This design comes from an exercise in tuning for small area and a short achievable clock period on the open sky130 flow, not from production work.
At most, simulation tests tie the RTL to the original design; equivalence was not proved.
Not every run is shown, and edits may drop behaviour that the tests do not exercise.
No functional check of the RTL was part of runs 1 to 6 and 15 to 17.
No activity file was given, so power comes from the tool's default toggle rates. The flow treats the clock pin as an ideal source, which a real chip does not have.

File: flow/standard.sh
#!/bin/bash
# synth_recipe.tcl (not shown) runs the flow's synth.tcl, then flattens the netlist and writes it again
# the make line also repeats each setting of config.mk as NAME=value (left out here)
make -C /OpenROAD-flow-scripts/flow DESIGN_CONFIG=/design/flow/config.mk WORK_HOME=/design/flow/orfs CLKGATE_MAP_FILE= SYNTH_SCRIPT=/design/flow/synth_recipe.tcl "${@:-finish}"
File: flow/flow/run.sh
#!/bin/bash
set -euo pipefail
cd "$(dirname "$0")/.."
bash standard.sh synth > flow_synth.log 2>&1
bash standard.sh SETUP_SLACK_MARGIN=7.5 finish > flow_layout.log 2>&1
File: flow/constraint.sdc
create_clock -name core_clock -period 11.0 [get_ports {i_clk}]
set_input_delay 2.2000 -clock core_clock [delete_from_list [all_inputs] [get_ports {i_clk}]]
set_output_delay 2.2000 -clock core_clock [all_outputs]
set_load 0.01 [all_outputs]
File: flow/config.mk
export PLATFORM = sky130hd
export DESIGN_NAME = ml_demodulator
export DESIGN_NICKNAME = ml_demodulator
export VERILOG_FILES = /design/flow/design.v
export SDC_FILE = /design/flow/constraint.sdc
export NUM_CORES = 8
export LEC_CHECK = 0
export ABC_CLOCK_PERIOD_IN_PS = 3000
export CAP_MARGIN = 20
export CORE_MARGIN = 2
export CORE_UTILIZATION = 40
export SETUP_SLACK_MARGIN = 5
export SLEW_MARGIN = 20
File: flow/design.v
module ml_demodulator_lane #(parameter LANE = 0) (
    input             clk,
    input             bwe,         
    input             rb,          
    input             sen,         
    input      [1:0]  sk,          
    input      [1:0]  sp,          
    input      [12:0] eo,          
    input      [10:0] t_s, t_c,    
    input      [10:0] dpos, dneg,  
    input      [1:0]  sel_j,       
    output reg [5:0]  s_out,
    output     [10:0] p1,
    output     [7:0]  s1
);
    wire e_l4 = eo[12], e_c1 = eo[11], e_c2 = eo[10], e_c3 = eo[9], e_c4 = eo[8], e_c5 = eo[7];
    wire e_d1 = eo[6], e_d2 = eo[5], e_d3 = eo[4], e_mrg = eo[3], e_cb = eo[2], e_it = eo[1], e_c31 = eo[0];
    reg  [10:0] s_temp [0:3];
    reg  [10:0] min_PED_1st, min_PED_2nd, min_PED_3rd, min_PED_temp, min_PED_temp2;
    reg  [1:0]  d1_76, d2_76, d3_76;
    reg  [3:0]  d1_h, d2_h, d3_h, dt_h, dt2_h;      
    reg         d1_0, d2_0, d3_0, dt_0, dt2_0;      
    wire [7:0]  s_fianl_1st   = {d1_76, d1_h, LANE[0], d1_0};
    wire [7:0]  s_fianl_2nd   = {d2_76, d2_h, LANE[0], d2_0};
    wire [7:0]  s_fianl_3rd   = {d3_76, d3_h, LANE[0], d3_0};
    wire [7:0]  s_final_temp  = {2'b00, dt_h, LANE[0], dt_0};
    wire [7:0]  s_final_temp2 = {2'b00, dt2_h, LANE[0], dt2_0};
    assign p1 = min_PED_1st;
    assign s1 = s_fianl_1st;
    always @(*) begin
        case (sel_j)
            2'd0: s_out = s_fianl_1st[5:0];
            2'd1: s_out = s_fianl_2nd[5:0];
            default: s_out = s_fianl_3rd[5:0];
        endcase
    end
    reg [10:0] b_s, b_c;
    always @(posedge clk) if (bwe) begin b_s <= t_s; b_c <= t_c; end
    wire [10:0] rx = rb ? dneg : dpos;
    wire [10:0] e  = b_s + b_c + ~rx + 11'd1;
    reg  [10:0] er;
    always @(posedge clk) er <= e;
    wire [9:0]  u = er[9:0];
    wire [19:0] sq_diag;
    genvar gi;
    generate
        for (gi = 0; gi < 10; gi = gi + 1) begin : g_diag
            assign sq_diag[2*gi] = u[gi];
            assign sq_diag[2*gi+1] = (gi == 5) ? er[10] : 1'b0;    
        end
    endgenerate
    wire [19:0] sq_r0 = ({10'd0, u[9:1] & {9{u[0]}}} << 2);
    wire [19:0] sq_r1 = ({10'd0, u[9:2] & {8{u[1]}}} << 4);
    wire [19:0] sq_r2 = ({10'd0, u[9:3] & {7{u[2]}}} << 6);
    wire [19:0] sq_r3 = ({10'd0, u[9:4] & {6{u[3]}}} << 8);
    wire [19:0] sq_r4 = ({10'd0, u[9:5] & {5{u[4]}}} << 10);
    wire [19:0] sq_r5 = ({10'd0, u[9:6] & {4{u[5]}}} << 12);
    wire [19:0] sq_r6 = ({10'd0, u[9:7] & {3{u[6]}}} << 14);
    wire [19:0] sq_r7 = ({10'd0, u[9:8] & {2{u[7]}}} << 16);
    wire [19:0] sq_r8 = ({10'd0, u[9:9] & {1{u[8]}}} << 18);
    wire [19:0] sq_sg = er[10] ? {~u[8:0], 11'd0} : 20'd0;
    wire [19:0] sqt_s1 = sq_diag ^ sq_r0 ^ sq_r1;
    wire [19:0] sqt_m1 = (sq_diag & sq_r0) | (sq_diag & sq_r1) | (sq_r0 & sq_r1);
    wire [19:0] sqt_c1 = {sqt_m1[18:0], 1'b0};
    wire [19:0] sqt_s2 = sq_r2 ^ sq_r3 ^ sq_r4;
    wire [19:0] sqt_m2 = (sq_r2 & sq_r3) | (sq_r2 & sq_r4) | (sq_r3 & sq_r4);
    wire [19:0] sqt_c2 = {sqt_m2[18:0], 1'b0};
    wire [19:0] sqt_s3 = sq_r5 ^ sq_r6 ^ sq_r7;
    wire [19:0] sqt_m3 = (sq_r5 & sq_r6) | (sq_r5 & sq_r7) | (sq_r6 & sq_r7);
    wire [19:0] sqt_c3 = {sqt_m3[18:0], 1'b0};
    wire [19:0] sqt_s4 = sqt_s1 ^ sqt_c1 ^ sqt_s2;
    wire [19:0] sqt_m4 = (sqt_s1 & sqt_c1) | (sqt_s1 & sqt_s2) | (sqt_c1 & sqt_s2);
    wire [19:0] sqt_c4 = {sqt_m4[18:0], 1'b0};
    wire [19:0] sqt_s5 = sqt_c2 ^ sqt_s3 ^ sqt_c3;
    wire [19:0] sqt_m5 = (sqt_c2 & sqt_s3) | (sqt_c2 & sqt_c3) | (sqt_s3 & sqt_c3);
    wire [19:0] sqt_c5 = {sqt_m5[18:0], 1'b0};
    wire [19:0] sqt_s6 = sqt_s4 ^ sqt_c4 ^ sqt_s5;
    wire [19:0] sqt_m6 = (sqt_s4 & sqt_c4) | (sqt_s4 & sqt_s5) | (sqt_c4 & sqt_s5);
    wire [19:0] sqt_c6 = {sqt_m6[18:0], 1'b0};
    wire [19:0] sqt_s7 = sqt_c5 ^ sq_r8 ^ sq_sg;
    wire [19:0] sqt_m7 = (sqt_c5 & sq_r8) | (sqt_c5 & sq_sg) | (sq_r8 & sq_sg);
    wire [19:0] sqt_c7 = {sqt_m7[18:0], 1'b0};
    wire [19:0] sqt_s8 = sqt_s6 ^ sqt_c6 ^ sqt_s7;
    wire [19:0] sqt_m8 = (sqt_s6 & sqt_c6) | (sqt_s6 & sqt_s7) | (sqt_c6 & sqt_s7);
    wire [19:0] sqt_c8 = {sqt_m8[18:0], 1'b0};
    wire [19:0] sqt_s9 = sqt_s8 ^ sqt_c8 ^ sqt_c7;
    wire [19:0] sqt_m9 = (sqt_s8 & sqt_c8) | (sqt_s8 & sqt_c7) | (sqt_c8 & sqt_c7);
    wire [19:0] sqt_c9 = {sqt_m9[18:0], 1'b0};
    wire [9:0] sq_lo = {1'b0, sqt_s9[8:0]} + {1'b0, sqt_c9[8:0]};
    reg  [10:0] q_s, q_c;
    reg         q_ci;
    always @(posedge clk) begin
        q_s  <= sqt_s9[19:9];
        q_c  <= sqt_c9[19:9];
        q_ci <= sq_lo[9];
    end
    reg  [10:0] pa;
    always @(*) begin
        case (sp)
            2'd0: pa = 11'd0;
            2'd1: pa = min_PED_1st;
            2'd2: pa = min_PED_2nd;
            default: pa = min_PED_3rd;
        endcase
    end
    wire [10:0] a1 = sk[1] ? (sk[0] ? s_temp[1] : s_temp[0]) : pa;
    wire [10:0] a2 = sk[0] ? s_temp[3] : s_temp[2];
    wire [10:0] x1s = a1 ^ q_s ^ q_c;
    wire [10:0] x1m = (a1 & q_s) | (a1 & q_c) | (q_s & q_c);
    wire [10:0] x2s = a2 ^ q_s ^ q_c;
    wire [10:0] x2m = (a2 & q_s) | (a2 & q_c) | (q_s & q_c);
    wire [10:0] o1 = x1s + {x1m[9:0], 1'b0} + {10'd0, q_ci};
    wire [10:0] o2 = x2s + {x2m[9:0], 1'b0} + {10'd0, q_ci};
    always @(posedge clk) if (sen) begin
        case (sk)
            2'd0: begin s_temp[0] <= o1; s_temp[1] <= o1; end
            2'd1: begin s_temp[2] <= o1; s_temp[3] <= o1; end
            2'd2: begin s_temp[0] <= o1; s_temp[2] <= o2; end
            default: begin s_temp[1] <= o1; s_temp[3] <= o2; end
        endcase
    end
    wire        mIT = e_it;
    wire        mCB = e_cb;
    wire        mrg = e_mrg;
    wire [10:0] mC = mIT ? min_PED_temp : min_PED_3rd;
    wire [10:0] mT = mCB ? min_PED_temp : min_PED_temp2;
    wire [10:0] k0 = mrg ? min_PED_1st : s_temp[0];
    wire [10:0] k1 = mrg ? min_PED_2nd : s_temp[1];
    wire [10:0] k2 = mrg ? mC : s_temp[2];
    wire [10:0] k3 = mrg ? mT : s_temp[3];
    wire lt01 = k0 < k1, lt02 = k0 < k2, lt03 = k0 < k3;
    wire lt12 = k1 < k2, lt13 = k1 < k3, lt23 = k2 < k3;
    wire eq01 = k0 == k1, eq02 = k0 == k2, eq03 = k0 == k3;
    wire eq12 = k1 == k2, eq13 = k1 == k3, eq23 = k2 == k3;
    wire lt10 = ~lt01 & ~eq01, lt20 = ~lt02 & ~eq02, lt30 = ~lt03 & ~eq03;
    wire lt21 = ~lt12 & ~eq12, lt31 = ~lt13 & ~eq13, lt32 = ~lt23 & ~eq23;
    reg [1:0] C1_1st, C1_3rd, C1_temp;
    always @(*) begin
        C1_1st = 2'd0; C1_3rd = 2'd0; C1_temp = 2'd0;
        if(lt01 && lt02 && lt03)
        begin
        C1_1st = 2'd0;
        if(lt13 && lt23)
        begin
        C1_3rd = 2'd1;
        C1_temp = 2'd2;
        end
        else if(lt12 && lt32)
        begin
        C1_3rd = 2'd1;
        C1_temp = 2'd3;
        end
        else
        begin
        C1_3rd = 2'd2;
        C1_temp = 2'd3;
        end
        end
        else if(lt10 && lt12 && lt13)
        begin
        C1_1st = 2'd1;
        if(lt03 && lt23)
        begin
        C1_3rd = 2'd0;
        C1_temp = 2'd2;
        end
        else if(lt02 && lt32)
        begin
        C1_3rd = 2'd0;
        C1_temp = 2'd3;
        end
        else
        begin
        C1_3rd = 2'd2;
        C1_temp = 2'd3;
        end
        end
        else if(lt20 && lt21 && lt23)
        begin
        C1_1st = 2'd2;
        if(lt03 && lt13)
        begin
        C1_3rd = 2'd0;
        C1_temp = 2'd1;
        end
        else if(lt10 && lt03)
        begin
        C1_3rd = 2'd1;
        C1_temp = 2'd3;
        end
        else
        begin
        C1_3rd = 2'd0;
        C1_temp = 2'd3;
        end
        end
        else
        begin
        C1_1st = 2'd3;
        if(lt02 && lt12)
        begin
        C1_3rd = 2'd0;
        C1_temp = 2'd1;
        end
        else if(lt01 && lt21)
        begin
        C1_3rd = 2'd0;
        C1_temp = 2'd2;
        end
        else
        begin
        C1_3rd = 2'd2;
        C1_temp = 2'd1;
        end
        end
    end
    reg [1:0] C2_2nd, C2_temp2;
    always @(*) begin
        C2_2nd = 2'd0; C2_temp2 = 2'd0;
        if(lt01 && lt02 && lt03)
        begin
        C2_2nd = 2'd0;
        if(lt12 && lt13)
        begin
        C2_temp2 = 2'd1;
        end
        else if(lt21 && lt23)
        begin
        C2_temp2 = 2'd2;
        end
        else
        begin
        C2_temp2 = 2'd3;
        end
        end
        else if(lt10 && lt12 && lt13)
        begin
        C2_2nd = 2'd1;
        if(lt02 && lt03)
        begin
        C2_temp2 = 2'd0;
        end
        else if(lt20 && lt23)
        begin
        C2_temp2 = 2'd2;
        end
        else
        begin
        C2_temp2 = 2'd3;
        end
        end
        else if(lt20 && lt21 && lt23)
        begin
        C2_2nd = 2'd2;
        if(lt01 && lt03)
        begin
        C2_temp2 = 2'd0;
        end
        else if(lt10 && lt13)
        begin
        C2_temp2 = 2'd1;
        end
        else
        begin
        C2_temp2 = 2'd3;
        end
        end
        else
        begin
        C2_2nd = 2'd3;
        if(lt01 && lt02)
        begin
        C2_temp2 = 2'd0;
        end
        else if(lt10 && lt12)
        begin
        C2_temp2 = 2'd1;
        end
        else
        begin
        C2_temp2 = 2'd2;
        end
        end
    end
    reg [1:0] C3_1st, C3_temp;
    always @(*) begin
        C3_1st = 2'd0; C3_temp = 2'd0;
        if(lt01 && lt02 && lt03)
        begin
        C3_1st = 2'd0;
        if(lt12 && lt13)
        begin
        C3_temp = 2'd1;
        end
        else if(lt21 && lt23)
        begin
        C3_temp = 2'd2;
        end
        else
        begin
        C3_temp = 2'd3;
        end
        end
        else if(lt10 && lt12 && lt13)
        begin
        C3_1st = 2'd1;
        if(lt02 && lt03)
        begin
        C3_temp = 2'd0;
        end
        else if(lt20 && lt23)
        begin
        C3_temp = 2'd2;
        end
        else
        begin
        C3_temp = 2'd3;
        end
        end
        else if(lt20 && lt21 && lt23)
        begin
        C3_1st = 2'd2;
        if(lt01 && lt03)
        begin
        C3_temp = 2'd0;
        end
        else if(lt10 && lt13)
        begin
        C3_temp = 2'd1;
        end
        else
        begin
        C3_temp = 2'd3;
        end
        end
        else
        begin
        C3_1st = 2'd3;
        if(lt01 && lt02)
        begin
        C3_temp = 2'd0;
        end
        else if(lt10 && lt12)
        begin
        C3_temp = 2'd1;
        end
        else
        begin
        C3_temp = 2'd2;
        end
        end
    end
    reg [1:0] C4_2nd, C4_temp2;
    always @(*) begin
        C4_2nd = 2'd0; C4_temp2 = 2'd0;
        if(lt01 && lt02 && lt03)
        begin
        C4_2nd = 2'd0;
        if(lt12 && lt13)
        begin
        C4_temp2 = 2'd1;
        end
        else if(lt21 && lt23)
        begin
        C4_temp2 = 2'd2;
        end
        else
        begin
        C4_temp2 = 2'd3;
        end
        end
        else if(lt10 && lt12 && lt13)
        begin
        C4_2nd = 2'd1;
        if(lt02 && lt03)
        begin
        C4_temp2 = 2'd0;
        end
        else if(lt20 && lt23)
        begin
        C4_temp2 = 2'd2;
        end
        else
        begin
        C4_temp2 = 2'd3;
        end
        end
        else if(lt20 && lt21 && lt23)
        begin
        C4_2nd = 2'd2;
        if(lt01 && lt03)
        begin
        C4_temp2 = 2'd0;
        end
        else if(lt10 && lt13)
        begin
        C4_temp2 = 2'd1;
        end
        else
        begin
        C4_temp2 = 2'd3;
        end
        end
        else
        begin
        C4_2nd = 2'd3;
        if(lt01 && lt02)
        begin
        C4_temp2 = 2'd0;
        end
        else if(lt10 && lt12)
        begin
        C4_temp2 = 2'd1;
        end
        else
        begin
        C4_temp2 = 2'd2;
        end
        end
    end
    reg [1:0] C5_3rd, C5_temp2;
    always @(*) begin
        C5_3rd = 2'd0; C5_temp2 = 2'd0;
        if(lt01 && lt02 && lt03)
        begin
        C5_3rd = 2'd0;
        if(lt12 && lt13)
        begin
        C5_temp2 = 2'd1;
        end
        else if(lt21 && lt23)
        begin
        C5_temp2 = 2'd2;
        end
        else
        begin
        C5_temp2 = 2'd3;
        end
        end
        else if(lt10 && lt12 && lt13)
        begin
        C5_3rd = 2'd1;
        if(lt02 && lt03)
        begin
        C5_temp2 = 2'd0;
        end
        else if(lt20 && lt23)
        begin
        C5_temp2 = 2'd2;
        end
        else
        begin
        C5_temp2 = 2'd3;
        end
        end
        else if(lt20 && lt21 && lt23)
        begin
        C5_3rd = 2'd2;
        if(lt01 && lt03)
        begin
        C5_temp2 = 2'd0;
        end
        else if(lt10 && lt13)
        begin
        C5_temp2 = 2'd1;
        end
        else
        begin
        C5_temp2 = 2'd3;
        end
        end
        else
        begin
        C5_3rd = 2'd3;
        if(lt01 && lt02)
        begin
        C5_temp2 = 2'd0;
        end
        else if(lt10 && lt12)
        begin
        C5_temp2 = 2'd1;
        end
        else
        begin
        C5_temp2 = 2'd2;
        end
        end
    end
    reg [1:0] D1_1st;
    always @(*) begin
        D1_1st = 2'd0;
        if(lt01 && lt02 && lt03)
        begin
        D1_1st = 2'd0;
        end
        else if(lt10 && lt12 && lt13)
        begin
        D1_1st = 2'd1;
        end
        else if(lt20 && lt21 && lt23)
        begin
        D1_1st = 2'd2;
        end
        else
        begin
        D1_1st = 2'd3;
        end
    end
    reg [1:0] D2_2nd;
    always @(*) begin
        D2_2nd = 2'd0;
        if(lt01 && lt02 && lt03)
        begin
        D2_2nd = 2'd0;
        end
        else if(lt10 && lt12 && lt13)
        begin
        D2_2nd = 2'd1;
        end
        else if(lt20 && lt21 && lt23)
        begin
        D2_2nd = 2'd2;
        end
        else
        begin
        D2_2nd = 2'd3;
        end
    end
    reg [1:0] D3_3rd;
    always @(*) begin
        D3_3rd = 2'd0;
        if(lt01 && lt02 && lt03)
        begin
        D3_3rd = 2'd0;
        end
        else if(lt10 && lt12 && lt13)
        begin
        D3_3rd = 2'd1;
        end
        else if(lt20 && lt21 && lt23)
        begin
        D3_3rd = 2'd2;
        end
        else
        begin
        D3_3rd = 2'd3;
        end
    end
    wire [1:0] iM  = e_l4 ? (LANE ? 2'd2 : 2'd0) : C1_1st;
    wire [1:0] iX2 = e_l4 ? (LANE ? 2'd3 : 2'd1) : (e_c1 ? C1_3rd : C2_temp2);
    wire [1:0] iX3 = C1_temp;
    wire       ps1 = e_c1 | e_c3 | e_d1;
    wire       ps2 = e_c2 | e_c4 | e_d2;
    wire [4:0] par = ps1 ? {d1_h, d1_0} : (ps2 ? {d2_h, d2_0} : {d3_h, d3_0});
    wire       f32 = e_c1 | e_c2;        
    wire [10:0] vM  = s_temp[iM];
    wire [10:0] vX2 = s_temp[iX2];
    wire [10:0] vX3 = s_temp[iX3];
    wire [4:0]  nM  = f32 ? {par[4:3], iM,  par[0]} : {iM,  par[2:1], par[0]};
    wire [4:0]  nX2 = f32 ? {par[4:3], iX2, par[0]} : {iX2, par[2:1], par[0]};
    wire [4:0]  nX3 = {par[4:3], iX3, par[0]};
    wire [4:0]  mS = mCB ? {dt_h, dt_0} : {dt2_h, dt2_0};
    wire gAB = lt10, gAC = lt20, gBA = lt01, gBC = lt21, gCA = lt02, gCB = lt12;
    wire amax = gAB & gAC, bmax = gBA & gBC, cmax = gCA & gCB;
    wire repA = amax & lt30;
    wire repB = ~amax & bmax & lt31;
    wire repC = ~amax & ~bmax & cmax & lt32;
    wire c31a = gAB & gCB;            
    wire c31b = ~c31a & gAC & gBC;    
    wire mg   = e_mrg & ~e_c31;
    wire rA   = mg & repA, rB = mg & repB, rC3 = mg & repC & ~mIT, rCT = mg & repC & mIT;
    wire c3a  = e_c31 & c31a, c3b = e_c31 & c31b;
    wire p1m  = e_l4 | e_c1 | e_c3 | e_d1;
    wire p2m  = e_c2 | e_c4 | e_d2;
    wire p3m  = e_c5 | e_d3;
    wire s1n  = e_c1 | e_c3;
    wire s2n  = e_c2 | e_c4;
    wire t2x  = e_c2 | e_c4 | e_c5;
    wire en1  = p1m | rA | c3a | c3b;
    wire en2  = p2m | e_l4 | rB;
    wire en3  = p3m | e_c1 | rC3;
    wire enT  = e_c1 | e_c3 | rCT;
    wire [10:0] nP1 = ({11{p1m}} & vM) | ({11{rA}} & mT) | ({11{c3a}} & min_PED_2nd) | ({11{c3b}} & min_PED_3rd);
    wire [10:0] nP2 = ({11{p2m}} & vM) | ({11{e_l4}} & vX2) | ({11{rB}} & mT);
    wire [10:0] nP3 = ({11{p3m}} & vM) | ({11{e_c1}} & vX2) | ({11{rC3}} & mT);
    wire [10:0] nPT = ({11{e_c1}} & vX3) | ({11{e_c3}} & vX2) | ({11{rCT}} & mT);
    wire [4:0]  nS1 = ({5{s1n}} & nM) | ({5{rA}} & mS) | ({5{c3a}} & {d2_h, d2_0}) | ({5{c3b}} & {d3_h, d3_0});
    wire [4:0]  nS2 = ({5{s2n}} & nM) | ({5{e_l4}} & 5'b00001) | ({5{rB}} & mS);
    wire [4:0]  nS3 = ({5{e_c5}} & nM) | ({5{e_c1}} & nX2) | ({5{rC3}} & mS);
    wire [4:0]  nST = ({5{e_c1}} & nX3) | ({5{e_c3}} & nX2) | ({5{rCT}} & mS);
    wire [1:0]  n76 = ({2{e_d1}} & iM) | ({2{c3a}} & d2_76) | ({2{c3b}} & d3_76);
    always @(posedge clk) begin
        if (en1) min_PED_1st <= nP1;
        if (en2) min_PED_2nd <= nP2;
        if (en3) min_PED_3rd <= nP3;
        if (enT) min_PED_temp <= nPT;
        if (t2x) min_PED_temp2 <= vX2;
        if (e_l4 | s1n | rA | c3a | c3b) {d1_h, d1_0} <= nS1;
        if (e_l4 | s2n | rB) {d2_h, d2_0} <= nS2;
        if (e_c5 | e_c1 | rC3) {d3_h, d3_0} <= nS3;
        if (enT) {dt_h, dt_0} <= nST;
        if (t2x) {dt2_h, dt2_0} <= nX2;
        if (e_d1 | c3a | c3b) d1_76 <= n76;
        if (e_d2) d2_76 <= iM;
        if (e_d3) d3_76 <= iM;
    end
endmodule
module ml_demodulator(
    i_clk,
    i_reset,
    i_trig,
    i_y_hat,
    i_r,
    i_rd_rdy,
    o_rd_vld,
    o_llr,
    o_hard_bit
);
    input i_clk;
    input i_reset;
    input i_trig;
    input [159:0] i_y_hat;
    input [319:0] i_r;
    input i_rd_rdy;
    output o_rd_vld;
    output [7:0] o_llr;
    output o_hard_bit;
    reg [10:0] y4i, y4r, y3i, y3r, y2i, y2r, y1i, y1r;
    always @(posedge i_clk) if (i_trig) begin
        y4i <= i_y_hat[159:149]; y4r <= i_y_hat[139:129];
        y3i <= i_y_hat[119:109]; y3r <= i_y_hat[ 99: 89];
        y2i <= i_y_hat[ 79: 69]; y2r <= i_y_hat[ 59: 49];
        y1i <= i_y_hat[ 39: 29]; y1r <= i_y_hat[ 19:  9];
    end
    reg [10:0] ch [0:15];
    wire       ch_sh = (k_slot != 3'd0);
    integer ci;
    always @(posedge i_clk) begin
        if (i_trig) begin
        ch[0] <= i_r[319:309];    
        ch[1] <= i_r[279:269];    
        ch[2] <= i_r[299:289];    
        ch[3] <= i_r[179:169];    
        ch[4] <= i_r[239:229];    
        ch[5] <= i_r[259:249];    
        ch[6] <= i_r[139:129];    
        ch[7] <= i_r[159:149];    
        ch[8] <= i_r[79:69];    
        ch[9] <= i_r[39:29];    
        ch[10] <= i_r[59:49];    
        ch[11] <= i_r[199:189];    
        ch[12] <= i_r[219:209];    
        ch[13] <= i_r[99:89];    
        ch[14] <= i_r[119:109];    
        ch[15] <= i_r[19:9];    
        end else if (ch_sh) begin
            for (ci = 0; ci < 15; ci = ci + 1) ch[ci] <= ch[ci + 1];
        end
    end
    reg       busy;
    reg [5:0] cyc;
    always @(posedge i_clk or posedge i_reset) begin
        if (i_reset) begin
            busy <= 1'b0;
            cyc  <= 6'd0;
        end else if (i_trig) begin
            busy <= 1'b1;
            cyc  <= 6'd0;
        end else if (busy) begin
            cyc  <= cyc + 6'd1;
            if (cyc == 6'd57) busy <= 1'b0;
        end
    end
    reg [30-1:0] cw_next, cw;
    always @(*) begin
        cw_next = 30'h300000;
        if (busy) begin
            case (cyc)
            6'd0: cw_next = 30'h2400000;
            6'd1: cw_next = 30'h1780000;
            6'd2: cw_next = 30'h3040000;
            6'd3: cw_next = 30'hd0000;
            6'd4: cw_next = 30'h10360000;
            6'd5: cw_next = 30'h12070000;
            6'd6: cw_next = 30'h11182000;
            6'd7: cw_next = 30'h13044000;
            6'd8: cw_next = 30'h141d4000;
            6'd9: cw_next = 30'h16064000;
            6'd10: cw_next = 30'h151f4000;
            6'd11: cw_next = 30'h17049000;
            6'd12: cw_next = 30'h4d8000;
            6'd13: cw_next = 30'h668000;
            6'd14: cw_next = 30'h878000;
            6'd15: cw_next = 30'ha00800;
            6'd16: cw_next = 30'h200010;
            6'd17: cw_next = 30'h18;
            6'd18: cw_next = 30'h0;
            6'd19: cw_next = 30'h20100000;
            6'd20: cw_next = 30'h22c00000;
            6'd21: cw_next = 30'h21f80000;
            6'd22: cw_next = 30'h23044000;
            6'd23: cw_next = 30'h241d4000;
            6'd24: cw_next = 30'h26064000;
            6'd25: cw_next = 30'h251f4000;
            6'd26: cw_next = 30'h27048400;
            6'd27: cw_next = 30'h281d8000;
            6'd28: cw_next = 30'h2a068000;
            6'd29: cw_next = 30'h291f8000;
            6'd30: cw_next = 30'h2b04c200;
            6'd31: cw_next = 30'h4dc014;
            6'd32: cw_next = 30'h66c014;
            6'd33: cw_next = 30'h87c014;
            6'd34: cw_next = 30'ha00100;
            6'd35: cw_next = 30'h200010;
            6'd36: cw_next = 30'h18;
            6'd37: cw_next = 30'h0;
            6'd38: cw_next = 30'h30100000;
            6'd39: cw_next = 30'h32000000;
            6'd40: cw_next = 30'h31180000;
            6'd41: cw_next = 30'h33044000;
            6'd42: cw_next = 30'h341d4000;
            6'd43: cw_next = 30'h36064000;
            6'd44: cw_next = 30'h351f4000;
            6'd45: cw_next = 30'h37048080;
            6'd46: cw_next = 30'h381d8000;
            6'd47: cw_next = 30'h3a068000;
            6'd48: cw_next = 30'h391f8000;
            6'd49: cw_next = 30'h3b04c040;
            6'd50: cw_next = 30'hdc000;
            6'd51: cw_next = 30'h6c000;
            6'd52: cw_next = 30'h7c000;
            6'd53: cw_next = 30'h20;
            6'd54: cw_next = 30'h12;
            6'd55: cw_next = 30'h0;
            6'd56: cw_next = 30'h1;
            6'd57: cw_next = 30'h300000;
                default: cw_next = 30'h300000;
            endcase
        end
    end
    always @(posedge i_clk) cw <= cw_next;
    wire [1:0] k_lay = cw[29:28];
    wire [1:0] k_j = cw[27:26];
    wire [0:0] k_lane = cw[25:25];
    wire [0:0] k_part = cw[24:24];
    wire [2:0] k_slot = cw[23:21];
    wire [0:0] k_bwe = cw[20:20];
    wire [0:0] k_rb = cw[19:19];
    wire [0:0] k_sen = cw[18:18];
    wire [1:0] k_sk = cw[17:16];
    wire [1:0] k_sp = cw[15:14];
    wire [12:0] k_eo = cw[13:1];
    wire [0:0] k_fin = cw[0:0];
    reg [19:0] cwp;     
    always @(posedge i_clk) cwp <= {k_bwe, k_rb, k_sen, k_sk, k_sp, k_eo};
    wire [10:0] cx = ch[0];
    wire [10:0] cx1 = {cx[10], cx[10:1]};
    wire [10:0] cx3 = {{3{cx[10]}}, cx[10:3]};
    wire [10:0] cx4 = {{4{cx[10]}}, cx[10:4]};
    wire [10:0] cpos = cx1 + cx3 + cx4;
    wire [1:0]  ccor = {1'b0, ~cx[0]} + {1'b0, ~|cx[2:0]} + {1'b0, ~|cx[3:0]};
    wire        cmin = (cx == 11'h400);
    wire [10:0] cneg = cmin ? cpos : (~cx1 + ~cx3 + ~cx4 + {9'd0, ccor});
    wire [1:0]  cc = {1'b0, cx[0]} + {1'b0, |cx[2:0]} + {1'b0, |cx[3:0]};
    reg [10:0] dP, dN, f1rP, f1iP, f2rP, f2iP, f3rP, f3iP;
    reg [1:0]  f1rC, f1iC, f2rC, f2iC, f3rC, f3iC;
    reg        f1rM, f1iM, f2rM, f2iM, f3rM, f3iM;
    always @(posedge i_clk) begin
        case (k_slot)
            3'd1: begin dP <= cpos; dN <= cneg; end
            3'd2: begin f1rP <= cpos; f1rC <= cc; f1rM <= cmin; end
            3'd3: begin f1iP <= cpos; f1iC <= cc; f1iM <= cmin; end
            3'd4: begin f2rP <= cpos; f2rC <= cc; f2rM <= cmin; end
            3'd5: begin f2iP <= cpos; f2iC <= cc; f2iM <= cmin; end
            3'd6: begin f3rP <= cpos; f3rC <= cc; f3rM <= cmin; end
            3'd7: begin f3iP <= cpos; f3iC <= cc; f3iM <= cmin; end
            default: ;
        endcase
    end
    wire [1:0] n_lay = cw_next[29:28];
    wire [1:0] n_j = cw_next[27:26];
    wire [0:0] n_lane = cw_next[25:25];
    wire [0:0] n_part = cw_next[24:24];
    wire [5:0] s_n, s_p;
    wire [5:0] ns = (n_lay == 2'd1) ? {4'd0, n_lane, n_j[0]} : (n_lane ? s_p : s_n);
    function automatic [4:0] term;    
        input g, sub, s, m;
        input [1:0] c;
        reg se;
        begin
            se = s & ~m;
            if (!g)       term = 5'b0_0000;
            else if (sub) term = se ? {1'b0, 2'b00, c} : {1'b1, 4'd1};
            else          term = se ? {1'b1, 4'd1 - {2'b00, c}} : {1'b0, 4'd0};
        end
    endfunction
    wire ng1 = (n_lay != 2'd0), ng2 = n_lay[1], ng3 = (n_lay == 2'd3);
    wire [4:0] ta1 = term(ng1, 1'b1,   n_part ? ns[0] : ns[1], f1rM, f1rC);
    wire [4:0] tb1 = term(ng1, n_part, n_part ? ns[1] : ns[0], f1iM, f1iC);
    wire [4:0] ta2 = term(ng2, 1'b1,   n_part ? ns[2] : ns[3], f2rM, f2rC);
    wire [4:0] tb2 = term(ng2, n_part, n_part ? ns[3] : ns[2], f2iM, f2iC);
    wire [4:0] ta3 = term(ng3, 1'b1,   n_part ? ns[4] : ns[5], f3rM, f3rC);
    wire [4:0] tb3 = term(ng3, n_part, n_part ? ns[5] : ns[4], f3iM, f3iC);
    wire [5:0] nk = {{2{ta1[3]}}, ta1[3:0]} + {{2{tb1[3]}}, tb1[3:0]} + {{2{ta2[3]}}, ta2[3:0]}
                  + {{2{tb2[3]}}, tb2[3:0]} + {{2{ta3[3]}}, ta3[3:0]} + {{2{tb3[3]}}, tb3[3:0]};
    reg  fa1, fb1, fa2, fb2, fa3, fb3;
    reg  [5:0] tk;
    always @(posedge i_clk) begin
        fa1 <= ta1[4]; fb1 <= tb1[4]; fa2 <= ta2[4]; fb2 <= tb2[4]; fa3 <= ta3[4]; fb3 <= tb3[4];
        tk <= nk;
    end
    reg  g1, g2, g3;
    always @(posedge i_clk) begin g1 <= ng1; g2 <= ng2; g3 <= ng3; end
    reg  [10:0] t_y;
    always @(*) begin
        case ({k_lay, k_part})
            3'b000: t_y = y4r; 3'b001: t_y = y4i;
            3'b010: t_y = y3r; 3'b011: t_y = y3i;
            3'b100: t_y = y2r; 3'b101: t_y = y2i;
            3'b110: t_y = y1r; default: t_y = y1i;
        endcase
    end
    wire [10:0] t_a1 = ({11{g1}} & f1rP) ^ {11{fa1}};
    wire [10:0] t_b1 = ({11{g1}} & f1iP) ^ {11{fb1}};
    wire [10:0] t_a2 = ({11{g2}} & f2rP) ^ {11{fa2}};
    wire [10:0] t_b2 = ({11{g2}} & f2iP) ^ {11{fb2}};
    wire [10:0] t_a3 = ({11{g3}} & f3rP) ^ {11{fa3}};
    wire [10:0] t_b3 = ({11{g3}} & f3iP) ^ {11{fb3}};
    wire [10:0] t_k  = {{5{tk[5]}}, tk};
    wire [10:0] trt_s10 = t_y ^ t_a1 ^ t_a2;
    wire [10:0] trt_m10 = (t_y & t_a1) | (t_y & t_a2) | (t_a1 & t_a2);
    wire [10:0] trt_c10 = {trt_m10[9:0], 1'b0};
    wire [10:0] trt_s11 = t_a3 ^ t_b1 ^ t_b2;
    wire [10:0] trt_m11 = (t_a3 & t_b1) | (t_a3 & t_b2) | (t_b1 & t_b2);
    wire [10:0] trt_c11 = {trt_m11[9:0], 1'b0};
    wire [10:0] trt_s12 = trt_s10 ^ trt_c10 ^ trt_s11;
    wire [10:0] trt_m12 = (trt_s10 & trt_c10) | (trt_s10 & trt_s11) | (trt_c10 & trt_s11);
    wire [10:0] trt_c12 = {trt_m12[9:0], 1'b0};
    wire [10:0] trt_s13 = trt_c11 ^ t_b3 ^ t_k;
    wire [10:0] trt_m13 = (trt_c11 & t_b3) | (trt_c11 & t_k) | (t_b3 & t_k);
    wire [10:0] trt_c13 = {trt_m13[9:0], 1'b0};
    wire [10:0] trt_s14 = trt_s12 ^ trt_c12 ^ trt_s13;
    wire [10:0] trt_m14 = (trt_s12 & trt_c12) | (trt_s12 & trt_s13) | (trt_c12 & trt_s13);
    wire [10:0] trt_c14 = {trt_m14[9:0], 1'b0};
    wire [10:0] trt_s15 = trt_s14 ^ trt_c14 ^ trt_c13;
    wire [10:0] trt_m15 = (trt_s14 & trt_c14) | (trt_s14 & trt_c13) | (trt_c14 & trt_c13);
    wire [10:0] trt_c15 = {trt_m15[9:0], 1'b0};
    wire [10:0] p1_n, p1_p;
    wire [7:0]  s1_n, s1_p;
    ml_demodulator_lane #(.LANE(0)) lane_n (
        .clk(i_clk), .bwe(k_bwe & ~k_lane), .rb(k_rb), .sen(k_sen), .sk(k_sk), .sp(k_sp), .eo(k_eo),
        .t_s(trt_s15), .t_c(trt_c15), .dpos(dP), .dneg(dN),
        .sel_j(n_j), .s_out(s_n), .p1(p1_n), .s1(s1_n));
    ml_demodulator_lane #(.LANE(1)) lane_p (
        .clk(i_clk), .bwe(cwp[19] & k_lane), .rb(cwp[18]), .sen(cwp[17]), .sk(cwp[16:15]), .sp(cwp[14:13]), .eo(cwp[12:0]),
        .t_s(trt_s15), .t_c(trt_c15), .dpos(dP), .dneg(dN),
        .sel_j(n_j), .s_out(s_p), .p1(p1_p), .s1(s1_p));
    wire        fin  = busy & k_fin;
    wire        win  = (p1_n < p1_p);
    wire [7:0]  w_m  = win ? p1_n[8:1] : p1_p[8:1];
    wire [7:0]  w_s  = win ? s1_n : s1_p;
    reg  [7:0]  q_m [0:15];
    reg  [7:0]  q_sb [0:15];
    reg  [3:0]  wp, rp;
    reg  [4:0]  cnt;
    reg  [2:0]  oi;
    reg         vld;
    reg  [7:0]  llr;
    always @(posedge i_clk) if (fin) begin
        q_m[wp]  <= w_m;
        q_sb[wp] <= w_s;
    end
    wire [7:0] h_m  = q_m[rp];
    wire [7:0] h_s  = q_sb[rp];
    wire       h_b  = h_s[~oi];
    wire [7:0] h_l  = h_b ? (h_m - 8'h7f) : (8'h7f - h_m);
    wire       free = ~vld | i_rd_rdy;
    wire       avail = (cnt != 5'd0);
    wire       pop  = free & avail;
    wire       done = pop & (oi == 3'd7);
    always @(posedge i_clk or posedge i_reset) begin
        if (i_reset) begin
            wp <= 4'd0; rp <= 4'd0; cnt <= 5'd0; oi <= 3'd0; vld <= 1'b0;
        end else begin
            if (fin) wp <= wp + 4'd1;
            if (done) rp <= rp + 4'd1;
            cnt <= cnt + {4'd0, fin} - {4'd0, done};
            if (pop) oi <= oi + 3'd1;
            if (free) vld <= avail;
        end
    end
    always @(posedge i_clk) if (pop) llr <= h_l;
    assign o_rd_vld   = vld;
    assign o_llr      = llr;
    assign o_hard_bit = llr[7];
endmodule
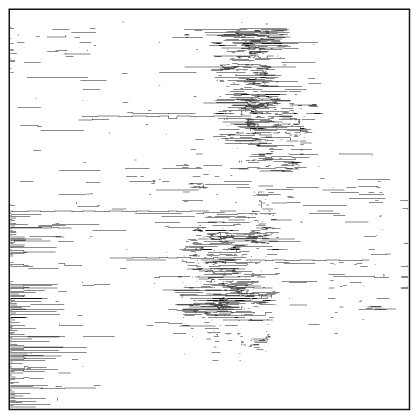
run_1/layer_met3.png
Drawn at 1 px/um.
nets with wire on the layer = 694
longest straight run = 84.6 um

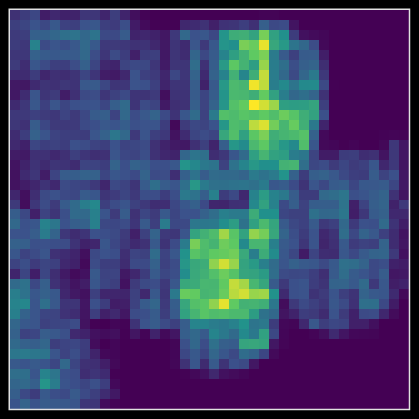
run_1/metal_density.png
Drawn at 1 px/um. The die is cut into 40 by 40 equal tiles; dark purple is low, yellow is high, scaled to the fullest tile. Values are wire area over tile area, all layers added.
tiles over half the peak = 11%
mean over tiles = 0.20
densest ninth of the die = middle
fullest tile = 0.87
emptiest ninth of the die = bottom right
nearly empty tiles = 21%

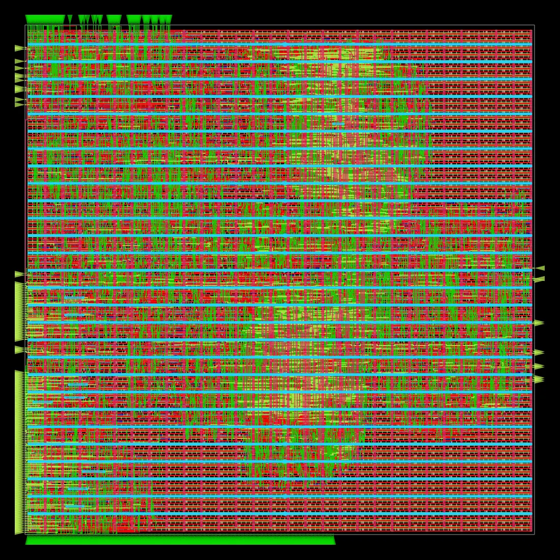
run_1/chip.png
post-route cell area: 81,900 sq um
floorplan die width: 399 um

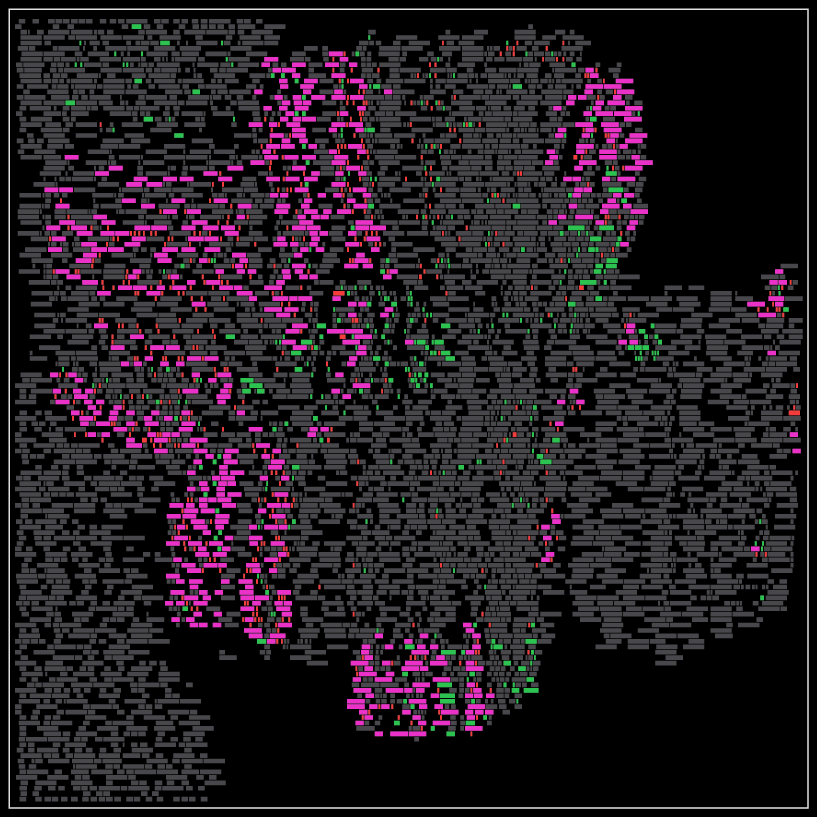
run_1/logic_types.png
Drawn at 2 px/um.
inv cells -> red  # cells 508, most used inv_1
fa/ha/maj cells -> magenta  # cells 568, most used ha_1
nor cells -> green  # cells 338, most used nor2_1

[run 1: layout make-up]
type	count	area (sq um)
antenna	8	20.0
clock buffer	145	3150
clock inverter	83	923
fill	12800	72500
inverter	508	1950
timing repair buffer	826	8930
sequential	1088	31300
tap	2044	2560
multi-input combinational	3228	33100
[run 1: routing by layer]
metal,part of all wire [%],GRT usage (%)
met5,0.064,0
met4,5.4,10.5
met3,8.4,5.61
met2,47,37.4
met1,40,29.1
[run 1: critical path: cells and delay by family (launching register included)]
family / cells / cell delay, ps
flops: 1 / 500
buf+inv: 3 / 180
mux: 3 / 1030
compound gates: 6 / 1150
fa+ha+maj: 6 / 2190
simple gates: 2 / 470
xor+xnor: 1 / 150
[run 1: report_power, final]
part	leakage, nW	total [mW]	switching [mW]	internal [mW]
combinational	19.6	10.7	5.54	5.21
clock	1.96	4.14	1.76	2.38
sequential	10.3	5.78	0.413	5.37
[run 1: registers in the layout, indices dropped and copies added (netlist names), 20 cells and up]
register,flops
ch,176
cw,28
cwp,20
lane_n.s_temp,44
lane_p.s_temp,44
q_m,128
q_sb,128
[run 1: what timing repair did]
| action | 4_1_cts | 5_1_grt |
|---|---|---|
| pin swaps | 194 | 194 |
| setup endpoints to repair | 635 | 510 |
| gates resized for setup | 743 | 337 |
| hold endpoints to repair | 0 | 0 |
| buffers inserted | 289 | 144 |
| gates cloned | 46 | 1 |
[run 1: path summary, 6_finish.rpt]
check	from	to	slack, ps
hold reg to reg	cw[20]	cwp[19]	380
max in group asynchronous	i_reset	rp[0]	8770
min in group asynchronous	i_reset	oi[0]	1800
setup reg to reg	cyc[1]	tk[4]	5250
setup / recovery	cyc[1]	tk[4]	5250
hold / removal	cw[20]	cwp[19]	380
[run 1: cell families (layout without fill, tap and decap cells)]
kind of cell	count (synthesis)	in the layout	synth area share [%]
fa+ha+maj	568	568	13.9
other cells	0	8	0
buf+inv	728	1562	4.48
compound gates	911	913	9.90
simple gates	949	962	7.47
flops	1088	1088	50.2
xor+xnor	175	175	2.46
mux	610	610	11.7
[run 1: through the flow]
stage	cell area (sq um)	power [mW]
after CTS	79200	19.8
after detailed placement	68500	13.8
after floorplan	63700	11.7
after global placement	68500	13.7
after global routing	81900	22.0
final	81900	20.7
==> summary.md, run 1 <==
- Detailed Place HPWL: 117,000 um
- top library cells by usage in the layout, fill and taps aside: edfxtp_1, inv_1, buf_4, ha_1, nand2_1
- via count of the first global-routing pass: 45,200
- worst hold margin: 380 ps
- DRC errors left: 0
- cell taking the most area after synthesis: edfxtp_1
- number of vias per cell: 5.63
- crit path DAT: 6460 ps
- clock root buffer: clkbuf_16
- Final #Nets: 6,824
- mapped cell area: 62,300 sq um
- proportion of synthesized chip area in sequential cells: 50.2%
- per-cell routed wire length: 23.6 um
- Area contributors post-synth: edfxtp_1, ha_1, fa_1, mux2_2, dfxtp_1
- clock tree from TritonCTS: yes
- starting utilization of the core area: 40.3%
- commonest non-fill, non-tap cell in the layout: edfxtp_1
- largest fanout on the critical path: 6
- gp weighted congestion: 0.906
- Setup-failing EPs final: 0
- Data required, critical path: 11,720 ps
- total number of yosys warnings: 6
- Worst Tran Pin Value: 1270 ps
- most instantiated library cell after synthesis: edfxtp_1
- endpoint kind of the worst setup timing path: register
- most used cell, CP: inv_2
- Setup crit start kind: register
- Final Hold Viols: 0
- slowest cell on the critical path: fa_1
- top cell type's share of synthesized area: 45.0%
- overall die area: 159,000 sq um
- aggregate global routing overflow: 0
- Post-Route WL: 187,000 um
- max-slew violation count: 0
- outcome: finished clean
- relative max-transition margin: 15.1%
- share of synthesized registers carrying an async set or reset: 2.21%
- unique cell type count in the Yosys netlist: 98
- TritonCTS Buffers: 120
- largest stage delay on the critical path: 580 ps
- number of violations of the max-capacitance limit: 0
- Top Ports: 494
- clock-pin slew of the registers on the worst-case setup and hold paths: 70 ps
- Post-Syn Nets: 6,081
- layout cell share with drive strength beyond 1: 31.8%
- class of the worst hold path: register to register
- most common library cells after synthesis: edfxtp_1, inv_1, ha_1
- clock insertion delay at the later pin of the skew report: 790 ps
- Avg Synthesized Cell Area: 12.4 sq um
- dpl ws: 4290 ps
- count of flip-flops with a built-in enable after synthesis: 934
- utilization after layout: 53.1%
- Max Fclk: 174 MHz
- largest voltage drop on the vdd net: 0.173 mV
- Main synth FF type: edfxtp_1
- total clock sinks: 1,088
- Tcrit/Tclk final: 52.3%
- pin count of the biggest net entering global routing: 77
- critical path class: register to register
- synthesized instance count: 5,029
==> run 2, diff against run 1 <==
--- a/flow/design.v
+++ b/flow/design.v
@@ -626,12 +626,6 @@
     output [7:0] o_llr;
     output o_hard_bit;
     reg [10:0] y4i, y4r, y3i, y3r, y2i, y2r, y1i, y1r;
-    always @(posedge i_clk) if (i_trig) begin
-        y4i <= i_y_hat[159:149]; y4r <= i_y_hat[139:129];
-        y3i <= i_y_hat[119:109]; y3r <= i_y_hat[ 99: 89];
-        y2i <= i_y_hat[ 79: 69]; y2r <= i_y_hat[ 59: 49];
-        y1i <= i_y_hat[ 39: 29]; y1r <= i_y_hat[ 19:  9];
-    end
     reg [10:0] ch [0:15];
     wire       ch_sh = (k_slot != 3'd0);
     integer ci;
@@ -762,7 +756,8 @@
     wire        cmin = (cx == 11'h400);
     wire [10:0] cneg = cmin ? cpos : (~cx1 + ~cx3 + ~cx4 + {9'd0, ccor});
     wire [1:0]  cc = {1'b0, cx[0]} + {1'b0, |cx[2:0]} + {1'b0, |cx[3:0]};
-    reg [10:0] dP, dN, f1rP, f1iP, f2rP, f2iP, f3rP, f3iP;
+    reg [10:0] dP, dN, f1rP, f1iP;
+    wire [10:0] f2rP = y4r, f2iP = y4i, f3rP = y3r, f3iP = y3i;
     reg [1:0]  f1rC, f1iC, f2rC, f2iC, f3rC, f3iC;
     reg        f1rM, f1iM, f2rM, f2iM, f3rM, f3iM;
     always @(posedge i_clk) begin
@@ -770,17 +765,98 @@
             3'd1: begin dP <= cpos; dN <= cneg; end
             3'd2: begin f1rP <= cpos; f1rC <= cc; f1rM <= cmin; end
             3'd3: begin f1iP <= cpos; f1iC <= cc; f1iM <= cmin; end
-            3'd4: begin f2rP <= cpos; f2rC <= cc; f2rM <= cmin; end
-            3'd5: begin f2iP <= cpos; f2iC <= cc; f2iM <= cmin; end
-            3'd6: begin f3rP <= cpos; f3rC <= cc; f3rM <= cmin; end
-            3'd7: begin f3iP <= cpos; f3iC <= cc; f3iM <= cmin; end
+            3'd4: begin f2rC <= cc; f2rM <= cmin; end
+            3'd5: begin f2iC <= cc; f2iM <= cmin; end
+            3'd6: begin f3rC <= cc; f3rM <= cmin; end
+            3'd7: begin f3iC <= cc; f3iM <= cmin; end
             default: ;
         endcase
     end
-    wire [1:0] n_lay = cw_next[29:28];
-    wire [1:0] n_j = cw_next[27:26];
-    wire [0:0] n_lane = cw_next[25:25];
-    wire [0:0] n_part = cw_next[24:24];
+    always @(posedge i_clk) begin
+        if (i_trig) begin
+            y4i <= i_y_hat[159:149]; y4r <= i_y_hat[139:129];
+            y3i <= i_y_hat[119:109]; y3r <= i_y_hat[ 99: 89];
+            y2i <= i_y_hat[ 79: 69]; y2r <= i_y_hat[ 59: 49];
+            y1i <= i_y_hat[ 39: 29]; y1r <= i_y_hat[ 19:  9];
+        end else begin
+            if (k_slot == 3'd4) y4r <= cpos;
+            if (k_slot == 3'd5) y4i <= cpos;
+            if (k_slot == 3'd6) y3r <= cpos;
+            if (k_slot == 3'd7) y3i <= cpos;
+        end
+    end
+    reg [5:0] tf2_next, tf2;
+    always @(*) begin
+        tf2_next = 6'h2;
+        if (busy) begin
+            case (cyc)
+                6'd0: tf2_next = 6'h1;
+                6'd1: tf2_next = 6'h3;
+                6'd2: tf2_next = 6'h0;
+                6'd3: tf2_next = 6'h10;
+                6'd4: tf2_next = 6'h12;
+                6'd5: tf2_next = 6'h11;
+                6'd6: tf2_next = 6'h13;
+                6'd7: tf2_next = 6'h14;
+                6'd8: tf2_next = 6'h16;
+                6'd9: tf2_next = 6'h15;
+                6'd10: tf2_next = 6'h17;
+                6'd11: tf2_next = 6'h0;
+                6'd12: tf2_next = 6'h0;
+                6'd13: tf2_next = 6'h0;
+                6'd14: tf2_next = 6'h0;
+                6'd15: tf2_next = 6'h0;
+                6'd16: tf2_next = 6'h0;
+                6'd17: tf2_next = 6'h0;
+                6'd18: tf2_next = 6'h20;
+                6'd19: tf2_next = 6'h22;
+                6'd20: tf2_next = 6'h21;
+                6'd21: tf2_next = 6'h23;
+                6'd22: tf2_next = 6'h24;
+                6'd23: tf2_next = 6'h26;
+                6'd24: tf2_next = 6'h25;
+                6'd25: tf2_next = 6'h27;
+                6'd26: tf2_next = 6'h28;
+                6'd27: tf2_next = 6'h2a;
+                6'd28: tf2_next = 6'h29;
+                6'd29: tf2_next = 6'h2b;
+                6'd30: tf2_next = 6'h0;
+                6'd31: tf2_next = 6'h0;
+                6'd32: tf2_next = 6'h0;
+                6'd33: tf2_next = 6'h0;
+                6'd34: tf2_next = 6'h0;
+                6'd35: tf2_next = 6'h0;
+                6'd36: tf2_next = 6'h0;
+                6'd37: tf2_next = 6'h30;
+                6'd38: tf2_next = 6'h32;
+                6'd39: tf2_next = 6'h31;
+                6'd40: tf2_next = 6'h33;
+                6'd41: tf2_next = 6'h34;
+                6'd42: tf2_next = 6'h36;
+                6'd43: tf2_next = 6'h35;
+                6'd44: tf2_next = 6'h37;
+                6'd45: tf2_next = 6'h38;
+                6'd46: tf2_next = 6'h3a;
+                6'd47: tf2_next = 6'h39;
+                6'd48: tf2_next = 6'h3b;
+                6'd49: tf2_next = 6'h0;
+                6'd50: tf2_next = 6'h0;
+                6'd51: tf2_next = 6'h0;
+                6'd52: tf2_next = 6'h0;
+                6'd53: tf2_next = 6'h0;
+                6'd54: tf2_next = 6'h0;
+                6'd55: tf2_next = 6'h0;
+                6'd56: tf2_next = 6'h0;
+                6'd57: tf2_next = 6'h2;
+                default: tf2_next = 6'h2;
+            endcase
+        end
+    end
+    always @(posedge i_clk) tf2 <= tf2_next;
+    wire [1:0] n_lay = tf2[5:4];
+    wire [1:0] n_j = tf2[3:2];
+    wire       n_lane = tf2[1];
+    wire       n_part = tf2[0];
     wire [5:0] s_n, s_p;
     wire [5:0] ns = (n_lay == 2'd1) ? {4'd0, n_lane, n_j[0]} : (n_lane ? s_p : s_n);
     function automatic [4:0] term;    
@@ -859,14 +935,15 @@
     wire        win  = (p1_n < p1_p);
     wire [7:0]  w_m  = win ? p1_n[8:1] : p1_p[8:1];
     wire [7:0]  w_s  = win ? s1_n : s1_p;
-    reg  [7:0]  q_m [0:15];
-    reg  [7:0]  q_sb [0:15];
-    reg  [3:0]  wp, rp;
-    reg  [4:0]  cnt;
+    reg  [7:0]  q_m [0:14];
+    reg  [7:0]  q_sb [0:14];
+    reg  [3:0]  wp, rp, cnt;
     reg  [2:0]  oi;
-    reg         vld;
+    reg         vld, pnd;
     reg  [7:0]  llr;
-    always @(posedge i_clk) if (fin) begin
+    wire        full = (cnt == 4'd15);
+    wire        wr   = (fin | pnd) & ~full;
+    always @(posedge i_clk) if (wr) begin
         q_m[wp]  <= w_m;
         q_sb[wp] <= w_s;
     end
@@ -875,16 +952,17 @@
     wire       h_b  = h_s[~oi];
     wire [7:0] h_l  = h_b ? (h_m - 8'h7f) : (8'h7f - h_m);
     wire       free = ~vld | i_rd_rdy;
-    wire       avail = (cnt != 5'd0);
+    wire       avail = (cnt != 4'd0);
     wire       pop  = free & avail;
     wire       done = pop & (oi == 3'd7);
     always @(posedge i_clk or posedge i_reset) begin
         if (i_reset) begin
-            wp <= 4'd0; rp <= 4'd0; cnt <= 5'd0; oi <= 3'd0; vld <= 1'b0;
+            wp <= 4'd0; rp <= 4'd0; cnt <= 4'd0; oi <= 3'd0; vld <= 1'b0; pnd <= 1'b0;
         end else begin
-            if (fin) wp <= wp + 4'd1;
-            if (done) rp <= rp + 4'd1;
-            cnt <= cnt + {4'd0, fin} - {4'd0, done};
+            if (wr) wp <= (wp == 4'd14) ? 4'd0 : wp + 4'd1;
+            if (done) rp <= (rp == 4'd14) ? 4'd0 : rp + 4'd1;
+            cnt <= cnt + {3'd0, wr} - {3'd0, done};
+            pnd <= (fin | pnd) & full;
             if (pop) oi <= oi + 3'd1;
             if (free) vld <= avail;
         end
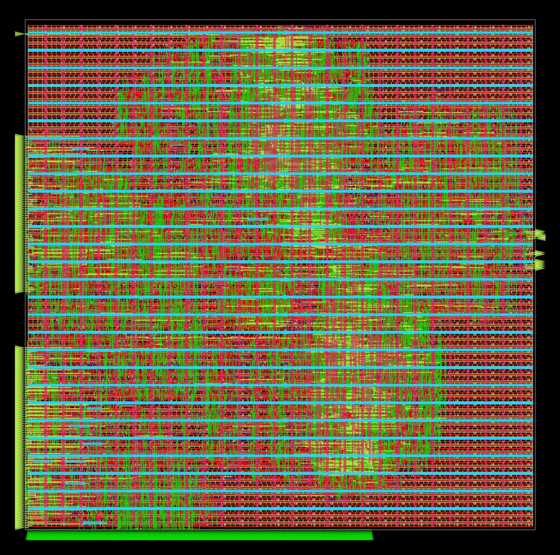
run_2/chip.png
overall die area: 155,000 sq um
Post-Route WL: 184,000 um
die outline height: 393 um
Layout Cells excl Fill: 7,743
utilization after layout: 53.3%

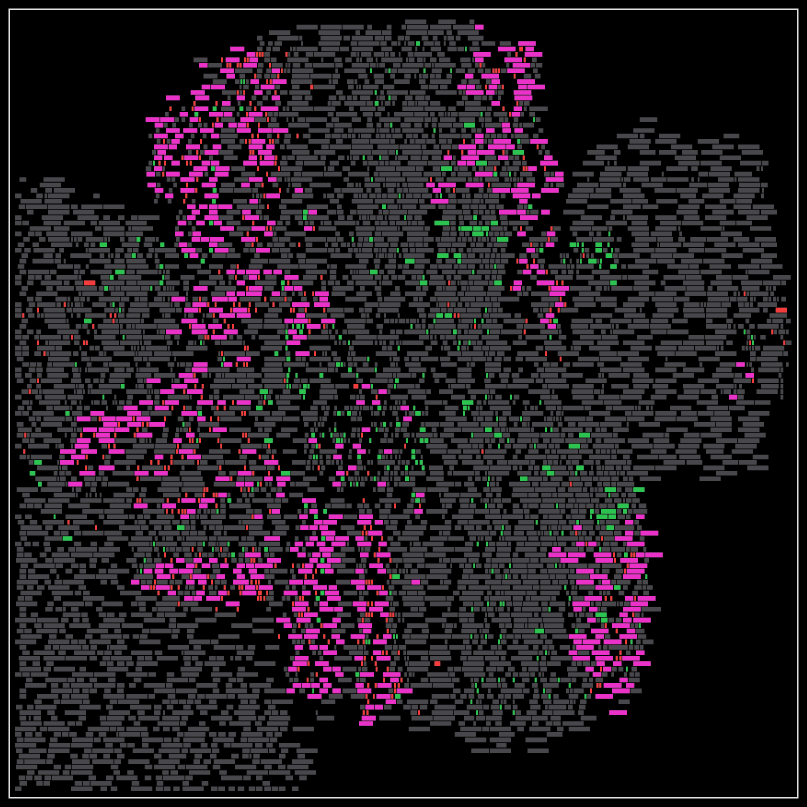
run_2/logic_types.png
Drawn at 2 px/um.
fa/ha/maj cells -> magenta  # cells 561, most used ha_1
inv cells -> red  # cells 442, most used inv_1
nor cells -> green  # cells 341, most used nor2_1

==> summary.md, run 2 <==
- Setup crit start kind: register
- most instantiated library cell after synthesis: edfxtp_1
- Reg area: 29,700 sq um
- Main synth FF type: edfxtp_1
- largest voltage drop on the vdd net: 0.173 mV
- commonest non-fill, non-tap cell in the layout: edfxtp_1
- flip-flop count of the largest register, all copies and words added: 176
- registers with the most flip-flops: ch: 176 flops, q_m: 120 flops, q_sb: 120 flops
- via count of the first global-routing pass: 44,500
- dpl ws: 4910 ps
- synthesized instance count: 4,913
- cell taking the most area after synthesis: edfxtp_1
- top layer reached by signal wires: met5
- class of the worst hold path: register to register
- Tcrit/Tclk final: 41.8%
- pin count of the biggest net entering global routing: 172
- DRC errors left: 0
- number of violations of the max-capacitance limit: 0
- Top Ports: 494
- Setup-failing EPs final: 0
- setup repair after global routing missed its margin: true
- TritonCTS Buffers: 115
- relative max-transition margin: 12.2%
- share of synthesized registers carrying an async set or reset: 2.32%
- largest fanout on the critical path: 8
- routed length on met2: 85,600 um
- total clock sinks: 1,035
- top cell type's share of synthesized area: 43.3%
- # fillers: 12,500
- Area contributors post-synth: edfxtp_1, ha_1, fa_1, mux2_2, dfxtp_1
- LEAKAGE: 30.7 nW
- count of flip-flops with a built-in enable after synthesis: 874
- layout cell share with drive strength beyond 1: 33.1%
- clock tree from TritonCTS: yes
- outcome: finished clean
- per-cell routed wire length: 23.8 um
- mapped cell area: 60,700 sq um
- most common library cells after synthesis: edfxtp_1, inv_1, ha_1
- top library cells by usage in the layout, fill and taps aside: edfxtp_1, inv_1, buf_4, nand2_1, mux2_2
- crit path DAT: 5250 ps
- starting utilization of the core area: 40.4%
- area used by multi-input combinational logic: 33,600 sq um
- Avg Synthesized Cell Area: 12.4 sq um
- register name with the most flops: ch
- proportion of synthesized chip area in sequential cells: 48.8%
- clock-pin slew of the registers on the worst-case setup and hold paths: 60 ps
- count of port buffers added during placement: 277
- critical path class: register to register
- Max Fclk: 217 MHz
- Detail Route met3 WL: 16,000 um
- max-slew violation count: 0
- total number of yosys warnings: 6
- unique cell type count in the Yosys netlist: 98
- total routing resource utilization after global routing: 22.8%
- gp weighted congestion: 0.905
- Final Hold Viols: 0
- Data required, critical path: 11,650 ps
- Final #Nets: 6,664
- clock root buffer: clkbuf_16
- Worst Tran Pin Value: 1310 ps
- Post-Syn Nets: 5,958
- endpoint kind of the worst setup timing path: register
- floorplan die width: 393 um
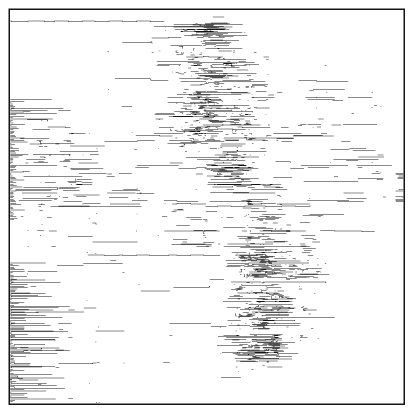
run_2/layer_met3.png
Drawn at 1 px/um.
nets with wire on the layer = 741
share of all routed wire = 8.7%
main direction = horizontal
longest straight run = 90.6 um
wire length on this layer = 16,000 um

run 2: final cells by class:
cell class / instances / area share [%]
diodes: 7 / 0.0218
clock buffers: 160 / 4.20
clock inverters: 58 / 0.733
inverters: 442 / 2.12
multi-input cells: 3227 / 41.9
flip-flops and latches: 1035 / 37.0
well taps: 2016 / 3.15
repair buffers: 798 / 10.8
run 2: per-stage QoR:
step	utilization, %	std cells	power [mW]	hold slack (ps)
floorplan	-	4913	11.6	324
global placement	44.1	7054	13.6	333
detailed placement	44.1	7054	13.8	345
CTS	51.6	7626	20.0	355
global route	53.3	7738	22.2	366
finish	53.3	7743	20.9	357
run 2: critical path, cell delays in order (launching register included):
cell     delay, ps
dfxtp_4        430
mux2_4         330
mux4_2         500
nand2_2        100
nor2_2          50
a31oi_4        220
nor2_2          70
and3_4         170
fa_1           440
fa_1           500
inv_2           40
fa_1           530
inv_1           50
ha_1           260
a21o_1         160
a21oi_2        140
inv_1           70
a21oi_2        120
nor2_1          60
nor2_2         120
xnor2_2        140
run 2: worst paths after layout:
path	start	endpoint	slack, ps	cells past startpoint
hold reg to reg	cw[20]	cwp[19]	360	0
hold / removal	cw[20]	cwp[19]	360	0
max in group asynchronous	i_reset	cyc[1]	8810	3
setup reg to reg	tf2[2]	tk[5]	6400	20
min in group asynchronous	i_reset	oi[1]	1860	3
setup / recovery	tf2[2]	tk[5]	6400	20
run 2: what timing repair did:
action | CTS | global route
setup buffers | 308 | 100
gates cloned | 46 | 10
gates resized for setup | 864 | 359
pin swaps | 251 | 213
endpoints found under the setup margin | 656 | 742
run 2: cell families (layout without fill, tap and decap cells):
group	Yosys count	in the layout	synth area share (%)
XOR/XNOR	178	178	2.57
AO/OA/AOI/OAI	941	942	10.7
flip-flops	1035	1035	48.8
AND/OR/NAND/NOR	913	926	7.21
adder cells (fa/ha/maj)	561	561	14.1
buffers and inverters	665	1458	4.24
other	0	7	0
multiplexers	620	620	12.4
run 2: per-layer routing:
metal  vias to the layer above  GRT usage, %
met2                      2088          37.1
met3                       631          5.21
met5                         -             0
li1                      19500             -
met4                        18          11.9
met1                     21500          28.4
run 2: power by group:
group / total, mW / switching, mW / internal, mW
combinational: 11.2 / 5.70 / 5.48
sequential: 5.72 / 0.530 / 5.19
clock: 3.98 / 1.65 / 2.33
==> run 3, diff against run 2 <==
--- a/flow/config.mk
+++ b/flow/config.mk
@@ -5,9 +5,9 @@
 export SDC_FILE = /design/flow/constraint.sdc
 export NUM_CORES = 8
 export LEC_CHECK = 0
-export ABC_CLOCK_PERIOD_IN_PS = 3000
 export CAP_MARGIN = 20
 export CORE_MARGIN = 2
 export CORE_UTILIZATION = 40
 export SETUP_SLACK_MARGIN = 5
 export SLEW_MARGIN = 20
+export TNS_END_PERCENT = 0
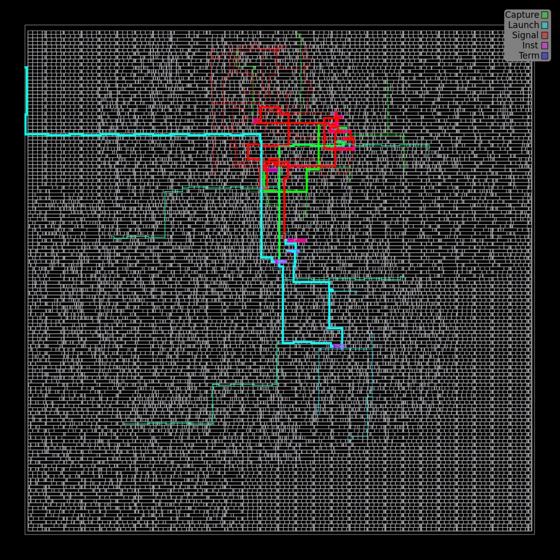
run_3/worst_path.png
utilization after layout: 47.0%
smallest setup slack after layout: 6320 ps
setup TNS after final layout: 0 ps
final worst path period need: 4680 ps

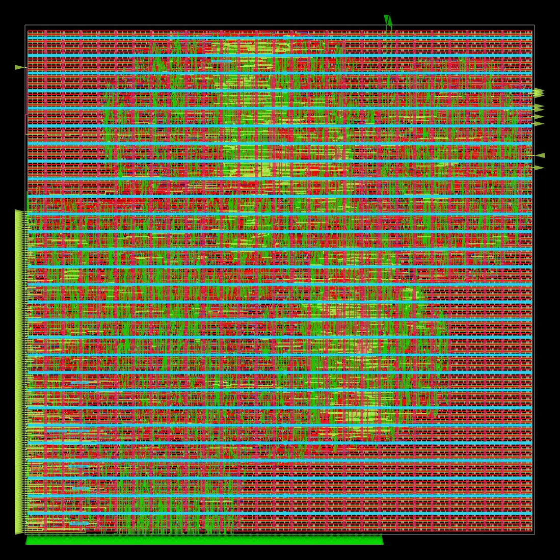
run_3/chip.png
Top Ports: 494
Layout Cells excl Fill: 7,317
floorplan die width: 393 um
number of rows created at floorplan: 142
Post-Route WL: 164,000 um

==> summary.md, run 3 <==
- main combinational cell family by area after synthesis: adder cells
- clock-pin slew of the registers on the worst-case setup and hold paths: 60 ps
- proportion of synthesized chip area in sequential cells: 48.8%
- largest fanout on the critical path: 68
- share of the synthesized netlist area taken by xor and xnor gates: 2.57%
- start point of the critical path: cw[4]
- Area contributors post-synth: edfxtp_1, ha_1, fa_1, mux2_2, dfxtp_1
- most common library cells after synthesis: edfxtp_1, inv_1, ha_1
- logic depth of the worst path, buffers included: 16
- setup repair after global routing missed its margin: true
- number of violations of the max-capacitance limit: 0
- Setup-failing EPs final: 0
- endpoint kind of the worst setup timing path: register
- share of synthesized registers carrying an async set or reset: 2.32%
- largest stage delay on the critical path: 510 ps
- Final Hold Viols: 0
- registers with the most flip-flops: ch: 176 flops, q_m: 120 flops, q_sb: 120 flops
- total clock sinks: 1,035
- Post-Syn Nets: 5,958
- Detailed Place HPWL: 116,000 um
- cell-by-cell listing of the critical path: buf_12 > mux2i_1 > inv_1 > ha_1 > nand4_1 > a211oi_2 > a2111o_1 > nor4_4 > buf_6 > or4_1 > o31ai_2 > buf_6 > nor2_1 > buf_4 > a211oi_1 > o221ai_1
- Tcrit/Tclk final: 42.6%
- count of port buffers added during placement: 277
- overall die area: 155,000 sq um
- worst path bufs/invs: 5
- fraction of the mapped netlist area in compound gates: 10.7%
- most used cell, CP: buf_6
- most instantiated library cell after synthesis: edfxtp_1
- gp weighted congestion: 0.899
- LEAKAGE: 27.2 nW
- Main synth FF type: edfxtp_1
- min-delay src: cw[20]
- Detail Route met3 WL: 12,600 um
- count of flip-flops with a built-in enable after synthesis: 874
- top layer reached by signal wires: met5
- via count of the first global-routing pass: 41,100
- Data required, critical path: 11,480 ps
- pwr/cell area: 250 nW/um^2
- total routing resource utilization after global routing: 20.8%
- layout cell share with drive strength beyond 1: 16.1%
- post-route cell area: 70,600 sq um
- clock root buffer: clkbuf_16
- Worst R2R Start: cw[4]
- routed length on met2: 76,400 um
- flip-flop count of the largest register, all copies and words added: 176
- multiplexer area fraction after synthesis: 12.4%
- Worst Hold Path Cells: 0
- post-synthesis sequential element count: 1,035
- top cell type's share of synthesized area: 43.3%
- clock insertion delay at the later pin of the skew report: 780 ps
- number of cells traversed by the worst register-to-register path: 16
- cell taking the most area after synthesis: edfxtp_1
- class of the worst hold path: register to register
- Worst Tran Pin Value: 1170 ps
- register name with the most flops: ch
- Setup crit start kind: register
- DRC errors left: 0
- max-slew violation count: 0
- unique cell type count in the Yosys netlist: 98
- aggregate global routing overflow: 0
- share of synthesized cell area in full adder, half adder and majority cells: 14.1%
- Max Fclk: 214 MHz
- clock tree from TritonCTS: yes
- mapped cell area: 60,700 sq um
- total number of yosys warnings: 6
- per-cell routed wire length: 22.4 um
- Top Family by Delay on Critical Path: compound AO/OA/AOI/OAI gates
- commonest non-fill, non-tap cell in the layout: edfxtp_1
- wire length on met1: 68,600 um
- top library cells by usage in the layout, fill and taps aside: edfxtp_1, inv_1, ha_1, mux2_2, nand2_1
- TritonCTS Buffers: 113
- outcome: finished clean
- Avg Synthesized Cell Area: 12.4 sq um
- pin count of the biggest net entering global routing: 76
- critical path class: register to register
- slowest cell on the critical path: or4_1
- synthesized instance count: 4,913
- crit path DAT: 5170 ps
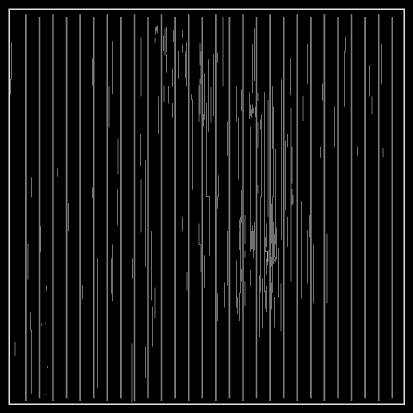
run_3/layer_met4.png
Drawn at 1 px/um. Supply wires on this layer in gray.
nets with wire on the layer = 94
wire length on this layer = 5,940 um
main direction = vertical

[run 3: cell counts after synthesis]
No cell type changed its count.
[run 3: final timing paths]
path / end
worst max-delay path: lane_n.min_PED_temp[0]
worst min-delay path: cwp[19]
worst max register to register: lane_n.min_PED_temp[0]
worst min register to register: cwp[19]
max in group asynchronous: pnd
min in group asynchronous: cnt[1]
[run 3: power by group]
group | leakage (nW) | total (mW) | internal, mW | switching [mW]
Sequential | 9.61 | 5.71 | 5.19 | 0.520
Combinational | 15.7 | 8.06 | 3.58 | 4.48
Clock | 1.87 | 3.89 | 2.24 | 1.65
[run 3: what timing repair did]
item	CTS	global route
pin swaps	18	7
hold buffers	0	0
cloned	2	1
buffers inserted	31	3
resized for setup	131	40
setup endpoints to repair	722	889
[run 3: cells by family (layout without fill, tap and decap cells)]
family          after synthesis  count (layout)
compound gates              941             942
other cells                   0               6
flops                      1035            1035
mux                         620             620
buf+inv                     665            1044
fa+ha+maj                   561             561
xor+xnor                    178             178
simple gates                913             915
[run 3: final cells by class]
class | instances | area, sq um
Inverter | 442 | 1660
Tap cell | 2016 | 2520
Clock inverter | 49 | 601
Sequential cell | 1035 | 29600
Antenna cell | 6 | 15.0
Clock buffer | 164 | 3240
Fill cell | 13500 | 79700
Multi-Input combinational cell | 3216 | 29200
Timing Repair Buffer | 389 | 3750
[run 3: stage by stage]
stage               power [mW]  std cells  hold slack (ps)  setup WS, ps  util, %
global route              19.0       7313              363          6190     47.0
detailed placement        13.5       7061              342          4940     43.8
CTS                       17.7       7307              350          6450     46.8
global placement          13.3       7060              330          4830     43.8
finish                    17.7       7317              349          6320     47.0
floorplan                 11.3       4913              324          6640        -
[run 3: layer usage]
layer / global-route usage (%) / vias to the layer above
met5: 0 / -
met4: 6.85 / 14
met3: 4.25 / 362
met2: 34.1 / 1633
met1: 27.6 / 19800
li1: - / 18600
[run 3: worst register-to-register path, cell delays in order, from the launching register on]
cell and delay [ps]:
dfxtp_2 340, buf_12 280, mux2i_1 570, inv_1 130, ha_1 330, nand4_1 150, a211oi_2 370, a2111o_1 330
nor4_4 90, buf_6 190, or4_1 510, o31ai_2 90, buf_6 270, nor2_1 90, buf_4 210, a211oi_1 320
o221ai_1 190
==> run 4, diff against run 3 <==
--- a/flow/config.mk
+++ b/flow/config.mk
@@ -10,4 +10,4 @@
 export CORE_UTILIZATION = 40
 export SETUP_SLACK_MARGIN = 5
 export SLEW_MARGIN = 20
-export TNS_END_PERCENT = 0
+export TNS_END_PERCENT = 20
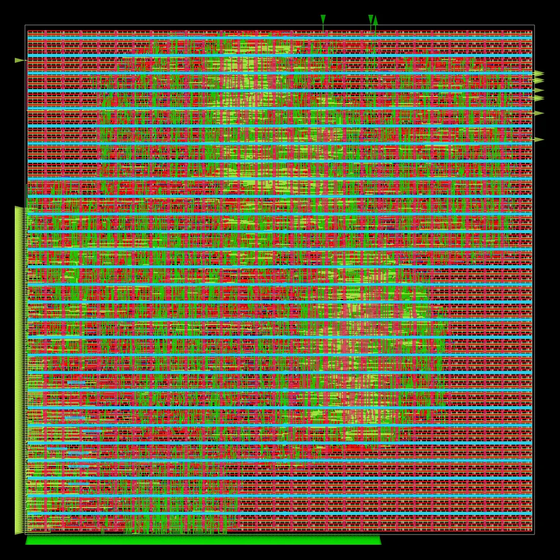
run_4/chip.png
Post-Route WL: 180,000 um
Layout Cells excl Fill: 7,655
utilization after layout: 51.5%
post-route cell area: 77,400 sq um

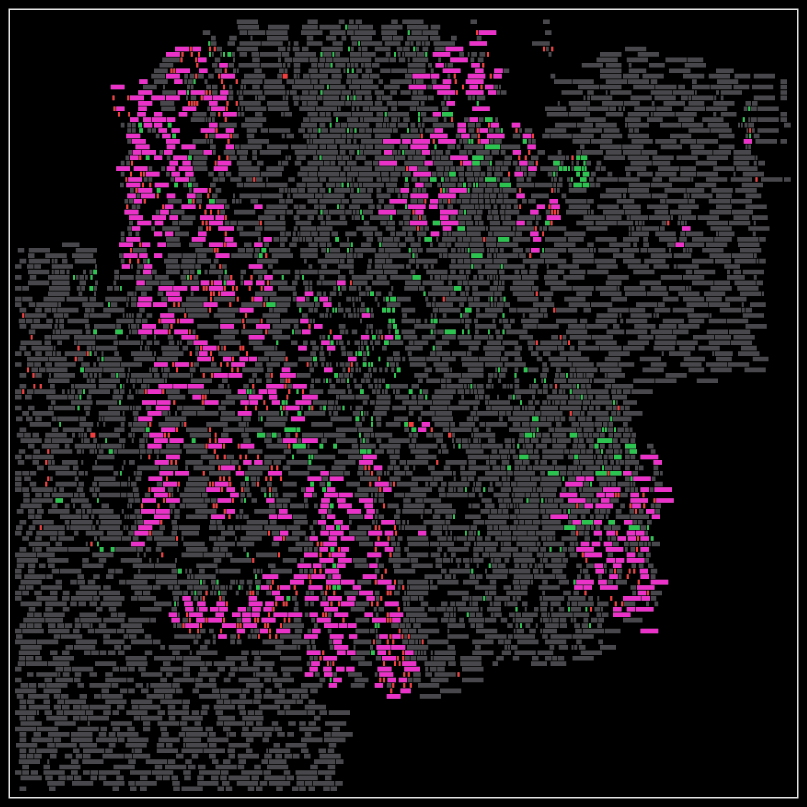
run_4/logic_types.png
Drawn at 2 px/um.
inv cells -> red  # cells 442, most used inv_1
nor cells -> green  # cells 341, most used nor2_1
fa/ha/maj cells -> magenta  # cells 561, most used ha_1

==> summary.md, run 4 <==
- outcome: finished clean
- most instantiated library cell after synthesis: edfxtp_1
- DRC errors left: 0
- share of synthesized registers carrying an async set or reset: 2.32%
- flip-flop count of the largest register, all copies and words added: 176
- quantity of hold-fixing buffers added after cts: 0
- endpoint kind of the worst setup timing path: register
- floorplan die width: 393 um
- number of rows created at floorplan: 142
- relative max-transition margin: 20.9%
- clock tree from TritonCTS: yes
- fraction of power consumed by sequential logic: 28.9%
- clock root buffer: clkbuf_16
- registers with the most flip-flops: ch: 176 flops, q_m: 120 flops, q_sb: 120 flops
- number of vias per cell: 5.62
- total routing resource utilization after global routing: 21.9%
- Tcrit/Tclk final: 43.4%
- Top Family by Delay on Critical Path: adder cells
- Post-Syn Nets: 5,958
- count of flip-flops with a built-in enable after synthesis: 874
- largest stage delay on the critical path: 530 ps
- Avg Synthesized Cell Area: 12.4 sq um
- overall die area: 155,000 sq um
- die outline height: 393 um
- Final #Nets: 6,577
- first-pass GRT wire length: 262,000 um
- cell-by-cell listing of the critical path: mux2_4 > mux4_2 > nand2_2 > nor2_1 > a31oi_4 > nor2_2 > and3_4 > fa_1 > fa_1 > inv_1 > fa_1 > inv_1 > ha_1 > a21o_1 > a21oi_2 > inv_1 > a21oi_1 > nor2_1 > nor2_1 > xnor2_1
- register name with the most flops: ch
- fraction of power spent switching nets: 38.1%
- TritonCTS Buffers: 113
- commonest non-fill, non-tap cell in the layout: edfxtp_1
- top library cells by usage in the layout, fill and taps aside: edfxtp_1, inv_1, ha_1, nand2_1, mux2_2
- synthesized instance count: 4,913
- top cell type's share of synthesized area: 43.3%
- most common library cells after synthesis: edfxtp_1, inv_1, ha_1
- clock insertion delay at the later pin of the skew report: 760 ps
- cell-internal power: 12.3 mW
- clock network fraction of total power: 18.8%
- unique cell type count in the Yosys netlist: 98
- total number of yosys warnings: 6
- switching power: 7.56 mW
- number of violations of the max-capacitance limit: 0
- worst hold margin: 354 ps
- largest voltage drop on the vdd net: 0.158 mV
- critical path class: register to register
- setup TNS after final layout: 0 ps
- post-synthesis sequential element count: 1,035
- LEAKAGE: 29.7 nW
- pin count of the biggest net entering global routing: 152
- Main synth FF type: edfxtp_1
- via count of the first global-routing pass: 42,800
- Top Ports: 494
- count of port buffers added during placement: 277
- setup repair after global routing missed its margin: true
- area used by multi-input combinational logic: 32,300 sq um
- mapped cell area: 60,700 sq um
- max-slew violation count: 0
- Reg area: 29,600 sq um
- class of the worst hold path: register to register
- per-cell routed wire length: 23.5 um
- largest fanout on the critical path: 3
- PnR Total Power: 19.8 mW
- Max Fclk: 209 MHz
- # fillers: 12,800
- starting utilization of the core area: 40.4%
- Final Hold Viols: 0
- Setup crit start kind: register
- Setup-failing EPs final: 0
- number of placed instances, taps included: 7,057
- total clock sinks: 1,035
- layout cell share with drive strength beyond 1: 28.0%
- Data required, critical path: 11,640 ps
- cell taking the most area after synthesis: edfxtp_1
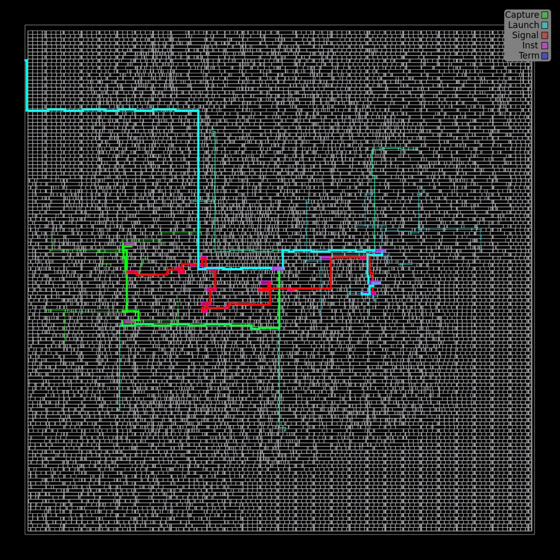
run_4/worst_path.png
final worst path period need: 4780 ps
smallest setup slack after layout: 6220 ps

run 4: cell counts after synthesis:
Identical to the previous run, type by type.
run 4: power by group through the flow:
stage | Combinational, mW | Clock, mW | Sequential (mW)
final | 10.4 | 3.73 | 5.73
after global routing | 11.4 | 3.95 | 5.79
after CTS | 9.41 | 3.80 | 5.74
after detailed placement | 7.74 | 0 | 5.79
after global placement | 7.57 | 0 | 5.78
after floorplan | 5.81 | 0 | 5.52
run 4: area by class of cell:
class                           instances  share of cell area, %
Sequential cell                      1035                   38.3
Antenna cell                            8                 0.0259
Clock buffer                          149                   4.00
Tap cell                             2016                   3.26
Multi-Input combinational cell       3224                   41.7
Inverter                              442                   2.16
Timing Repair Buffer                  716                   9.84
Clock inverter                         65                  0.745
run 4: path summary, 6_finish.rpt:
path	cells after the start	slack, ps	to	from
min reg2reg	0	350	cwp[19]	cw[20]
max reg2reg	20	6220	tk[5]	lane_p.d1_h[1]
min	0	350	cwp[19]	cw[20]
max in group asynchronous	3	8790	rp[0]	i_reset
max	20	6220	tk[5]	lane_p.d1_h[1]
min in group asynchronous	3	1840	vld	i_reset
run 4: cells by family after synthesis:
group | Yosys count | share of synthesized area, %
DFF | 1035 | 48.8
buffers and inverters | 665 | 4.24
xor gates and xnor gates | 178 | 2.57
AOI/OAI and AO/OA | 941 | 10.7
muxes | 620 | 12.4
adders and majority gates | 561 | 14.1
and+or+nand+nor | 913 | 7.21
run 4: timing repair:
| item | 4_1_cts | 5_1_grt |
|---|---|---|
| resized for setup | 560 | 415 |
| setup buffers | 178 | 157 |
| setup endpoints to repair | 573 | 821 |
| pin swaps | 170 | 216 |
| gates cloned | 27 | 14 |
run 4: metrics by stage:
step	area (sq um)	setup WS, ps
2_1_floorplan	60700	6640
3_3_place_gp	65800	5090
3_5_place_dp	65800	5000
4_1_cts	74200	6300
5_1_grt	77400	6060
6_report	77400	6220
run 4: per-layer routing:
layer  vias up  GRT usage [%]  wire length [um]
met5         -              0                93
met4        14           9.70              8740
met3       557           4.71             15400
met2      2037           35.6             83800
met1     21100           28.2             71600
li1      19300              -                 -
==> run 5, diff against run 4 <==
--- a/flow/design.v
+++ b/flow/design.v
@@ -755,20 +755,14 @@
     wire [1:0]  ccor = {1'b0, ~cx[0]} + {1'b0, ~|cx[2:0]} + {1'b0, ~|cx[3:0]};
     wire        cmin = (cx == 11'h400);
     wire [10:0] cneg = cmin ? cpos : (~cx1 + ~cx3 + ~cx4 + {9'd0, ccor});
-    wire [1:0]  cc = {1'b0, cx[0]} + {1'b0, |cx[2:0]} + {1'b0, |cx[3:0]};
-    reg [10:0] dP, dN, f1rP, f1iP;
-    wire [10:0] f2rP = y4r, f2iP = y4i, f3rP = y3r, f3iP = y3i;
-    reg [1:0]  f1rC, f1iC, f2rC, f2iC, f3rC, f3iC;
-    reg        f1rM, f1iM, f2rM, f2iM, f3rM, f3iM;
+    reg [10:0] dP, dN, f1rP, f1rN, f1iP, f1iN, f3rP, f3rN, f3iP, f3iN;
     always @(posedge i_clk) begin
         case (k_slot)
-            3'd1: begin dP <= cpos; dN <= cneg; end
-            3'd2: begin f1rP <= cpos; f1rC <= cc; f1rM <= cmin; end
-            3'd3: begin f1iP <= cpos; f1iC <= cc; f1iM <= cmin; end
-            3'd4: begin f2rC <= cc; f2rM <= cmin; end
-            3'd5: begin f2iC <= cc; f2iM <= cmin; end
-            3'd6: begin f3rC <= cc; f3rM <= cmin; end
-            3'd7: begin f3iC <= cc; f3iM <= cmin; end
+            3'd1: begin dP   <= cpos; dN   <= cneg; end
+            3'd2: begin f1rP <= cpos; f1rN <= cneg; end
+            3'd3: begin f1iP <= cpos; f1iN <= cneg; end
+            3'd6: begin f3rP <= cpos; f3rN <= cneg; end
+            3'd7: begin f3iP <= cpos; f3iN <= cneg; end
             default: ;
         endcase
     end
@@ -779,12 +773,11 @@
             y2i <= i_y_hat[ 79: 69]; y2r <= i_y_hat[ 59: 49];
             y1i <= i_y_hat[ 39: 29]; y1r <= i_y_hat[ 19:  9];
         end else begin
-            if (k_slot == 3'd4) y4r <= cpos;
-            if (k_slot == 3'd5) y4i <= cpos;
-            if (k_slot == 3'd6) y3r <= cpos;
-            if (k_slot == 3'd7) y3i <= cpos;
+            if (k_slot == 3'd4) begin y4r <= cpos; y3r <= cneg; end
+            if (k_slot == 3'd5) begin y4i <= cpos; y3i <= cneg; end
         end
     end
+    wire [10:0] f2rP = y4r, f2iP = y4i, f2rN = y3r, f2iN = y3i;
     reg [5:0] tf2_next, tf2;
     always @(*) begin
         tf2_next = 6'h2;
@@ -859,34 +852,23 @@
     wire       n_part = tf2[0];
     wire [5:0] s_n, s_p;
     wire [5:0] ns = (n_lay == 2'd1) ? {4'd0, n_lane, n_j[0]} : (n_lane ? s_p : s_n);
-    function automatic [4:0] term;    
-        input g, sub, s, m;
-        input [1:0] c;
-        reg se;
-        begin
-            se = s & ~m;
-            if (!g)       term = 5'b0_0000;
-            else if (sub) term = se ? {1'b0, 2'b00, c} : {1'b1, 4'd1};
-            else          term = se ? {1'b1, 4'd1 - {2'b00, c}} : {1'b0, 4'd0};
-        end
-    endfunction
     wire ng1 = (n_lay != 2'd0), ng2 = n_lay[1], ng3 = (n_lay == 2'd3);
-    wire [4:0] ta1 = term(ng1, 1'b1,   n_part ? ns[0] : ns[1], f1rM, f1rC);
-    wire [4:0] tb1 = term(ng1, n_part, n_part ? ns[1] : ns[0], f1iM, f1iC);
-    wire [4:0] ta2 = term(ng2, 1'b1,   n_part ? ns[2] : ns[3], f2rM, f2rC);
-    wire [4:0] tb2 = term(ng2, n_part, n_part ? ns[3] : ns[2], f2iM, f2iC);
-    wire [4:0] ta3 = term(ng3, 1'b1,   n_part ? ns[4] : ns[5], f3rM, f3rC);
-    wire [4:0] tb3 = term(ng3, n_part, n_part ? ns[5] : ns[4], f3iM, f3iC);
-    wire [5:0] nk = {{2{ta1[3]}}, ta1[3:0]} + {{2{tb1[3]}}, tb1[3:0]} + {{2{ta2[3]}}, ta2[3:0]}
-                  + {{2{tb2[3]}}, tb2[3:0]} + {{2{ta3[3]}}, ta3[3:0]} + {{2{tb3[3]}}, tb3[3:0]};
-    reg  fa1, fb1, fa2, fb2, fa3, fb3;
-    reg  [5:0] tk;
+    reg  a1s, b1s, a2s, b2s, a3s, b3s, g1, g2, g3;
     always @(posedge i_clk) begin
-        fa1 <= ta1[4]; fb1 <= tb1[4]; fa2 <= ta2[4]; fb2 <= tb2[4]; fa3 <= ta3[4]; fb3 <= tb3[4];
-        tk <= nk;
+        a1s <= n_part ? ns[0] : ns[1];
+        b1s <= n_part ? ns[1] : ns[0];
+        a2s <= n_part ? ns[2] : ns[3];
+        b2s <= n_part ? ns[3] : ns[2];
+        a3s <= n_part ? ns[4] : ns[5];
+        b3s <= n_part ? ns[5] : ns[4];
+        g1 <= ng1; g2 <= ng2; g3 <= ng3;
     end
-    reg  g1, g2, g3;
-    always @(posedge i_clk) begin g1 <= ng1; g2 <= ng2; g3 <= ng3; end
+    wire [10:0] va1 = {11{g1}} & (a1s ? f1rN : f1rP);
+    wire [10:0] vb1 = {11{g1}} & (b1s ? f1iN : f1iP);
+    wire [10:0] va2 = {11{g2}} & (a2s ? f2rN : f2rP);
+    wire [10:0] vb2 = {11{g2}} & (b2s ? f2iN : f2iP);
+    wire [10:0] va3 = {11{g3}} & (a3s ? f3rN : f3rP);
+    wire [10:0] vb3 = {11{g3}} & (b3s ? f3iN : f3iP);
     reg  [10:0] t_y;
     always @(*) begin
         case ({k_lay, k_part})
@@ -896,13 +878,11 @@
             3'b110: t_y = y1r; default: t_y = y1i;
         endcase
     end
-    wire [10:0] t_a1 = ({11{g1}} & f1rP) ^ {11{fa1}};
-    wire [10:0] t_b1 = ({11{g1}} & f1iP) ^ {11{fb1}};
-    wire [10:0] t_a2 = ({11{g2}} & f2rP) ^ {11{fa2}};
-    wire [10:0] t_b2 = ({11{g2}} & f2iP) ^ {11{fb2}};
-    wire [10:0] t_a3 = ({11{g3}} & f3rP) ^ {11{fa3}};
-    wire [10:0] t_b3 = ({11{g3}} & f3iP) ^ {11{fb3}};
-    wire [10:0] t_k  = {{5{tk[5]}}, tk};
+    wire [10:0] t_a1 = ~va1, t_a2 = ~va2, t_a3 = ~va3;
+    wire [10:0] t_b1 = k_part ? ~vb1 : vb1;
+    wire [10:0] t_b2 = k_part ? ~vb2 : vb2;
+    wire [10:0] t_b3 = k_part ? ~vb3 : vb3;
+    wire [10:0] t_k  = k_part ? 11'd6 : 11'd3;
     wire [10:0] trt_s10 = t_y ^ t_a1 ^ t_a2;
     wire [10:0] trt_m10 = (t_y & t_a1) | (t_y & t_a2) | (t_a1 & t_a2);
     wire [10:0] trt_c10 = {trt_m10[9:0], 1'b0};
--- a/flow/config.mk
+++ b/flow/config.mk
@@ -5,9 +5,9 @@
 export SDC_FILE = /design/flow/constraint.sdc
 export NUM_CORES = 8
 export LEC_CHECK = 0
+export ABC_CLOCK_PERIOD_IN_PS = 3000
 export CAP_MARGIN = 20
 export CORE_MARGIN = 2
 export CORE_UTILIZATION = 40
 export SETUP_SLACK_MARGIN = 5
 export SLEW_MARGIN = 20
-export TNS_END_PERCENT = 20
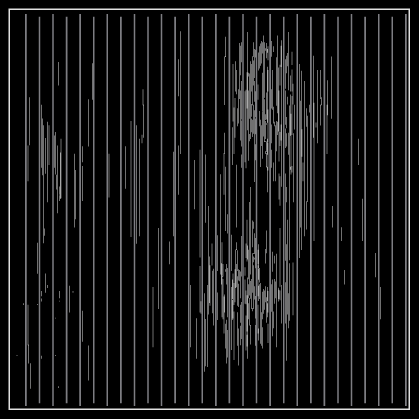
run_5/layer_met4.png
Drawn at 1 px/um. Supply wires on this layer in gray.
wire length on this layer = 11,900 um
nets with wire on the layer = 223
share of all routed wire = 6.1%
main direction = vertical
longest straight run = 194 um

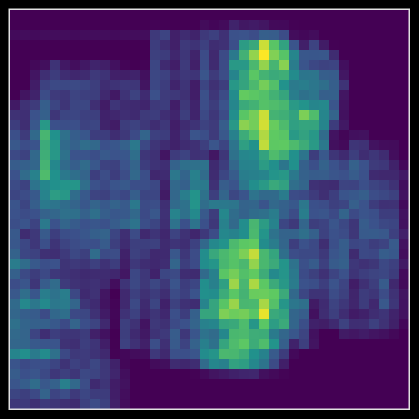
run_5/metal_density.png
Drawn at 1 px/um. The die is cut into 40 by 40 equal tiles; dark purple is low, yellow is high, scaled to the fullest tile. Values are wire area over tile area, all layers added.
tiles over half the peak = 11%
fullest tile = 0.95
nearly empty tiles = 21%
densest ninth of the die = middle

==> summary.md, run 5 <==
- Top Ports: 494
- number of vias per cell: 5.77
- end of the worst register-to-register path: lane_p.min_PED_temp[7]
- Main synth FF type: edfxtp_1
- clock insertion delay at the later pin of the skew report: 780 ps
- PnR Total Power: 23.4 mW
- unique cell type count in the Yosys netlist: 94
- gp weighted congestion: 0.933
- Post-Route WL: 196,000 um
- top cell type's share of synthesized area: 44.5%
- clock-pin slew of the registers on the worst-case setup and hold paths: 70 ps
- fraction of the mapped netlist area in compound gates: 10.5%
- Data required, critical path: 11,460 ps
- slowest cell on the critical path: dfxtp_4
- outcome: finished clean
- Tcrit/Tclk final: 41.5%
- final worst path period need: 4560 ps
- Worst Tran Pin Value: 1410 ps
- smallest setup slack after layout: 6440 ps
- class of the worst hold path: register to register
- number of placed instances, taps included: 7,174
- per-cell routed wire length: 25.0 um
- # fillers: 12,800
- Layout Cells excl Fill: 7,852
- registers with the most flip-flops: ch: 176 flops, q_m: 120 flops, q_sb: 120 flops
- setup TNS after final layout: 0 ps
- number of violations of the max-capacitance limit: 0
- count of flip-flops with a built-in enable after synthesis: 922
- largest voltage drop on the vdd net: 0.205 mV
- Detailed Place HPWL: 123,000 um
- top library cells by usage in the layout, fill and taps aside: edfxtp_1, inv_1, mux2_2, ha_1, nand2_1
- overall die area: 159,000 sq um
- LEAKAGE: 30.7 nW
- floorplan die width: 399 um
- aggregate global routing overflow: 0
- most common library cells after synthesis: edfxtp_1, inv_1, mux2_2
- total clock sinks: 1,077
- share of synthesized registers carrying an async set or reset: 2.23%
- Final #Nets: 6,721
- clock tree from TritonCTS: yes
- starting utilization of the core area: 40.3%
- Setup-failing EPs final: 0
- number of rows created at floorplan: 144
- layout cell share with drive strength beyond 1: 32.4%
- TritonCTS Buffers: 117
- share of the synthesized netlist area taken by xor and xnor gates: 1.94%
- most instantiated library cell after synthesis: edfxtp_1
- main combinational cell family by area after synthesis: multiplexers
- pin count of the biggest net entering global routing: 87
- number of cells traversed by the worst register-to-register path: 18
- hold endpoint: g2
- largest fanout on the critical path: 6
- largest stage delay on the critical path: 390 ps
- DRC errors left: 0
- Worst Hold Path Cells: 0
- setup repair after global routing missed its margin: true
- cell taking the most area after synthesis: edfxtp_1
- dpl ws: 4630 ps
- worst path bufs/invs: 6
- reg-to-reg slack, setup: 6440 ps
- Max Fclk: 219 MHz
- die outline height: 399 um
- critical path class: register to register
- Top Family by Delay on Critical Path: compound AO/OA/AOI/OAI gates
- commonest non-fill, non-tap cell in the layout: edfxtp_1
- proportion of synthesized chip area in sequential cells: 49.6%
- Area contributors post-synth: edfxtp_1, ha_1, mux2_2, fa_1, dfxtp_1
- multiplexer area fraction after synthesis: 13.1%
- Setup crit start kind: register
- synthesized instance count: 5,011
- share of synthesized cell area in full adder, half adder and majority cells: 13.1%
- Post-Syn Nets: 6,036
- count of port buffers added during placement: 277
- min-delay src: tf2[5]
- total number of yosys warnings: 6
- most used cell, CP: buf_12
- crit path DAT: 5030 ps
- Worst R2R Start: cwp[3]
- mapped cell area: 62,300 sq um
- simple-gate portion of the synthesized area: 7.60%
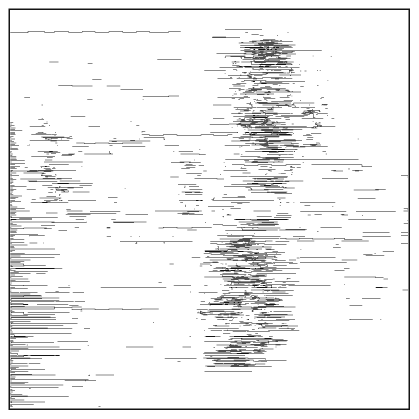
run_5/layer_met3.png
Drawn at 1 px/um.
wire length on this layer = 18,900 um
nets with wire on the layer = 817
share of all routed wire = 9.6%
main direction = horizontal
longest straight run = 133 um

-- run 5: changes by cell type after synthesis, sizes merged, moves of 21 or more --
cell / change
xor2: -50
edfxtp: +48
mux2: +44
o21ai: -38
nand3: +28
clkbuf: +25
nor2b: +23
a22oi: +21
-- run 5: stage by stage --
step | instance area, sq um | hold slack, ps | utilization [%]
after CTS | 78500 | 378 | 50.8
after global placement | 67800 | 334 | 43.9
after detailed placement | 67800 | 342 | 43.9
after floorplan | 63000 | 324 | -
after global routing | 81500 | 381 | 52.8
final | 81600 | 394 | 52.8
-- run 5: how the worst max path moves through the flow --
stage / startpoint / to / cells past startpoint
CTS: cw[3] / lane_n.min_PED_temp[1] / 15
global placement: cw[3] / lane_n.min_PED_temp[10] / 14
floorplan: cw[3] / lane_n.min_PED_temp[0] / 17
global route: cwp[3] / lane_p.min_PED_temp[7] / 18
detailed placement: cw[3] / lane_n.min_PED_temp[1] / 14
finish: cwp[3] / lane_p.min_PED_temp[7] / 18
-- run 5: final cells by class --
cell class                 count  area, sq um  area share (%)
inverter                     423         1610            1.97
timing repair buffer         788         8430            10.3
multi-input combinational   3289        33800            41.5
sequential                  1077        31000            38.0
tap                         2044         2560            3.14
clock buffer                 144         3100            3.80
clock inverter                78         1050            1.29
antenna                        9         22.5          0.0276
-- run 5: what timing repair did --
item	4_1_cts	5_1_grt
pin swaps	201	206
gates resized for setup	813	386
setup buffers	268	124
hold buffers	0	0
endpoints found under the setup margin	690	536
gates cloned	43	10
endpoints found under the hold margin	0	0
-- run 5: worst register-to-register path, stage by stage (launching register included) --
cell,delay (ps)
dfxtp_4,390
buf_12,170
buf_12,130
buf_16,120
mux2_4,350
ha_4,290
nand4_1,220
a211oi_4,350
a2111o_1,240
buf_6,130
nand4_1,110
or3_1,390
a21oi_2,240
a31oi_4,130
buf_12,170
buf_16,170
mux2i_1,220
mux2i_2,140
a221o_1,350
-- run 5: power breakdown --
part | internal (mW) | total [mW] | switching (mW)
Sequential | 5.65 | 6.22 | 0.571
Clock | 2.47 | 4.23 | 1.76
Combinational | 6.14 | 13.0 | 6.82
Total | 14.3 | 23.4 | 9.15
-- run 5: routing by layer --
metal	wire length, um	global-route usage, %	vias to the layer above
met5	178	0	-
met4	11900	11.0	24
met3	18900	5.84	738
met2	91900	39.2	2387
met1	73100	28.8	22200
li1	-	-	20000
==> run 6, diff against run 5 <==
--- a/flow/design.v
+++ b/flow/design.v
@@ -630,7 +630,7 @@
     wire       ch_sh = (k_slot != 3'd0);
     integer ci;
     always @(posedge i_clk) begin
-        if (i_trig) begin
+        if (~busy) begin
         ch[0] <= i_r[319:309];    
         ch[1] <= i_r[279:269];    
         ch[2] <= i_r[299:289];    
@@ -767,7 +767,7 @@
         endcase
     end
     always @(posedge i_clk) begin
-        if (i_trig) begin
+        if (~busy) begin
             y4i <= i_y_hat[159:149]; y4r <= i_y_hat[139:129];
             y3i <= i_y_hat[119:109]; y3r <= i_y_hat[ 99: 89];
             y2i <= i_y_hat[ 79: 69]; y2r <= i_y_hat[ 59: 49];
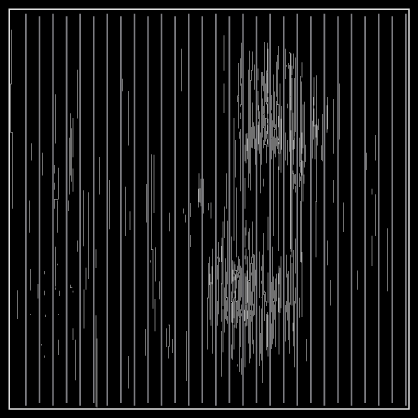
run_6/layer_met4.png
Drawn at 1 px/um. Supply wires on this layer in gray.
longest straight run = 181 um
wire length on this layer = 12,000 um
main direction = vertical

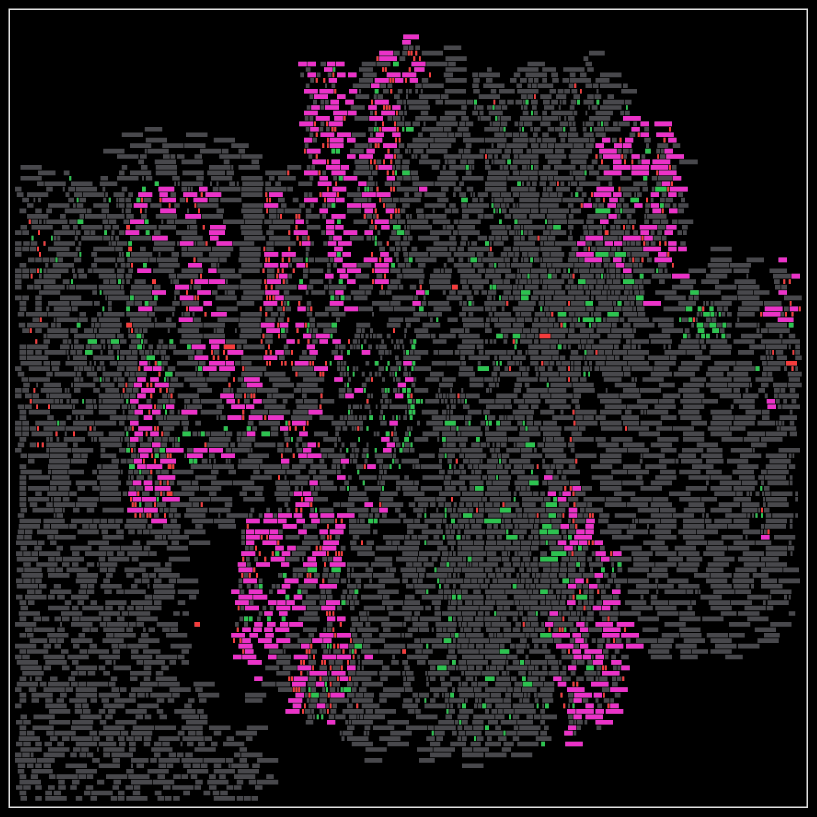
run_6/logic_types.png
Drawn at 2 px/um.
nor cells -> green  # cells 373, most used nor2_1
inv cells -> red  # cells 463, most used inv_1
fa/ha/maj cells -> magenta  # cells 541, most used ha_1

==> summary.md, run 6 <==
- outcome: finished clean
- Area contributors post-synth: edfxtp_1, ha_1, mux2_2, fa_1, dfxtp_1
- floorplan die width: 398 um
- number of vias per cell: 5.79
- Detail Route met3 WL: 17,600 um
- unique cell type count in the Yosys netlist: 91
- area grow syn2layout: 32.7%
- number of violations of the max-capacitance limit: 0
- most instantiated library cell after synthesis: edfxtp_1
- setup repair after global routing missed its margin: true
- cell area after placement: 68,000 sq um
- count of flip-flops with a built-in enable after synthesis: 922
- register name with the most flops: ch
- pwr/cell area: 306 nW/um^2
- per-cell routed wire length: 24.8 um
- buffers from clock root to sink, at most: 3
- Post-Route WL: 197,000 um
- quantity of hold-fixing buffers added after cts: 0
- proportion of synthesized chip area in sequential cells: 49.7%
- pin count of the biggest net entering global routing: 166
- Final #Nets: 6,820
- LEAKAGE: 31.6 nW
- clock-pin slew of the registers on the worst-case setup and hold paths: 70 ps
- first-pass GRT wire length: 285,000 um
- wire length on met1: 74,200 um
- layout cell share with drive strength beyond 1: 33.8%
- overall die area: 159,000 sq um
- mapped cell area: 62,200 sq um
- Global Route met2 Usage: 39.5%
- relative max-transition margin: 8.40%
- largest voltage drop on the vdd net: 0.259 mV
- synthesized instance count: 5,041
- top cell type's share of synthesized area: 44.5%
- commonest non-fill, non-tap cell in the layout: edfxtp_1
- router iterations before antenna repair: 9
- cell taking the most area after synthesis: edfxtp_1
- # fillers: 12,600
- die outline height: 398 um
- top library cells by usage in the layout, fill and taps aside: edfxtp_1, inv_1, buf_4, mux2_2, ha_1
- largest fanout on the critical path: 11
- registers with the most flip-flops: ch: 176 flops, q_m: 120 flops, q_sb: 120 flops
- class of the worst hold path: register to register
- gp weighted congestion: 0.918
- via count of the first global-routing pass: 46,600
- DRC errors left: 0
- Detailed Place HPWL: 121,000 um
- final worst path period need: 4560 ps
- Max Fclk: 220 MHz
- Setup crit start kind: register
- total routing resource utilization after global routing: 23.7%
- clock insertion delay at the later pin of the skew report: 770 ps
- Top Usage Layer GRT: met2
- Data required, critical path: 11,510 ps
- post-synthesis sequential element count: 1,077
- Avg Synthesized Cell Area: 12.3 sq um
- max-slew violation count: 0
- endpoint kind of the worst setup timing path: register
- critical path class: register to register
- Main synth FF type: edfxtp_1
- number of rows created at floorplan: 144
- starting utilization of the core area: 40.3%
- Worst Tran Pin Value: 1370 ps
- setup TNS after final layout: 0 ps
- total clock sinks: 1,077
- Post-Syn Nets: 6,066
- met3 usage in global routing: 5.01%
- top layer reached by signal wires: met5
- flip-flop count of the largest register, all copies and words added: 176
- count of port buffers added during placement: 277
- aggregate global routing overflow: 0
- routed length on met2: 93,000 um
- most common library cells after synthesis: edfxtp_1, inv_1, mux2_2
- Tcrit/Tclk final: 41.4%
- post-route cell area: 82,500 sq um
- met1 demand-to-capacity share in global routing: 29.2%
- clock tree from TritonCTS: yes
- share of synthesized registers carrying an async set or reset: 2.23%
- Setup-failing EPs final: 0
- area used by multi-input combinational logic: 33,900 sq um
- clock root buffer: clkbuf_16
- crit path DAT: 5060 ps
- TritonCTS Buffers: 116
- total number of yosys warnings: 6
- Final Hold Viols: 0
- Reg area: 31,000 sq um
- Top Ports: 494
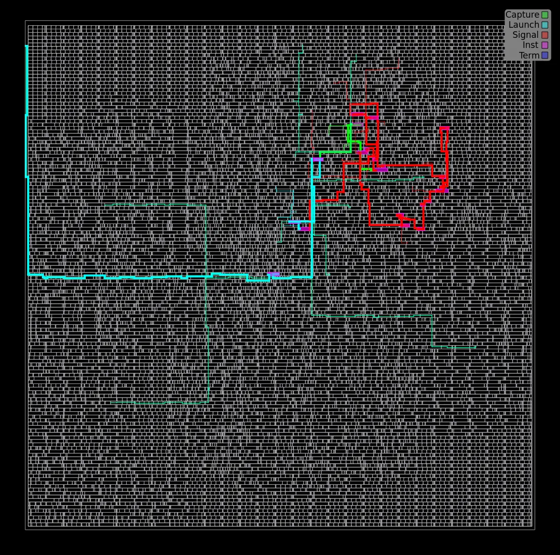
run_6/worst_path.png
Layout Cells excl Fill: 7,949
utilization after layout: 53.5%
smallest setup slack after layout: 6440 ps

## run 6: worst max-delay path, stage by stage (launching register included)
cell and delay [ps]:
dfxtp_4 490, buf_12 170, buf_16 140, nor2_4 30, a21o_1 220, ha_1 320
nand4_1 250, a211oi_4 380, a2111oi_4 80, buf_4 160, or3_4 370, a32oi_2 220
nand2_1 80, a221o_2 420, buf_12 190, mux4_2 430, a221o_1 340
## run 6: cell families after synthesis
kind of cell	after synthesis	synth area share, %
flip-flops	1077	49.7
adder cells (fa/ha/maj)	541	13.1
buffers and inverters	700	4.29
XOR/XNOR	127	1.79
AND/OR/NAND/NOR	985	7.71
multiplexers	671	13.1
AO/OA/AOI/OAI	940	10.3
## run 6: cell type report
cell class | instances | area share (%)
antenna | 8 | 0.0243
clock buffer | 141 | 3.74
clock inverter | 79 | 1.05
inverter | 463 | 2.19
multi-input combinational | 3277 | 41.0
sequential | 1077 | 37.5
tap | 2044 | 3.10
timing repair buffer | 860 | 11.3
## run 6: path summary, 6_finish.rpt
check                         from                      to  slack [ps]  cells after the start
hold / removal              cw[17]                 cwp[16]         350                      0
min in group asynchronous  i_reset                     vld        1840                      3
hold reg to reg             cw[17]                 cwp[16]         350                      0
setup / recovery            cwp[3]  lane_p.min_PED_temp[7]        6440                     16
max in group asynchronous  i_reset                   wp[2]        8780                      3
setup reg to reg            cwp[3]  lane_p.min_PED_temp[7]        6440                     16
## run 6: timing repair
action | CTS | global route
buffers inserted | 327 | 138
pin swaps | 230 | 202
endpoints found under the hold margin | 0 | 0
endpoints found under the setup margin | 754 | 678
gates resized for setup | 912 | 419
gates cloned | 38 | 11
## run 6: stage by stage
step	power, mW	worst slack [ps]	hold slack (ps)	utilization (%)	instances
global route	26.8	6400	378	53.5	7943
detailed placement	17.0	4680	340	44.1	7207
global placement	16.8	4730	338	44.1	7205
floorplan	14.0	4760	324	-	5041
CTS	23.5	6600	365	51.3	7792
finish	25.2	6440	349	53.5	7949
## run 6: power by group
group | total, mW | leakage [nW] | switching, mW | internal, mW
Clock | 4.05 | 1.94 | 1.73 | 2.31
Sequential | 6.65 | 9.85 | 0.579 | 6.07
Combinational | 14.6 | 19.8 | 7.70 | 6.85
==> run 7, diff against run 6 <==
--- a/flow/design.v
+++ b/flow/design.v
@@ -119,19 +119,10 @@
             default: begin s_temp[1] <= o1; s_temp[3] <= o2; end
         endcase
     end
-    wire        mIT = e_it;
-    wire        mCB = e_cb;
-    wire        mrg = e_mrg;
-    wire [10:0] mC = mIT ? min_PED_temp : min_PED_3rd;
-    wire [10:0] mT = mCB ? min_PED_temp : min_PED_temp2;
-    wire [10:0] k0 = mrg ? min_PED_1st : s_temp[0];
-    wire [10:0] k1 = mrg ? min_PED_2nd : s_temp[1];
-    wire [10:0] k2 = mrg ? mC : s_temp[2];
-    wire [10:0] k3 = mrg ? mT : s_temp[3];
-    wire lt01 = k0 < k1, lt02 = k0 < k2, lt03 = k0 < k3;
-    wire lt12 = k1 < k2, lt13 = k1 < k3, lt23 = k2 < k3;
-    wire eq01 = k0 == k1, eq02 = k0 == k2, eq03 = k0 == k3;
-    wire eq12 = k1 == k2, eq13 = k1 == k3, eq23 = k2 == k3;
+    wire lt01 = s_temp[0] < s_temp[1], lt02 = s_temp[0] < s_temp[2], lt03 = s_temp[0] < s_temp[3];
+    wire lt12 = s_temp[1] < s_temp[2], lt13 = s_temp[1] < s_temp[3], lt23 = s_temp[2] < s_temp[3];
+    wire eq01 = s_temp[0] == s_temp[1], eq02 = s_temp[0] == s_temp[2], eq03 = s_temp[0] == s_temp[3];
+    wire eq12 = s_temp[1] == s_temp[2], eq13 = s_temp[1] == s_temp[3], eq23 = s_temp[2] == s_temp[3];
     wire lt10 = ~lt01 & ~eq01, lt20 = ~lt02 & ~eq02, lt30 = ~lt03 & ~eq03;
     wire lt21 = ~lt12 & ~eq12, lt31 = ~lt13 & ~eq13, lt32 = ~lt23 & ~eq23;
     reg [1:0] C1_1st, C1_3rd, C1_temp;
@@ -559,12 +550,19 @@
     wire [4:0]  nM  = f32 ? {par[4:3], iM,  par[0]} : {iM,  par[2:1], par[0]};
     wire [4:0]  nX2 = f32 ? {par[4:3], iX2, par[0]} : {iX2, par[2:1], par[0]};
     wire [4:0]  nX3 = {par[4:3], iX3, par[0]};
+    wire        mIT = e_it;
+    wire        mCB = e_cb;
+    wire [10:0] mA = min_PED_1st, mB = min_PED_2nd;
+    wire [10:0] mC = mIT ? min_PED_temp : min_PED_3rd;
+    wire [10:0] mT = mCB ? min_PED_temp : min_PED_temp2;
     wire [4:0]  mS = mCB ? {dt_h, dt_0} : {dt2_h, dt2_0};
-    wire gAB = lt10, gAC = lt20, gBA = lt01, gBC = lt21, gCA = lt02, gCB = lt12;
+    wire gAB = mB < mA, gAC = mC < mA, gBC = mC < mB;
+    wire eAB = mA == mB, eAC = mA == mC, eBC = mB == mC;
+    wire gBA = ~gAB & ~eAB, gCA = ~gAC & ~eAC, gCB = ~gBC & ~eBC;
     wire amax = gAB & gAC, bmax = gBA & gBC, cmax = gCA & gCB;
-    wire repA = amax & lt30;
-    wire repB = ~amax & bmax & lt31;
-    wire repC = ~amax & ~bmax & cmax & lt32;
+    wire repA = amax & (mT < mA);
+    wire repB = ~amax & bmax & (mT < mB);
+    wire repC = ~amax & ~bmax & cmax & (mT < mC);
     wire c31a = gAB & gCB;            
     wire c31b = ~c31a & gAC & gBC;    
     wire mg   = e_mrg & ~e_c31;
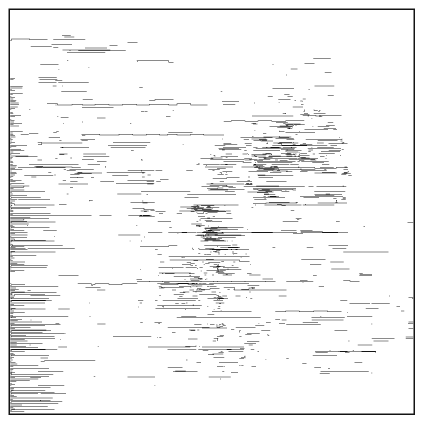
run_7/layer_met3.png
Drawn at 1 px/um.
wire length on this layer = 13,600 um
main direction = horizontal
nets with wire on the layer = 739
longest straight run = 83.7 um

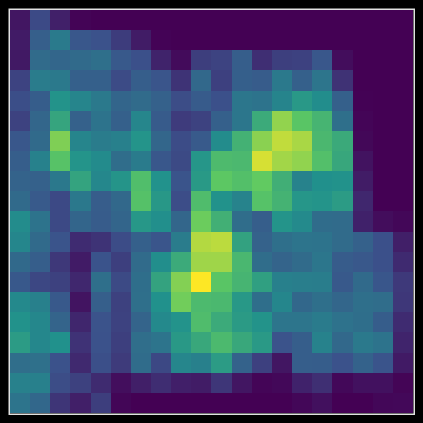
run_7/metal_density.png
Drawn at 1 px/um. The die is cut into 20 by 20 equal tiles; dark purple is low, yellow is high, scaled to the fullest tile. Values are wire area over tile area, all layers added.
fullest tile = 0.60
densest ninth of the die = middle
emptiest ninth of the die = top right
nearly empty tiles = 17%

==> summary.md, run 7 <==
- setup TNS after final layout: 0 ps
- gp weighted congestion: 0.896
- TritonCTS Buffers: 121
- slowest cell on the critical path: edfxtp_1
- share of synthesized registers carrying an async set or reset: 2.23%
- layout cell share with drive strength beyond 1: 29.9%
- number of violations of the max-capacitance limit: 0
- registers with the most flip-flops: ch: 176 flops, q_m: 120 flops, q_sb: 120 flops
- commonest non-fill, non-tap cell in the layout: edfxtp_1
- class of the worst hold path: register to register
- cell area after placement: 69,400 sq um
- clock insertion delay at the later pin of the skew report: 760 ps
- clock network fraction of total power: 15.9%
- cell-by-cell listing of the critical path: inv_2 > ha_4 > nand4_1 > a211oi_4 > a2111o_1 > and4_4 > nand3_2 > and3_4 > o21a_1 > a221o_4 > mux4_2 > nand2_2 > o221ai_2
- Tcrit/Tclk final: 37.0%
- dpl ws: 5500 ps
- total number of yosys warnings: 6
- Global Route met2 Usage: 36.1%
- total routing resource utilization after global routing: 21.7%
- critical path class: register to register
- Avg Synthesized Cell Area: 12.1 sq um
- flip-flop count of the largest register, all copies and words added: 176
- fraction of power spent switching nets: 39.6%
- post-route cell area: 82,300 sq um
- switching power: 10.2 mW
- fraction of power consumed by sequential logic: 25.8%
- die outline height: 403 um
- via count of the first global-routing pass: 45,800
- Main synth FF type: edfxtp_1
- number of vias per cell: 5.54
- logic depth of the worst path, buffers included: 13
- PnR Total Power: 25.8 mW
- buffers from clock root to sink, at most: 3
- most instantiated library cell after synthesis: edfxtp_1
- per-cell routed wire length: 22.4 um
- Setup-failing EPs final: 0
- Max Fclk: 246 MHz
- Post-Syn Nets: 6,419
- proportion of synthesized chip area in sequential cells: 48.4%
- clock distribution power: 4.11 mW
- reg-to-reg slack, setup: 6930 ps
- aggregate global routing overflow: 0
- Worst Tran Pin Value: 1210 ps
- smallest setup slack after layout: 6930 ps
- cell taking the most area after synthesis: edfxtp_1
- area grow syn2layout: 29.0%
- endpoint kind of the worst setup timing path: register
- largest voltage drop on the vdd net: 0.230 mV
- outcome: finished clean
- largest fanout on the critical path: 6
- floorplan die width: 403 um
- setup repair after global routing missed its margin: true
- proportion of power drawn by combinational gates: 58.3%
- met1 demand-to-capacity share in global routing: 28.7%
- total clock sinks: 1,077
- overall die area: 163,000 sq um
- relative max-transition margin: 19.3%
- LEAKAGE: 32.3 nW
- Final Hold Viols: 0
- Top Family by Delay on Critical Path: compound AO/OA/AOI/OAI gates
- DRC errors left: 0
- met3 usage in global routing: 4.34%
- cell-internal power: 15.6 mW
- top cell type's share of synthesized area: 43.4%
- # fillers: 13,400
- Setup crit start kind: register
- Top Usage Layer GRT: met2
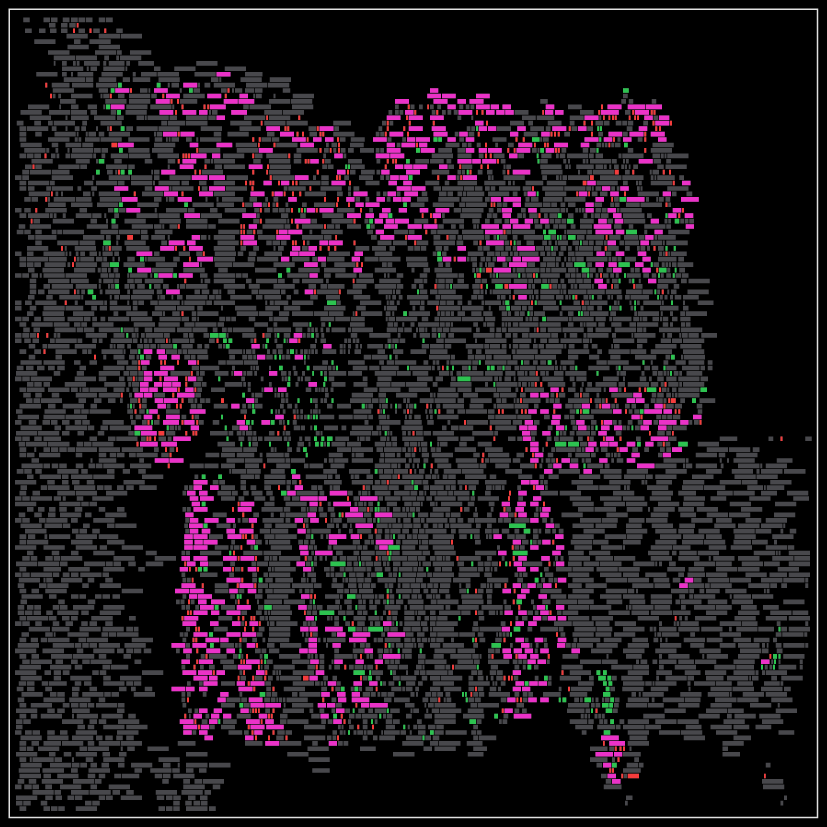
run_7/logic_types.png
Drawn at 2 px/um.
fa/ha/maj cells -> magenta  # cells 663, most used ha_1
inv cells -> red  # cells 541, most used inv_1
nor cells -> green  # cells 360, most used nor2_1

==> run 7: changes by cell type in the layout (fill, tap and decap cells not counted), sizes merged, moves of 26 or more <==
cell   change
nor2      +27
nand2     +59
a21oi     +78
o22a      +26
inv       +83
mux2i     -26
ha       +122
mux2      -80
==> run 7: repair_timing <==
item                                    4_1_cts  5_1_grt
setup buffers                               309      167
cloned                                       20       13
endpoints found under the setup margin      703      438
hold buffers                                  0        0
gates resized for setup                     638      408
pin swaps                                   180      230
==> run 7: stage by stage <==
| stage | util, % | hold slack, ps | instances |
|---|---|---|---|
| 2_1_floorplan | - | 324 | 5272 |
| 3_3_place_gp | 43.8 | 333 | 7483 |
| 3_5_place_dp | 43.8 | 343 | 7484 |
| 4_1_cts | 49.8 | 359 | 8041 |
| 5_1_grt | 52.0 | 373 | 8222 |
| 6_report | 52.0 | 361 | 8225 |
==> run 7: worst paths after layout <==
kind	startpoint	endpoint
max reg2reg	lane_p.s_temp[2][10]	lane_p.min_PED_temp[1]
max	lane_p.s_temp[2][10]	lane_p.min_PED_temp[1]
max in group asynchronous	i_reset	busy
min in group asynchronous	i_reset	oi[2]
min reg2reg	cw[20]	cwp[19]
min	cw[20]	cwp[19]
==> run 7: area by class of cell <==
type	count	area, sq um	share of cell area [%]
diodes	3	7.51	0.00912
clock buffers	155	3280	3.99
clock inverters	73	807	0.980
inverters	541	2090	2.53
multi-input cells	3449	34100	41.5
flip-flops and latches	1077	31000	37.6
well taps	2072	2590	3.15
repair buffers	855	8450	10.3
==> run 7: kinds of logic (layout without fill, tap and decap cells) <==
| kind of cell | after synthesis | count (layout) | share of synthesized area [%] |
|---|---|---|---|
| AO/OA/AOI/OAI | 1033 | 1035 | 10.8 |
| XOR/XNOR | 136 | 136 | 1.87 |
| adder cells (fa/ha/maj) | 663 | 663 | 15.2 |
| buffers and inverters | 757 | 1624 | 4.57 |
| flip-flops | 1077 | 1077 | 48.4 |
| multiplexers | 582 | 582 | 11.5 |
| other | 0 | 3 | 0 |
| AND/OR/NAND/NOR | 1024 | 1033 | 7.62 |
==> run 7: layer usage <==
layer | vias to the layer above | routed length (um)
met3 | 412 | 13600
li1 | 20900 | -
met5 | - | 80
met2 | 1767 | 88100
met4 | 12 | 6470
met1 | 22500 | 76000
==> run 8, diff against run 7 <==
==> flow/flow/run.sh (replaced) <==
#!/bin/bash
set -euo pipefail
cd "$(dirname "$0")/.."
bash standard.sh synth > flow_synth.log 2>&1
bash standard.sh SETUP_SLACK_MARGIN=7.0 finish > flow_layout.log 2>&1
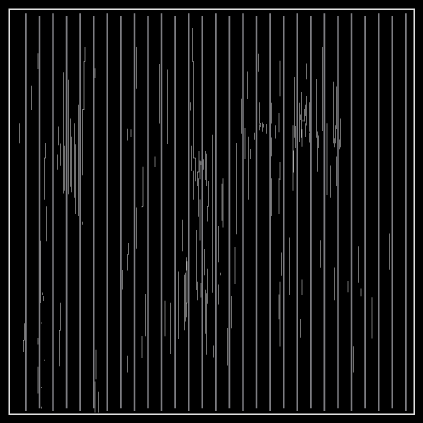
run_8/layer_met4.png
Drawn at 1 px/um. Supply wires on this layer in gray.
wire length on this layer = 5,040 um
share of all routed wire = 2.9%
main direction = vertical
longest straight run = 158 um

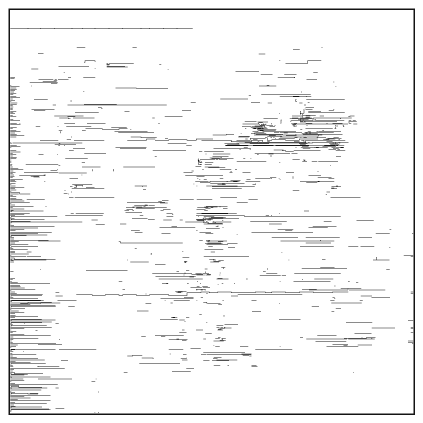
run_8/layer_met3.png
Drawn at 1 px/um.
main direction = horizontal
wire length on this layer = 12,000 um

==> summary.md, run 8 <==
- outcome: finished clean
- total routing resource utilization after global routing: 20.9%
- post-synthesis sequential element count: 1,077
- Top Ports: 494
- number of violations of the max-capacitance limit: 0
- top cell type's share of synthesized area: 43.4%
- largest fanout on the critical path: 6
- pwr/cell area: 304 nW/um^2
- crit path DAT: 4540 ps
- fraction of power spent switching nets: 40.0%
- proportion of synthesized chip area in sequential cells: 48.4%
- overall die area: 163,000 sq um
- total number of yosys warnings: 6
- end of the worst register-to-register path: lane_p.min_PED_temp[7]
- starting utilization of the core area: 40.3%
- hold endpoint: cwp[19]
- share of synthesized registers carrying an async set or reset: 2.23%
- clock insertion delay at the later pin of the skew report: 750 ps
- die outline height: 403 um
- number of vias per cell: 5.51
- unique cell type count in the Yosys netlist: 94
- Top Usage Layer GRT: met2
- buffers from clock root to sink, at most: 3
- fraction of power consumed by sequential logic: 28.0%
- Worst R2R Start: lane_p.s_temp[2][7]
- slowest cell on the critical path: a2111o_2
- Avg Synthesized Cell Area: 12.1 sq um
- gp weighted congestion: 0.918
- PnR Total Power: 23.8 mW
- floorplan die width: 403 um
- synthesized instance count: 5,272
- Tcrit/Tclk final: 37.3%
- setup TNS after final layout: 0 ps
- total clock sinks: 1,077
- class of the worst hold path: register to register
- first-pass GRT wire length: 265,000 um
- Post-Route WL: 175,000 um
- largest voltage drop on the vdd net: 0.216 mV
- count of flip-flops with a built-in enable after synthesis: 922
- area grow syn2layout: 22.5%
- relative max-transition margin: 19.0%
- reg-to-reg slack, setup: 6900 ps
- commonest non-fill, non-tap cell in the layout: edfxtp_1
- count of port buffers added during placement: 277
- cell-by-cell listing of the critical path: inv_2 > ha_4 > nand4_1 > a211oi_2 > buf_4 > a2111oi_4 > buf_4 > buf_6 > or3_4 > o21ai_2 > a211oi_2 > a2111o_2 > buf_12 > bufbuf_16 > mux4_2 > nand2_1 > o221ai_2
- Final Hold Viols: 0
- clock tree from TritonCTS: yes
- min-delay src: cw[20]
- Area contributors post-synth: edfxtp_1, ha_1, fa_1, mux2_2, dfxtp_1
- clock-pin slew of the registers on the worst-case setup and hold paths: 60 ps
- proportion of power drawn by combinational gates: 55.5%
- Setup-failing EPs final: 0
- layout cell share with drive strength beyond 1: 22.9%
- smallest setup slack after layout: 6900 ps
- number of cells traversed by the worst register-to-register path: 17
- per-cell routed wire length: 21.9 um
- met1 demand-to-capacity share in global routing: 28.1%
- largest stage delay on the critical path: 520 ps
- endpoint kind of the worst setup timing path: register
- registers with the most flip-flops: ch: 176 flops, q_m: 120 flops, q_sb: 120 flops
- most common library cells after synthesis: edfxtp_1, inv_1, ha_1
- TritonCTS Buffers: 116
- cell taking the most area after synthesis: edfxtp_1
- switching power: 9.52 mW
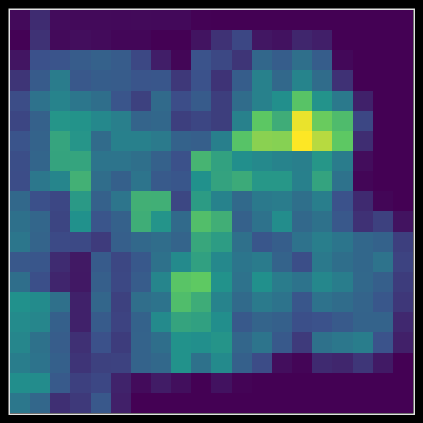
run_8/metal_density.png
Drawn at 1 px/um. The die is cut into 20 by 20 equal tiles; dark purple is low, yellow is high, scaled to the fullest tile. Values are wire area over tile area, all layers added.
tiles over half the peak = 13%
densest ninth of the die = middle
fullest tile = 0.62
emptiest ninth of the die = bottom right
mean over tiles = 0.18
nearly empty tiles = 17%

==> run 8: what timing repair did <==
action,4_1_cts,5_1_grt
setup buffers,162,136
setup endpoints to repair,458,393
pin swaps,78,134
gates resized for setup,248,357
cloned,11,9
==> run 8: per-layer routing <==
| layer | wire [um] | vias up |
|---|---|---|
| li1 | - | 20500 |
| met1 | 74800 | 21800 |
| met2 | 83500 | 1517 |
| met3 | 12000 | 340 |
| met4 | 5040 | 16 |
| met5 | 109 | - |
==> run 8: power groups by stage <==
stage,sequential [mW],clock [mW],combinational (mW)
final,6.66,3.91,13.2
after floorplan,6.48,0,7.59
after detailed placement,6.82,0,10.8
after global routing,6.75,4.15,14.5
after CTS,6.68,3.99,11.9
after global placement,6.80,0,10.6
==> run 8: cell families after synthesis <==
family,synth area share (%)
flops,48.4
fa+ha+maj,15.2
buf+inv,4.57
compound gates,10.8
mux,11.5
xor+xnor,1.87
simple gates,7.62
==> run 8: how the worst max path moves through the flow <==
stage | endpoint | slack, ps | depth (start not counted)
floorplan | lane_n.b_s[10] | 7030 | 14
global placement | lane_p.s_temp[3][10] | 5870 | 20
detailed placement | lane_p.s_temp[3][10] | 5720 | 20
CTS | y3i[10] | 6930 | 18
global route | lane_p.min_PED_1st[4] | 6790 | 14
finish | lane_p.min_PED_temp[7] | 6900 | 17
==> run 8: worst register-to-register path, delay by kind of cell, from the launching register on <==
family	cells	cell delay [ps]
compound gates	6	1110
fa+ha+maj	1	290
buf+inv	6	1010
flops	1	490
mux	1	320
simple gates	3	620
==> run 8: through the flow <==
step | std cells | instance area, sq um
2_1_floorplan | 5272 | 63800
3_5_place_dp | 7489 | 69000
4_1_cts | 7876 | 75300
3_3_place_gp | 7488 | 69000
5_1_grt | 8021 | 78200
6_report | 8026 | 78200
==> run 8: final cells by class <==
class,count,area (sq um)
Fill cell,13800,80200
Multi-Input combinational cell,3443,32300
Sequential cell,1077,30900
Timing Repair Buffer,674,6420
Clock buffer,147,3190
Tap cell,2072,2590
Inverter,541,2050
Clock inverter,67,633
Antenna cell,5,12.5
==> run 9, diff against run 8 <==
==> flow/flow/run.sh (replaced) <==
#!/bin/bash
set -euo pipefail
cd "$(dirname "$0")/.."
bash standard.sh synth > flow_synth.log 2>&1
bash standard.sh SETUP_SLACK_MARGIN=6.6 finish > flow_layout.log 2>&1
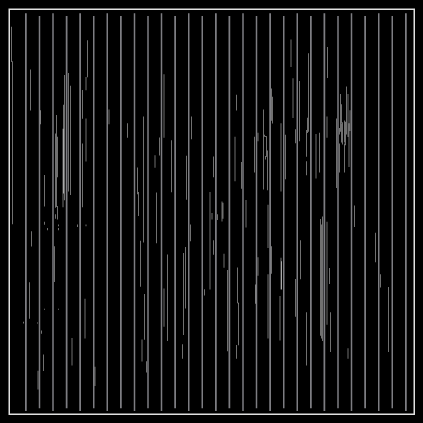
run_9/layer_met4.png
Drawn at 1 px/um. Supply wires on this layer in gray.
main direction = vertical
wire length on this layer = 5,060 um

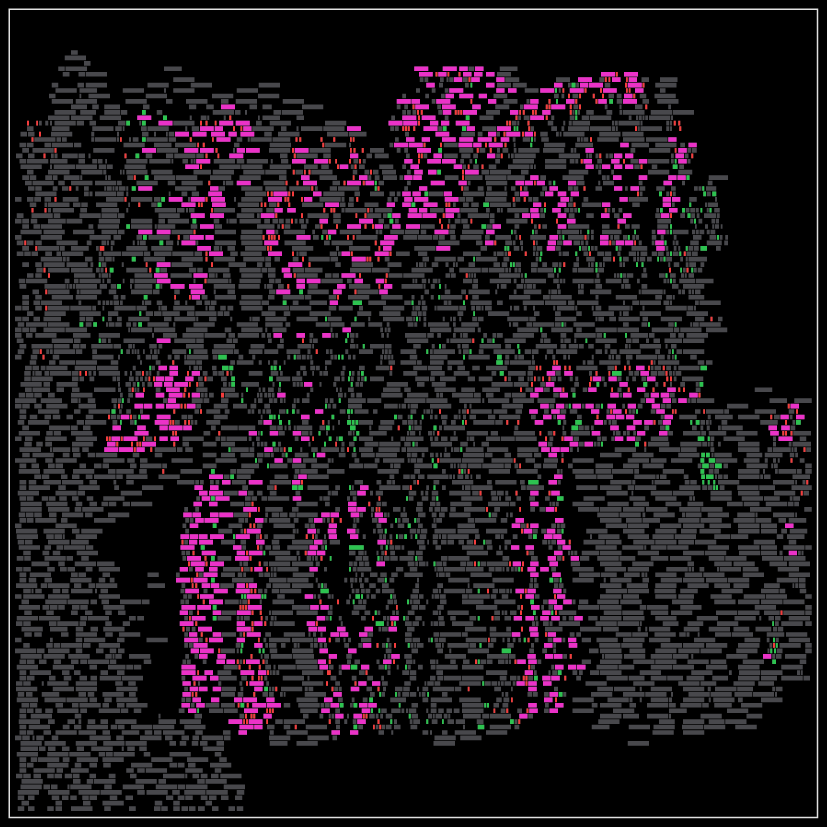
run_9/logic_types.png
Drawn at 2 px/um.
nor cells -> green  # cells 360, most used nor2_1
inv cells -> red  # cells 541, most used inv_1
fa/ha/maj cells -> magenta  # cells 663, most used ha_1

==> summary.md, run 9 <==
- share of the synthesized netlist area taken by xor and xnor gates: 1.87%
- clock-pin slew of the registers on the worst-case setup and hold paths: 60 ps
- max-slew violation count: 0
- total clock sinks: 1,077
- Worst Hold Path Cells: 0
- registers with the most flip-flops: ch: 176 flops, q_m: 120 flops, q_sb: 120 flops
- via count of the first global-routing pass: 43,700
- proportion of power drawn by combinational gates: 51.8%
- fraction of power consumed by sequential logic: 30.7%
- layout cell share with drive strength beyond 1: 14.6%
- aggregate global routing overflow: 0
- crit path DAT: 4810 ps
- utilization after layout: 46.6%
- count of flip-flops with a built-in enable after synthesis: 922
- router iterations before antenna repair: 9
- number of DRC markers after the initial detailed-route iteration: 3,148
- floorplan die width: 403 um
- Setup crit start kind: register
- Worst R2R Start: lane_p.s_temp[3][1]
- number of cells traversed by the worst register-to-register path: 12
- largest voltage drop on the vdd net: 0.250 mV
- Worst Tran Pin Value: 1090 ps
- fraction of the mapped netlist area in compound gates: 10.8%
- total number of yosys warnings: 6
- top library cells by usage in the layout, fill and taps aside: edfxtp_1, inv_1, ha_1, nand2_1, o21ai_0
- worst hold margin: 372 ps
- min-delay src: cw[20]
- critical path class: register to register
- buffers from clock root to sink, at most: 3
- cell taking the most area after synthesis: edfxtp_1
- number of rows created at floorplan: 146
- starting utilization of the core area: 40.3%
- die outline height: 403 um
- outcome: finished clean
- LEAKAGE: 29.0 nW
- Data required, critical path: 11,440 ps
- most common library cells after synthesis: edfxtp_1, inv_1, ha_1
- hold endpoint: cwp[19]
- # fillers: 14,200
- Post-Syn Nets: 6,419
- relative max-transition margin: 26.6%
- commonest non-fill, non-tap cell in the layout: edfxtp_1
- class of the worst hold path: register to register
- most instantiated library cell after synthesis: edfxtp_1
- setup repair after global routing missed its margin: true
- main combinational cell family by area after synthesis: adder cells
- number of violations of the max-capacitance limit: 0
- pin count of the biggest net entering global routing: 87
- synthesized instance count: 5,272
- Reg area: 30,900 sq um
- per-cell routed wire length: 21.7 um
- fraction of power spent switching nets: 40.5%
- clock tree from TritonCTS: yes
- total routing resource utilization after global routing: 20.4%
- clock insertion delay at the later pin of the skew report: 770 ps
- smallest setup slack after layout: 6630 ps
- overall die area: 163,000 sq um
- first-pass GRT wire length: 259,000 um
- number of antenna violations at the first check in global routing: 18
- Post-Route WL: 168,000 um
- proportion of synthesized chip area in sequential cells: 48.4%
- flip-flop count of the largest register, all copies and words added: 176
- endpoint kind of the worst setup timing path: register
- Top Ports: 494
- Tcrit/Tclk final: 39.7%
- post-synthesis sequential element count: 1,077
- pwr/cell area: 294 nW/um^2
- share of synthesized registers carrying an async set or reset: 2.23%
- total vias in the final route: 42,600
- reg-to-reg slack, setup: 6630 ps
- area grow syn2layout: 15.7%
- Detailed Place HPWL: 124,000 um
- clock root buffer: clkbuf_16
- Setup-failing EPs final: 0
- end of the worst register-to-register path: lane_p.min_PED_temp[0]
- Avg Synthesized Cell Area: 12.1 sq um
- count of port buffers added during placement: 277
- unique cell type count in the Yosys netlist: 94
- quantity of hold-fixing buffers added after cts: 0
- Final Hold Viols: 0
- setup TNS after final layout: 0 ps
- DRC errors left: 0
- dpl ws: 5580 ps
- register name with the most flops: ch
- simple-gate portion of the synthesized area: 7.62%
- share of synthesized cell area in full adder, half adder and majority cells: 15.2%
- largest fanout on the critical path: 7
- Max Fclk: 229 MHz
- clock network fraction of total power: 17.5%
- number of vias per cell: 5.48
- cell-internal power: 12.9 mW
- Final #Nets: 6,749
- PnR Total Power: 21.7 mW
- Area contributors post-synth: edfxtp_1, ha_1, fa_1, mux2_2, dfxtp_1
- top cell type's share of synthesized area: 43.4%
- switching power: 8.78 mW
- final worst path period need: 4370 ps
- area used by multi-input combinational logic: 30,600 sq um
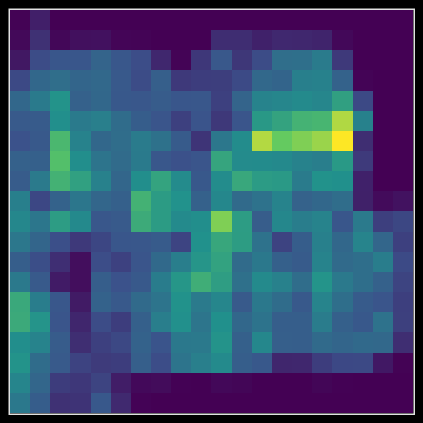
run_9/metal_density.png
Drawn at 1 px/um. The die is cut into 20 by 20 equal tiles; dark purple is low, yellow is high, scaled to the fullest tile. Values are wire area over tile area, all layers added.
densest ninth of the die = middle
mean over tiles = 0.17
fullest tile = 0.60
tiles over half the peak = 12%
nearly empty tiles = 18%

==> run 9: metal layers <==
| layer | vias to the layer above | wire [um] | global-route usage (%) |
|---|---|---|---|
| met1 | 21000 | 73600 | 27.4 |
| met4 | 16 | 5060 | 5.41 |
| met2 | 1300 | 78900 | 33.9 |
| li1 | 20000 | - | - |
| met5 | - | 104 | 0 |
| met3 | 284 | 10900 | 4.02 |
==> run 9: area by class of cell <==
type	count	share of cell area, %
Antenna cell	4	0.0136
Timing Repair Buffer	422	5.39
Inverter	541	2.76
Multi-Input combinational cell	3442	41.4
Clock buffer	156	4.32
Sequential cell	1077	41.9
Tap cell	2072	3.51
Clock inverter	64	0.705
==> run 9: worst max-delay path by stage <==
stage / from / to
final: lane_p.s_temp[3][1] / lane_p.min_PED_temp[0]
after global routing: lane_p.s_temp[3][4] / lane_p.min_PED_temp[1]
after CTS: lane_p.s_temp[2][5] / lane_p.min_PED_temp[0]
after detailed placement: cwp[2] / lane_p.min_PED_3rd[0]
after global placement: cwp[2] / lane_p.min_PED_3rd[1]
after floorplan: i_rd_rdy / cnt[2]
==> run 9: worst max-delay path, stage by stage (launching register included) <==
cell and delay [ps]:
edfxtp_1 560, inv_1 150, ha_1 220, a21o_1 160, a31oi_1 250, or3_1 200
a32o_1 460, nand3_1 390, o21ai_1 530, a2111o_2 380, mux4_2 580, nand2_1 90
o221ai_1 120
==> run 9: power groups by stage <==
stage | logic (mW) | clock network (mW) | registers, mW
floorplan | 7.59 | 0 | 6.48
global placement | 10.6 | 0 | 6.76
detailed placement | 10.9 | 0 | 6.78
CTS | 11.1 | 3.88 | 6.69
global route | 12.6 | 4.04 | 6.76
finish | 11.2 | 3.79 | 6.67
==> run 9: through the flow <==
stage / instances / area [sq um]
6_report: 7778 / 73800
5_1_grt: 7775 / 73800
4_1_cts: 7724 / 73100
3_5_place_dp: 7486 / 69000
3_3_place_gp: 7486 / 69000
2_1_floorplan: 5272 / 63800
==> run 9: timing repair <==
item,4_1_cts,5_1_grt
gates cloned,2,4
setup endpoints to repair,208,208
gates resized for setup,60,78
pin swaps,7,27
buffers inserted,16,46
==> run 10, diff against run 9 <==
==> flow/flow/run.sh (replaced) <==
#!/bin/bash
set -euo pipefail
cd "$(dirname "$0")/.."
bash standard.sh synth > flow_synth.log 2>&1
bash standard.sh SETUP_SLACK_MARGIN=7.0 \
  'CTS_ARGS=-sink_clustering_enable -repair_clock_nets -dont_use_dummy_load -sink_clustering_size 24 -buf_list sky130_fd_sc_hd__clkbuf_8' \
  finish > flow_layout.log 2>&1
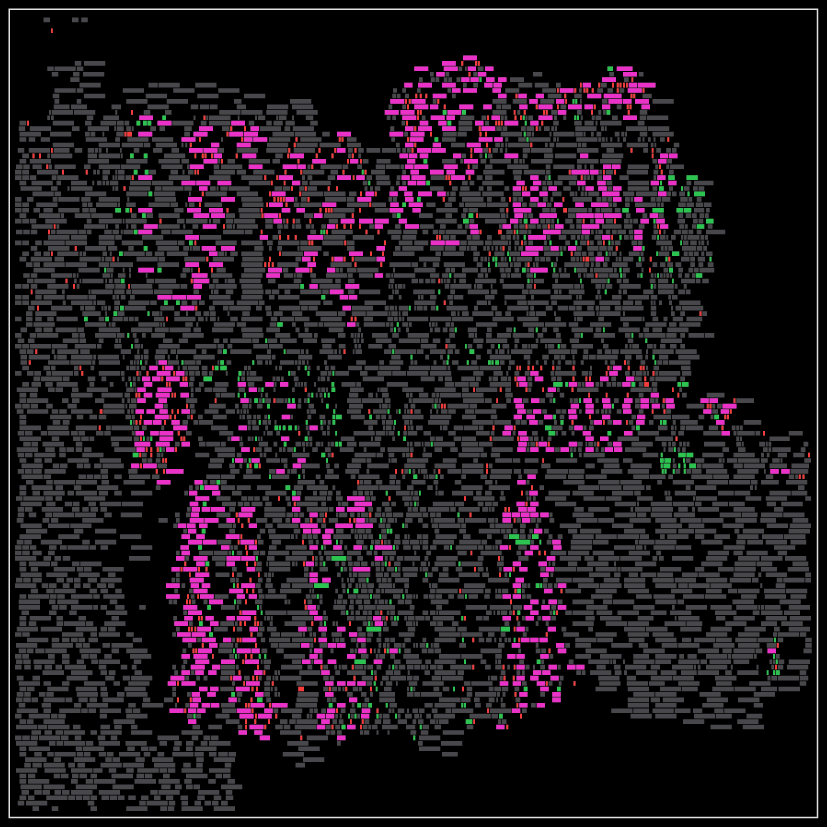
run_10/logic_types.png
Drawn at 2 px/um.
fa/ha/maj cells -> magenta  # cells 663, most used ha_1
nor cells -> green  # cells 360, most used nor2_1
inv cells -> red  # cells 541, most used inv_1

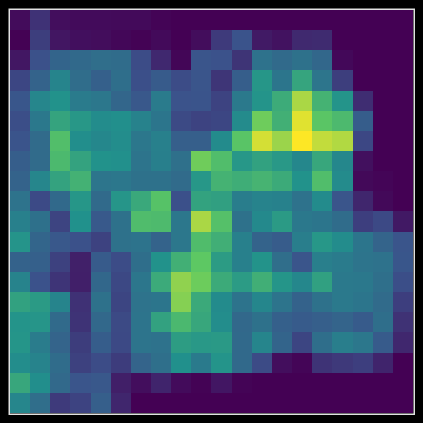
run_10/metal_density.png
Drawn at 1 px/um. The die is cut into 20 by 20 equal tiles; dark purple is low, yellow is high, scaled to the fullest tile. Values are wire area over tile area, all layers added.
nearly empty tiles = 16%
tiles over half the peak = 21%
fullest tile = 0.55
emptiest ninth of the die = bottom right

==> summary.md, run 10 <==
- number of cells traversed by the worst register-to-register path: 18
- LEAKAGE: 29.9 nW
- proportion of power drawn by combinational gates: 57.0%
- most instantiated library cell after synthesis: edfxtp_1
- Post-Syn Nets: 6,419
- endpoint kind of the worst setup timing path: register
- top cell type's share of synthesized area: 43.4%
- clock network fraction of total power: 13.0%
- Setup-failing EPs final: 0
- Detailed Place HPWL: 124,000 um
- number of rows created at floorplan: 146
- pin count of the biggest net entering global routing: 80
- synthesized instance count: 5,272
- Setup crit start kind: register
- most common library cells after synthesis: edfxtp_1, inv_1, ha_1
- largest voltage drop on the vdd net: 0.217 mV
- setup repair after global routing missed its margin: true
- via count of the first global-routing pass: 44,500
- Tcrit/Tclk final: 37.7%
- cell taking the most area after synthesis: edfxtp_1
- Worst Hold Path Cells: 0
- setup TNS after final layout: 0 ps
- starting utilization of the core area: 40.3%
- count of flip-flops with a built-in enable after synthesis: 922
- TritonCTS Buffers: 180
- max-slew violation count: 0
- top library cells by usage in the layout, fill and taps aside: edfxtp_1, inv_1, ha_1, nand2_1, buf_4
- clock root buffer: clkbuf_8
- router iterations before antenna repair: 8
- post-synthesis sequential element count: 1,077
- overall die area: 163,000 sq um
- relative max-transition margin: 23.1%
- Area contributors post-synth: edfxtp_1, ha_1, fa_1, mux2_2, dfxtp_1
- unique cell type count in the Yosys netlist: 94
- largest fanout on the critical path: 6
- clock insertion delay at the later pin of the skew report: 900 ps
- number of vias per cell: 5.54
- class of the worst hold path: register to register
- clock distribution power: 2.89 mW
- floorplan die width: 403 um
- Placeable Area: 158,000 sq um
- share of synthesized registers carrying an async set or reset: 2.23%
- registers with the most flip-flops: ch: 176 flops, q_m: 120 flops, q_sb: 120 flops
- fraction of power spent switching nets: 40.9%
- Top Ports: 494
- Final #Nets: 7,038
- proportion of synthesized chip area in sequential cells: 48.4%
- register name with the most flops: ch
- crit path DAT: 4660 ps
- power of the combinational group: 12.7 mW
- area grow syn2layout: 19.3%
- Data required, critical path: 11,520 ps
- count of port buffers added during placement: 277
- gp weighted congestion: 0.918
- critical path class: register to register
- first-pass GRT wire length: 264,000 um
- DRC errors left: 0
- number of antenna violations at the first check in global routing: 14
- clock tree from TritonCTS: yes
- remaining antenna violation count: 0
- total clock sinks: 1,077
- Max Fclk: 241 MHz
- outcome: finished clean
- Final Hold Viols: 0
- number of DRC markers after the initial detailed-route iteration: 3,470
- reported sequential group power: 6.67 mW
- buffers from clock root to sink, at most: 3
- mapped cell area: 63,800 sq um
- level count of the clock H-tree: 4
- setup clock skew after layout: 112 ps
- die outline height: 403 um
- Avg Synthesized Cell Area: 12.1 sq um
- total routing resource utilization after global routing: 20.9%
- total vias in the final route: 44,100
- quantity of hold-fixing buffers added after cts: 0
- Post-Route WL: 174,000 um
- commonest non-fill, non-tap cell in the layout: edfxtp_1
- PnR Total Power: 22.2 mW
- aggregate global routing overflow: 0
- per-cell routed wire length: 21.9 um
- reg-to-reg slack, setup: 6860 ps
- flip-flop count of the largest register, all copies and words added: 176
- total number of yosys warnings: 6
- Worst Tran Pin Value: 1150 ps
- fraction of power consumed by sequential logic: 30.0%
- clock-pin slew of the registers on the worst-case setup and hold paths: 50 ps
- switching power: 9.09 mW
- Main synth FF type: edfxtp_1
- number of violations of the max-capacitance limit: 0
- cell-internal power: 13.1 mW
- layout cell share with drive strength beyond 1: 22.1%
- largest power group: combinational cells
- pwr/cell area: 292 nW/um^2
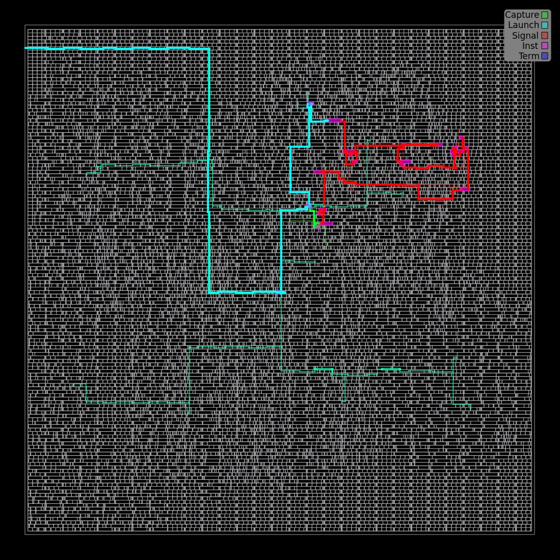
run_10/worst_path.png
final worst path period need: 4140 ps
Layout Cells excl Fill: 7,964
smallest setup slack after layout: 6860 ps
utilization after layout: 48.1%

run 10: what timing repair did:
action | CTS | global route
setup endpoints to repair | 463 | 361
setup buffers | 164 | 114
cloned | 9 | 5
pin swaps | 83 | 97
gates resized for setup | 278 | 260
run 10: layer usage:
layer,routed length [um],global-route usage (%),share of wire [%],vias up
met3,12400,4.42,7.1,328
met4,4680,6.07,2.7,20
met2,82800,34.4,48,1520
met1,74100,27.8,43,21800
met5,143,0,0.082,-
li1,-,-,-,20500
run 10: layout make-up:
cell class	instances	area, sq um
Fill cell	14000	82300
Inverter	541	2050
Clock buffer	180	2480
Antenna cell	3	7.51
Sequential cell	1077	30900
Multi-Input combinational cell	3443	32000
Timing Repair Buffer	648	6040
Tap cell	2072	2590
run 10: worst max-delay path, stage by stage, from the launching register on:
cell,delay [ps]
edfxtp_1,510
buf_6,180
ha_4,250
nand4_1,240
a211oi_2,280
buf_4,150
buf_4,120
a2111oi_4,30
buf_4,170
buf_6,140
nor2_4,90
o21ai_2,70
a311oi_2,240
a21oi_2,60
buf_6,140
a221o_4,490
mux4_2,500
nand2_2,80
o221ai_2,100
run 10: stage by stage:
stage / hold slack, ps / setup slack, ps / utilization (%) / cells / instance area, sq um
after floorplan: 324 / 7030 / - / 5272 / 63800
after global placement: 342 / 5870 / 43.6 / 7488 / 69000
after detailed placement: 342 / 5720 / 43.6 / 7489 / 69000
after CTS: 349 / 6860 / 46.7 / 7842 / 74000
after global routing: 361 / 6790 / 48.1 / 7963 / 76100
final: 349 / 6860 / 48.1 / 7964 / 76100
run 10: cells by family (layout without fill, tap and decap cells):
| group | Yosys count | after routing | synth area share, % |
|---|---|---|---|
| AO/OA/AOI/OAI | 1033 | 1035 | 10.8 |
| multiplexers | 582 | 582 | 11.5 |
| other | 0 | 3 | 0 |
| XOR/XNOR | 136 | 136 | 1.87 |
| buffers and inverters | 757 | 1369 | 4.57 |
| flip-flops | 1077 | 1077 | 48.4 |
| adder cells (fa/ha/maj) | 663 | 663 | 15.2 |
| AND/OR/NAND/NOR | 1024 | 1027 | 7.62 |
run 10: final timing paths:
check	start	endpoint
max	lane_p.s_temp[1][7]	lane_p.min_PED_temp[10]
min	cw[20]	cwp[19]
max reg2reg	lane_p.s_temp[1][7]	lane_p.min_PED_temp[10]
min reg2reg	cw[20]	cwp[19]
max in group asynchronous	i_reset	cnt[1]
min in group asynchronous	i_reset	rp[3]
==> run 11, diff against run 10 <==
==> flow/flow/run.sh (replaced) <==
#!/bin/bash
set -euo pipefail
cd "$(dirname "$0")/.."
bash standard.sh synth > flow_synth.log 2>&1
bash standard.sh SETUP_SLACK_MARGIN=7.0 \
  'CTS_ARGS=-sink_clustering_enable -repair_clock_nets -dont_use_dummy_load' \
  finish > flow_layout.log 2>&1
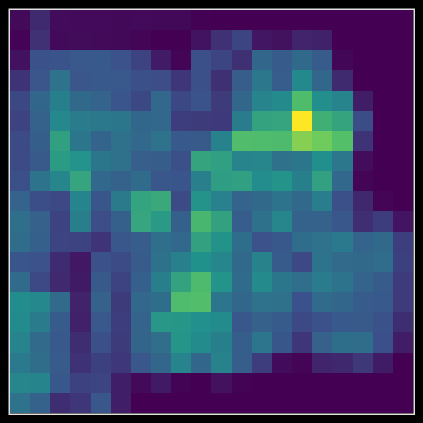
run_11/metal_density.png
Drawn at 1 px/um. The die is cut into 20 by 20 equal tiles; dark purple is low, yellow is high, scaled to the fullest tile. Values are wire area over tile area, all layers added.
nearly empty tiles = 17%
fullest tile = 0.66
emptiest ninth of the die = bottom right

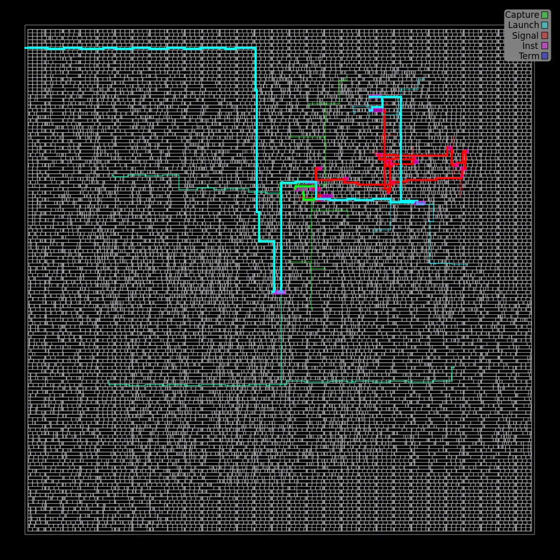
run_11/worst_path.png
final worst path period need: 4090 ps
smallest setup slack after layout: 6910 ps

==> summary.md, run 11 <==
- outcome: finished clean
- setup TNS after final layout: 0 ps
- area grow syn2layout: 19.9%
- proportion of synthesized chip area in sequential cells: 48.4%
- slowest cell on the critical path: a221o_2
- count of flip-flops with a built-in enable after synthesis: 922
- number of violations of the max-capacitance limit: 0
- Area contributors post-synth: edfxtp_1, ha_1, fa_1, mux2_2, dfxtp_1
- Top Ports: 494
- number of antenna violations at the first check in global routing: 13
- share of synthesized registers carrying an async set or reset: 2.23%
- # fillers: 13,900
- level count of the clock H-tree: 3
- total number of yosys warnings: 6
- mapped cell area: 63,800 sq um
- LEAKAGE: 30.0 nW
- share of synthesized cell area in full adder, half adder and majority cells: 15.2%
- largest voltage drop on the vdd net: 0.212 mV
- Detail Route met3 WL: 11,900 um
- largest stage delay on the critical path: 510 ps
- total routing resource utilization after global routing: 20.7%
- router iterations before antenna repair: 6
- relative max-transition margin: 24.0%
- Tcrit/Tclk final: 37.2%
- main combinational cell family by area after synthesis: adder cells
- Setup crit start kind: register
- Setup-failing EPs final: 0
- synthesized instance count: 5,272
- most common library cells after synthesis: edfxtp_1, inv_1, ha_1
- clock tree from TritonCTS: yes
- most used cell, CP: buf_6
- pin count of the biggest net entering global routing: 80
- post-synthesis sequential element count: 1,077
- utilization after layout: 48.3%
- Main synth FF type: edfxtp_1
- buffers from clock root to sink, at most: 3
- fraction of power consumed by sequential logic: 29.3%
- clock network fraction of total power: 14.6%
- number of placed instances, taps included: 7,489
- per-cell routed wire length: 22.1 um
- Final Hold Viols: 0
- fraction of power spent switching nets: 40.3%
- top layer reached by signal wires: met5
- Placeable Area: 158,000 sq um
- Top Family by Delay on Critical Path: compound AO/OA/AOI/OAI gates
- via count of the first global-routing pass: 43,800
- cell-internal power: 13.6 mW
- critical path class: register to register
- setup clock skew after layout: 105 ps
- proportion of power drawn by combinational gates: 56.1%
- setup repair after global routing missed its margin: true
- clock root buffer: clkbuf_16
- number of DRC markers after the initial detailed-route iteration: 3,605
- TritonCTS Buffers: 116
- share of the synthesized netlist area taken by xor and xnor gates: 1.87%
- Post-Syn Nets: 6,419
- pwr/cell area: 297 nW/um^2
- endpoint kind of the worst setup timing path: register
- DRC errors left: 0
- commonest non-fill, non-tap cell in the layout: edfxtp_1
- cell taking the most area after synthesis: edfxtp_1
- remaining antenna violation count: 0
- quantity of hold-fixing buffers added after cts: 0
- aggregate global routing overflow: 0
- register name with the most flops: ch
- unique cell type count in the Yosys netlist: 94
- Avg Synthesized Cell Area: 12.1 sq um
- class of the worst hold path: register to register
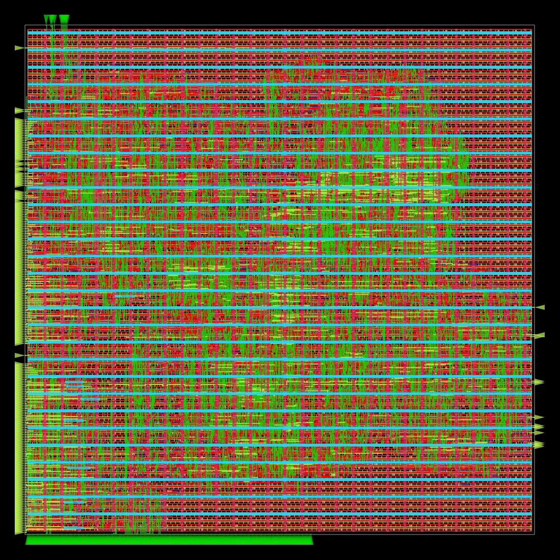
run_11/chip.png
die outline height: 403 um
Post-Route WL: 174,000 um
overall die area: 163,000 sq um
Layout Cells excl Fill: 7,893
floorplan die width: 403 um

==> run 11: cell types whose count changed in the layout (fill, tap and decap cells not counted), sizes merged <==
cell | previous run | this run
buf | 365 | 359
clkbuf | 184 | 119
clkdlybuf4s50 | 272 | 277
clkinvlp | 2 | 1
dlygate4sd2 | 3 | 0
dlymetal6s2s | 2 | 0
inv | 534 | 535
==> run 11: timing repair <==
action,in CTS,in global routing
buffers inserted,153,118
gates cloned,8,6
endpoints found under the setup margin,459,350
resized for setup,229,313
pin swaps,68,122
==> run 11: per-layer routing <==
metal  GRT usage (%)  vias up
met2            34.5     1483
met5               0        -
met3            3.82      316
met1            27.9    21700
met4            5.32       16
li1                -    20300
==> run 11: final timing paths <==
kind / slack, ps / to / cells after the start / start
worst max-delay path: 6910 / lane_p.min_PED_temp[9] / 17 / lane_p.s_temp[2][5]
worst min-delay path: 350 / cwp[19] / 0 / cw[20]
worst max register to register: 6910 / lane_p.min_PED_temp[9] / 17 / lane_p.s_temp[2][5]
worst min register to register: 350 / cwp[19] / 0 / cw[20]
max in group asynchronous: 8760 / busy / 3 / i_reset
min in group asynchronous: 1840 / oi[2] / 3 / i_reset
==> run 11: final cells by class <==
| cell class | count | area (sq um) | area share (%) |
|---|---|---|---|
| Antenna cell | 3 | 7.51 | 0.00981 |
| Inverter | 541 | 2050 | 2.68 |
| Clock buffer | 116 | 2900 | 3.79 |
| Multi-Input combinational cell | 3443 | 32000 | 41.9 |
| Timing Repair Buffer | 641 | 5990 | 7.83 |
| Sequential cell | 1077 | 30900 | 40.4 |
| Tap cell | 2072 | 2590 | 3.39 |
==> run 11: power by group through the flow <==
| stage | clock [mW] | combinational, mW | sequential, mW |
|---|---|---|---|
| floorplan | 0 | 7.59 | 6.48 |
| global placement | 0 | 10.6 | 6.80 |
| detailed placement | 0 | 10.8 | 6.82 |
| CTS | 3.40 | 11.7 | 6.67 |
| global route | 3.53 | 14.1 | 6.75 |
| finish | 3.31 | 12.8 | 6.66 |
==> run 11: stage by stage <==
step / power (mW) / hold slack [ps] / worst slack, ps / area (sq um)
floorplan: 14.1 / 324 / 7030 / 63800
global placement: 17.4 / 342 / 5870 / 69000
detailed placement: 17.6 / 342 / 5720 / 69000
CTS: 21.8 / 354 / 6840 / 74100
global route: 24.4 / 366 / 6830 / 76500
finish: 22.7 / 349 / 6910 / 76500
==> run 12, diff against run 11 <==
--- a/flow/config.mk
+++ b/flow/config.mk
@@ -5,9 +5,9 @@
 export SDC_FILE = /design/flow/constraint.sdc
 export NUM_CORES = 8
 export LEC_CHECK = 0
-export ABC_CLOCK_PERIOD_IN_PS = 3000
 export CAP_MARGIN = 20
 export CORE_MARGIN = 2
-export CORE_UTILIZATION = 40
+export CORE_UTILIZATION = 70
+export PLACE_DENSITY = 0.8
 export SETUP_SLACK_MARGIN = 5
 export SLEW_MARGIN = 20
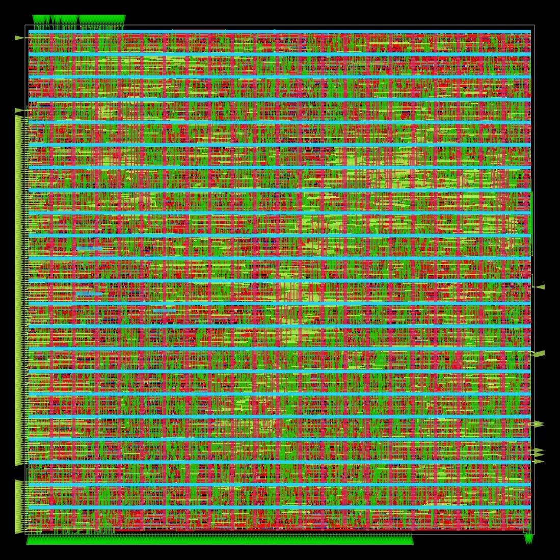
run_12/chip.png
utilization after layout: 82.3%
post-route cell area: 74,200 sq um

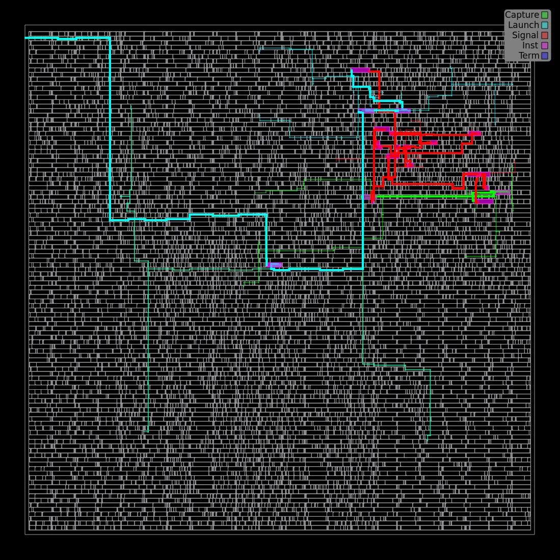
run_12/worst_path.png
Layout Cells excl Fill: 6,943
smallest setup slack after layout: 6880 ps
final worst path period need: 4120 ps

==> summary.md, run 12 <==
- outcome: finished clean
- area grow syn2layout: 16.2%
- Avg Synthesized Cell Area: 12.1 sq um
- fraction of the mapped netlist area in compound gates: 10.8%
- largest fanout on the critical path: 7
- most common library cells after synthesis: edfxtp_1, inv_1, ha_1
- per-cell routed wire length: 24.3 um
- share of synthesized registers carrying an async set or reset: 2.23%
- relative max-transition margin: 27.9%
- top cell type's share of synthesized area: 43.4%
- buffers from clock root to sink, at most: 3
- total vias in the final route: 45,300
- unique cell type count in the Yosys netlist: 94
- Max Fclk: 242 MHz
- largest stage delay on the critical path: 550 ps
- class of the worst hold path: register to register
- via count of the first global-routing pass: 46,100
- share of synthesized cell area in full adder, half adder and majority cells: 15.2%
- LEAKAGE: 29.6 nW
- number of antenna violations at the first check in global routing: 5
- cell-by-cell listing of the critical path: inv_2 > ha_4 > nand4_1 > buf_6 > a211oi_4 > a2111o_1 > and4_4 > nand3_2 > and3_4 > o21a_1 > a221o_4 > mux4_2 > nand2_2 > o221ai_2
- total number of yosys warnings: 6
- dpl ws: 5640 ps
- count of flip-flops with a built-in enable after synthesis: 922
- register name with the most flops: ch
- reg-to-reg slack, setup: 6880 ps
- switching power: 9.02 mW
- setup clock skew after layout: 83.7 ps
- # fillers: 5,017
- fraction of power spent switching nets: 40.6%
- power of the combinational group: 12.4 mW
- Area contributors post-synth: edfxtp_1, ha_1, fa_1, mux2_2, dfxtp_1
- proportion of synthesized chip area in sequential cells: 48.4%
- mapped cell area: 63,800 sq um
- aggregate global routing overflow: 0
- total routing resource utilization after global routing: 35.4%
- multiplexer area fraction after synthesis: 11.5%
- Post-Route WL: 168,000 um
- endpoint kind of the worst setup timing path: register
- clock root buffer: clkbuf_16
- clock network fraction of total power: 14.0%
- commonest non-fill, non-tap cell in the layout: edfxtp_1
- Setup-failing EPs final: 0
- Setup crit start kind: register
- cell taking the most area after synthesis: edfxtp_1
- clock tree from TritonCTS: yes
- Post-Syn Nets: 6,419
- first-pass GRT wire length: 257,000 um
- Worst Tran Pin Value: 1080 ps
- largest power group: combinational cells
- setup repair after global routing missed its margin: true
- clock distribution power: 3.11 mW
- worst path bufs/invs: 2
- gp weighted congestion: 0.960
- router iterations before antenna repair: 8
- registers with the most flip-flops: ch: 176 flops, q_m: 120 flops, q_sb: 120 flops
- most instantiated library cell after synthesis: edfxtp_1
- Placeable Area: 90,100 sq um
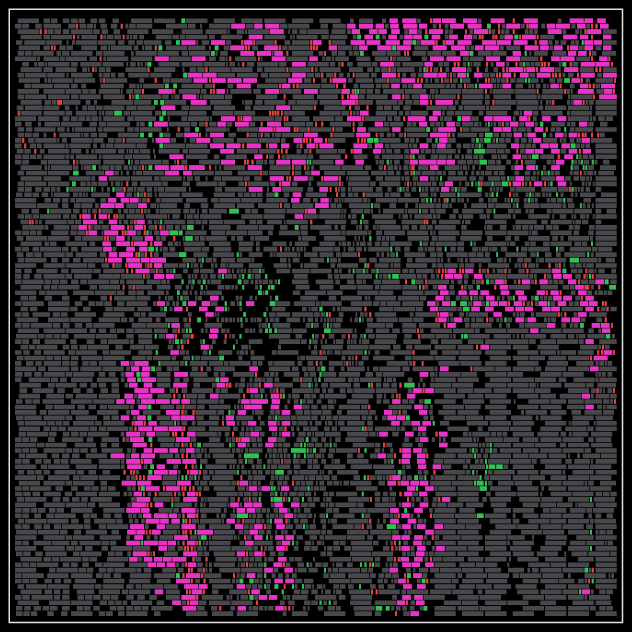
run_12/logic_types.png
Drawn at 2 px/um.
nor cells -> green  # cells 360, most used nor2_1, where spread over the die
inv cells -> red  # cells 541, most used inv_1, where spread over the die
fa/ha/maj cells -> magenta  # cells 663, most used ha_1, where spread over the die

## run 12: changes by cell type in the layout (fill, tap and decap cells not counted), moves of 7 or more
cell	before	now
buf_4	309	278
clkbuf_16	119	108
ha_1	452	468
ha_4	26	9
inv_1	497	506
inv_2	35	27
mux2i_1	174	184
mux2i_4	21	7
o21ai_0	241	254
o21ai_1	31	15
o221ai_1	49	57
o221ai_2	13	6
o22ai_1	16	23
o22ai_2	7	0
## run 12: repair_timing
item	in CTS	in global routing
gates resized for setup	210	202
gates cloned	7	2
pin swaps	68	114
endpoints found under the setup margin	383	263
buffers inserted	129	112
## run 12: cell families (layout without fill, tap and decap cells)
| logic type | count (synthesis) | in the layout |
|---|---|---|
| adders and majority gates | 663 | 663 |
| AOI/OAI and AO/OA | 1033 | 1035 |
| and+or+nand+nor | 1024 | 1026 |
| other | 0 | 3 |
| xor gates and xnor gates | 136 | 136 |
| buffers and inverters | 757 | 1245 |
| DFF | 1077 | 1077 |
| muxes | 582 | 582 |
## run 12: path summary, 6_finish.rpt
path / depth (start not counted) / to / startpoint
min in group asynchronous: 3 / cnt[2] / i_reset
worst max register to register: 14 / lane_p.min_PED_temp[3] / lane_p.s_temp[2][8]
max in group asynchronous: 3 / busy / i_reset
worst min-delay path: 0 / g2 / tf2[5]
worst max-delay path: 14 / lane_p.min_PED_temp[3] / lane_p.s_temp[2][8]
worst min register to register: 0 / g2 / tf2[5]
## run 12: stage by stage
step / instances / utilization [%] / instance area [sq um] / power (mW)
detailed placement: 6582 / 75.2 / 67800 / 17.4
finish: 6943 / 82.3 / 74200 / 22.2
floorplan: 5272 / - / 63800 / 14.1
global route: 6940 / 82.3 / 74200 / 23.5
CTS: 6826 / 80.3 / 72400 / 21.2
global placement: 6582 / 75.2 / 67800 / 16.9
## run 12: per-layer routing
metal	vias to the layer above	global-route usage [%]	wire [um]
met3	504	7.47	15600
met4	6	13.5	6790
met2	2442	59.0	81400
met1	22100	45.7	64600
met5	-	0	39
li1	20200	-	-
## run 12: cell type report
cell class / count / area (sq um) / share of cell area [%]
multi-input combinational: 3442 / 31500 / 42.5
antenna: 3 / 7.51 / 0.0101
clock buffer: 108 / 2700 / 3.64
inverter: 541 / 2040 / 2.75
sequential: 1077 / 31000 / 41.7
tap: 1176 / 1470 / 1.98
timing repair buffer: 596 / 5500 / 7.42
==> run 13, diff against run 12 <==
--- a/flow/config.mk
+++ b/flow/config.mk
@@ -7,7 +7,7 @@
 export LEC_CHECK = 0
 export CAP_MARGIN = 20
 export CORE_MARGIN = 2
-export CORE_UTILIZATION = 70
-export PLACE_DENSITY = 0.8
+export CORE_UTILIZATION = 60
+export PLACE_DENSITY = 0.7
 export SETUP_SLACK_MARGIN = 5
 export SLEW_MARGIN = 20
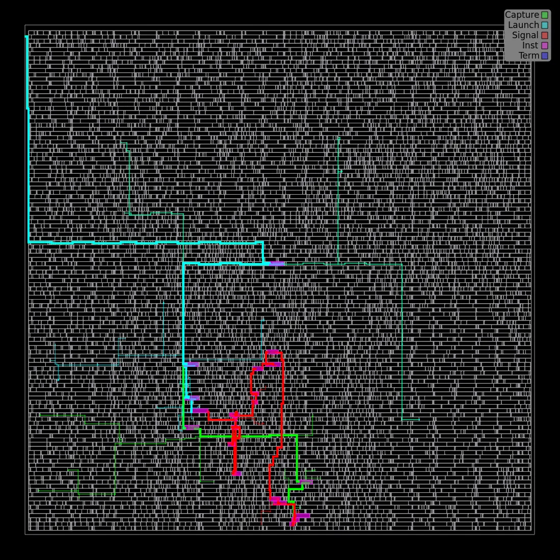
run_13/worst_path.png
Layout Cells excl Fill: 7,177
utilization after layout: 71.2%
final worst path period need: 4060 ps

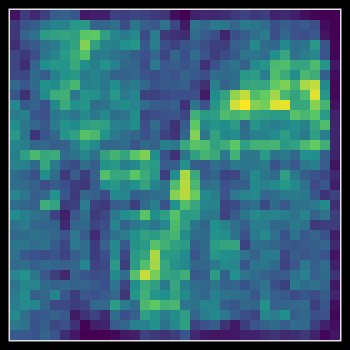
run_13/metal_density.png
Drawn at 1 px/um. The die is cut into 33 by 33 equal tiles; dark purple is low, yellow is high, scaled to the fullest tile. Values are wire area over tile area, all layers added.
tiles over half the peak = 22%
mean over tiles = 0.26
nearly empty tiles = 1.3%
fullest tile = 0.69

==> summary.md, run 13 <==
- first-pass GRT wire length: 256,000 um
- setup clock skew after layout: 89.5 ps
- setup TNS after final layout: 0 ps
- registers with the most flip-flops: ch: 176 flops, q_m: 120 flops, q_sb: 120 flops
- share of synthesized registers carrying an async set or reset: 2.23%
- aggregate global routing overflow: 0
- max-slew violation count: 0
- overall die area: 109,000 sq um
- Avg Synthesized Cell Area: 12.1 sq um
- Max Fclk: 246 MHz
- total number of yosys warnings: 6
- relative max-transition margin: 26.2%
- die outline height: 330 um
- router iterations before antenna repair: 17
- layout cell share with drive strength beyond 1: 20.3%
- min-delay src: cw[20]
- quantity of hold-fixing buffers added after cts: 0
- most used cell, CP: buf_12
- pwr/cell area: 299 nW/um^2
- class of the worst hold path: register to register
- largest voltage drop on the vdd net: 0.396 mV
- largest stage delay on the critical path: 460 ps
- clock-pin slew of the registers on the worst-case setup and hold paths: 60 ps
- cell-by-cell listing of the critical path: buf_4 > ha_1 > and3_4 > o2111ai_2 > o211a_4 > or3_4 > or4_4 > a31o_4 > o221ai_4 > buf_12 > buf_12 > mux2i_4 > o22ai_2 > or3b_1
- mapped cell area: 63,800 sq um
- pin count of the biggest net entering global routing: 90
- LEAKAGE: 29.9 nW
- hold endpoint: cwp[19]
- end of the worst register-to-register path: lane_n.min_PED_temp[2]
- clock root buffer: clkbuf_16
- Final Hold Viols: 0
- slowest cell on the critical path: edfxtp_1
- routed length on met2: 82,200 um
- floorplan die width: 330 um
- outcome: finished clean
- total routing resource utilization after global routing: 30.6%
- Post-Route WL: 170,000 um
- number of rows created at floorplan: 119
- cell taking the most area after synthesis: edfxtp_1
- synthesized instance count: 5,272
- total vias in the final route: 44,400
- number of cells traversed by the worst register-to-register path: 14
- Final #Nets: 6,934
- Worst Tran Pin Value: 1110 ps
- buffers from clock root to sink, at most: 3
- flip-flop count of the largest register, all copies and words added: 176
- Data required, critical path: 11,430 ps
- number of violations of the max-capacitance limit: 0
- Area contributors post-synth: edfxtp_1, ha_1, fa_1, mux2_2, dfxtp_1
- Setup-failing EPs final: 0
- number of DRC markers after the initial detailed-route iteration: 3,976
- unique cell type count in the Yosys netlist: 94
- top library cells by usage in the layout, fill and taps aside: edfxtp_1, inv_1, ha_1, nand2_1, buf_4
- largest fanout on the critical path: 8
- post-synthesis sequential element count: 1,077
- area grow syn2layout: 17.6%
- Placeable Area: 105,000 sq um
- clock insertion delay at the later pin of the skew report: 710 ps
- Top Ports: 494
- Detailed Place HPWL: 118,000 um
- count of flip-flops with a built-in enable after synthesis: 922
- register name with the most flops: ch
- top layer reached by signal wires: met5
- wire length on met1: 69,000 um
- worst hold margin: 361 ps
- Worst R2R Start: lane_n.s_temp[1][6]
- Setup crit start kind: register
- # fillers: 7,473
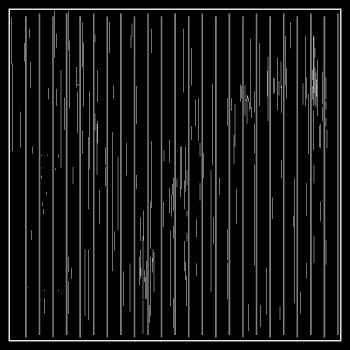
run_13/layer_met4.png
Drawn at 1 px/um. Supply wires on this layer in gray.
nets with wire on the layer = 129
share of all routed wire = 3.2%
longest straight run = 139 um
wire length on this layer = 5,500 um

run 13: metal layers:
metal / up-vias / track usage [%]
met3: 395 / 5.73
met1: 21900 / 40.5
li1: 20300 / -
met2: 1775 / 51.7
met4: 18 / 8.89
met5: - / 0
run 13: worst max-delay path, delay by kind of cell, from the launching register on:
family	cells	cell delay [ps]
flops	1	460
mux	1	250
buf+inv	3	480
compound gates	5	910
simple gates	4	1400
fa+ha+maj	1	340
run 13: repair_timing:
action                                  CTS  global route
endpoints found under the setup margin  369           329
cloned                                    8             5
setup buffers                           146           109
gates resized for setup                 220           248
pin swaps                                61           109
run 13: worst max path at each step:
| stage | startpoint | to | slack (ps) | cells past startpoint |
|---|---|---|---|---|
| floorplan | cw[24] | lane_n.b_s[10] | 7030 | 14 |
| global placement | cw[14] | lane_n.s_temp[3][10] | 5760 | 19 |
| detailed placement | cw[14] | lane_n.s_temp[3][10] | 5620 | 19 |
| CTS | cwp[2] | lane_p.dt_h[2] | 6970 | 14 |
| global route | cwp[13] | lane_p.s_temp[3][10] | 6820 | 20 |
| finish | lane_n.s_temp[1][6] | lane_n.min_PED_temp[2] | 6940 | 14 |
run 13: logic make-up after synthesis:
family / share of synthesized area, %
buf+inv: 4.57
fa+ha+maj: 15.2
simple gates: 7.62
mux: 11.5
xor+xnor: 1.87
compound gates: 10.8
flops: 48.4
run 13: cell type report:
cell class	instances	area [sq um]	area share, %
multi-input cells	3442	31700	42.3
flip-flops and latches	1077	30900	41.2
repair buffers	613	5810	7.74
clock buffers	112	2800	3.73
inverters	541	2050	2.73
well taps	1391	1740	2.32
diodes	1	2.50	0.00333
run 13: where the power goes:
group | internal, mW | leakage [nW] | switching, mW | total [mW]
registers | 6.12 | 9.93 | 0.524 | 6.64
logic | 5.54 | 18.6 | 7.07 | 12.6
clock network | 1.77 | 1.38 | 1.44 | 3.20
total | 13.4 | 29.9 | 9.03 | 22.5
run 13: per-stage QoR:
stage	total power, mW	instance area, sq um	util (%)	worst slack (ps)
after floorplan	14.1	63800	-	7030
after global placement	17.2	68100	64.6	5760
after detailed placement	17.5	68100	64.6	5620
after CTS	21.6	73000	69.3	6970
after global routing	23.9	75100	71.2	6820
final	22.5	75100	71.2	6940
==> run 14, diff against run 13 <==
--- a/flow/config.mk
+++ b/flow/config.mk
@@ -5,9 +5,9 @@
 export SDC_FILE = /design/flow/constraint.sdc
 export NUM_CORES = 8
 export LEC_CHECK = 0
-export CAP_MARGIN = 20
+export CAP_MARGIN = 5
 export CORE_MARGIN = 2
 export CORE_UTILIZATION = 60
 export PLACE_DENSITY = 0.7
 export SETUP_SLACK_MARGIN = 5
-export SLEW_MARGIN = 20
+export SLEW_MARGIN = 5
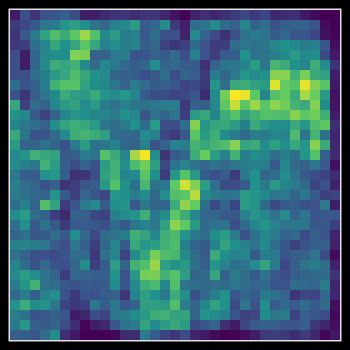
run_14/metal_density.png
Drawn at 1 px/um. The die is cut into 33 by 33 equal tiles; dark purple is low, yellow is high, scaled to the fullest tile. Values are wire area over tile area, all layers added.
tiles over half the peak = 24%
nearly empty tiles = 1.1%
mean over tiles = 0.26
fullest tile = 0.65

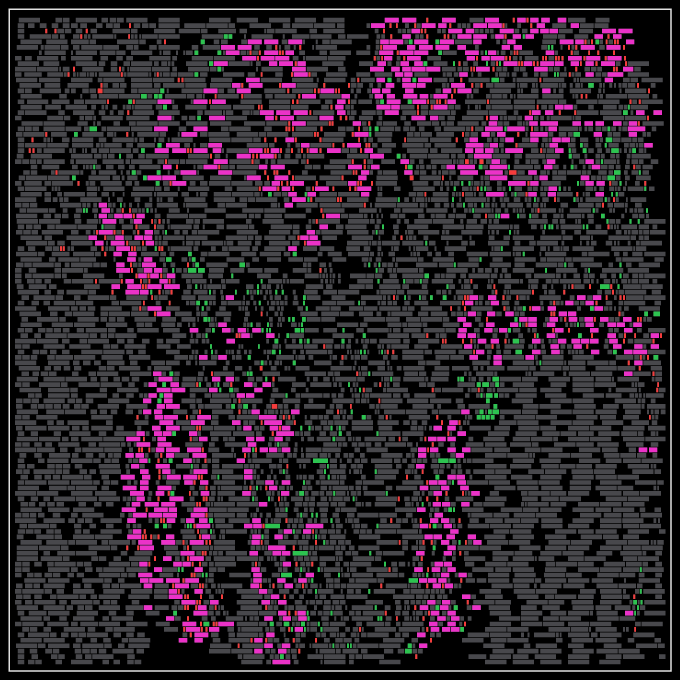
run_14/logic_types.png
Drawn at 2 px/um.
inv cells -> red  # cells 541, most used inv_1, where spread over the die
fa/ha/maj cells -> magenta  # cells 663, most used ha_1, where spread over the die
nor cells -> green  # cells 360, most used nor2_1, where spread over the die

==> summary.md, run 14 <==
- Final #Nets: 6,953
- count of port buffers added during placement: 277
- Detailed Place HPWL: 118,000 um
- utilization after layout: 71.4%
- setup repair after global routing missed its margin: true
- Tcrit/Tclk final: 37.3%
- number of antenna violations at the first check in global routing: 14
- area used by multi-input combinational logic: 31,800 sq um
- Setup-failing EPs final: 0
- mapped cell area: 63,800 sq um
- registers with the most flip-flops: ch: 176 flops, q_m: 120 flops, q_sb: 120 flops
- number of DRC markers after the initial detailed-route iteration: 3,847
- total clock sinks: 1,077
- via count of the first global-routing pass: 44,400
- clock-pin slew of the registers on the worst-case setup and hold paths: 70 ps
- area grow syn2layout: 18.0%
- unique cell type count in the Yosys netlist: 94
- most common library cells after synthesis: edfxtp_1, inv_1, ha_1
- aggregate global routing overflow: 0
- total number of yosys warnings: 6
- pwr/cell area: 299 nW/um^2
- gp weighted congestion: 0.925
- per-cell routed wire length: 23.4 um
- commonest non-fill, non-tap cell in the layout: edfxtp_1
- Avg Synthesized Cell Area: 12.1 sq um
- setup clock skew after layout: 64.7 ps
- largest fanout on the critical path: 6
- outcome: finished clean
- # fillers: 7,457
- top library cells by usage in the layout, fill and taps aside: edfxtp_1, inv_1, ha_1, nand2_1, buf_4
- register name with the most flops: ch
- count of flip-flops with a built-in enable after synthesis: 922
- overall die area: 109,000 sq um
- Post-Syn Nets: 6,419
- final worst path period need: 4110 ps
- LEAKAGE: 29.9 nW
- Setup crit start kind: register
- TritonCTS Buffers: 112
- proportion of synthesized chip area in sequential cells: 48.4%
- setup TNS after final layout: 0 ps
- class of the worst hold path: register to register
- clock insertion delay at the later pin of the skew report: 700 ps
- starting utilization of the core area: 60.5%
- flip-flop count of the largest register, all copies and words added: 176
- Max Fclk: 243 MHz
- most instantiated library cell after synthesis: edfxtp_1
- crit path DAT: 4520 ps
- share of synthesized registers carrying an async set or reset: 2.23%
- pin count of the biggest net entering global routing: 90
- total vias in the final route: 44,300
- post-synthesis sequential element count: 1,077
- Reg area: 30,900 sq um
- Placeable Area: 105,000 sq um
- reg-to-reg slack, setup: 6890 ps
- number of rows created at floorplan: 119
- Final Hold Viols: 0
- max-slew violation count: 0
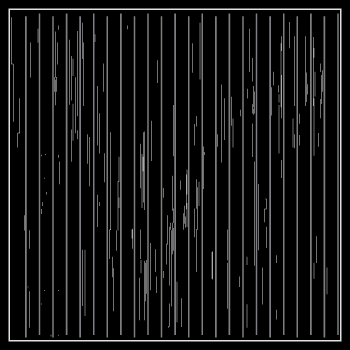
run_14/layer_met4.png
Drawn at 1 px/um. Supply wires on this layer in gray.
longest straight run = 104 um
share of all routed wire = 2.8%

run 14: final timing paths:
path / from / end / cells past startpoint
max in group asynchronous: i_reset / busy / 2
setup reg to reg: lane_p.s_temp[1][9] / lane_p.min_PED_temp[8] / 14
min in group asynchronous: i_reset / oi[2] / 2
hold reg to reg: cw[20] / cwp[19] / 0
setup / recovery: lane_p.s_temp[1][9] / lane_p.min_PED_temp[8] / 14
hold / removal: cw[20] / cwp[19] / 0
run 14: kinds of logic after synthesis:
logic type                 Yosys count  synth area share (%)
adders and majority gates          663                  15.2
xor gates and xnor gates           136                  1.87
AOI/OAI and AO/OA                 1033                  10.8
DFF                               1077                  48.4
buffers and inverters              757                  4.57
and+or+nand+nor                   1024                  7.62
muxes                              582                  11.5
run 14: per-layer routing:
metal / global-route usage (%) / routed length [um] / share of wire (%)
met1: 40.3 / 69300 / 41
met2: 51.2 / 81400 / 48
met3: 5.87 / 13100 / 7.7
met4: 8.54 / 4790 / 2.8
met5: 0 / 172 / 0.10
run 14: layout make-up:
| class | count | area share, % |
|---|---|---|
| flip-flops and latches | 1077 | 41.1 |
| multi-input cells | 3442 | 42.3 |
| clock buffers | 112 | 3.72 |
| well taps | 1391 | 2.31 |
| repair buffers | 632 | 7.84 |
| diodes | 3 | 0.00997 |
| inverters | 541 | 2.73 |
run 14: what timing repair did:
action / CTS / global route
gates resized for setup: 221 / 271
pin swaps: 71 / 101
cloned: 10 / 4
endpoints found under the setup margin: 374 / 402
buffers inserted: 159 / 115
run 14: power by group:
group / switching [mW] / internal, mW / leakage, nW
registers: 0.526 / 6.12 / 9.93
logic: 7.12 / 5.56 / 18.6
clock network: 1.44 / 1.77 / 1.38
total: 9.08 / 13.4 / 29.9
run 14: critical path: stages, from the launching register on:
cell	delay, ps
edfxtp_1	550
inv_2	120
ha_4	300
nand4_1	240
a211oi_4	360
a2111o_1	260
and2_4	240
nand3_4	90
a311oi_2	260
a21oi_2	60
buf_4	150
a221o_4	490
mux4_2	500
nand2_2	100
o221ai_2	100
run 14: per-stage QoR:
| stage | instances | cell area [sq um] | setup slack [ps] |
|---|---|---|---|
| 6_report | 7198 | 75300 | 6890 |
| 5_1_grt | 7196 | 75300 | 6780 |
| 4_1_cts | 7076 | 73100 | 6890 |
| 3_5_place_dp | 6795 | 68100 | 5600 |
| 3_3_place_gp | 6795 | 68100 | 5760 |
| 2_1_floorplan | 5272 | 63800 | 7030 |
==> run 15, diff against run 14 <==
--- a/flow/design.v
+++ b/flow/design.v
@@ -625,30 +625,6 @@
     output o_hard_bit;
     reg [10:0] y4i, y4r, y3i, y3r, y2i, y2r, y1i, y1r;
     reg [10:0] ch [0:15];
-    wire       ch_sh = (k_slot != 3'd0);
-    integer ci;
-    always @(posedge i_clk) begin
-        if (~busy) begin
-        ch[0] <= i_r[319:309];    
-        ch[1] <= i_r[279:269];    
-        ch[2] <= i_r[299:289];    
-        ch[3] <= i_r[179:169];    
-        ch[4] <= i_r[239:229];    
-        ch[5] <= i_r[259:249];    
-        ch[6] <= i_r[139:129];    
-        ch[7] <= i_r[159:149];    
-        ch[8] <= i_r[79:69];    
-        ch[9] <= i_r[39:29];    
-        ch[10] <= i_r[59:49];    
-        ch[11] <= i_r[199:189];    
-        ch[12] <= i_r[219:209];    
-        ch[13] <= i_r[99:89];    
-        ch[14] <= i_r[119:109];    
-        ch[15] <= i_r[19:9];    
-        end else if (ch_sh) begin
-            for (ci = 0; ci < 15; ci = ci + 1) ch[ci] <= ch[ci + 1];
-        end
-    end
     reg       busy;
     reg [5:0] cyc;
     always @(posedge i_clk or posedge i_reset) begin
@@ -753,17 +729,44 @@
     wire [1:0]  ccor = {1'b0, ~cx[0]} + {1'b0, ~|cx[2:0]} + {1'b0, ~|cx[3:0]};
     wire        cmin = (cx == 11'h400);
     wire [10:0] cneg = cmin ? cpos : (~cx1 + ~cx3 + ~cx4 + {9'd0, ccor});
-    reg [10:0] dP, dN, f1rP, f1rN, f1iP, f1iN, f3rP, f3rN, f3iP, f3iN;
+    reg [10:0] dP, dN, f1rP, f1rN, f1iP, f1iN;
+    wire [10:0] f3rP = ch[12], f3rN = ch[13], f3iP = ch[14], f3iN = ch[15];
     always @(posedge i_clk) begin
         case (k_slot)
             3'd1: begin dP   <= cpos; dN   <= cneg; end
             3'd2: begin f1rP <= cpos; f1rN <= cneg; end
             3'd3: begin f1iP <= cpos; f1iN <= cneg; end
-            3'd6: begin f3rP <= cpos; f3rN <= cneg; end
-            3'd7: begin f3iP <= cpos; f3iN <= cneg; end
             default: ;
         endcase
     end
+    wire       ch_sh = (k_slot != 3'd0);
+    wire       ch_tail = ch_sh & (cyc < 6'd6);
+    integer ci;
+    always @(posedge i_clk) begin
+        if (~busy) begin
+        ch[0] <= i_r[319:309];    
+        ch[1] <= i_r[279:269];    
+        ch[2] <= i_r[299:289];    
+        ch[3] <= i_r[179:169];    
+        ch[4] <= i_r[239:229];    
+        ch[5] <= i_r[259:249];    
+        ch[6] <= i_r[139:129];    
+        ch[7] <= i_r[159:149];    
+        ch[8] <= i_r[79:69];    
+        ch[9] <= i_r[39:29];    
+        ch[10] <= i_r[59:49];    
+        ch[11] <= i_r[199:189];    
+        ch[12] <= i_r[219:209];    
+        ch[13] <= i_r[99:89];    
+        ch[14] <= i_r[119:109];    
+        ch[15] <= i_r[19:9];    
+        end else begin
+            if (ch_sh) for (ci = 0; ci < 12; ci = ci + 1) ch[ci] <= ch[ci + 1];
+            if (k_slot == 3'd6) begin ch[12] <= cpos; ch[13] <= cneg; end
+            else if (k_slot == 3'd7) begin ch[14] <= cpos; ch[15] <= cneg; end
+            else if (ch_tail) for (ci = 12; ci < 15; ci = ci + 1) ch[ci] <= ch[ci + 1];
+        end
+    end
     always @(posedge i_clk) begin
         if (~busy) begin
             y4i <= i_y_hat[159:149]; y4r <= i_y_hat[139:129];
--- a/flow/config.mk
+++ b/flow/config.mk
@@ -5,9 +5,9 @@
 export SDC_FILE = /design/flow/constraint.sdc
 export NUM_CORES = 8
 export LEC_CHECK = 0
-export CAP_MARGIN = 5
+export CAP_MARGIN = 20
 export CORE_MARGIN = 2
 export CORE_UTILIZATION = 60
 export PLACE_DENSITY = 0.7
 export SETUP_SLACK_MARGIN = 5
-export SLEW_MARGIN = 5
+export SLEW_MARGIN = 20
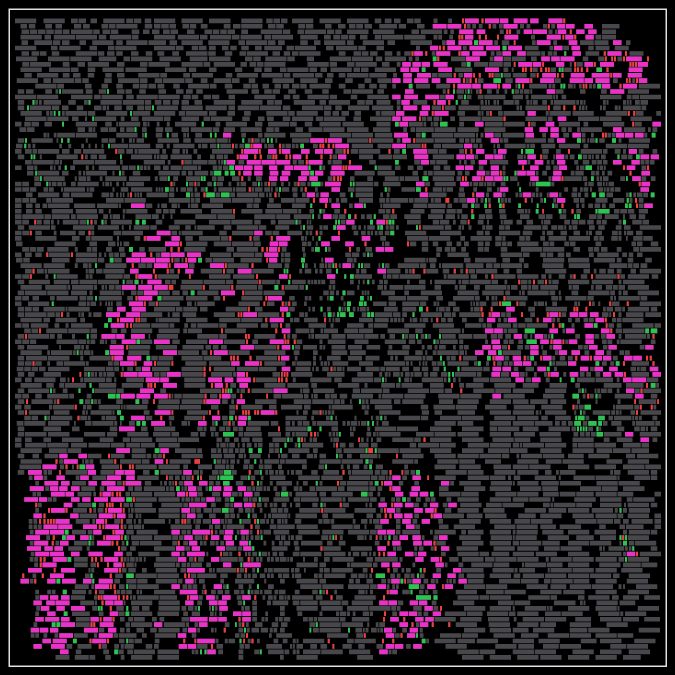
run_15/logic_types.png
Drawn at 2 px/um.
nor cells -> green  # cells 398, most used nor2_1, where spread over the die
fa/ha/maj cells -> magenta  # cells 665, most used ha_1, where spread over the die
inv cells -> red  # cells 555, most used inv_1, where spread over the die

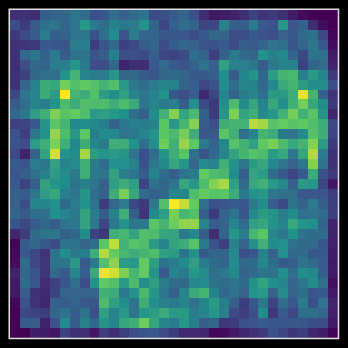
run_15/metal_density.png
Drawn at 1 px/um. The die is cut into 33 by 33 equal tiles; dark purple is low, yellow is high, scaled to the fullest tile. Values are wire area over tile area, all layers added.
mean over tiles = 0.26
tiles over half the peak = 29%
nearly empty tiles = 1.0%
fullest tile = 0.65

==> summary.md, run 15 <==
- Placeable Area: 104,000 sq um
- unique cell type count in the Yosys netlist: 92
- number of vias per cell: 6.19
- setup repair after global routing missed its margin: true
- critical path class: register to register
- TritonCTS Buffers: 109
- quantity of hold-fixing buffers added after cts: 0
- register name with the most flops: ch
- final worst path period need: 4030 ps
- DRC errors left: 0
- pwr/cell area: 300 nW/um^2
- clock root buffer: clkbuf_16
- number of antenna violations at the first check in global routing: 7
- class of the worst hold path: register to register
- router iterations before antenna repair: 8
- count of flip-flops with a built-in enable after synthesis: 878
- number of violations of the max-capacitance limit: 0
- Setup-failing EPs final: 0
- setup TNS after final layout: 0 ps
- top library cells by usage in the layout, fill and taps aside: edfxtp_1, inv_1, ha_1, nand2_1, o21ai_0
- outcome: finished clean
- layout cell share with drive strength beyond 1: 18.1%
- clock insertion delay at the later pin of the skew report: 700 ps
- floorplan die width: 328 um
- Final Hold Viols: 0
- Max Fclk: 248 MHz
- Main synth FF type: edfxtp_1
- Final #Nets: 6,968
- pin count of the biggest net entering global routing: 133
- post-synthesis sequential element count: 1,033
- proportion of synthesized chip area in sequential cells: 47.1%
- overall die area: 107,000 sq um
- Post-Route WL: 173,000 um
- dpl ws: 5180 ps
- number of DRC markers after the initial detailed-route iteration: 4,307
- most common library cells after synthesis: edfxtp_1, inv_1, ha_1
- count of port buffers added during placement: 277
- buffers from clock root to sink, at most: 3
- remaining antenna violation count: 0
- share of synthesized registers carrying an async set or reset: 2.32%
- worst hold margin: 381 ps
- flip-flop count of the largest register, all copies and words added: 176
- cell taking the most area after synthesis: edfxtp_1
- gp weighted congestion: 0.927
- total number of yosys warnings: 6
- LEAKAGE: 29.2 nW
- top cell type's share of synthesized area: 41.9%
- smallest setup slack after layout: 6970 ps
- largest fanout on the critical path: 15
- level count of the clock H-tree: 3
- area grow syn2layout: 16.4%
- Post-Syn Nets: 6,494
- most instantiated library cell after synthesis: edfxtp_1
- max-slew violation count: 0
- commonest non-fill, non-tap cell in the layout: edfxtp_1
- Setup crit start kind: register
- Top Ports: 494
- clock tree from TritonCTS: yes
- Detailed Place HPWL: 123,000 um
- largest voltage drop on the vdd net: 0.413 mV
- aggregate global routing overflow: 0
- first-pass GRT wire length: 259,000 um
- total clock sinks: 1,033
- Worst Tran Pin Value: 1080 ps
- total vias in the final route: 44,600
- Tcrit/Tclk final: 36.6%
- Avg Synthesized Cell Area: 11.8 sq um
- crit path DAT: 4450 ps
- die outline height: 328 um
- total routing resource utilization after global routing: 31.3%
- synthesized instance count: 5,345
- starting utilization of the core area: 60.6%
- Data required, critical path: 11,420 ps
- per-cell routed wire length: 24.0 um
- Area contributors post-synth: edfxtp_1, ha_1, fa_1, mux2_2, dfxtp_1
- setup clock skew after layout: 57.8 ps
- via count of the first global-routing pass: 44,300
- relative max-transition margin: 28.2%
- endpoint kind of the worst setup timing path: register
- mapped cell area: 62,900 sq um
- clock-pin slew of the registers on the worst-case setup and hold paths: 60 ps
- registers with the most flip-flops: ch: 176 flops, q_m: 120 flops, q_sb: 120 flops
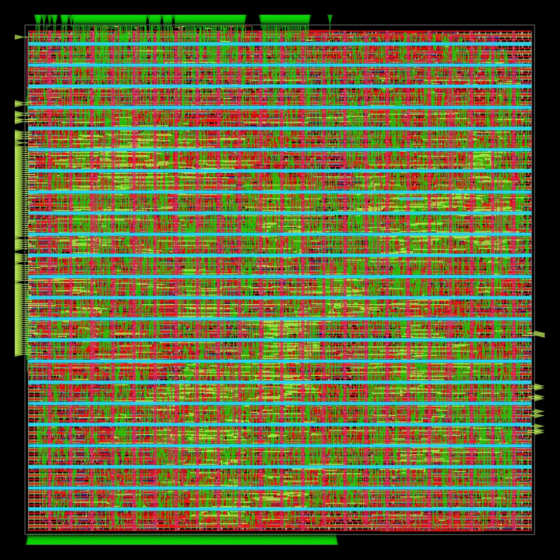
run_15/chip.png
utilization after layout: 70.5%
number of rows created at floorplan: 118

[run 15: cells by family (layout without fill, tap and decap cells)]
group           Yosys count  after routing  share of synthesized area [%]
flops                  1033           1033                           47.1
buf+inv                 780           1249                           4.74
fa+ha+maj               665            665                           15.4
compound gates         1165           1165                           12.1
other cells               0              7                              0
xor+xnor                124            124                           1.73
simple gates           1027           1030                           7.85
mux                     551            551                           11.1
[run 15: where the power goes]
group	switching [mW]	internal, mW
clock network	1.39	1.72
registers	0.530	5.80
logic	7.22	5.29
[run 15: repair_timing]
item                                    in CTS  in global routing
endpoints found under the setup margin     422                303
setup buffers                              102                121
pin swaps                                   75                 96
gates resized for setup                    197                182
gates cloned                                 3                  9
[run 15: critical path: stages (launching register included)]
cell and delay, ps:
dfxtp_4 400, buf_12 170, mux2i_1 190, nor2_1 50, a311oi_1 330, a21oi_1 110
o22ai_2 160, fa_1 460, fa_1 490, fa_2 370, xor2_2 180, xnor2_2 220
xnor2_1 160, xnor2_1 90, xnor2_1 250, xnor2_2 130
[run 15: layer usage]
metal	vias to the layer above	part of all wire, %	global-route usage, %	wire [um]
li1	20500	-	-	-
met1	21900	41	42.7	70700
met2	1914	48	52.0	83400
met3	350	7.1	4.29	12300
met4	2	3.5	10.4	6080
met5	-	0.0075	0	13
[run 15: metrics by stage]
| stage | power [mW] | instances | cell area, sq um | utilization (%) |
|---|---|---|---|---|
| floorplan | 13.7 | 5345 | 62900 | - |
| global placement | 17.2 | 6852 | 67200 | 64.7 |
| detailed placement | 17.5 | 6852 | 67200 | 64.7 |
| CTS | 21.2 | 7066 | 71400 | 68.8 |
| global route | 23.4 | 7203 | 73200 | 70.5 |
| finish | 22.0 | 7204 | 73200 | 70.5 |
[run 15: path summary, 6_finish.rpt]
path	start	end	slack, ps	depth (start not counted)
setup reg to reg	cw[28]	lane_n.b_s[10]	6970	15
max in group asynchronous	i_reset	rp[0]	8750	3
hold reg to reg	cw[20]	cwp[19]	380	0
setup / recovery	cw[28]	lane_n.b_s[10]	6970	15
hold / removal	cw[20]	cwp[19]	380	0
min in group asynchronous	i_reset	busy	1920	3
[run 15: final cells by class]
type	count	area (sq um)
Inverter	555	2100
Sequential cell	1033	29600
Clock buffer	109	2730
Tap cell	1380	1730
Multi-Input combinational cell	3535	31600
Fill cell	7507	30600
Timing Repair Buffer	585	5470
Antenna cell	7	17.5
==> run 16, diff against run 15 <==
--- a/flow/config.mk
+++ b/flow/config.mk
@@ -7,7 +7,7 @@
 export LEC_CHECK = 0
 export CAP_MARGIN = 20
 export CORE_MARGIN = 2
-export CORE_UTILIZATION = 60
-export PLACE_DENSITY = 0.7
+export CORE_UTILIZATION = 70
+export PLACE_DENSITY = 0.8
 export SETUP_SLACK_MARGIN = 5
 export SLEW_MARGIN = 20
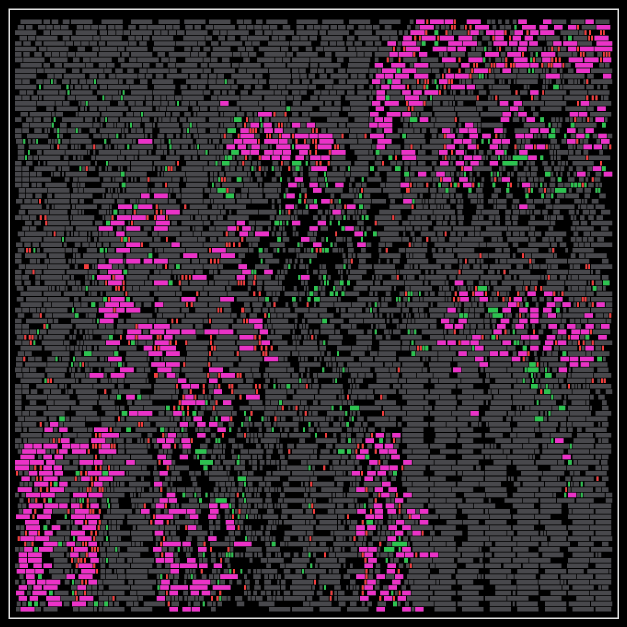
run_16/logic_types.png
Drawn at 2 px/um.
inv cells -> red  # cells 555, most used inv_1, where spread over the die
nor cells -> green  # cells 398, most used nor2_1, where spread over the die
fa/ha/maj cells -> magenta  # cells 665, most used ha_1, where spread over the die

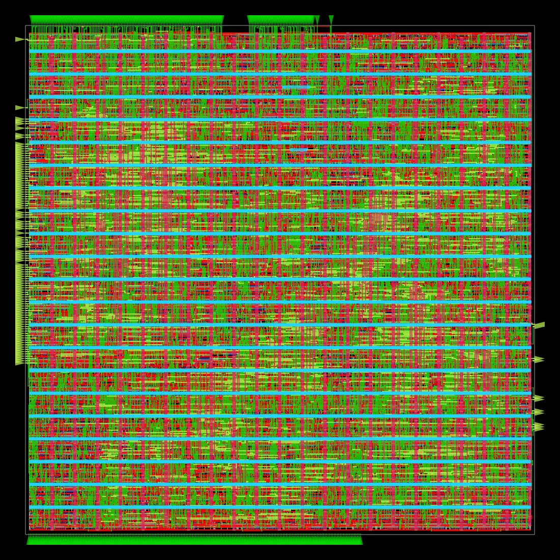
run_16/chip.png
utilization after layout: 81.9%
overall die area: 92,200 sq um
Layout Cells excl Fill: 6,946

==> summary.md, run 16 <==
- outcome: finished clean
- Max Fclk: 242 MHz
- starting utilization of the core area: 70.9%
- pwr/cell area: 307 nW/um^2
- Final #Nets: 6,923
- router iterations before antenna repair: 10
- Worst Hold Path Cells: 0
- die outline height: 304 um
- largest voltage drop on the vdd net: 0.396 mV
- total vias in the final route: 46,400
- proportion of synthesized chip area in sequential cells: 47.1%
- number of DRC markers after the initial detailed-route iteration: 6,082
- Detailed Place HPWL: 124,000 um
- Avg Synthesized Cell Area: 11.8 sq um
- most instantiated library cell after synthesis: edfxtp_1
- endpoint kind of the worst setup timing path: register
- layout cell share with drive strength beyond 1: 17.4%
- share of synthesized registers carrying an async set or reset: 2.32%
- max-slew violation count: 0
- total number of yosys warnings: 6
- DRC errors left: 0
- Data required, critical path: 11,400 ps
- registers with the most flip-flops: ch: 176 flops, q_m: 120 flops, q_sb: 120 flops
- Final Hold Viols: 0
- Worst Tran Pin Value: 1100 ps
- dpl ws: 5270 ps
- cell taking the most area after synthesis: edfxtp_1
- reg-to-reg slack, setup: 6860 ps
- first-pass GRT wire length: 267,000 um
- Area contributors post-synth: edfxtp_1, ha_1, fa_1, mux2_2, dfxtp_1
- post-synthesis sequential element count: 1,033
- floorplan die width: 304 um
- area grow syn2layout: 15.5%
- buffers from clock root to sink, at most: 3
- clock root buffer: clkbuf_16
- number of vias per cell: 6.68
- LEAKAGE: 28.9 nW
- cell area after placement: 66,900 sq um
- setup TNS after final layout: 0 ps
- count of flip-flops with a built-in enable after synthesis: 878
- largest fanout on the critical path: 6
- number of cells traversed by the worst register-to-register path: 13
- mapped cell area: 62,900 sq um
- level count of the clock H-tree: 3
- largest stage delay on the critical path: 530 ps
- crit path DAT: 4540 ps
- end of the worst register-to-register path: lane_n.min_PED_temp[5]
- aggregate global routing overflow: 0
- most common library cells after synthesis: edfxtp_1, inv_1, ha_1
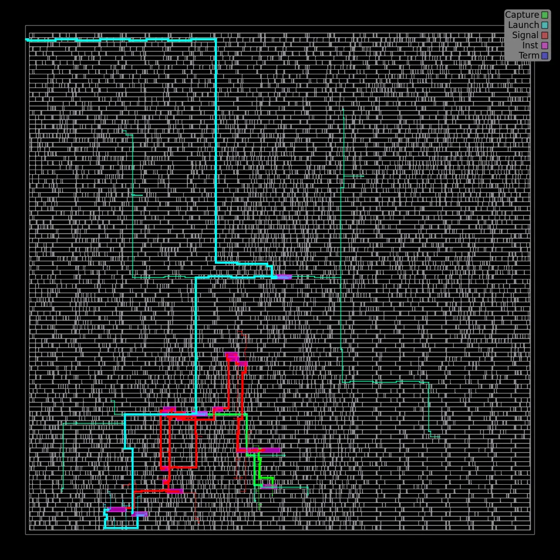
run_16/worst_path.png
final worst path period need: 4140 ps
smallest setup slack after layout: 6860 ps

run 16: cell counts after synthesis:
Identical to the previous run, type by type.
run 16: worst max path at each step:
stage / end / slack, ps / cells after the start
4_1_cts: q_m[11][1] / 6840 / 11
5_1_grt: lane_n.min_PED_temp[0] / 6790 / 13
6_report: lane_n.min_PED_temp[5] / 6860 / 13
2_1_floorplan: lane_n.b_s[5] / 7020 / 11
3_5_place_dp: lane_n.min_PED_temp[2] / 5270 / 11
3_3_place_gp: lane_n.min_PED_temp[2] / 5290 / 11
run 16: cells by family (layout without fill, tap and decap cells):
kind of cell,Yosys count,after routing,synth area share (%)
compound gates,1165,1165,12.1
flops,1033,1033,47.1
simple gates,1027,1032,7.85
buf+inv,780,1202,4.74
fa+ha+maj,665,665,15.4
mux,551,551,11.1
xor+xnor,124,124,1.73
other cells,0,9,0
run 16: final cells by class:
| class | count | area, sq um |
|---|---|---|
| timing repair buffer | 542 | 5100 |
| tap | 1165 | 1460 |
| fill | 5064 | 16000 |
| clock buffer | 105 | 2630 |
| inverter | 555 | 2090 |
| antenna | 9 | 22.5 |
| multi-input combinational | 3537 | 31700 |
| sequential | 1033 | 29600 |
run 16: timing repair:
action                     CTS  global route
gates cloned                 2             9
pin swaps                   73            94
setup endpoints to repair  503           354
buffers inserted           105            80
resized for setup          196           188
run 16: critical path: cells and delay by family, from the launching register on:
kind | cells | cell delay [ps]
mux | 1 | 520
buf+inv | 2 | 280
flops | 1 | 530
simple gates | 1 | 220
compound gates | 8 | 1980
fa+ha+maj | 1 | 340
run 16: routing by layer:
metal  part of all wire (%)  vias up  wire length [um]  global-route usage (%)
met2                     48     2887             87100                    62.5
li1                       -    20400                 -                       -
met3                    9.3      630             16800                    5.39
met4                    5.4        4              9760                    17.3
met5                  0.013        -                23                       0
met1                     37    22500             66600                    48.9
run 16: where the power goes:
group	internal [mW]	switching (mW)	total, mW
Clock	1.66	1.40	3.06
Sequential	5.80	0.547	6.34
Combinational	5.42	7.44	12.9
run 16: stage by stage:
stage	cells	power, mW	hold slack, ps	util (%)
finish	6946	22.3	346	81.9
CTS	6847	21.1	345	80.1
global route	6946	23.6	358	81.9
detailed placement	6635	17.4	334	75.5
global placement	6635	17.0	338	75.5
floorplan	5345	13.7	324	-
==> run 17, diff against run 16 <==
==> flow/flow/run.sh (replaced) <==
#!/bin/bash
set -euo pipefail
cd "$(dirname "$0")/.."
bash standard.sh synth > flow_synth.log 2>&1
bash standard.sh SETUP_SLACK_MARGIN=7.2 \
  'CTS_ARGS=-sink_clustering_enable -repair_clock_nets -dont_use_dummy_load' \
  finish > flow_layout.log 2>&1
--- a/flow/config.mk
+++ b/flow/config.mk
@@ -7,7 +7,7 @@
 export LEC_CHECK = 0
 export CAP_MARGIN = 20
 export CORE_MARGIN = 2
-export CORE_UTILIZATION = 70
-export PLACE_DENSITY = 0.8
+export CORE_UTILIZATION = 60
+export PLACE_DENSITY = 0.7
 export SETUP_SLACK_MARGIN = 5
 export SLEW_MARGIN = 20
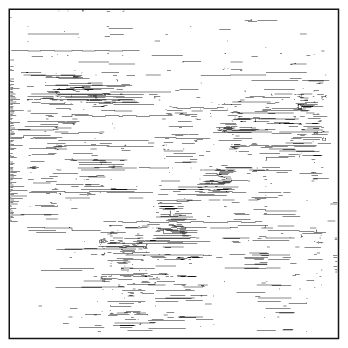
run_17/layer_met3.png
Drawn at 1 px/um.
share of all routed wire = 7.2%
nets with wire on the layer = 738
longest straight run = 90.4 um
wire length on this layer = 12,600 um

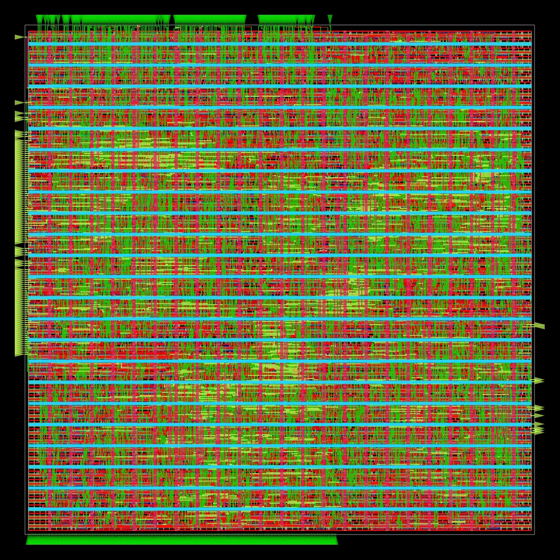
run_17/chip.png
utilization after layout: 72.1%
post-route cell area: 74,900 sq um
overall die area: 107,000 sq um
die outline height: 328 um

==> summary.md, run 17 <==
- outcome: finished clean
- Area contributors post-synth: edfxtp_1, ha_1, fa_1, mux2_2, dfxtp_1
- via count of the first global-routing pass: 45,100
- top library cells by usage in the layout, fill and taps aside: edfxtp_1, inv_1, ha_1, nand2_1, buf_4
- endpoint kind of the worst setup timing path: register
- number of vias per cell: 6.21
- level count of the clock H-tree: 3
- router iterations before antenna repair: 8
- number of DRC markers after the initial detailed-route iteration: 4,909
- starting utilization of the core area: 60.6%
- proportion of power drawn by combinational gates: 58.7%
- remaining antenna violation count: 0
- clock insertion delay at the later pin of the skew report: 730 ps
- layout cell share with drive strength beyond 1: 21.3%
- max-slew violation count: 0
- cell-internal power: 13.4 mW
- buffers from clock root to sink, at most: 3
- Placeable Area: 104,000 sq um
- Setup-failing EPs final: 0
- worst hold margin: 354 ps
- Final #Nets: 7,041
- clock network fraction of total power: 13.7%
- proportion of synthesized chip area in sequential cells: 47.1%
- Worst R2R Start: cw[29]
- largest stage delay on the critical path: 460 ps
- most instantiated library cell after synthesis: edfxtp_1
- clock root buffer: clkbuf_16
- worst path bufs/invs: 1
- number of antenna violations at the first check in global routing: 6
- number of violations of the max-capacitance limit: 0
- unique cell type count in the Yosys netlist: 92
- count of port buffers added during placement: 277
- Post-Syn Nets: 6,494
- final worst path period need: 4070 ps
- Worst Hold Path Cells: 0
- post-synthesis sequential element count: 1,033
- clock-pin slew of the registers on the worst-case setup and hold paths: 50 ps
- most common library cells after synthesis: edfxtp_1, inv_1, ha_1
- pin count of the biggest net entering global routing: 206
- number of placed instances, taps included: 6,853
- PnR Total Power: 22.9 mW
- reg-to-reg slack, setup: 6930 ps
- slowest cell on the critical path: fa_2
- largest voltage drop on the vdd net: 0.456 mV
- setup TNS after final layout: 0 ps
- total vias in the final route: 45,200
- Worst Tran Pin Value: 1220 ps
- TritonCTS Buffers: 110
- relative max-transition margin: 17.8%
- floorplan die width: 328 um
- clock tree from TritonCTS: yes
- Setup crit start kind: register
- total routing resource utilization after global routing: 31.7%
- largest fanout on the critical path: 3
- pwr/cell area: 305 nW/um^2
- Layout Cells excl Fill: 7,276
- class of the worst hold path: register to register
- count of flip-flops with a built-in enable after synthesis: 878
- mapped cell area: 62,900 sq um
- Max Fclk: 245 MHz
- share of synthesized registers carrying an async set or reset: 2.32%
- registers with the most flip-flops: ch: 176 flops, q_m: 120 flops, q_sb: 120 flops
- fraction of power spent switching nets: 41.6%
- switching power: 9.50 mW
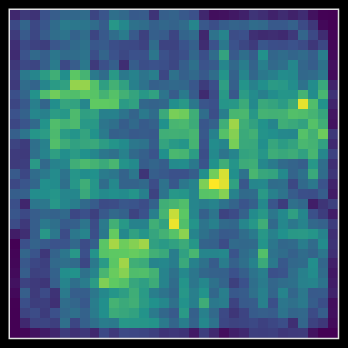
run_17/metal_density.png
Drawn at 1 px/um. The die is cut into 33 by 33 equal tiles; dark purple is low, yellow is high, scaled to the fullest tile. Values are wire area over tile area, all layers added.
mean over tiles = 0.27
tiles over half the peak = 26%
nearly empty tiles = 1.4%

==> run 17: cell counts after synthesis <==
No cell type changed its count.
==> run 17: how the worst max path moves through the flow <==
| stage | start | endpoint | depth (start not counted) |
|---|---|---|---|
| 2_1_floorplan | lane_n.s_temp[0][6] | lane_n.min_PED_temp[6] | 13 |
| 3_3_place_gp | lane_n.s_temp[3][4] | lane_n.min_PED_temp[2] | 11 |
| 3_5_place_dp | lane_n.s_temp[3][4] | lane_n.min_PED_temp[2] | 11 |
| 4_1_cts | cw[29] | lane_n.b_s[10] | 15 |
| 5_1_grt | cw[29] | lane_p.b_s[10] | 15 |
| 6_report | cw[29] | lane_p.b_s[10] | 15 |
==> run 17: power by group through the flow <==
stage	combinational, mW	clock (mW)	sequential [mW]
2_1_floorplan	7.58	0	6.16
3_3_place_gp	10.8	0	6.42
3_5_place_dp	11.0	0	6.45
4_1_cts	12.3	3.16	6.32
5_1_grt	14.6	3.30	6.39
6_report	13.4	3.12	6.32
==> run 17: timing repair <==
item,in CTS,in global routing
endpoints found under the hold margin,0,0
setup buffers,196,93
cloned,8,9
endpoints found under the setup margin,544,392
pin swaps,108,110
gates resized for setup,331,243
hold buffers,0,0
==> run 17: area by class of cell <==
type	instances	area, sq um
multi-input combinational	3536	32300
inverter	555	2110
fill	7162	28900
sequential	1033	29600
antenna	6	15.0
timing repair buffer	656	6270
tap	1380	1730
clock buffer	110	2750
==> run 17: stage by stage <==
step | utilization [%] | area, sq um
finish | 72.1 | 74900
global route | 72.1 | 74900
CTS | 70.3 | 73000
detailed placement | 64.9 | 67300
global placement | 64.9 | 67300
floorplan | - | 63100
==> run 17: logic make-up after synthesis <==
logic type	Yosys count	share of synthesized area, %
flip-flops	1033	47.1
AO/OA/AOI/OAI	1165	12.1
buffers and inverters	780	4.74
XOR/XNOR	124	1.73
adder cells (fa/ha/maj)	665	15.4
multiplexers	551	11.1
AND/OR/NAND/NOR	1027	7.85
==> run 17: metal layers <==
layer | vias to the layer above | GRT usage (%) | wire length (um)
met1 | 22200 | 43.3 | 71700
li1 | 20700 | - | -
met5 | - | 0 | 0
met2 | 1961 | 52.8 | 84600
met3 | 364 | 4.23 | 12600
met4 | 0 | 10.2 | 5970
==> run 18, diff against run 17 <==
--- a/flow/design.v
+++ b/flow/design.v
@@ -5,7 +5,7 @@
     input             sen,         
     input      [1:0]  sk,          
     input      [1:0]  sp,          
-    input      [12:0] eo,          
+    input      [3:0]  eo,          
     input      [10:0] t_s, t_c,    
     input      [10:0] dpos, dneg,  
     input      [1:0]  sel_j,       
@@ -13,8 +13,10 @@
     output     [10:0] p1,
     output     [7:0]  s1
 );
-    wire e_l4 = eo[12], e_c1 = eo[11], e_c2 = eo[10], e_c3 = eo[9], e_c4 = eo[8], e_c5 = eo[7];
-    wire e_d1 = eo[6], e_d2 = eo[5], e_d3 = eo[4], e_mrg = eo[3], e_cb = eo[2], e_it = eo[1], e_c31 = eo[0];
+    wire e_l4 = (eo == 4'd1), e_c1 = (eo == 4'd2), e_c2 = (eo == 4'd3), e_c3 = (eo == 4'd4);
+    wire e_c4 = (eo == 4'd5), e_c5 = (eo == 4'd6), e_d1 = (eo == 4'd7), e_d2 = (eo == 4'd8);
+    wire e_d3 = (eo == 4'd9), e_cb = (eo == 4'd11), e_it = (eo == 4'd12), e_c31 = (eo == 4'd13);
+    wire e_mrg = (eo == 4'd10) | e_cb | e_it | e_c31;
     reg  [10:0] s_temp [0:3];
     reg  [10:0] min_PED_1st, min_PED_2nd, min_PED_3rd, min_PED_temp, min_PED_temp2;
     reg  [1:0]  d1_76, d2_76, d3_76;
@@ -639,87 +641,87 @@
             if (cyc == 6'd57) busy <= 1'b0;
         end
     end
-    reg [30-1:0] cw_next, cw;
+    reg [21-1:0] cw_next, cw;
     always @(*) begin
-        cw_next = 30'h300000;
+        cw_next = 21'h1800;
         if (busy) begin
             case (cyc)
-            6'd0: cw_next = 30'h2400000;
-            6'd1: cw_next = 30'h1780000;
-            6'd2: cw_next = 30'h3040000;
-            6'd3: cw_next = 30'hd0000;
-            6'd4: cw_next = 30'h10360000;
-            6'd5: cw_next = 30'h12070000;
-            6'd6: cw_next = 30'h11182000;
-            6'd7: cw_next = 30'h13044000;
-            6'd8: cw_next = 30'h141d4000;
-            6'd9: cw_next = 30'h16064000;
-            6'd10: cw_next = 30'h151f4000;
-            6'd11: cw_next = 30'h17049000;
-            6'd12: cw_next = 30'h4d8000;
-            6'd13: cw_next = 30'h668000;
-            6'd14: cw_next = 30'h878000;
-            6'd15: cw_next = 30'ha00800;
-            6'd16: cw_next = 30'h200010;
-            6'd17: cw_next = 30'h18;
-            6'd18: cw_next = 30'h0;
-            6'd19: cw_next = 30'h20100000;
-            6'd20: cw_next = 30'h22c00000;
-            6'd21: cw_next = 30'h21f80000;
-            6'd22: cw_next = 30'h23044000;
-            6'd23: cw_next = 30'h241d4000;
-            6'd24: cw_next = 30'h26064000;
-            6'd25: cw_next = 30'h251f4000;
-            6'd26: cw_next = 30'h27048400;
-            6'd27: cw_next = 30'h281d8000;
-            6'd28: cw_next = 30'h2a068000;
-            6'd29: cw_next = 30'h291f8000;
-            6'd30: cw_next = 30'h2b04c200;
-            6'd31: cw_next = 30'h4dc014;
-            6'd32: cw_next = 30'h66c014;
-            6'd33: cw_next = 30'h87c014;
-            6'd34: cw_next = 30'ha00100;
-            6'd35: cw_next = 30'h200010;
-            6'd36: cw_next = 30'h18;
-            6'd37: cw_next = 30'h0;
-            6'd38: cw_next = 30'h30100000;
-            6'd39: cw_next = 30'h32000000;
-            6'd40: cw_next = 30'h31180000;
-            6'd41: cw_next = 30'h33044000;
-            6'd42: cw_next = 30'h341d4000;
-            6'd43: cw_next = 30'h36064000;
-            6'd44: cw_next = 30'h351f4000;
-            6'd45: cw_next = 30'h37048080;
-            6'd46: cw_next = 30'h381d8000;
-            6'd47: cw_next = 30'h3a068000;
-            6'd48: cw_next = 30'h391f8000;
-            6'd49: cw_next = 30'h3b04c040;
-            6'd50: cw_next = 30'hdc000;
-            6'd51: cw_next = 30'h6c000;
-            6'd52: cw_next = 30'h7c000;
-            6'd53: cw_next = 30'h20;
-            6'd54: cw_next = 30'h12;
-            6'd55: cw_next = 30'h0;
-            6'd56: cw_next = 30'h1;
-            6'd57: cw_next = 30'h300000;
-                default: cw_next = 30'h300000;
+            6'd0: cw_next = 21'h12000;
+            6'd1: cw_next = 21'hbc00;
+            6'd2: cw_next = 21'h18200;
+            6'd3: cw_next = 21'h680;
+            6'd4: cw_next = 21'h81b00;
+            6'd5: cw_next = 21'h90380;
+            6'd6: cw_next = 21'h88c02;
+            6'd7: cw_next = 21'h98220;
+            6'd8: cw_next = 21'ha0ea0;
+            6'd9: cw_next = 21'hb0320;
+            6'd10: cw_next = 21'ha8fa0;
+            6'd11: cw_next = 21'hb8244;
+            6'd12: cw_next = 21'h26c0;
+            6'd13: cw_next = 21'h3340;
+            6'd14: cw_next = 21'h43c0;
+            6'd15: cw_next = 21'h5006;
+            6'd16: cw_next = 21'h1014;
+            6'd17: cw_next = 21'h16;
+            6'd18: cw_next = 21'h0;
+            6'd19: cw_next = 21'h100800;
+            6'd20: cw_next = 21'h116000;
+            6'd21: cw_next = 21'h10fc00;
+            6'd22: cw_next = 21'h118220;
+            6'd23: cw_next = 21'h120ea0;
+            6'd24: cw_next = 21'h130320;
+            6'd25: cw_next = 21'h128fa0;
+            6'd26: cw_next = 21'h138248;
+            6'd27: cw_next = 21'h140ec0;
+            6'd28: cw_next = 21'h150340;
+            6'd29: cw_next = 21'h148fc0;
+            6'd30: cw_next = 21'h15826a;
+            6'd31: cw_next = 21'h26f8;
+            6'd32: cw_next = 21'h3378;
+            6'd33: cw_next = 21'h43f8;
+            6'd34: cw_next = 21'h500c;
+            6'd35: cw_next = 21'h1014;
+            6'd36: cw_next = 21'h16;
+            6'd37: cw_next = 21'h0;
+            6'd38: cw_next = 21'h180800;
+            6'd39: cw_next = 21'h190000;
+            6'd40: cw_next = 21'h188c00;
+            6'd41: cw_next = 21'h198220;
+            6'd42: cw_next = 21'h1a0ea0;
+            6'd43: cw_next = 21'h1b0320;
+            6'd44: cw_next = 21'h1a8fa0;
+            6'd45: cw_next = 21'h1b824e;
+            6'd46: cw_next = 21'h1c0ec0;
+            6'd47: cw_next = 21'h1d0340;
+            6'd48: cw_next = 21'h1c8fc0;
+            6'd49: cw_next = 21'h1d8270;
+            6'd50: cw_next = 21'h6e0;
+            6'd51: cw_next = 21'h360;
+            6'd52: cw_next = 21'h3e0;
+            6'd53: cw_next = 21'h12;
+            6'd54: cw_next = 21'h1a;
+            6'd55: cw_next = 21'h0;
+            6'd56: cw_next = 21'h1;
+            6'd57: cw_next = 21'h1800;
+                default: cw_next = 21'h1800;
             endcase
         end
     end
     always @(posedge i_clk) cw <= cw_next;
-    wire [1:0] k_lay = cw[29:28];
-    wire [1:0] k_j = cw[27:26];
-    wire [0:0] k_lane = cw[25:25];
-    wire [0:0] k_part = cw[24:24];
-    wire [2:0] k_slot = cw[23:21];
-    wire [0:0] k_bwe = cw[20:20];
-    wire [0:0] k_rb = cw[19:19];
-    wire [0:0] k_sen = cw[18:18];
-    wire [1:0] k_sk = cw[17:16];
-    wire [1:0] k_sp = cw[15:14];
-    wire [12:0] k_eo = cw[13:1];
+    wire [1:0] k_lay = cw[20:19];
+    wire [1:0] k_j = cw[18:17];
+    wire [0:0] k_lane = cw[16:16];
+    wire [0:0] k_part = cw[15:15];
+    wire [2:0] k_slot = cw[14:12];
+    wire [0:0] k_bwe = cw[11:11];
+    wire [0:0] k_rb = cw[10:10];
+    wire [0:0] k_sen = cw[9:9];
+    wire [1:0] k_sk = cw[8:7];
+    wire [1:0] k_sp = cw[6:5];
+    wire [3:0] k_eo = cw[4:1];
     wire [0:0] k_fin = cw[0:0];
-    reg [19:0] cwp;     
+    reg [10:0] cwp;     
     always @(posedge i_clk) cwp <= {k_bwe, k_rb, k_sen, k_sk, k_sp, k_eo};
     wire [10:0] cx = ch[0];
     wire [10:0] cx1 = {cx[10], cx[10:1]};
@@ -909,7 +911,7 @@
         .t_s(trt_s15), .t_c(trt_c15), .dpos(dP), .dneg(dN),
         .sel_j(n_j), .s_out(s_n), .p1(p1_n), .s1(s1_n));
     ml_demodulator_lane #(.LANE(1)) lane_p (
-        .clk(i_clk), .bwe(cwp[19] & k_lane), .rb(cwp[18]), .sen(cwp[17]), .sk(cwp[16:15]), .sp(cwp[14:13]), .eo(cwp[12:0]),
+        .clk(i_clk), .bwe(cwp[10] & k_lane), .rb(cwp[9]), .sen(cwp[8]), .sk(cwp[7:6]), .sp(cwp[5:4]), .eo(cwp[3:0]),
         .t_s(trt_s15), .t_c(trt_c15), .dpos(dP), .dneg(dN),
         .sel_j(n_j), .s_out(s_p), .p1(p1_p), .s1(s1_p));
     wire        fin  = busy & k_fin;
==> flow/flow/run.sh (replaced) <==
#!/bin/bash
set -euo pipefail
cd "$(dirname "$0")/.."
bash standard.sh synth > flow_synth.log 2>&1
bash standard.sh SETUP_SLACK_MARGIN=6.8 \
  'CTS_ARGS=-sink_clustering_enable -repair_clock_nets -dont_use_dummy_load' \
  finish > flow_layout.log 2>&1
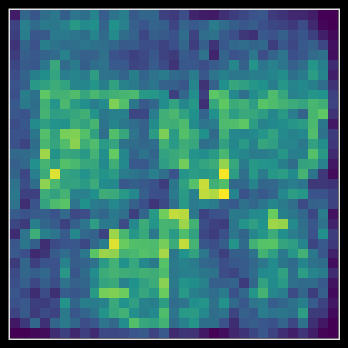
run_18/metal_density.png
Drawn at 1 px/um. The die is cut into 33 by 33 equal tiles; dark purple is low, yellow is high, scaled to the fullest tile. Values are wire area over tile area, all layers added.
nearly empty tiles = 0.90%
tiles over half the peak = 29%
mean over tiles = 0.26
fullest tile = 0.64

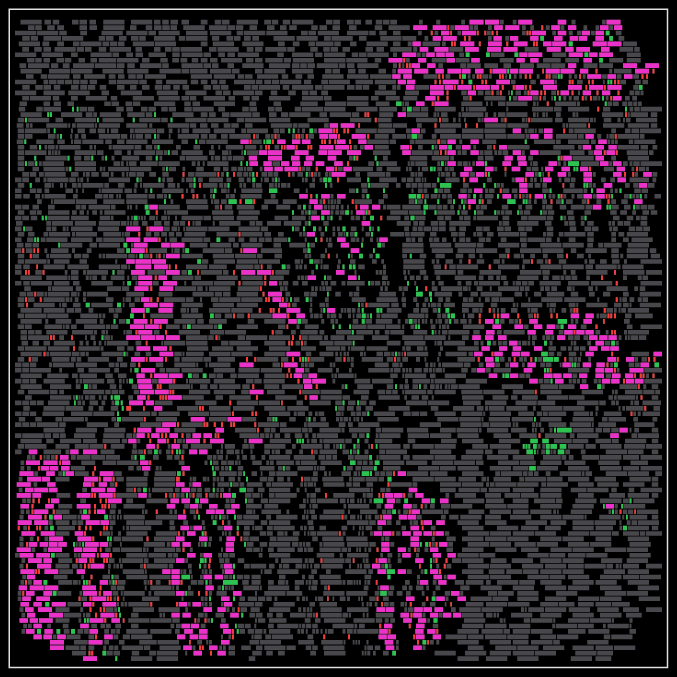
run_18/logic_types.png
Drawn at 2 px/um.
inv cells -> red  # cells 536, most used inv_1, where spread over the die
fa/ha/maj cells -> magenta  # cells 666, most used ha_1, where spread over the die
nor cells -> green  # cells 426, most used nor2_1, where spread over the die

==> summary.md, run 18 <==
- proportion of synthesized chip area in sequential cells: 46.3%
- first-pass GRT wire length: 258,000 um
- Main synth FF type: edfxtp_1
- Setup crit start kind: register
- count of flip-flops with a built-in enable after synthesis: 878
- buffers from clock root to sink, at most: 3
- layout cell share with drive strength beyond 1: 14.8%
- pwr/cell area: 297 nW/um^2
- router iterations before antenna repair: 7
- quantity of hold-fixing buffers added after cts: 0
- number of antenna violations at the first check in global routing: 6
- largest voltage drop on the vdd net: 0.349 mV
- top library cells by usage in the layout, fill and taps aside: edfxtp_1, inv_1, ha_1, nand2_1, o21ai_0
- total number of yosys warnings: 6
- Top Ports: 494
- Max Fclk: 245 MHz
- aggregate global routing overflow: 0
- count of port buffers added during placement: 277
- max-slew violation count: 0
- Post-Syn Nets: 6,613
- number of rows created at floorplan: 118
- synthesized instance count: 5,463
- mapped cell area: 63,100 sq um
- final worst path period need: 4080 ps
- PnR Total Power: 21.4 mW
- most common library cells after synthesis: edfxtp_1, inv_1, ha_1
- remaining antenna violation count: 0
- endpoint kind of the worst setup timing path: register
- number of DRC markers after the initial detailed-route iteration: 4,456
- clock insertion delay at the later pin of the skew report: 730 ps
- largest fanout on the critical path: 18
- via count of the first global-routing pass: 43,800
- outcome: finished clean
- starting utilization of the core area: 60.7%
- Detailed Place HPWL: 125,000 um
- registers with the most flip-flops: ch: 176 flops, q_m: 120 flops, q_sb: 120 flops
- class of the worst hold path: register to register
- Worst Tran Pin Value: 1070 ps
- relative max-transition margin: 28.7%
- Avg Synthesized Cell Area: 11.6 sq um
- commonest non-fill, non-tap cell in the layout: edfxtp_1
- setup TNS after final layout: 0 ps
- smallest setup slack after layout: 6920 ps
- number of violations of the max-capacitance limit: 0
- total vias in the final route: 44,500
- flip-flop count of the largest register, all copies and words added: 176
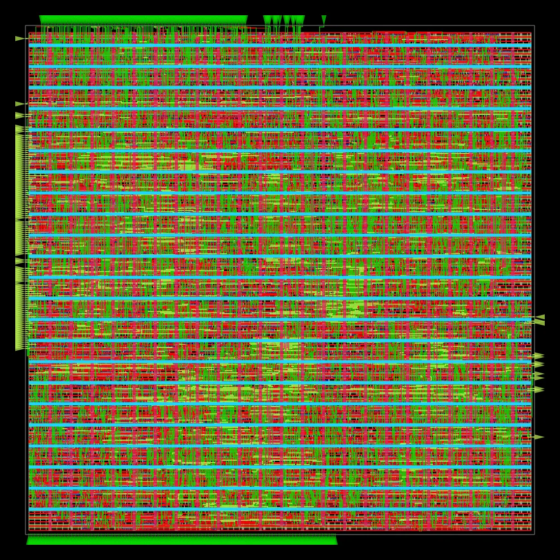
run_18/chip.png
overall die area: 108,000 sq um
floorplan die width: 328 um
Layout Cells excl Fill: 7,160

==> run 18: cell count changes after synthesis, moves of 19 or more <==
cell,delta
nand3_1,+28
nor2_1,+33
a22oi_1,-32
o21ai_0,-25
nand2_1,+63
a21oi_1,-19
o221ai_1,+31
o221a_2,+23
==> run 18: path summary, 6_finish.rpt <==
kind,startpoint,end,slack (ps),cells after the start
max,lane_n.s_temp[3][6],lane_n.min_PED_2nd[10],6920,13
max in group asynchronous,i_reset,busy,8730,3
max reg2reg,lane_n.s_temp[3][6],lane_n.min_PED_2nd[10],6920,13
min reg2reg,cw[11],cwp[10],350,0
min,cw[11],cwp[10],350,0
min in group asynchronous,i_reset,vld,1870,3
==> run 18: metal layers <==
layer | up-vias | part of all wire [%] | wire length, um | global-route usage, %
met5 | - | 0 | 0 | 0
met4 | 0 | 3.5 | 5930 | 9.52
met3 | 306 | 6.9 | 11800 | 4.02
met2 | 1830 | 48 | 81100 | 51.3
met1 | 21700 | 42 | 71300 | 43.2
li1 | 20600 | - | - | -
==> run 18: logic make-up after synthesis <==
group | synth area share (%)
and+or+nand+nor | 8.81
xor gates and xnor gates | 1.75
muxes | 10.8
adders and majority gates | 15.4
buffers and inverters | 4.80
AOI/OAI and AO/OA | 12.2
DFF | 46.3
==> run 18: critical path: stages, from the launching register on <==
cell      delay, ps
edfxtp_1        520
inv_1           150
ha_1            330
a21oi_1         150
o21ai_0         120
a21oi_2         240
nand2_1         160
a211o_4         370
or2_4           340
mux2_4          340
a41oi_4         250
buf_12          220
mux2i_2         360
o221ai_1        210
==> run 18: metrics by stage <==
stage	hold WS, ps	cells	area [sq um]
floorplan	324	5463	63200
global placement	333	6939	67300
detailed placement	340	6939	67300
CTS	348	7086	70900
global route	351	7159	71900
finish	346	7160	71900
==> run 18: timing repair <==
item / in CTS / in global routing
endpoints found under the setup margin: 411 / 278
buffers inserted: 33 / 62
cloned: 3 / 2
endpoints found under the hold margin: 0 / 0
pin swaps: 15 / 36
resized for setup: 132 / 114
==> run 18: power breakdown <==
group | switching [mW] | internal [mW]
sequential | 0.564 | 5.75
clock | 1.38 | 1.75
combinational | 7.00 | 4.93
total | 8.95 | 12.4
==> run 18: cell type report <==
class                   instances  area [sq um]
fillers                      7677         32100
multi-input cells            3666         31800
flip-flops and latches       1015         29300
repair buffers                445          4260
clock buffers                 111          2780
inverters                     536          2020
well taps                    1380          1730
diodes                          7          17.5
==> run 19, diff against run 18 <==
==> flow/flow/run.sh (replaced) <==
#!/bin/bash
set -euo pipefail
cd "$(dirname "$0")/.."
bash standard.sh synth > flow_synth.log 2>&1
bash standard.sh SETUP_SLACK_MARGIN=7.0 \
  'CTS_ARGS=-sink_clustering_enable -repair_clock_nets -dont_use_dummy_load' \
  finish > flow_layout.log 2>&1
--- a/flow/config.mk
+++ b/flow/config.mk
@@ -11,3 +11,4 @@
 export PLACE_DENSITY = 0.7
 export SETUP_SLACK_MARGIN = 5
 export SLEW_MARGIN = 20
+export TNS_END_PERCENT = 50
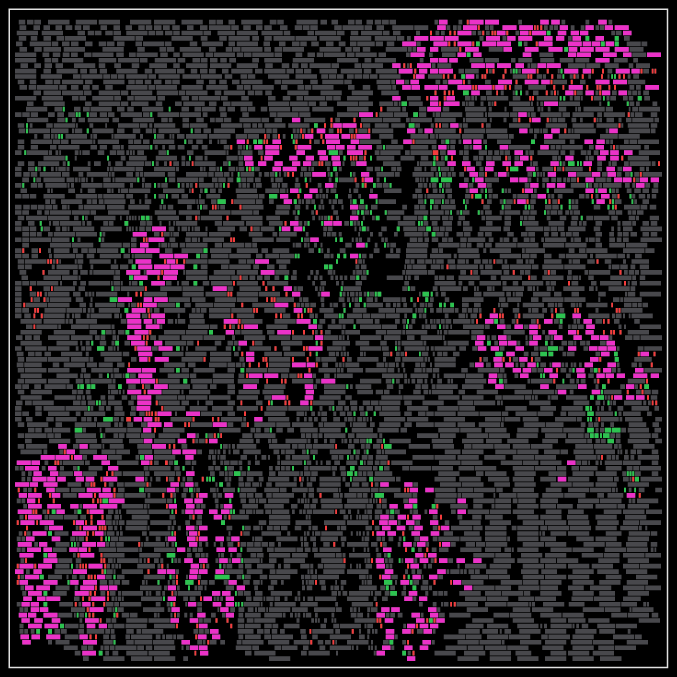
run_19/logic_types.png
Drawn at 2 px/um.
nor cells -> green  # cells 426, most used nor2_1, where spread over the die
inv cells -> red  # cells 536, most used inv_1, where spread over the die
fa/ha/maj cells -> magenta  # cells 666, most used ha_1, where spread over the die

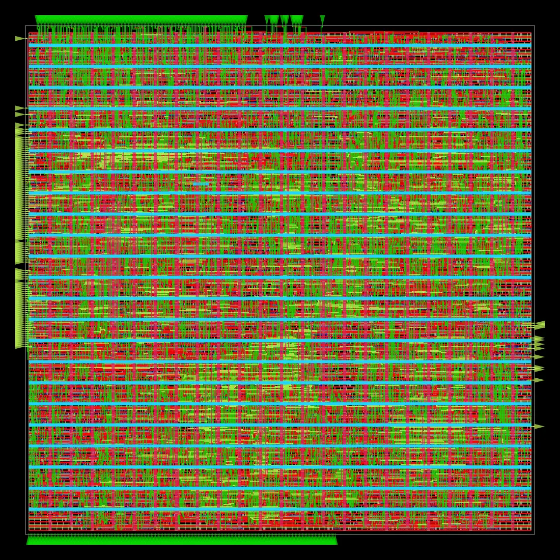
run_19/chip.png
die outline height: 328 um
post-route cell area: 73,100 sq um
utilization after layout: 70.4%

==> summary.md, run 19 <==
- buffers from clock root to sink, at most: 3
- top cell type's share of synthesized area: 41.8%
- total number of yosys warnings: 6
- Placeable Area: 104,000 sq um
- router iterations before antenna repair: 8
- share of synthesized registers carrying an async set or reset: 2.36%
- aggregate global routing overflow: 0
- relative max-transition margin: 26.9%
- largest stage delay on the critical path: 530 ps
- cell taking the most area after synthesis: edfxtp_1
- top library cells by usage in the layout, fill and taps aside: edfxtp_1, inv_1, ha_1, nand2_1, clkdlybuf4s50_1
- largest voltage drop on the vdd net: 0.334 mV
- count of port buffers added during placement: 277
- registers with the most flip-flops: ch: 176 flops, q_m: 120 flops, q_sb: 120 flops
- Post-Route WL: 175,000 um
- most used cell, CP: fa_1
- area grow syn2layout: 15.9%
- Top Ports: 494
- Data required, critical path: 11,430 ps
- Final #Nets: 7,014
- max-slew violation count: 0
- pwr/cell area: 300 nW/um^2
- floorplan die width: 328 um
- register name with the most flops: ch
- starting utilization of the core area: 60.7%
- per-cell routed wire length: 24.1 um
- mapped cell area: 63,100 sq um
- setup repair after global routing missed its margin: true
- endpoint kind of the worst setup timing path: register
- overall die area: 108,000 sq um
- number of DRC markers after the initial detailed-route iteration: 4,255
- Setup crit start kind: register
- total vias in the final route: 45,400
- quantity of hold-fixing buffers added after cts: 0
- total clock sinks: 1,015
- remaining antenna violation count: 0
- Post-Syn Nets: 6,613
- outcome: finished clean
- TritonCTS Buffers: 107
- min-delay src: cw[11]
- unique cell type count in the Yosys netlist: 95
- post-synthesis sequential element count: 1,015
- layout cell share with drive strength beyond 1: 17.3%
- Final Hold Viols: 0
- start point of the critical path: cw[15]
- Setup-failing EPs final: 0
- number of vias per cell: 6.26
- critical path class: register to register
- via count of the first global-routing pass: 44,300
- setup TNS after final layout: 0 ps
- slowest cell on the critical path: fa_1
- first-pass GRT wire length: 262,000 um
- setup clock skew after layout: 86.3 ps
- PnR Total Power: 22.0 mW
- clock root buffer: clkbuf_16
- pin count of the biggest net entering global routing: 133
- count of flip-flops with a built-in enable after synthesis: 878
- commonest non-fill, non-tap cell in the layout: edfxtp_1
- DRC errors left: 0
- Worst R2R Start: cw[15]
- Max Fclk: 251 MHz
- largest fanout on the critical path: 13
- Worst Tran Pin Value: 1100 ps
- proportion of synthesized chip area in sequential cells: 46.3%
- clock tree from TritonCTS: yes
- number of antenna violations at the first check in global routing: 5
- crit path DAT: 4410 ps
- Avg Synthesized Cell Area: 11.6 sq um
- LEAKAGE: 29.1 nW
- Tcrit/Tclk final: 36.2%
- most common library cells after synthesis: edfxtp_1, inv_1, ha_1
- Detailed Place HPWL: 126,000 um
- synthesized instance count: 5,463
- most instantiated library cell after synthesis: edfxtp_1
- level count of the clock H-tree: 3
- number of violations of the max-capacitance limit: 0
- Main synth FF type: edfxtp_1
- total routing resource utilization after global routing: 31.6%
- flip-flop count of the largest register, all copies and words added: 176
- number of rows created at floorplan: 118
- Area contributors post-synth: edfxtp_1, ha_1, fa_1, mux2_2, dfxtp_1
- clock insertion delay at the later pin of the skew report: 720 ps
- class of the worst hold path: register to register
- clock-pin slew of the registers on the worst-case setup and hold paths: 60 ps
- cell-by-cell listing of the critical path: buf_12 > bufbuf_16 > mux4_2 > o221ai_1 > fa_1 > fa_1 > inv_1 > fa_1 > fa_1
- gp weighted congestion: 0.939
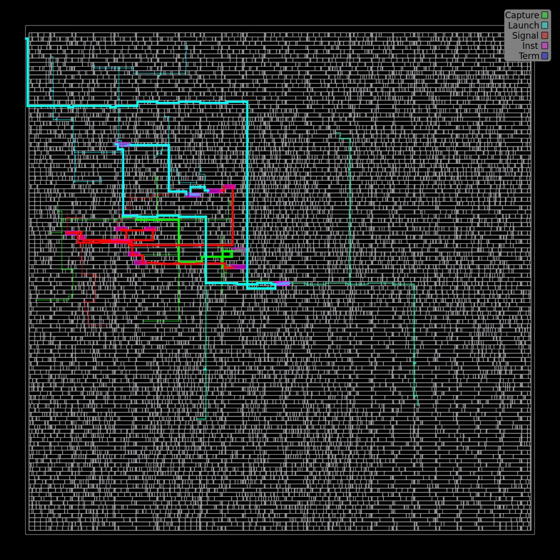
run_19/worst_path.png
smallest setup slack after layout: 7010 ps
final worst path period need: 3990 ps
Layout Cells excl Fill: 7,248

==> run 19: layout make-up <==
cell class	count	area (sq um)
well taps	1380	1730
fillers	7472	30800
diodes	6	15.0
inverters	536	2020
flip-flops and latches	1015	29300
repair buffers	536	5140
multi-input cells	3668	32300
clock buffers	107	2680
==> run 19: repair_timing <==
item,CTS,global route
setup endpoints to repair,442,349
buffers inserted,85,95
pin swaps,54,67
cloned,7,5
gates resized for setup,202,189
==> run 19: power breakdown <==
group / switching (mW) / leakage, nW / internal (mW)
Combinational: 7.30 / 18.4 / 5.27
Sequential: 0.576 / 9.40 / 5.75
Clock: 1.38 / 1.32 / 1.69
Total: 9.25 / 29.1 / 12.7
==> run 19: through the flow <==
| stage | hold WS [ps] | instance area (sq um) | instances | setup slack (ps) |
|---|---|---|---|---|
| final | 355 | 73100 | 7248 | 7010 |
| after global routing | 364 | 73100 | 7246 | 6830 |
| after CTS | 355 | 71600 | 7141 | 6850 |
| after detailed placement | 346 | 67300 | 6942 | 5540 |
| after global placement | 327 | 67300 | 6942 | 5590 |
| after floorplan | 324 | 63200 | 5463 | 6610 |
==> run 19: cell families (layout without fill, tap and decap cells) <==
group	Yosys count	after routing	synth area share, %
buffers and inverters	784	1179	4.80
muxes	556	556	10.8
AOI/OAI and AO/OA	1147	1150	12.2
and+or+nand+nor	1169	1170	8.81
adders and majority gates	666	666	15.4
xor gates and xnor gates	126	126	1.75
DFF	1015	1015	46.3
other	0	6	0
==> run 19: layer usage <==
metal / wire [um] / share of wire (%) / up-vias / global-route usage (%)
met4: 6570 / 3.8 / 2 / 10.8
li1: - / - / 20800 / -
met2: 82500 / 47 / 2015 / 51.7
met5: 8 / 0.0046 / - / 0
met3: 13100 / 7.5 / 349 / 4.38
met1: 72300 / 41 / 22200 / 43.7
==> run 19: final timing paths <==
path | end | cells past startpoint | slack, ps
max | lane_p.b_s[6] | 9 | 7010
min | cwp[10] | 0 | 360
max reg2reg | lane_p.b_s[6] | 9 | 7010
min reg2reg | cwp[10] | 0 | 360
max in group asynchronous | busy | 3 | 8730
min in group asynchronous | oi[2] | 3 | 1890
==> run 19: critical path, delay by kind of cell (launching register included) <==
| family | cells | cell delay (ps) |
|---|---|---|
| fa+ha+maj | 4 | 2010 |
| buf+inv | 3 | 460 |
| mux | 1 | 500 |
| compound gates | 1 | 360 |
| flops | 1 | 370 |
==> run 20, diff against run 19 <==
--- a/flow/config.mk
+++ b/flow/config.mk
@@ -8,7 +8,7 @@
 export CAP_MARGIN = 20
 export CORE_MARGIN = 2
 export CORE_UTILIZATION = 60
+export GPL_ROUTABILITY_DRIVEN = 0
 export PLACE_DENSITY = 0.7
 export SETUP_SLACK_MARGIN = 5
 export SLEW_MARGIN = 20
-export TNS_END_PERCENT = 50
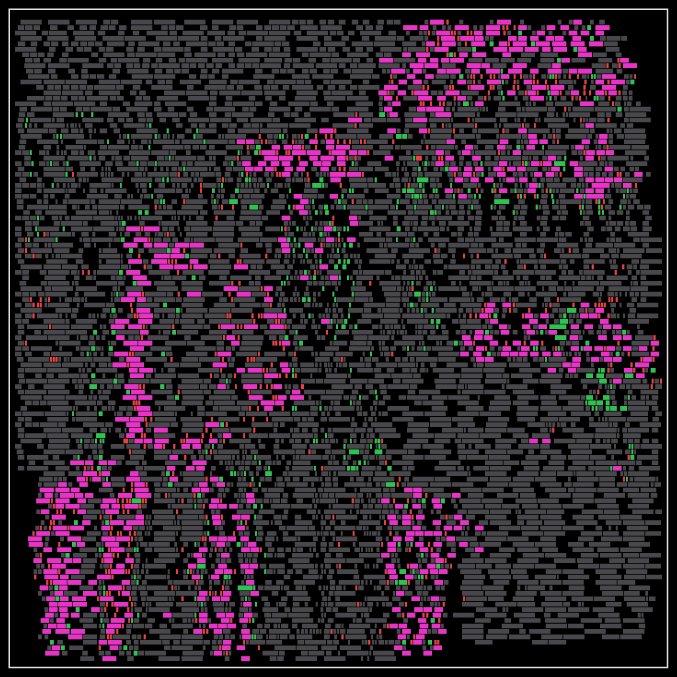
run_20/logic_types.png
Drawn at 2 px/um.
nor cells -> green  # cells 426, most used nor2_1, where spread over the die
inv cells -> red  # cells 536, most used inv_1, where spread over the die
fa/ha/maj cells -> magenta  # cells 666, most used ha_1, where spread over the die

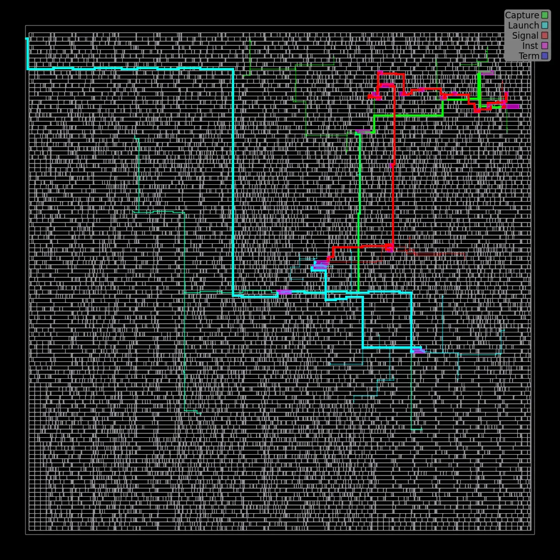
run_20/worst_path.png
utilization after layout: 70.2%
smallest setup slack after layout: 6980 ps
Layout Cells excl Fill: 7,229
final worst path period need: 4020 ps

==> summary.md, run 20 <==
- Worst Hold Path Cells: 0
- Final #Nets: 6,992
- Data required, critical path: 11,540 ps
- Main synth FF type: edfxtp_1
- area grow syn2layout: 15.5%
- slowest cell on the critical path: fa_1
- buffers from clock root to sink, at most: 3
- die outline height: 328 um
- Worst R2R Start: cwp[4]
- flip-flop count of the largest register, all copies and words added: 176
- number of DRC markers after the initial detailed-route iteration: 4,559
- aggregate global routing overflow: 0
- end of the worst register-to-register path: lane_p.s_temp[2][10]
- router iterations before antenna repair: 8
- setup TNS after final layout: 0 ps
- commonest non-fill, non-tap cell in the layout: edfxtp_1
- clock root buffer: clkbuf_16
- critical path class: register to register
- worst path bufs/invs: 2
- top library cells by usage in the layout, fill and taps aside: edfxtp_1, inv_1, ha_1, nand2_1, clkdlybuf4s50_1
- setup clock skew after layout: 80.1 ps
- overall die area: 108,000 sq um
- min-delay src: cw[11]
- per-cell routed wire length: 23.7 um
- clock-pin slew of the registers on the worst-case setup and hold paths: 60 ps
- class of the worst hold path: register to register
- relative max-transition margin: 30.4%
- Final Hold Viols: 0
- cell-by-cell listing of the critical path: buf_2 > o21ai_0 > a221o_1 > o21ai_1 > fa_1 > inv_1 > ha_1 > nor2b_2 > o21ai_2 > a21boi_2 > o21ai_2 > a21boi_2 > o21ai_2 > a21boi_2 > o21a_2 > or4_1 > nand4_1
- layout cell share with drive strength beyond 1: 16.9%
- number of rows created at floorplan: 118
- crit path DAT: 4560 ps
- largest voltage drop on the vdd net: 0.412 mV
- Setup-failing EPs final: 0
- clock insertion delay at the later pin of the skew report: 710 ps
- top cell type's share of synthesized area: 41.8%
- floorplan die width: 328 um
- remaining antenna violation count: 0
- total routing resource utilization after global routing: 31.0%
- unique cell type count in the Yosys netlist: 95
- TritonCTS Buffers: 108
- number of violations of the max-capacitance limit: 0
- quantity of hold-fixing buffers added after cts: 0
- endpoint kind of the worst setup timing path: register
- clock tree from TritonCTS: yes
- largest stage delay on the critical path: 470 ps
- count of flip-flops with a built-in enable after synthesis: 878
- number of antenna violations at the first check in global routing: 10
- outcome: finished clean
- count of port buffers added during placement: 277
- Top Family by Delay on Critical Path: compound AO/OA/AOI/OAI gates
- number of vias per cell: 6.22
- register name with the most flops: ch
- Setup crit start kind: register
- share of synthesized registers carrying an async set or reset: 2.36%
- Placeable Area: 104,000 sq um
- first-pass GRT wire length: 257,000 um
- most instantiated library cell after synthesis: edfxtp_1
- registers with the most flip-flops: ch: 176 flops, q_m: 120 flops, q_sb: 120 flops
- Avg Synthesized Cell Area: 11.6 sq um
- total vias in the final route: 45,000
- via count of the first global-routing pass: 44,000
- total clock sinks: 1,015
- Tcrit/Tclk final: 36.5%
- reg-to-reg slack, setup: 6980 ps
- starting utilization of the core area: 60.7%
- proportion of synthesized chip area in sequential cells: 46.3%
- Post-Syn Nets: 6,613
- Max Fclk: 249 MHz
- hold endpoint: cwp[10]
- Worst Tran Pin Value: 1040 ps
- max-slew violation count: 0
- total number of yosys warnings: 6
- level count of the clock H-tree: 3
- cell taking the most area after synthesis: edfxtp_1
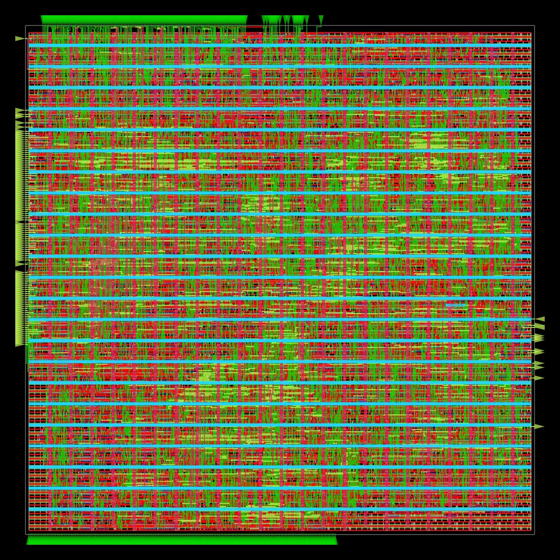
run_20/chip.png
post-route cell area: 72,900 sq um
Post-Route WL: 171,000 um

run 20: cell counts after synthesis:
No cell type changed its count.
run 20: area by class of cell:
class | instances | area, sq um
multi-input combinational | 3668 | 32300
sequential | 1015 | 29300
clock buffer | 108 | 2700
antenna | 9 | 22.5
timing repair buffer | 513 | 4900
fill | 7537 | 31000
inverter | 536 | 2020
tap | 1380 | 1730
run 20: kinds of logic (layout without fill, tap and decap cells):
family	count (synthesis)	in the layout	synth area share (%)
simple gates	1169	1171	8.81
compound gates	1147	1149	12.2
flops	1015	1015	46.3
buf+inv	784	1157	4.80
fa+ha+maj	666	666	15.4
mux	556	556	10.8
xor+xnor	126	126	1.75
other cells	0	9	0
run 20: worst max-delay path by stage:
stage                                      from              endpoint  slack (ps)  cells past startpoint
after CTS                 lane_n.min_PED_2nd[2]  lane_n.s_temp[3][10]        6860                     17
after global routing                     cwp[4]  lane_p.s_temp[2][10]        6820                     17
final                                    cwp[4]  lane_p.s_temp[2][10]        6980                     17
after floorplan                           cw[3]           lane_n.d1_0        7010                     18
after detailed placement                  cw[5]  lane_n.s_temp[3][10]        5510                     18
after global placement                    cw[5]  lane_n.s_temp[3][10]        5560                     18
run 20: stage by stage:
stage / setup slack (ps) / power, mW / instances / hold slack [ps] / area [sq um]
after floorplan: 7010 / 13.7 / 5463 / 324 / 63200
after global placement: 5560 / 17.1 / 6934 / 344 / 67300
after detailed placement: 5510 / 17.4 / 6935 / 346 / 67300
after CTS: 6860 / 21.1 / 7133 / 286 / 71400
after global routing: 6820 / 23.1 / 7227 / 312 / 72900
final: 6980 / 21.6 / 7229 / 293 / 72900
run 20: timing repair:
| item | in CTS | in global routing |
|---|---|---|
| endpoints found under the setup margin | 444 | 333 |
| setup buffers | 84 | 82 |
| cloned | 6 | 2 |
| gates resized for setup | 174 | 198 |
| pin swaps | 50 | 81 |
| endpoints found under the hold margin | 0 | 0 |
run 20: where the power goes:
| group | internal (mW) | total [mW] | switching, mW |
|---|---|---|---|
| Sequential | 5.75 | 6.32 | 0.566 |
| Clock | 1.71 | 3.09 | 1.38 |
| Combinational | 5.10 | 12.2 | 7.12 |
| Total | 12.6 | 21.6 | 9.07 |
run 20: metal layers:
layer  share of wire [%]  vias up  GRT usage [%]
met5              0.0064        -              0
met4                 3.7        2           11.2
met3                 7.0      353           3.72
met2                  48     1895           51.3
met1                  41    22000           42.5
li1                    -    20800              -
==> run 21, diff against run 20 <==
--- a/flow/config.mk
+++ b/flow/config.mk
@@ -8,7 +8,6 @@
 export CAP_MARGIN = 20
 export CORE_MARGIN = 2
 export CORE_UTILIZATION = 60
-export GPL_ROUTABILITY_DRIVEN = 0
 export PLACE_DENSITY = 0.7
 export SETUP_SLACK_MARGIN = 5
 export SLEW_MARGIN = 20
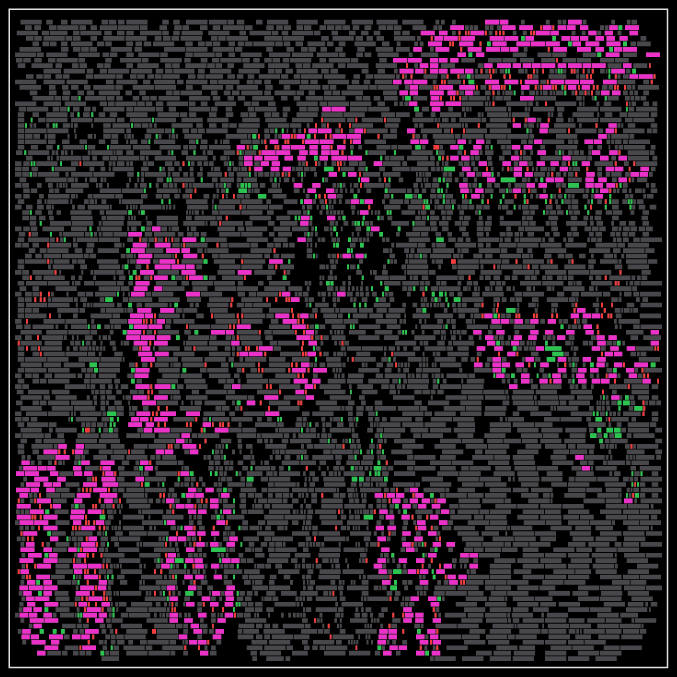
run_21/logic_types.png
Drawn at 2 px/um.
inv cells -> red  # cells 536, most used inv_1, where spread over the die
nor cells -> green  # cells 426, most used nor2_1, where spread over the die
fa/ha/maj cells -> magenta  # cells 666, most used ha_1, where spread over the die

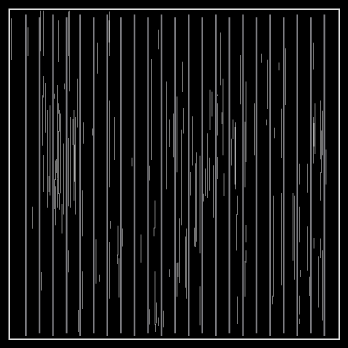
run_21/layer_met4.png
Drawn at 1 px/um. Supply wires on this layer in gray.
share of all routed wire = 3.4%
longest straight run = 107 um

==> summary.md, run 21 <==
- pwr/cell area: 299 nW/um^2
- cell taking the most area after synthesis: edfxtp_1
- per-cell routed wire length: 24.0 um
- gp weighted congestion: 0.933
- register name with the most flops: ch
- Setup crit start kind: register
- Global Route met2 Usage: 51.5%
- proportion of synthesized chip area in sequential cells: 46.3%
- starting utilization of the core area: 60.7%
- clock insertion delay at the later pin of the skew report: 730 ps
- met3 usage in global routing: 4.58%
- total routing resource utilization after global routing: 31.4%
- total clock sinks: 1,015
- most common library cells after synthesis: edfxtp_1, inv_1, ha_1
- Top Family by Delay on Critical Path: compound AO/OA/AOI/OAI gates
- synthesized instance count: 5,463
- aggregate global routing overflow: 0
- outcome: finished clean
- Final Hold Viols: 0
- Avg Synthesized Cell Area: 11.6 sq um
- quantity of hold-fixing buffers added after cts: 0
- Layout Cells excl Fill: 7,242
- top library cells by usage in the layout, fill and taps aside: edfxtp_1, inv_1, ha_1, nand2_1, clkdlybuf4s50_1
- final worst path period need: 4000 ps
- class of the worst hold path: register to register
- # fillers: 7,662
- Top Usage Layer GRT: met2
- area grow syn2layout: 15.5%
- Placeable Area: 104,000 sq um
- share of synthesized registers carrying an async set or reset: 2.36%
- via count of the first global-routing pass: 44,400
- number of placed instances, taps included: 6,941
- setup TNS after final layout: 0 ps
- floorplan die width: 328 um
- setup clock skew after layout: 102 ps
- Setup-failing EPs final: 0
- post-route cell area: 72,900 sq um
- LEAKAGE: 29.1 nW
- count of flip-flops with a built-in enable after synthesis: 878
- TritonCTS Buffers: 107
- registers with the most flip-flops: ch: 176 flops, q_m: 120 flops, q_sb: 120 flops
- number of rows created at floorplan: 118
- cell-by-cell listing of the critical path: ha_1 > nand4_1 > a211oi_2 > a2111oi_4 > buf_6 > nor2_4 > a21boi_0 > a21boi_1 > a221o_1 > a221oi_4 > buf_12 > mux2i_2 > o221ai_1
- max-slew violation count: 0
- clock-pin slew of the registers on the worst-case setup and hold paths: 60 ps
- Detailed Place HPWL: 124,000 um
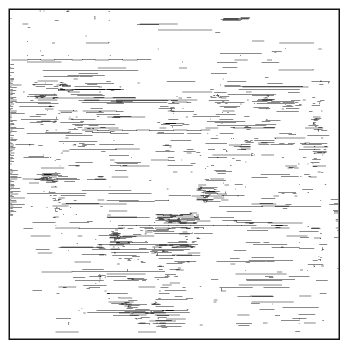
run_21/layer_met3.png
Drawn at 1 px/um.
wire length on this layer = 12,100 um
longest straight run = 102 um
nets with wire on the layer = 706
share of all routed wire = 7.0%

## run 21: cell counts after synthesis
Identical to the previous run, type by type.
## run 21: cell type report
class,count,area [sq um],share of cell area [%]
tap,1380,1730,2.37
timing repair buffer,533,5000,6.86
inverter,536,2030,2.78
multi-input combinational,3667,32200,44.1
sequential,1015,29300,40.2
clock buffer,107,2680,3.67
antenna,4,10.0,0.0137
## run 21: report_power, final
group / switching [mW] / internal (mW) / total (mW)
clock network: 1.38 / 1.69 / 3.07
logic: 7.25 / 5.21 / 12.5
registers: 0.550 / 5.75 / 6.30
## run 21: what timing repair did
item,in CTS,in global routing
gates resized for setup,186,176
buffers inserted,77,102
gates cloned,5,4
pin swaps,40,81
endpoints found under the setup margin,450,317
## run 21: path summary, 6_finish.rpt
path / endpoint / startpoint / cells after the start
min: cwp[10] / cw[11] / 0
min in group asynchronous: oi[0] / i_reset / 3
max in group asynchronous: busy / i_reset / 3
min reg2reg: cwp[10] / cw[11] / 0
max: lane_p.min_PED_temp[3] / lane_p.s_temp[0][8] / 13
max reg2reg: lane_p.min_PED_temp[3] / lane_p.s_temp[0][8] / 13
## run 21: kinds of logic (layout without fill, tap and decap cells)
family | Yosys count | in the layout | synth area share, %
simple gates | 1169 | 1171 | 8.81
compound gates | 1147 | 1148 | 12.2
flops | 1015 | 1015 | 46.3
buf+inv | 784 | 1176 | 4.80
fa+ha+maj | 666 | 666 | 15.4
mux | 556 | 556 | 10.8
xor+xnor | 126 | 126 | 1.75
other cells | 0 | 4 | 0
## run 21: per-layer routing
metal,vias up,part of all wire [%]
li1,20800,-
met1,22100,42
met2,1869,47
met3,318,7.0
met4,0,3.4
met5,-,0
## run 21: through the flow
stage               setup slack (ps)  hold WS (ps)  util (%)
CTS                             6830           263      68.7
global placement                5530           343      64.8
floorplan                       7010           324         -
detailed placement              5470           351      64.8
global route                    6900           273      70.1
finish                          7000           269      70.1
## run 21: worst reg2reg max path, delay by kind of cell, from the launching register on
family	cells	cell delay (ps)
simple gates	2	410
compound gates	7	1710
flops	1	500
fa+ha+maj	1	370
buf+inv	2	390
mux	1	310
==> run 22, diff against run 21 <==
==> flow/flow/run.sh (replaced) <==
#!/bin/bash
set -euo pipefail
cd "$(dirname "$0")/.."
bash standard.sh synth > flow_synth.log 2>&1
bash standard.sh SETUP_SLACK_MARGIN=7.0 \
  'CTS_ARGS=-sink_clustering_enable -repair_clock_nets -dont_use_dummy_load -sink_clustering_size 30 -sink_clustering_max_diameter 150' \
  finish > flow_layout.log 2>&1
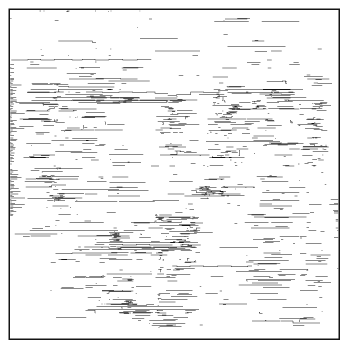
run_22/layer_met3.png
Drawn at 1 px/um.
nets with wire on the layer = 687
longest straight run = 111 um
share of all routed wire = 6.9%

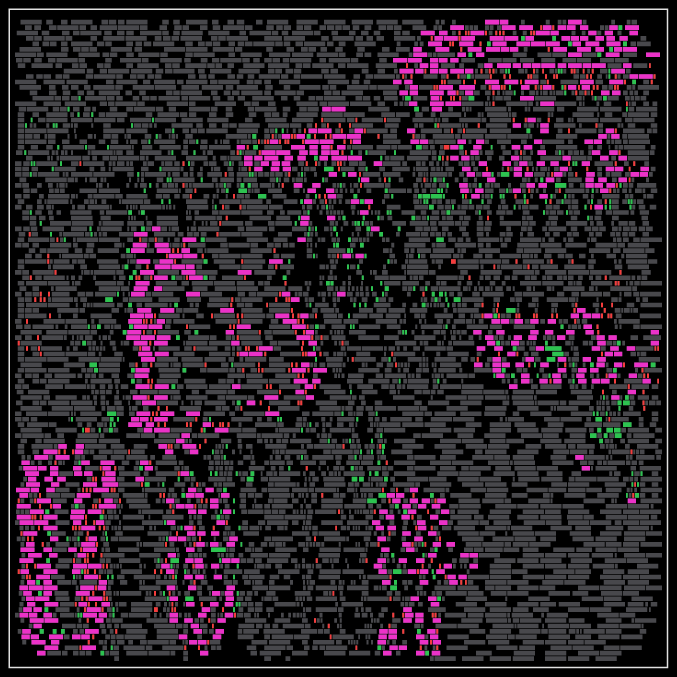
run_22/logic_types.png
Drawn at 2 px/um.
nor cells -> green  # cells 426, most used nor2_1, where spread over the die
inv cells -> red  # cells 536, most used inv_1, where spread over the die
fa/ha/maj cells -> magenta  # cells 666, most used ha_1, where spread over the die

==> summary.md, run 22 <==
- pin count of the biggest net entering global routing: 193
- total number of yosys warnings: 6
- unique cell type count in the Yosys netlist: 95
- mapped cell area: 63,100 sq um
- gp weighted congestion: 0.933
- most instantiated library cell after synthesis: edfxtp_1
- setup TNS after final layout: 0 ps
- setup repair after global routing missed its margin: true
- top cell type's share of synthesized area: 41.8%
- setup clock skew after layout: 66.7 ps
- clock-pin slew of the registers on the worst-case setup and hold paths: 120 ps
- area grow syn2layout: 12.9%
- Final #Nets: 6,940
- sequential share of cell area: 41.1%
- proportion of synthesized chip area in sequential cells: 46.3%
- number of flip-flops and latches: 1,015
- area used by multi-input combinational logic: 32,200 sq um
- Placeable Area: 104,000 sq um
- clock tree from TritonCTS: yes
- TritonCTS Buffers: 39
- Setup-failing EPs final: 0
- first-pass GRT wire length: 257,000 um
- LEAKAGE: 28.3 nW
- cell taking the most area after synthesis: edfxtp_1
- Post-Route WL: 171,000 um
- outcome: finished clean
- flip-flop count of the largest register, all copies and words added: 176
- overall die area: 108,000 sq um
- commonest non-fill, non-tap cell in the layout: edfxtp_1
- share of synthesized registers carrying an async set or reset: 2.36%
- Top Ports: 494
- total routing resource utilization after global routing: 30.9%
- number of violations of the max-capacitance limit: 0
- largest stage delay on the critical path: 450 ps
- starting utilization of the core area: 60.7%
- fraction of area in multi-input gates: 45.2%
- inverters: 536
- number of vias per cell: 6.21
- Worst Tran Pin Value: 1190 ps
- count of inserted antenna diode cells: 5
- multi-input logic cell count: 3,669
- DRC errors left: 0
- utilization after layout: 68.6%
- Final non-clock buffer share: 7.02%
- quantity of hold-fixing buffers added after cts: 0
- most used cell, CP: o21ai_1
- most common library cells after synthesis: edfxtp_1, inv_1, ha_1
- fraction of power consumed by sequential logic: 30.5%
- # fillers: 7,844
- via count of the first global-routing pass: 43,500
- cell-internal power: 11.6 mW
- floorplan die width: 328 um
- max-slew violation count: 0
- Detailed Place HPWL: 124,000 um
- total clock sinks: 1,015
- aggregate global routing overflow: 0
- remaining antenna violation count: 0
- synthesized instance count: 5,463
- number of antenna violations at the first check in global routing: 5
- largest fanout on the critical path: 3
- Post-Syn Nets: 6,613
- post-synthesis sequential element count: 1,015
- bufs w/o clock: 529
- per-cell routed wire length: 23.8 um
- relative max-transition margin: 20.9%
- clock network fraction of total power: 8.8%
- register name with the most flops: ch
- switching power: 8.98 mW
- top library cells by usage in the layout, fill and taps aside: edfxtp_1, inv_1, ha_1, nand2_1, clkdlybuf4s50_1
- largest voltage drop on the vdd net: 0.389 mV
- share of final layout cell area taken by clock buffers and inverters: 1.37%
- cell-by-cell listing of the critical path: nand2_1 > o21ai_1 > a221o_2 > o21ai_4 > fa_1 > inv_1 > ha_2 > inv_2 > fa_2 > nor2b_1 > o21ai_1 > a21boi_1 > o21ai_1 > a21boi_1 > o21ai_1 > a21boi_1 > o21a_1 > buf_4 > nor2_1 > xor2_1
- Avg Synthesized Cell Area: 11.6 sq um
- router iterations before antenna repair: 7
- class of the worst hold path: register to register
- level count of the clock H-tree: 2
- Reg area: 29,300 sq um
- tap cells: 1,380
- Final Hold Viols: 0
- slowest cell on the critical path: edfxtp_1
- critical path class: register to register
- Setup crit start kind: register
- Area contributors post-synth: edfxtp_1, ha_1, fa_1, mux2_2, dfxtp_1
- Max Fclk: 247 MHz
- clock insertion delay at the later pin of the skew report: 680 ps
- count of port buffers added during placement: 277
- Main synth FF type: edfxtp_1
- layout cell share with drive strength beyond 1: 16.2%
- number of DRC markers after the initial detailed-route iteration: 4,593
- clock root buffer: clkbuf_16
- total vias in the final route: 44,500
- count of flip-flops with a built-in enable after synthesis: 878
- number of rows created at floorplan: 118
- buffers from clock root to sink, at most: 3
- endpoint kind of the worst setup timing path: register
- proportion of power drawn by combinational gates: 60.7%
- area-dominant cell class after layout: multi-input gates
- Data required, critical path: 11,370 ps
- Tcrit/Tclk final: 36.8%
- registers with the most flip-flops: ch: 176 flops, q_m: 120 flops, q_sb: 120 flops
- pwr/cell area: 289 nW/um^2
- die outline height: 328 um
- clock tree buffer count of the final layout: 39
- crit path DAT: 4420 ps
- fraction of power spent switching nets: 43.6%
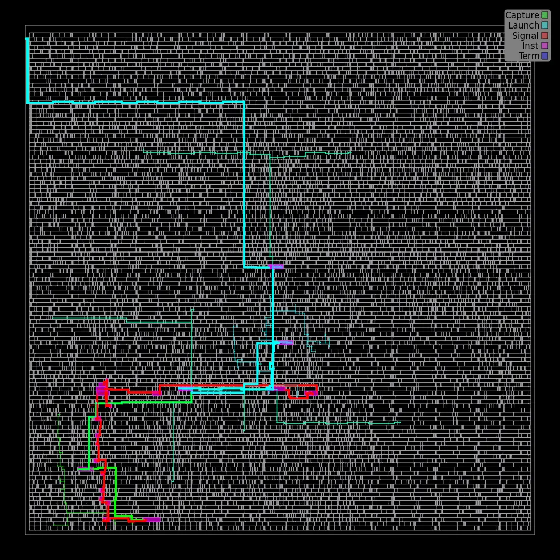
run_22/worst_path.png
smallest setup slack after layout: 6950 ps
Layout Cells excl Fill: 7,173
final worst path period need: 4050 ps

-- run 22: cell types whose count changed in the layout (fill, tap and decap cells not counted), sizes merged --
cell,change
buf,-5
or4,-1
a211oi,+1
diode,+1
o311a,+1
clkbuf,-67
nand2,+1
-- run 22: what timing repair did --
action	CTS	global route
gates cloned	4	7
setup endpoints to repair	457	338
setup buffers	69	106
gates resized for setup	175	198
pin swaps	36	80
-- run 22: power groups by stage --
stage / Sequential [mW] / Clock [mW] / Combinational (mW)
floorplan: 6.11 / 0 / 7.63
global placement: 6.37 / 0 / 10.8
detailed placement: 6.40 / 0 / 11.1
CTS: 6.30 / 1.84 / 11.7
global route: 6.36 / 1.95 / 13.8
finish: 6.28 / 1.81 / 12.5
-- run 22: final timing paths --
kind	from	end	slack, ps	depth (start not counted)
worst min register to register	cw[11]	cwp[10]	380	0
worst min-delay path	cw[11]	cwp[10]	380	0
worst max-delay path	lane_n.min_PED_3rd[0]	lane_n.s_temp[1][10]	6950	20
worst max register to register	lane_n.min_PED_3rd[0]	lane_n.s_temp[1][10]	6950	20
max in group asynchronous	i_reset	busy	8710	3
min in group asynchronous	i_reset	wp[2]	1900	3
-- run 22: cell families after synthesis --
group / after synthesis / share of synthesized area (%)
AO/OA/AOI/OAI: 1147 / 12.2
XOR/XNOR: 126 / 1.75
adder cells (fa/ha/maj): 666 / 15.4
buffers and inverters: 784 / 4.80
flip-flops: 1015 / 46.3
multiplexers: 556 / 10.8
AND/OR/NAND/NOR: 1169 / 8.81
-- run 22: worst max-delay path, delay by kind of cell (launching register included) --
kind | cells | cell delay, ps
AOI/OAI and AO/OA | 10 | 1700
adders and majority gates | 3 | 950
DFF | 1 | 450
buffers and inverters | 3 | 240
and+or+nand+nor | 3 | 230
xor gates and xnor gates | 1 | 180
-- run 22: through the flow --
step	setup WS, ps	cell area (sq um)	total power [mW]	hold slack, ps	cells
finish	6950	71300	20.6	376	7173
detailed placement	5470	67300	17.5	351	6941
floorplan	7010	63200	13.7	324	5463
global placement	5530	67300	17.2	343	6940
CTS	6860	69600	19.8	377	7053
global route	6700	71300	22.1	388	7171
-- run 22: layer usage --
layer	global-route usage [%]	wire (um)	vias to the layer above	part of all wire [%]
li1	-	-	20600	-
met5	0	0	-	0
met2	50.8	81100	1807	48
met4	8.60	5370	0	3.1
met3	3.77	11700	263	6.9
met1	43.6	72500	21800	42
==> run 23, diff against run 22 <==
==> flow/flow/run.sh (replaced) <==
#!/bin/bash
set -euo pipefail
cd "$(dirname "$0")/.."
bash standard.sh synth > flow_synth.log 2>&1
bash standard.sh SETUP_SLACK_MARGIN=7.0 \
  'CTS_ARGS=-sink_clustering_enable -repair_clock_nets -dont_use_dummy_load -sink_clustering_size 16 -sink_clustering_max_diameter 100' \
  finish > flow_layout.log 2>&1
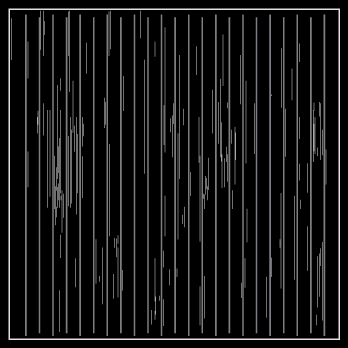
run_23/layer_met4.png
Drawn at 1 px/um. Supply wires on this layer in gray.
main direction = vertical
nets with wire on the layer = 109
wire length on this layer = 5,220 um

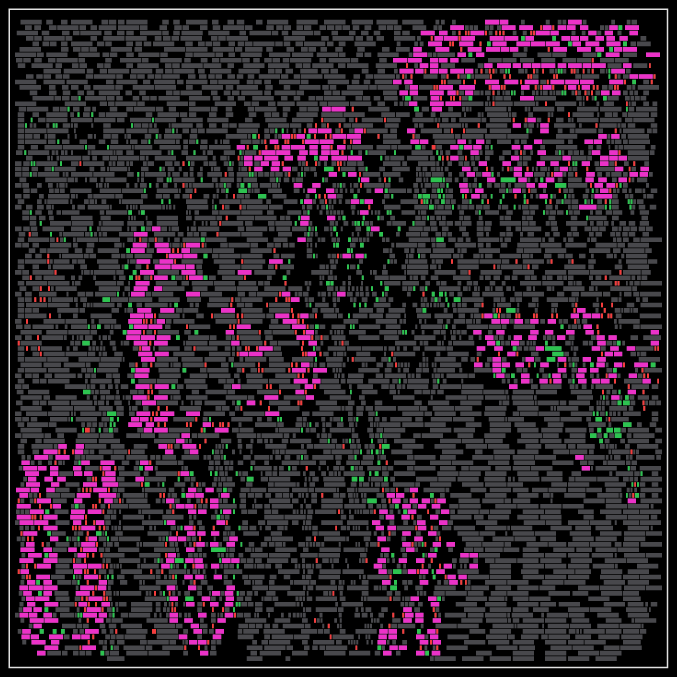
run_23/logic_types.png
Drawn at 2 px/um.
nor cells -> green  # cells 426, most used nor2_1, where spread over the die
fa/ha/maj cells -> magenta  # cells 666, most used ha_1, where spread over the die
inv cells -> red  # cells 536, most used inv_1, where spread over the die

==> summary.md, run 23 <==
- outcome: finished clean
- synthesized instance count: 5,463
- post-synthesis sequential element count: 1,015
- Max Fclk: 248 MHz
- area used by multi-input combinational logic: 32,200 sq um
- Main synth FF type: edfxtp_1
- cell taking the most area after synthesis: edfxtp_1
- number of violations of the max-capacitance limit: 0
- flip-flop count of the largest register, all copies and words added: 176
- number of rows created at floorplan: 118
- Post-Route WL: 172,000 um
- LEAKAGE: 28.6 nW
- largest voltage drop on the vdd net: 0.389 mV
- total vias in the final route: 44,800
- per-cell routed wire length: 23.9 um
- layout cell share with drive strength beyond 1: 16.4%
- worst hold margin: 365 ps
- top library cells by usage in the layout, fill and taps aside: edfxtp_1, inv_1, ha_1, nand2_1, clkdlybuf4s50_1
- Final Hold Viols: 0
- Setup crit start kind: register
- clock tree from TritonCTS: yes
- remaining antenna violation count: 0
- number of antenna violations at the first check in global routing: 7
- buffers from clock root to sink, at most: 3
- pwr/cell area: 293 nW/um^2
- level count of the clock H-tree: 3
- die outline height: 328 um
- class of the worst hold path: register to register
- Avg Synthesized Cell Area: 11.6 sq um
- count of port buffers added during placement: 277
- quantity of hold-fixing buffers added after cts: 0
- Top Ports: 494
- starting utilization of the core area: 60.7%
- PnR Total Power: 21.1 mW
- register name with the most flops: ch
- Data required, critical path: 11,370 ps
- total number of yosys warnings: 6
- overall die area: 108,000 sq um
- floorplan die width: 328 um
- share of synthesized registers carrying an async set or reset: 2.36%
- Detailed Place HPWL: 124,000 um
- Area contributors post-synth: edfxtp_1, ha_1, fa_1, mux2_2, dfxtp_1
- number of vias per cell: 6.23
- number of DRC markers after the initial detailed-route iteration: 4,529
- max-slew violation count: 0
- crit path DAT: 4400 ps
- first-pass GRT wire length: 259,000 um
- cell area after placement: 67,300 sq um
- total clock sinks: 1,015
- Tcrit/Tclk final: 36.6%
- commonest non-fill, non-tap cell in the layout: edfxtp_1
- endpoint kind of the worst setup timing path: register
- relative max-transition margin: 24.6%
- router iterations before antenna repair: 8
- count of flip-flops with a built-in enable after synthesis: 878
- setup TNS after final layout: 0 ps
- proportion of synthesized chip area in sequential cells: 46.3%
- Post-Syn Nets: 6,613
- most instantiated library cell after synthesis: edfxtp_1
- Placeable Area: 104,000 sq um
- dpl ws: 5470 ps
- DRC errors left: 0
- gp weighted congestion: 0.933
- clock root buffer: clkbuf_16
- setup clock skew after layout: 60.1 ps
- setup repair after global routing missed its margin: true
- # fillers: 7,770
- top cell type's share of synthesized area: 41.8%
- area grow syn2layout: 14.1%
- mapped cell area: 63,100 sq um
- pin count of the biggest net entering global routing: 193
- most common library cells after synthesis: edfxtp_1, inv_1, ha_1
- number of placed instances, taps included: 6,941
- unique cell type count in the Yosys netlist: 95
- Setup-failing EPs final: 0
- clock insertion delay at the later pin of the skew report: 670 ps
- TritonCTS Buffers: 74
- registers with the most flip-flops: ch: 176 flops, q_m: 120 flops, q_sb: 120 flops
- largest fanout on the critical path: 5
- total routing resource utilization after global routing: 31.3%
- post-route cell area: 72,000 sq um
- Worst Tran Pin Value: 1130 ps
- critical path class: register to register
- Final #Nets: 6,965
- clock-pin slew of the registers on the worst-case setup and hold paths: 80 ps
- Reg area: 29,300 sq um
- aggregate global routing overflow: 0
- via count of the first global-routing pass: 43,900
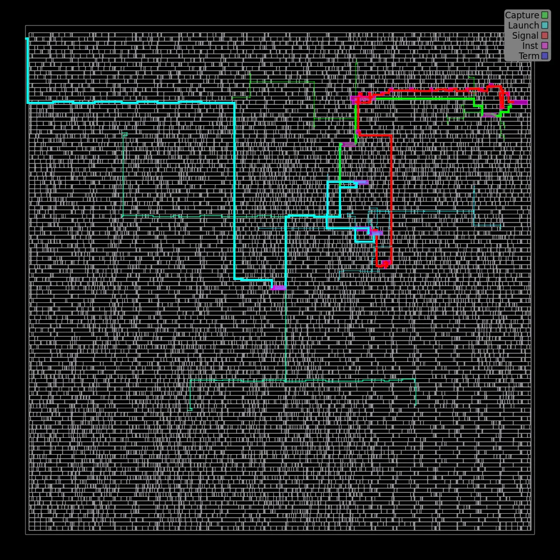
run_23/worst_path.png
utilization after layout: 69.3%
final worst path period need: 4030 ps
Layout Cells excl Fill: 7,196
smallest setup slack after layout: 6970 ps

## run 23: cell counts after synthesis
No cell type changed its count.
## run 23: layout make-up
| type | count | share of cell area (%) |
|---|---|---|
| multi-input combinational | 3667 | 44.7 |
| sequential | 1015 | 40.7 |
| timing repair buffer | 521 | 6.88 |
| inverter | 536 | 2.81 |
| clock buffer | 74 | 2.57 |
| tap | 1380 | 2.40 |
| antenna | 3 | 0.0104 |
## run 23: final timing paths
check,from,endpoint,slack [ps],cells after the start
setup / recovery,lane_p.min_PED_3rd[0],lane_p.s_temp[2][10],6970,19
hold / removal,cw[11],cwp[10],360,0
setup reg to reg,lane_p.min_PED_3rd[0],lane_p.s_temp[2][10],6970,19
hold reg to reg,cw[11],cwp[10],360,0
max in group asynchronous,i_reset,busy,8690,3
min in group asynchronous,i_reset,wp[2],1960,3
## run 23: critical path, cell delays in order (launching register included)
cell	delay, ps
edfxtp_1	440
nand2_1	90
o21ai_1	60
a221o_1	420
o21ai_2	120
fa_1	430
inv_1	70
ha_2	180
inv_2	40
fa_2	340
nor2b_1	120
o21ai_1	100
a21boi_1	210
o21ai_1	130
a21boi_1	210
o21ai_1	130
a21boi_1	240
o21a_1	220
or4_1	150
nand4_1	90
## run 23: where the power goes
group | switching (mW) | internal [mW] | total [mW] | leakage, nW
Clock | 1.29 | 1.19 | 2.48 | 0.912
Combinational | 7.21 | 5.14 | 12.3 | 18.3
Sequential | 0.550 | 5.74 | 6.29 | 9.40
## run 23: cell families (layout without fill, tap and decap cells)
| family | count (synthesis) | count (layout) | synth area share [%] |
|---|---|---|---|
| DFF | 1015 | 1015 | 46.3 |
| adders and majority gates | 666 | 666 | 15.4 |
| and+or+nand+nor | 1169 | 1170 | 8.81 |
| buffers and inverters | 784 | 1131 | 4.80 |
| xor gates and xnor gates | 126 | 126 | 1.75 |
| muxes | 556 | 556 | 10.8 |
| other | 0 | 3 | 0 |
| AOI/OAI and AO/OA | 1147 | 1149 | 12.2 |
## run 23: timing repair
item | in CTS | in global routing
pin swaps | 37 | 74
endpoints found under the setup margin | 459 | 329
setup buffers | 79 | 88
resized for setup | 181 | 180
cloned | 6 | 3
## run 23: layer usage
layer / track usage (%) / vias to the layer above / share of wire (%)
li1: - / 20700 / -
met1: 43.7 / 22000 / 42
met2: 51.5 / 1854 / 48
met3: 4.32 / 305 / 7.1
met4: 8.33 / 2 / 3.0
met5: 0 / - / 0.0075

[static timing again, ports no longer ideal]
Ports are ideal in the flow. The routed layouts listed here were re-timed in OpenROAD. Step 1 assumes that a clkbuf_16 drives the clock port and a buf_2 every other input. Step 2 also shifts input and output timing later by t, the mid clock arrival at the registers, as if the neighbouring blocks saw the same clock. a / b / c = ideal ports / drivers / drivers and shift; a / b = the first two.
run	shift t [ns]	setup WS [ns]
run 1	0.818	5.251 / 5.251 / 5.251
run 2	0.800	6.398 / 6.398 / 6.398
run 3	0.826	6.318 / 6.318 / 5.776
run 4	0.801	6.225 / 6.225 / 6.225
run 5	0.827	6.438 / 6.438 / 6.438
run 6	0.827	6.444 / 6.444 / 6.444
run 7	0.816	6.934 / 6.934 / 6.859
run 8	0.800	6.900 / 6.900 / 6.564
run 9	0.829	6.629 / 6.629 / 6.108
run 10	0.929	6.858 / 6.858 / 6.253
run 11	0.775	6.906 / 6.906 / 6.605
run 12	0.736	6.876 / 6.876 / 6.650
run 13	0.738	6.935 / 6.935 / 6.655
run 14	0.737	6.892 / 6.892 / 6.602
run 15	0.754	6.969 / 6.969 / 6.632
run 16	0.749	6.862 / 6.862 / 6.491
run 17	0.760	6.925 / 6.925 / 6.731
run 18	0.757	6.917 / 6.917 / 6.352
run 19	0.752	7.014 / 7.014 / 6.424
run 20	0.752	6.982 / 6.982 / 6.500
run 21	0.752	7.005 / 7.005 / 6.580
run 22	0.722	6.950 / 6.950 / 6.559
run 23	0.713	6.970 / 6.970 / 6.596
After both steps setup and hold are still met in every run listed.
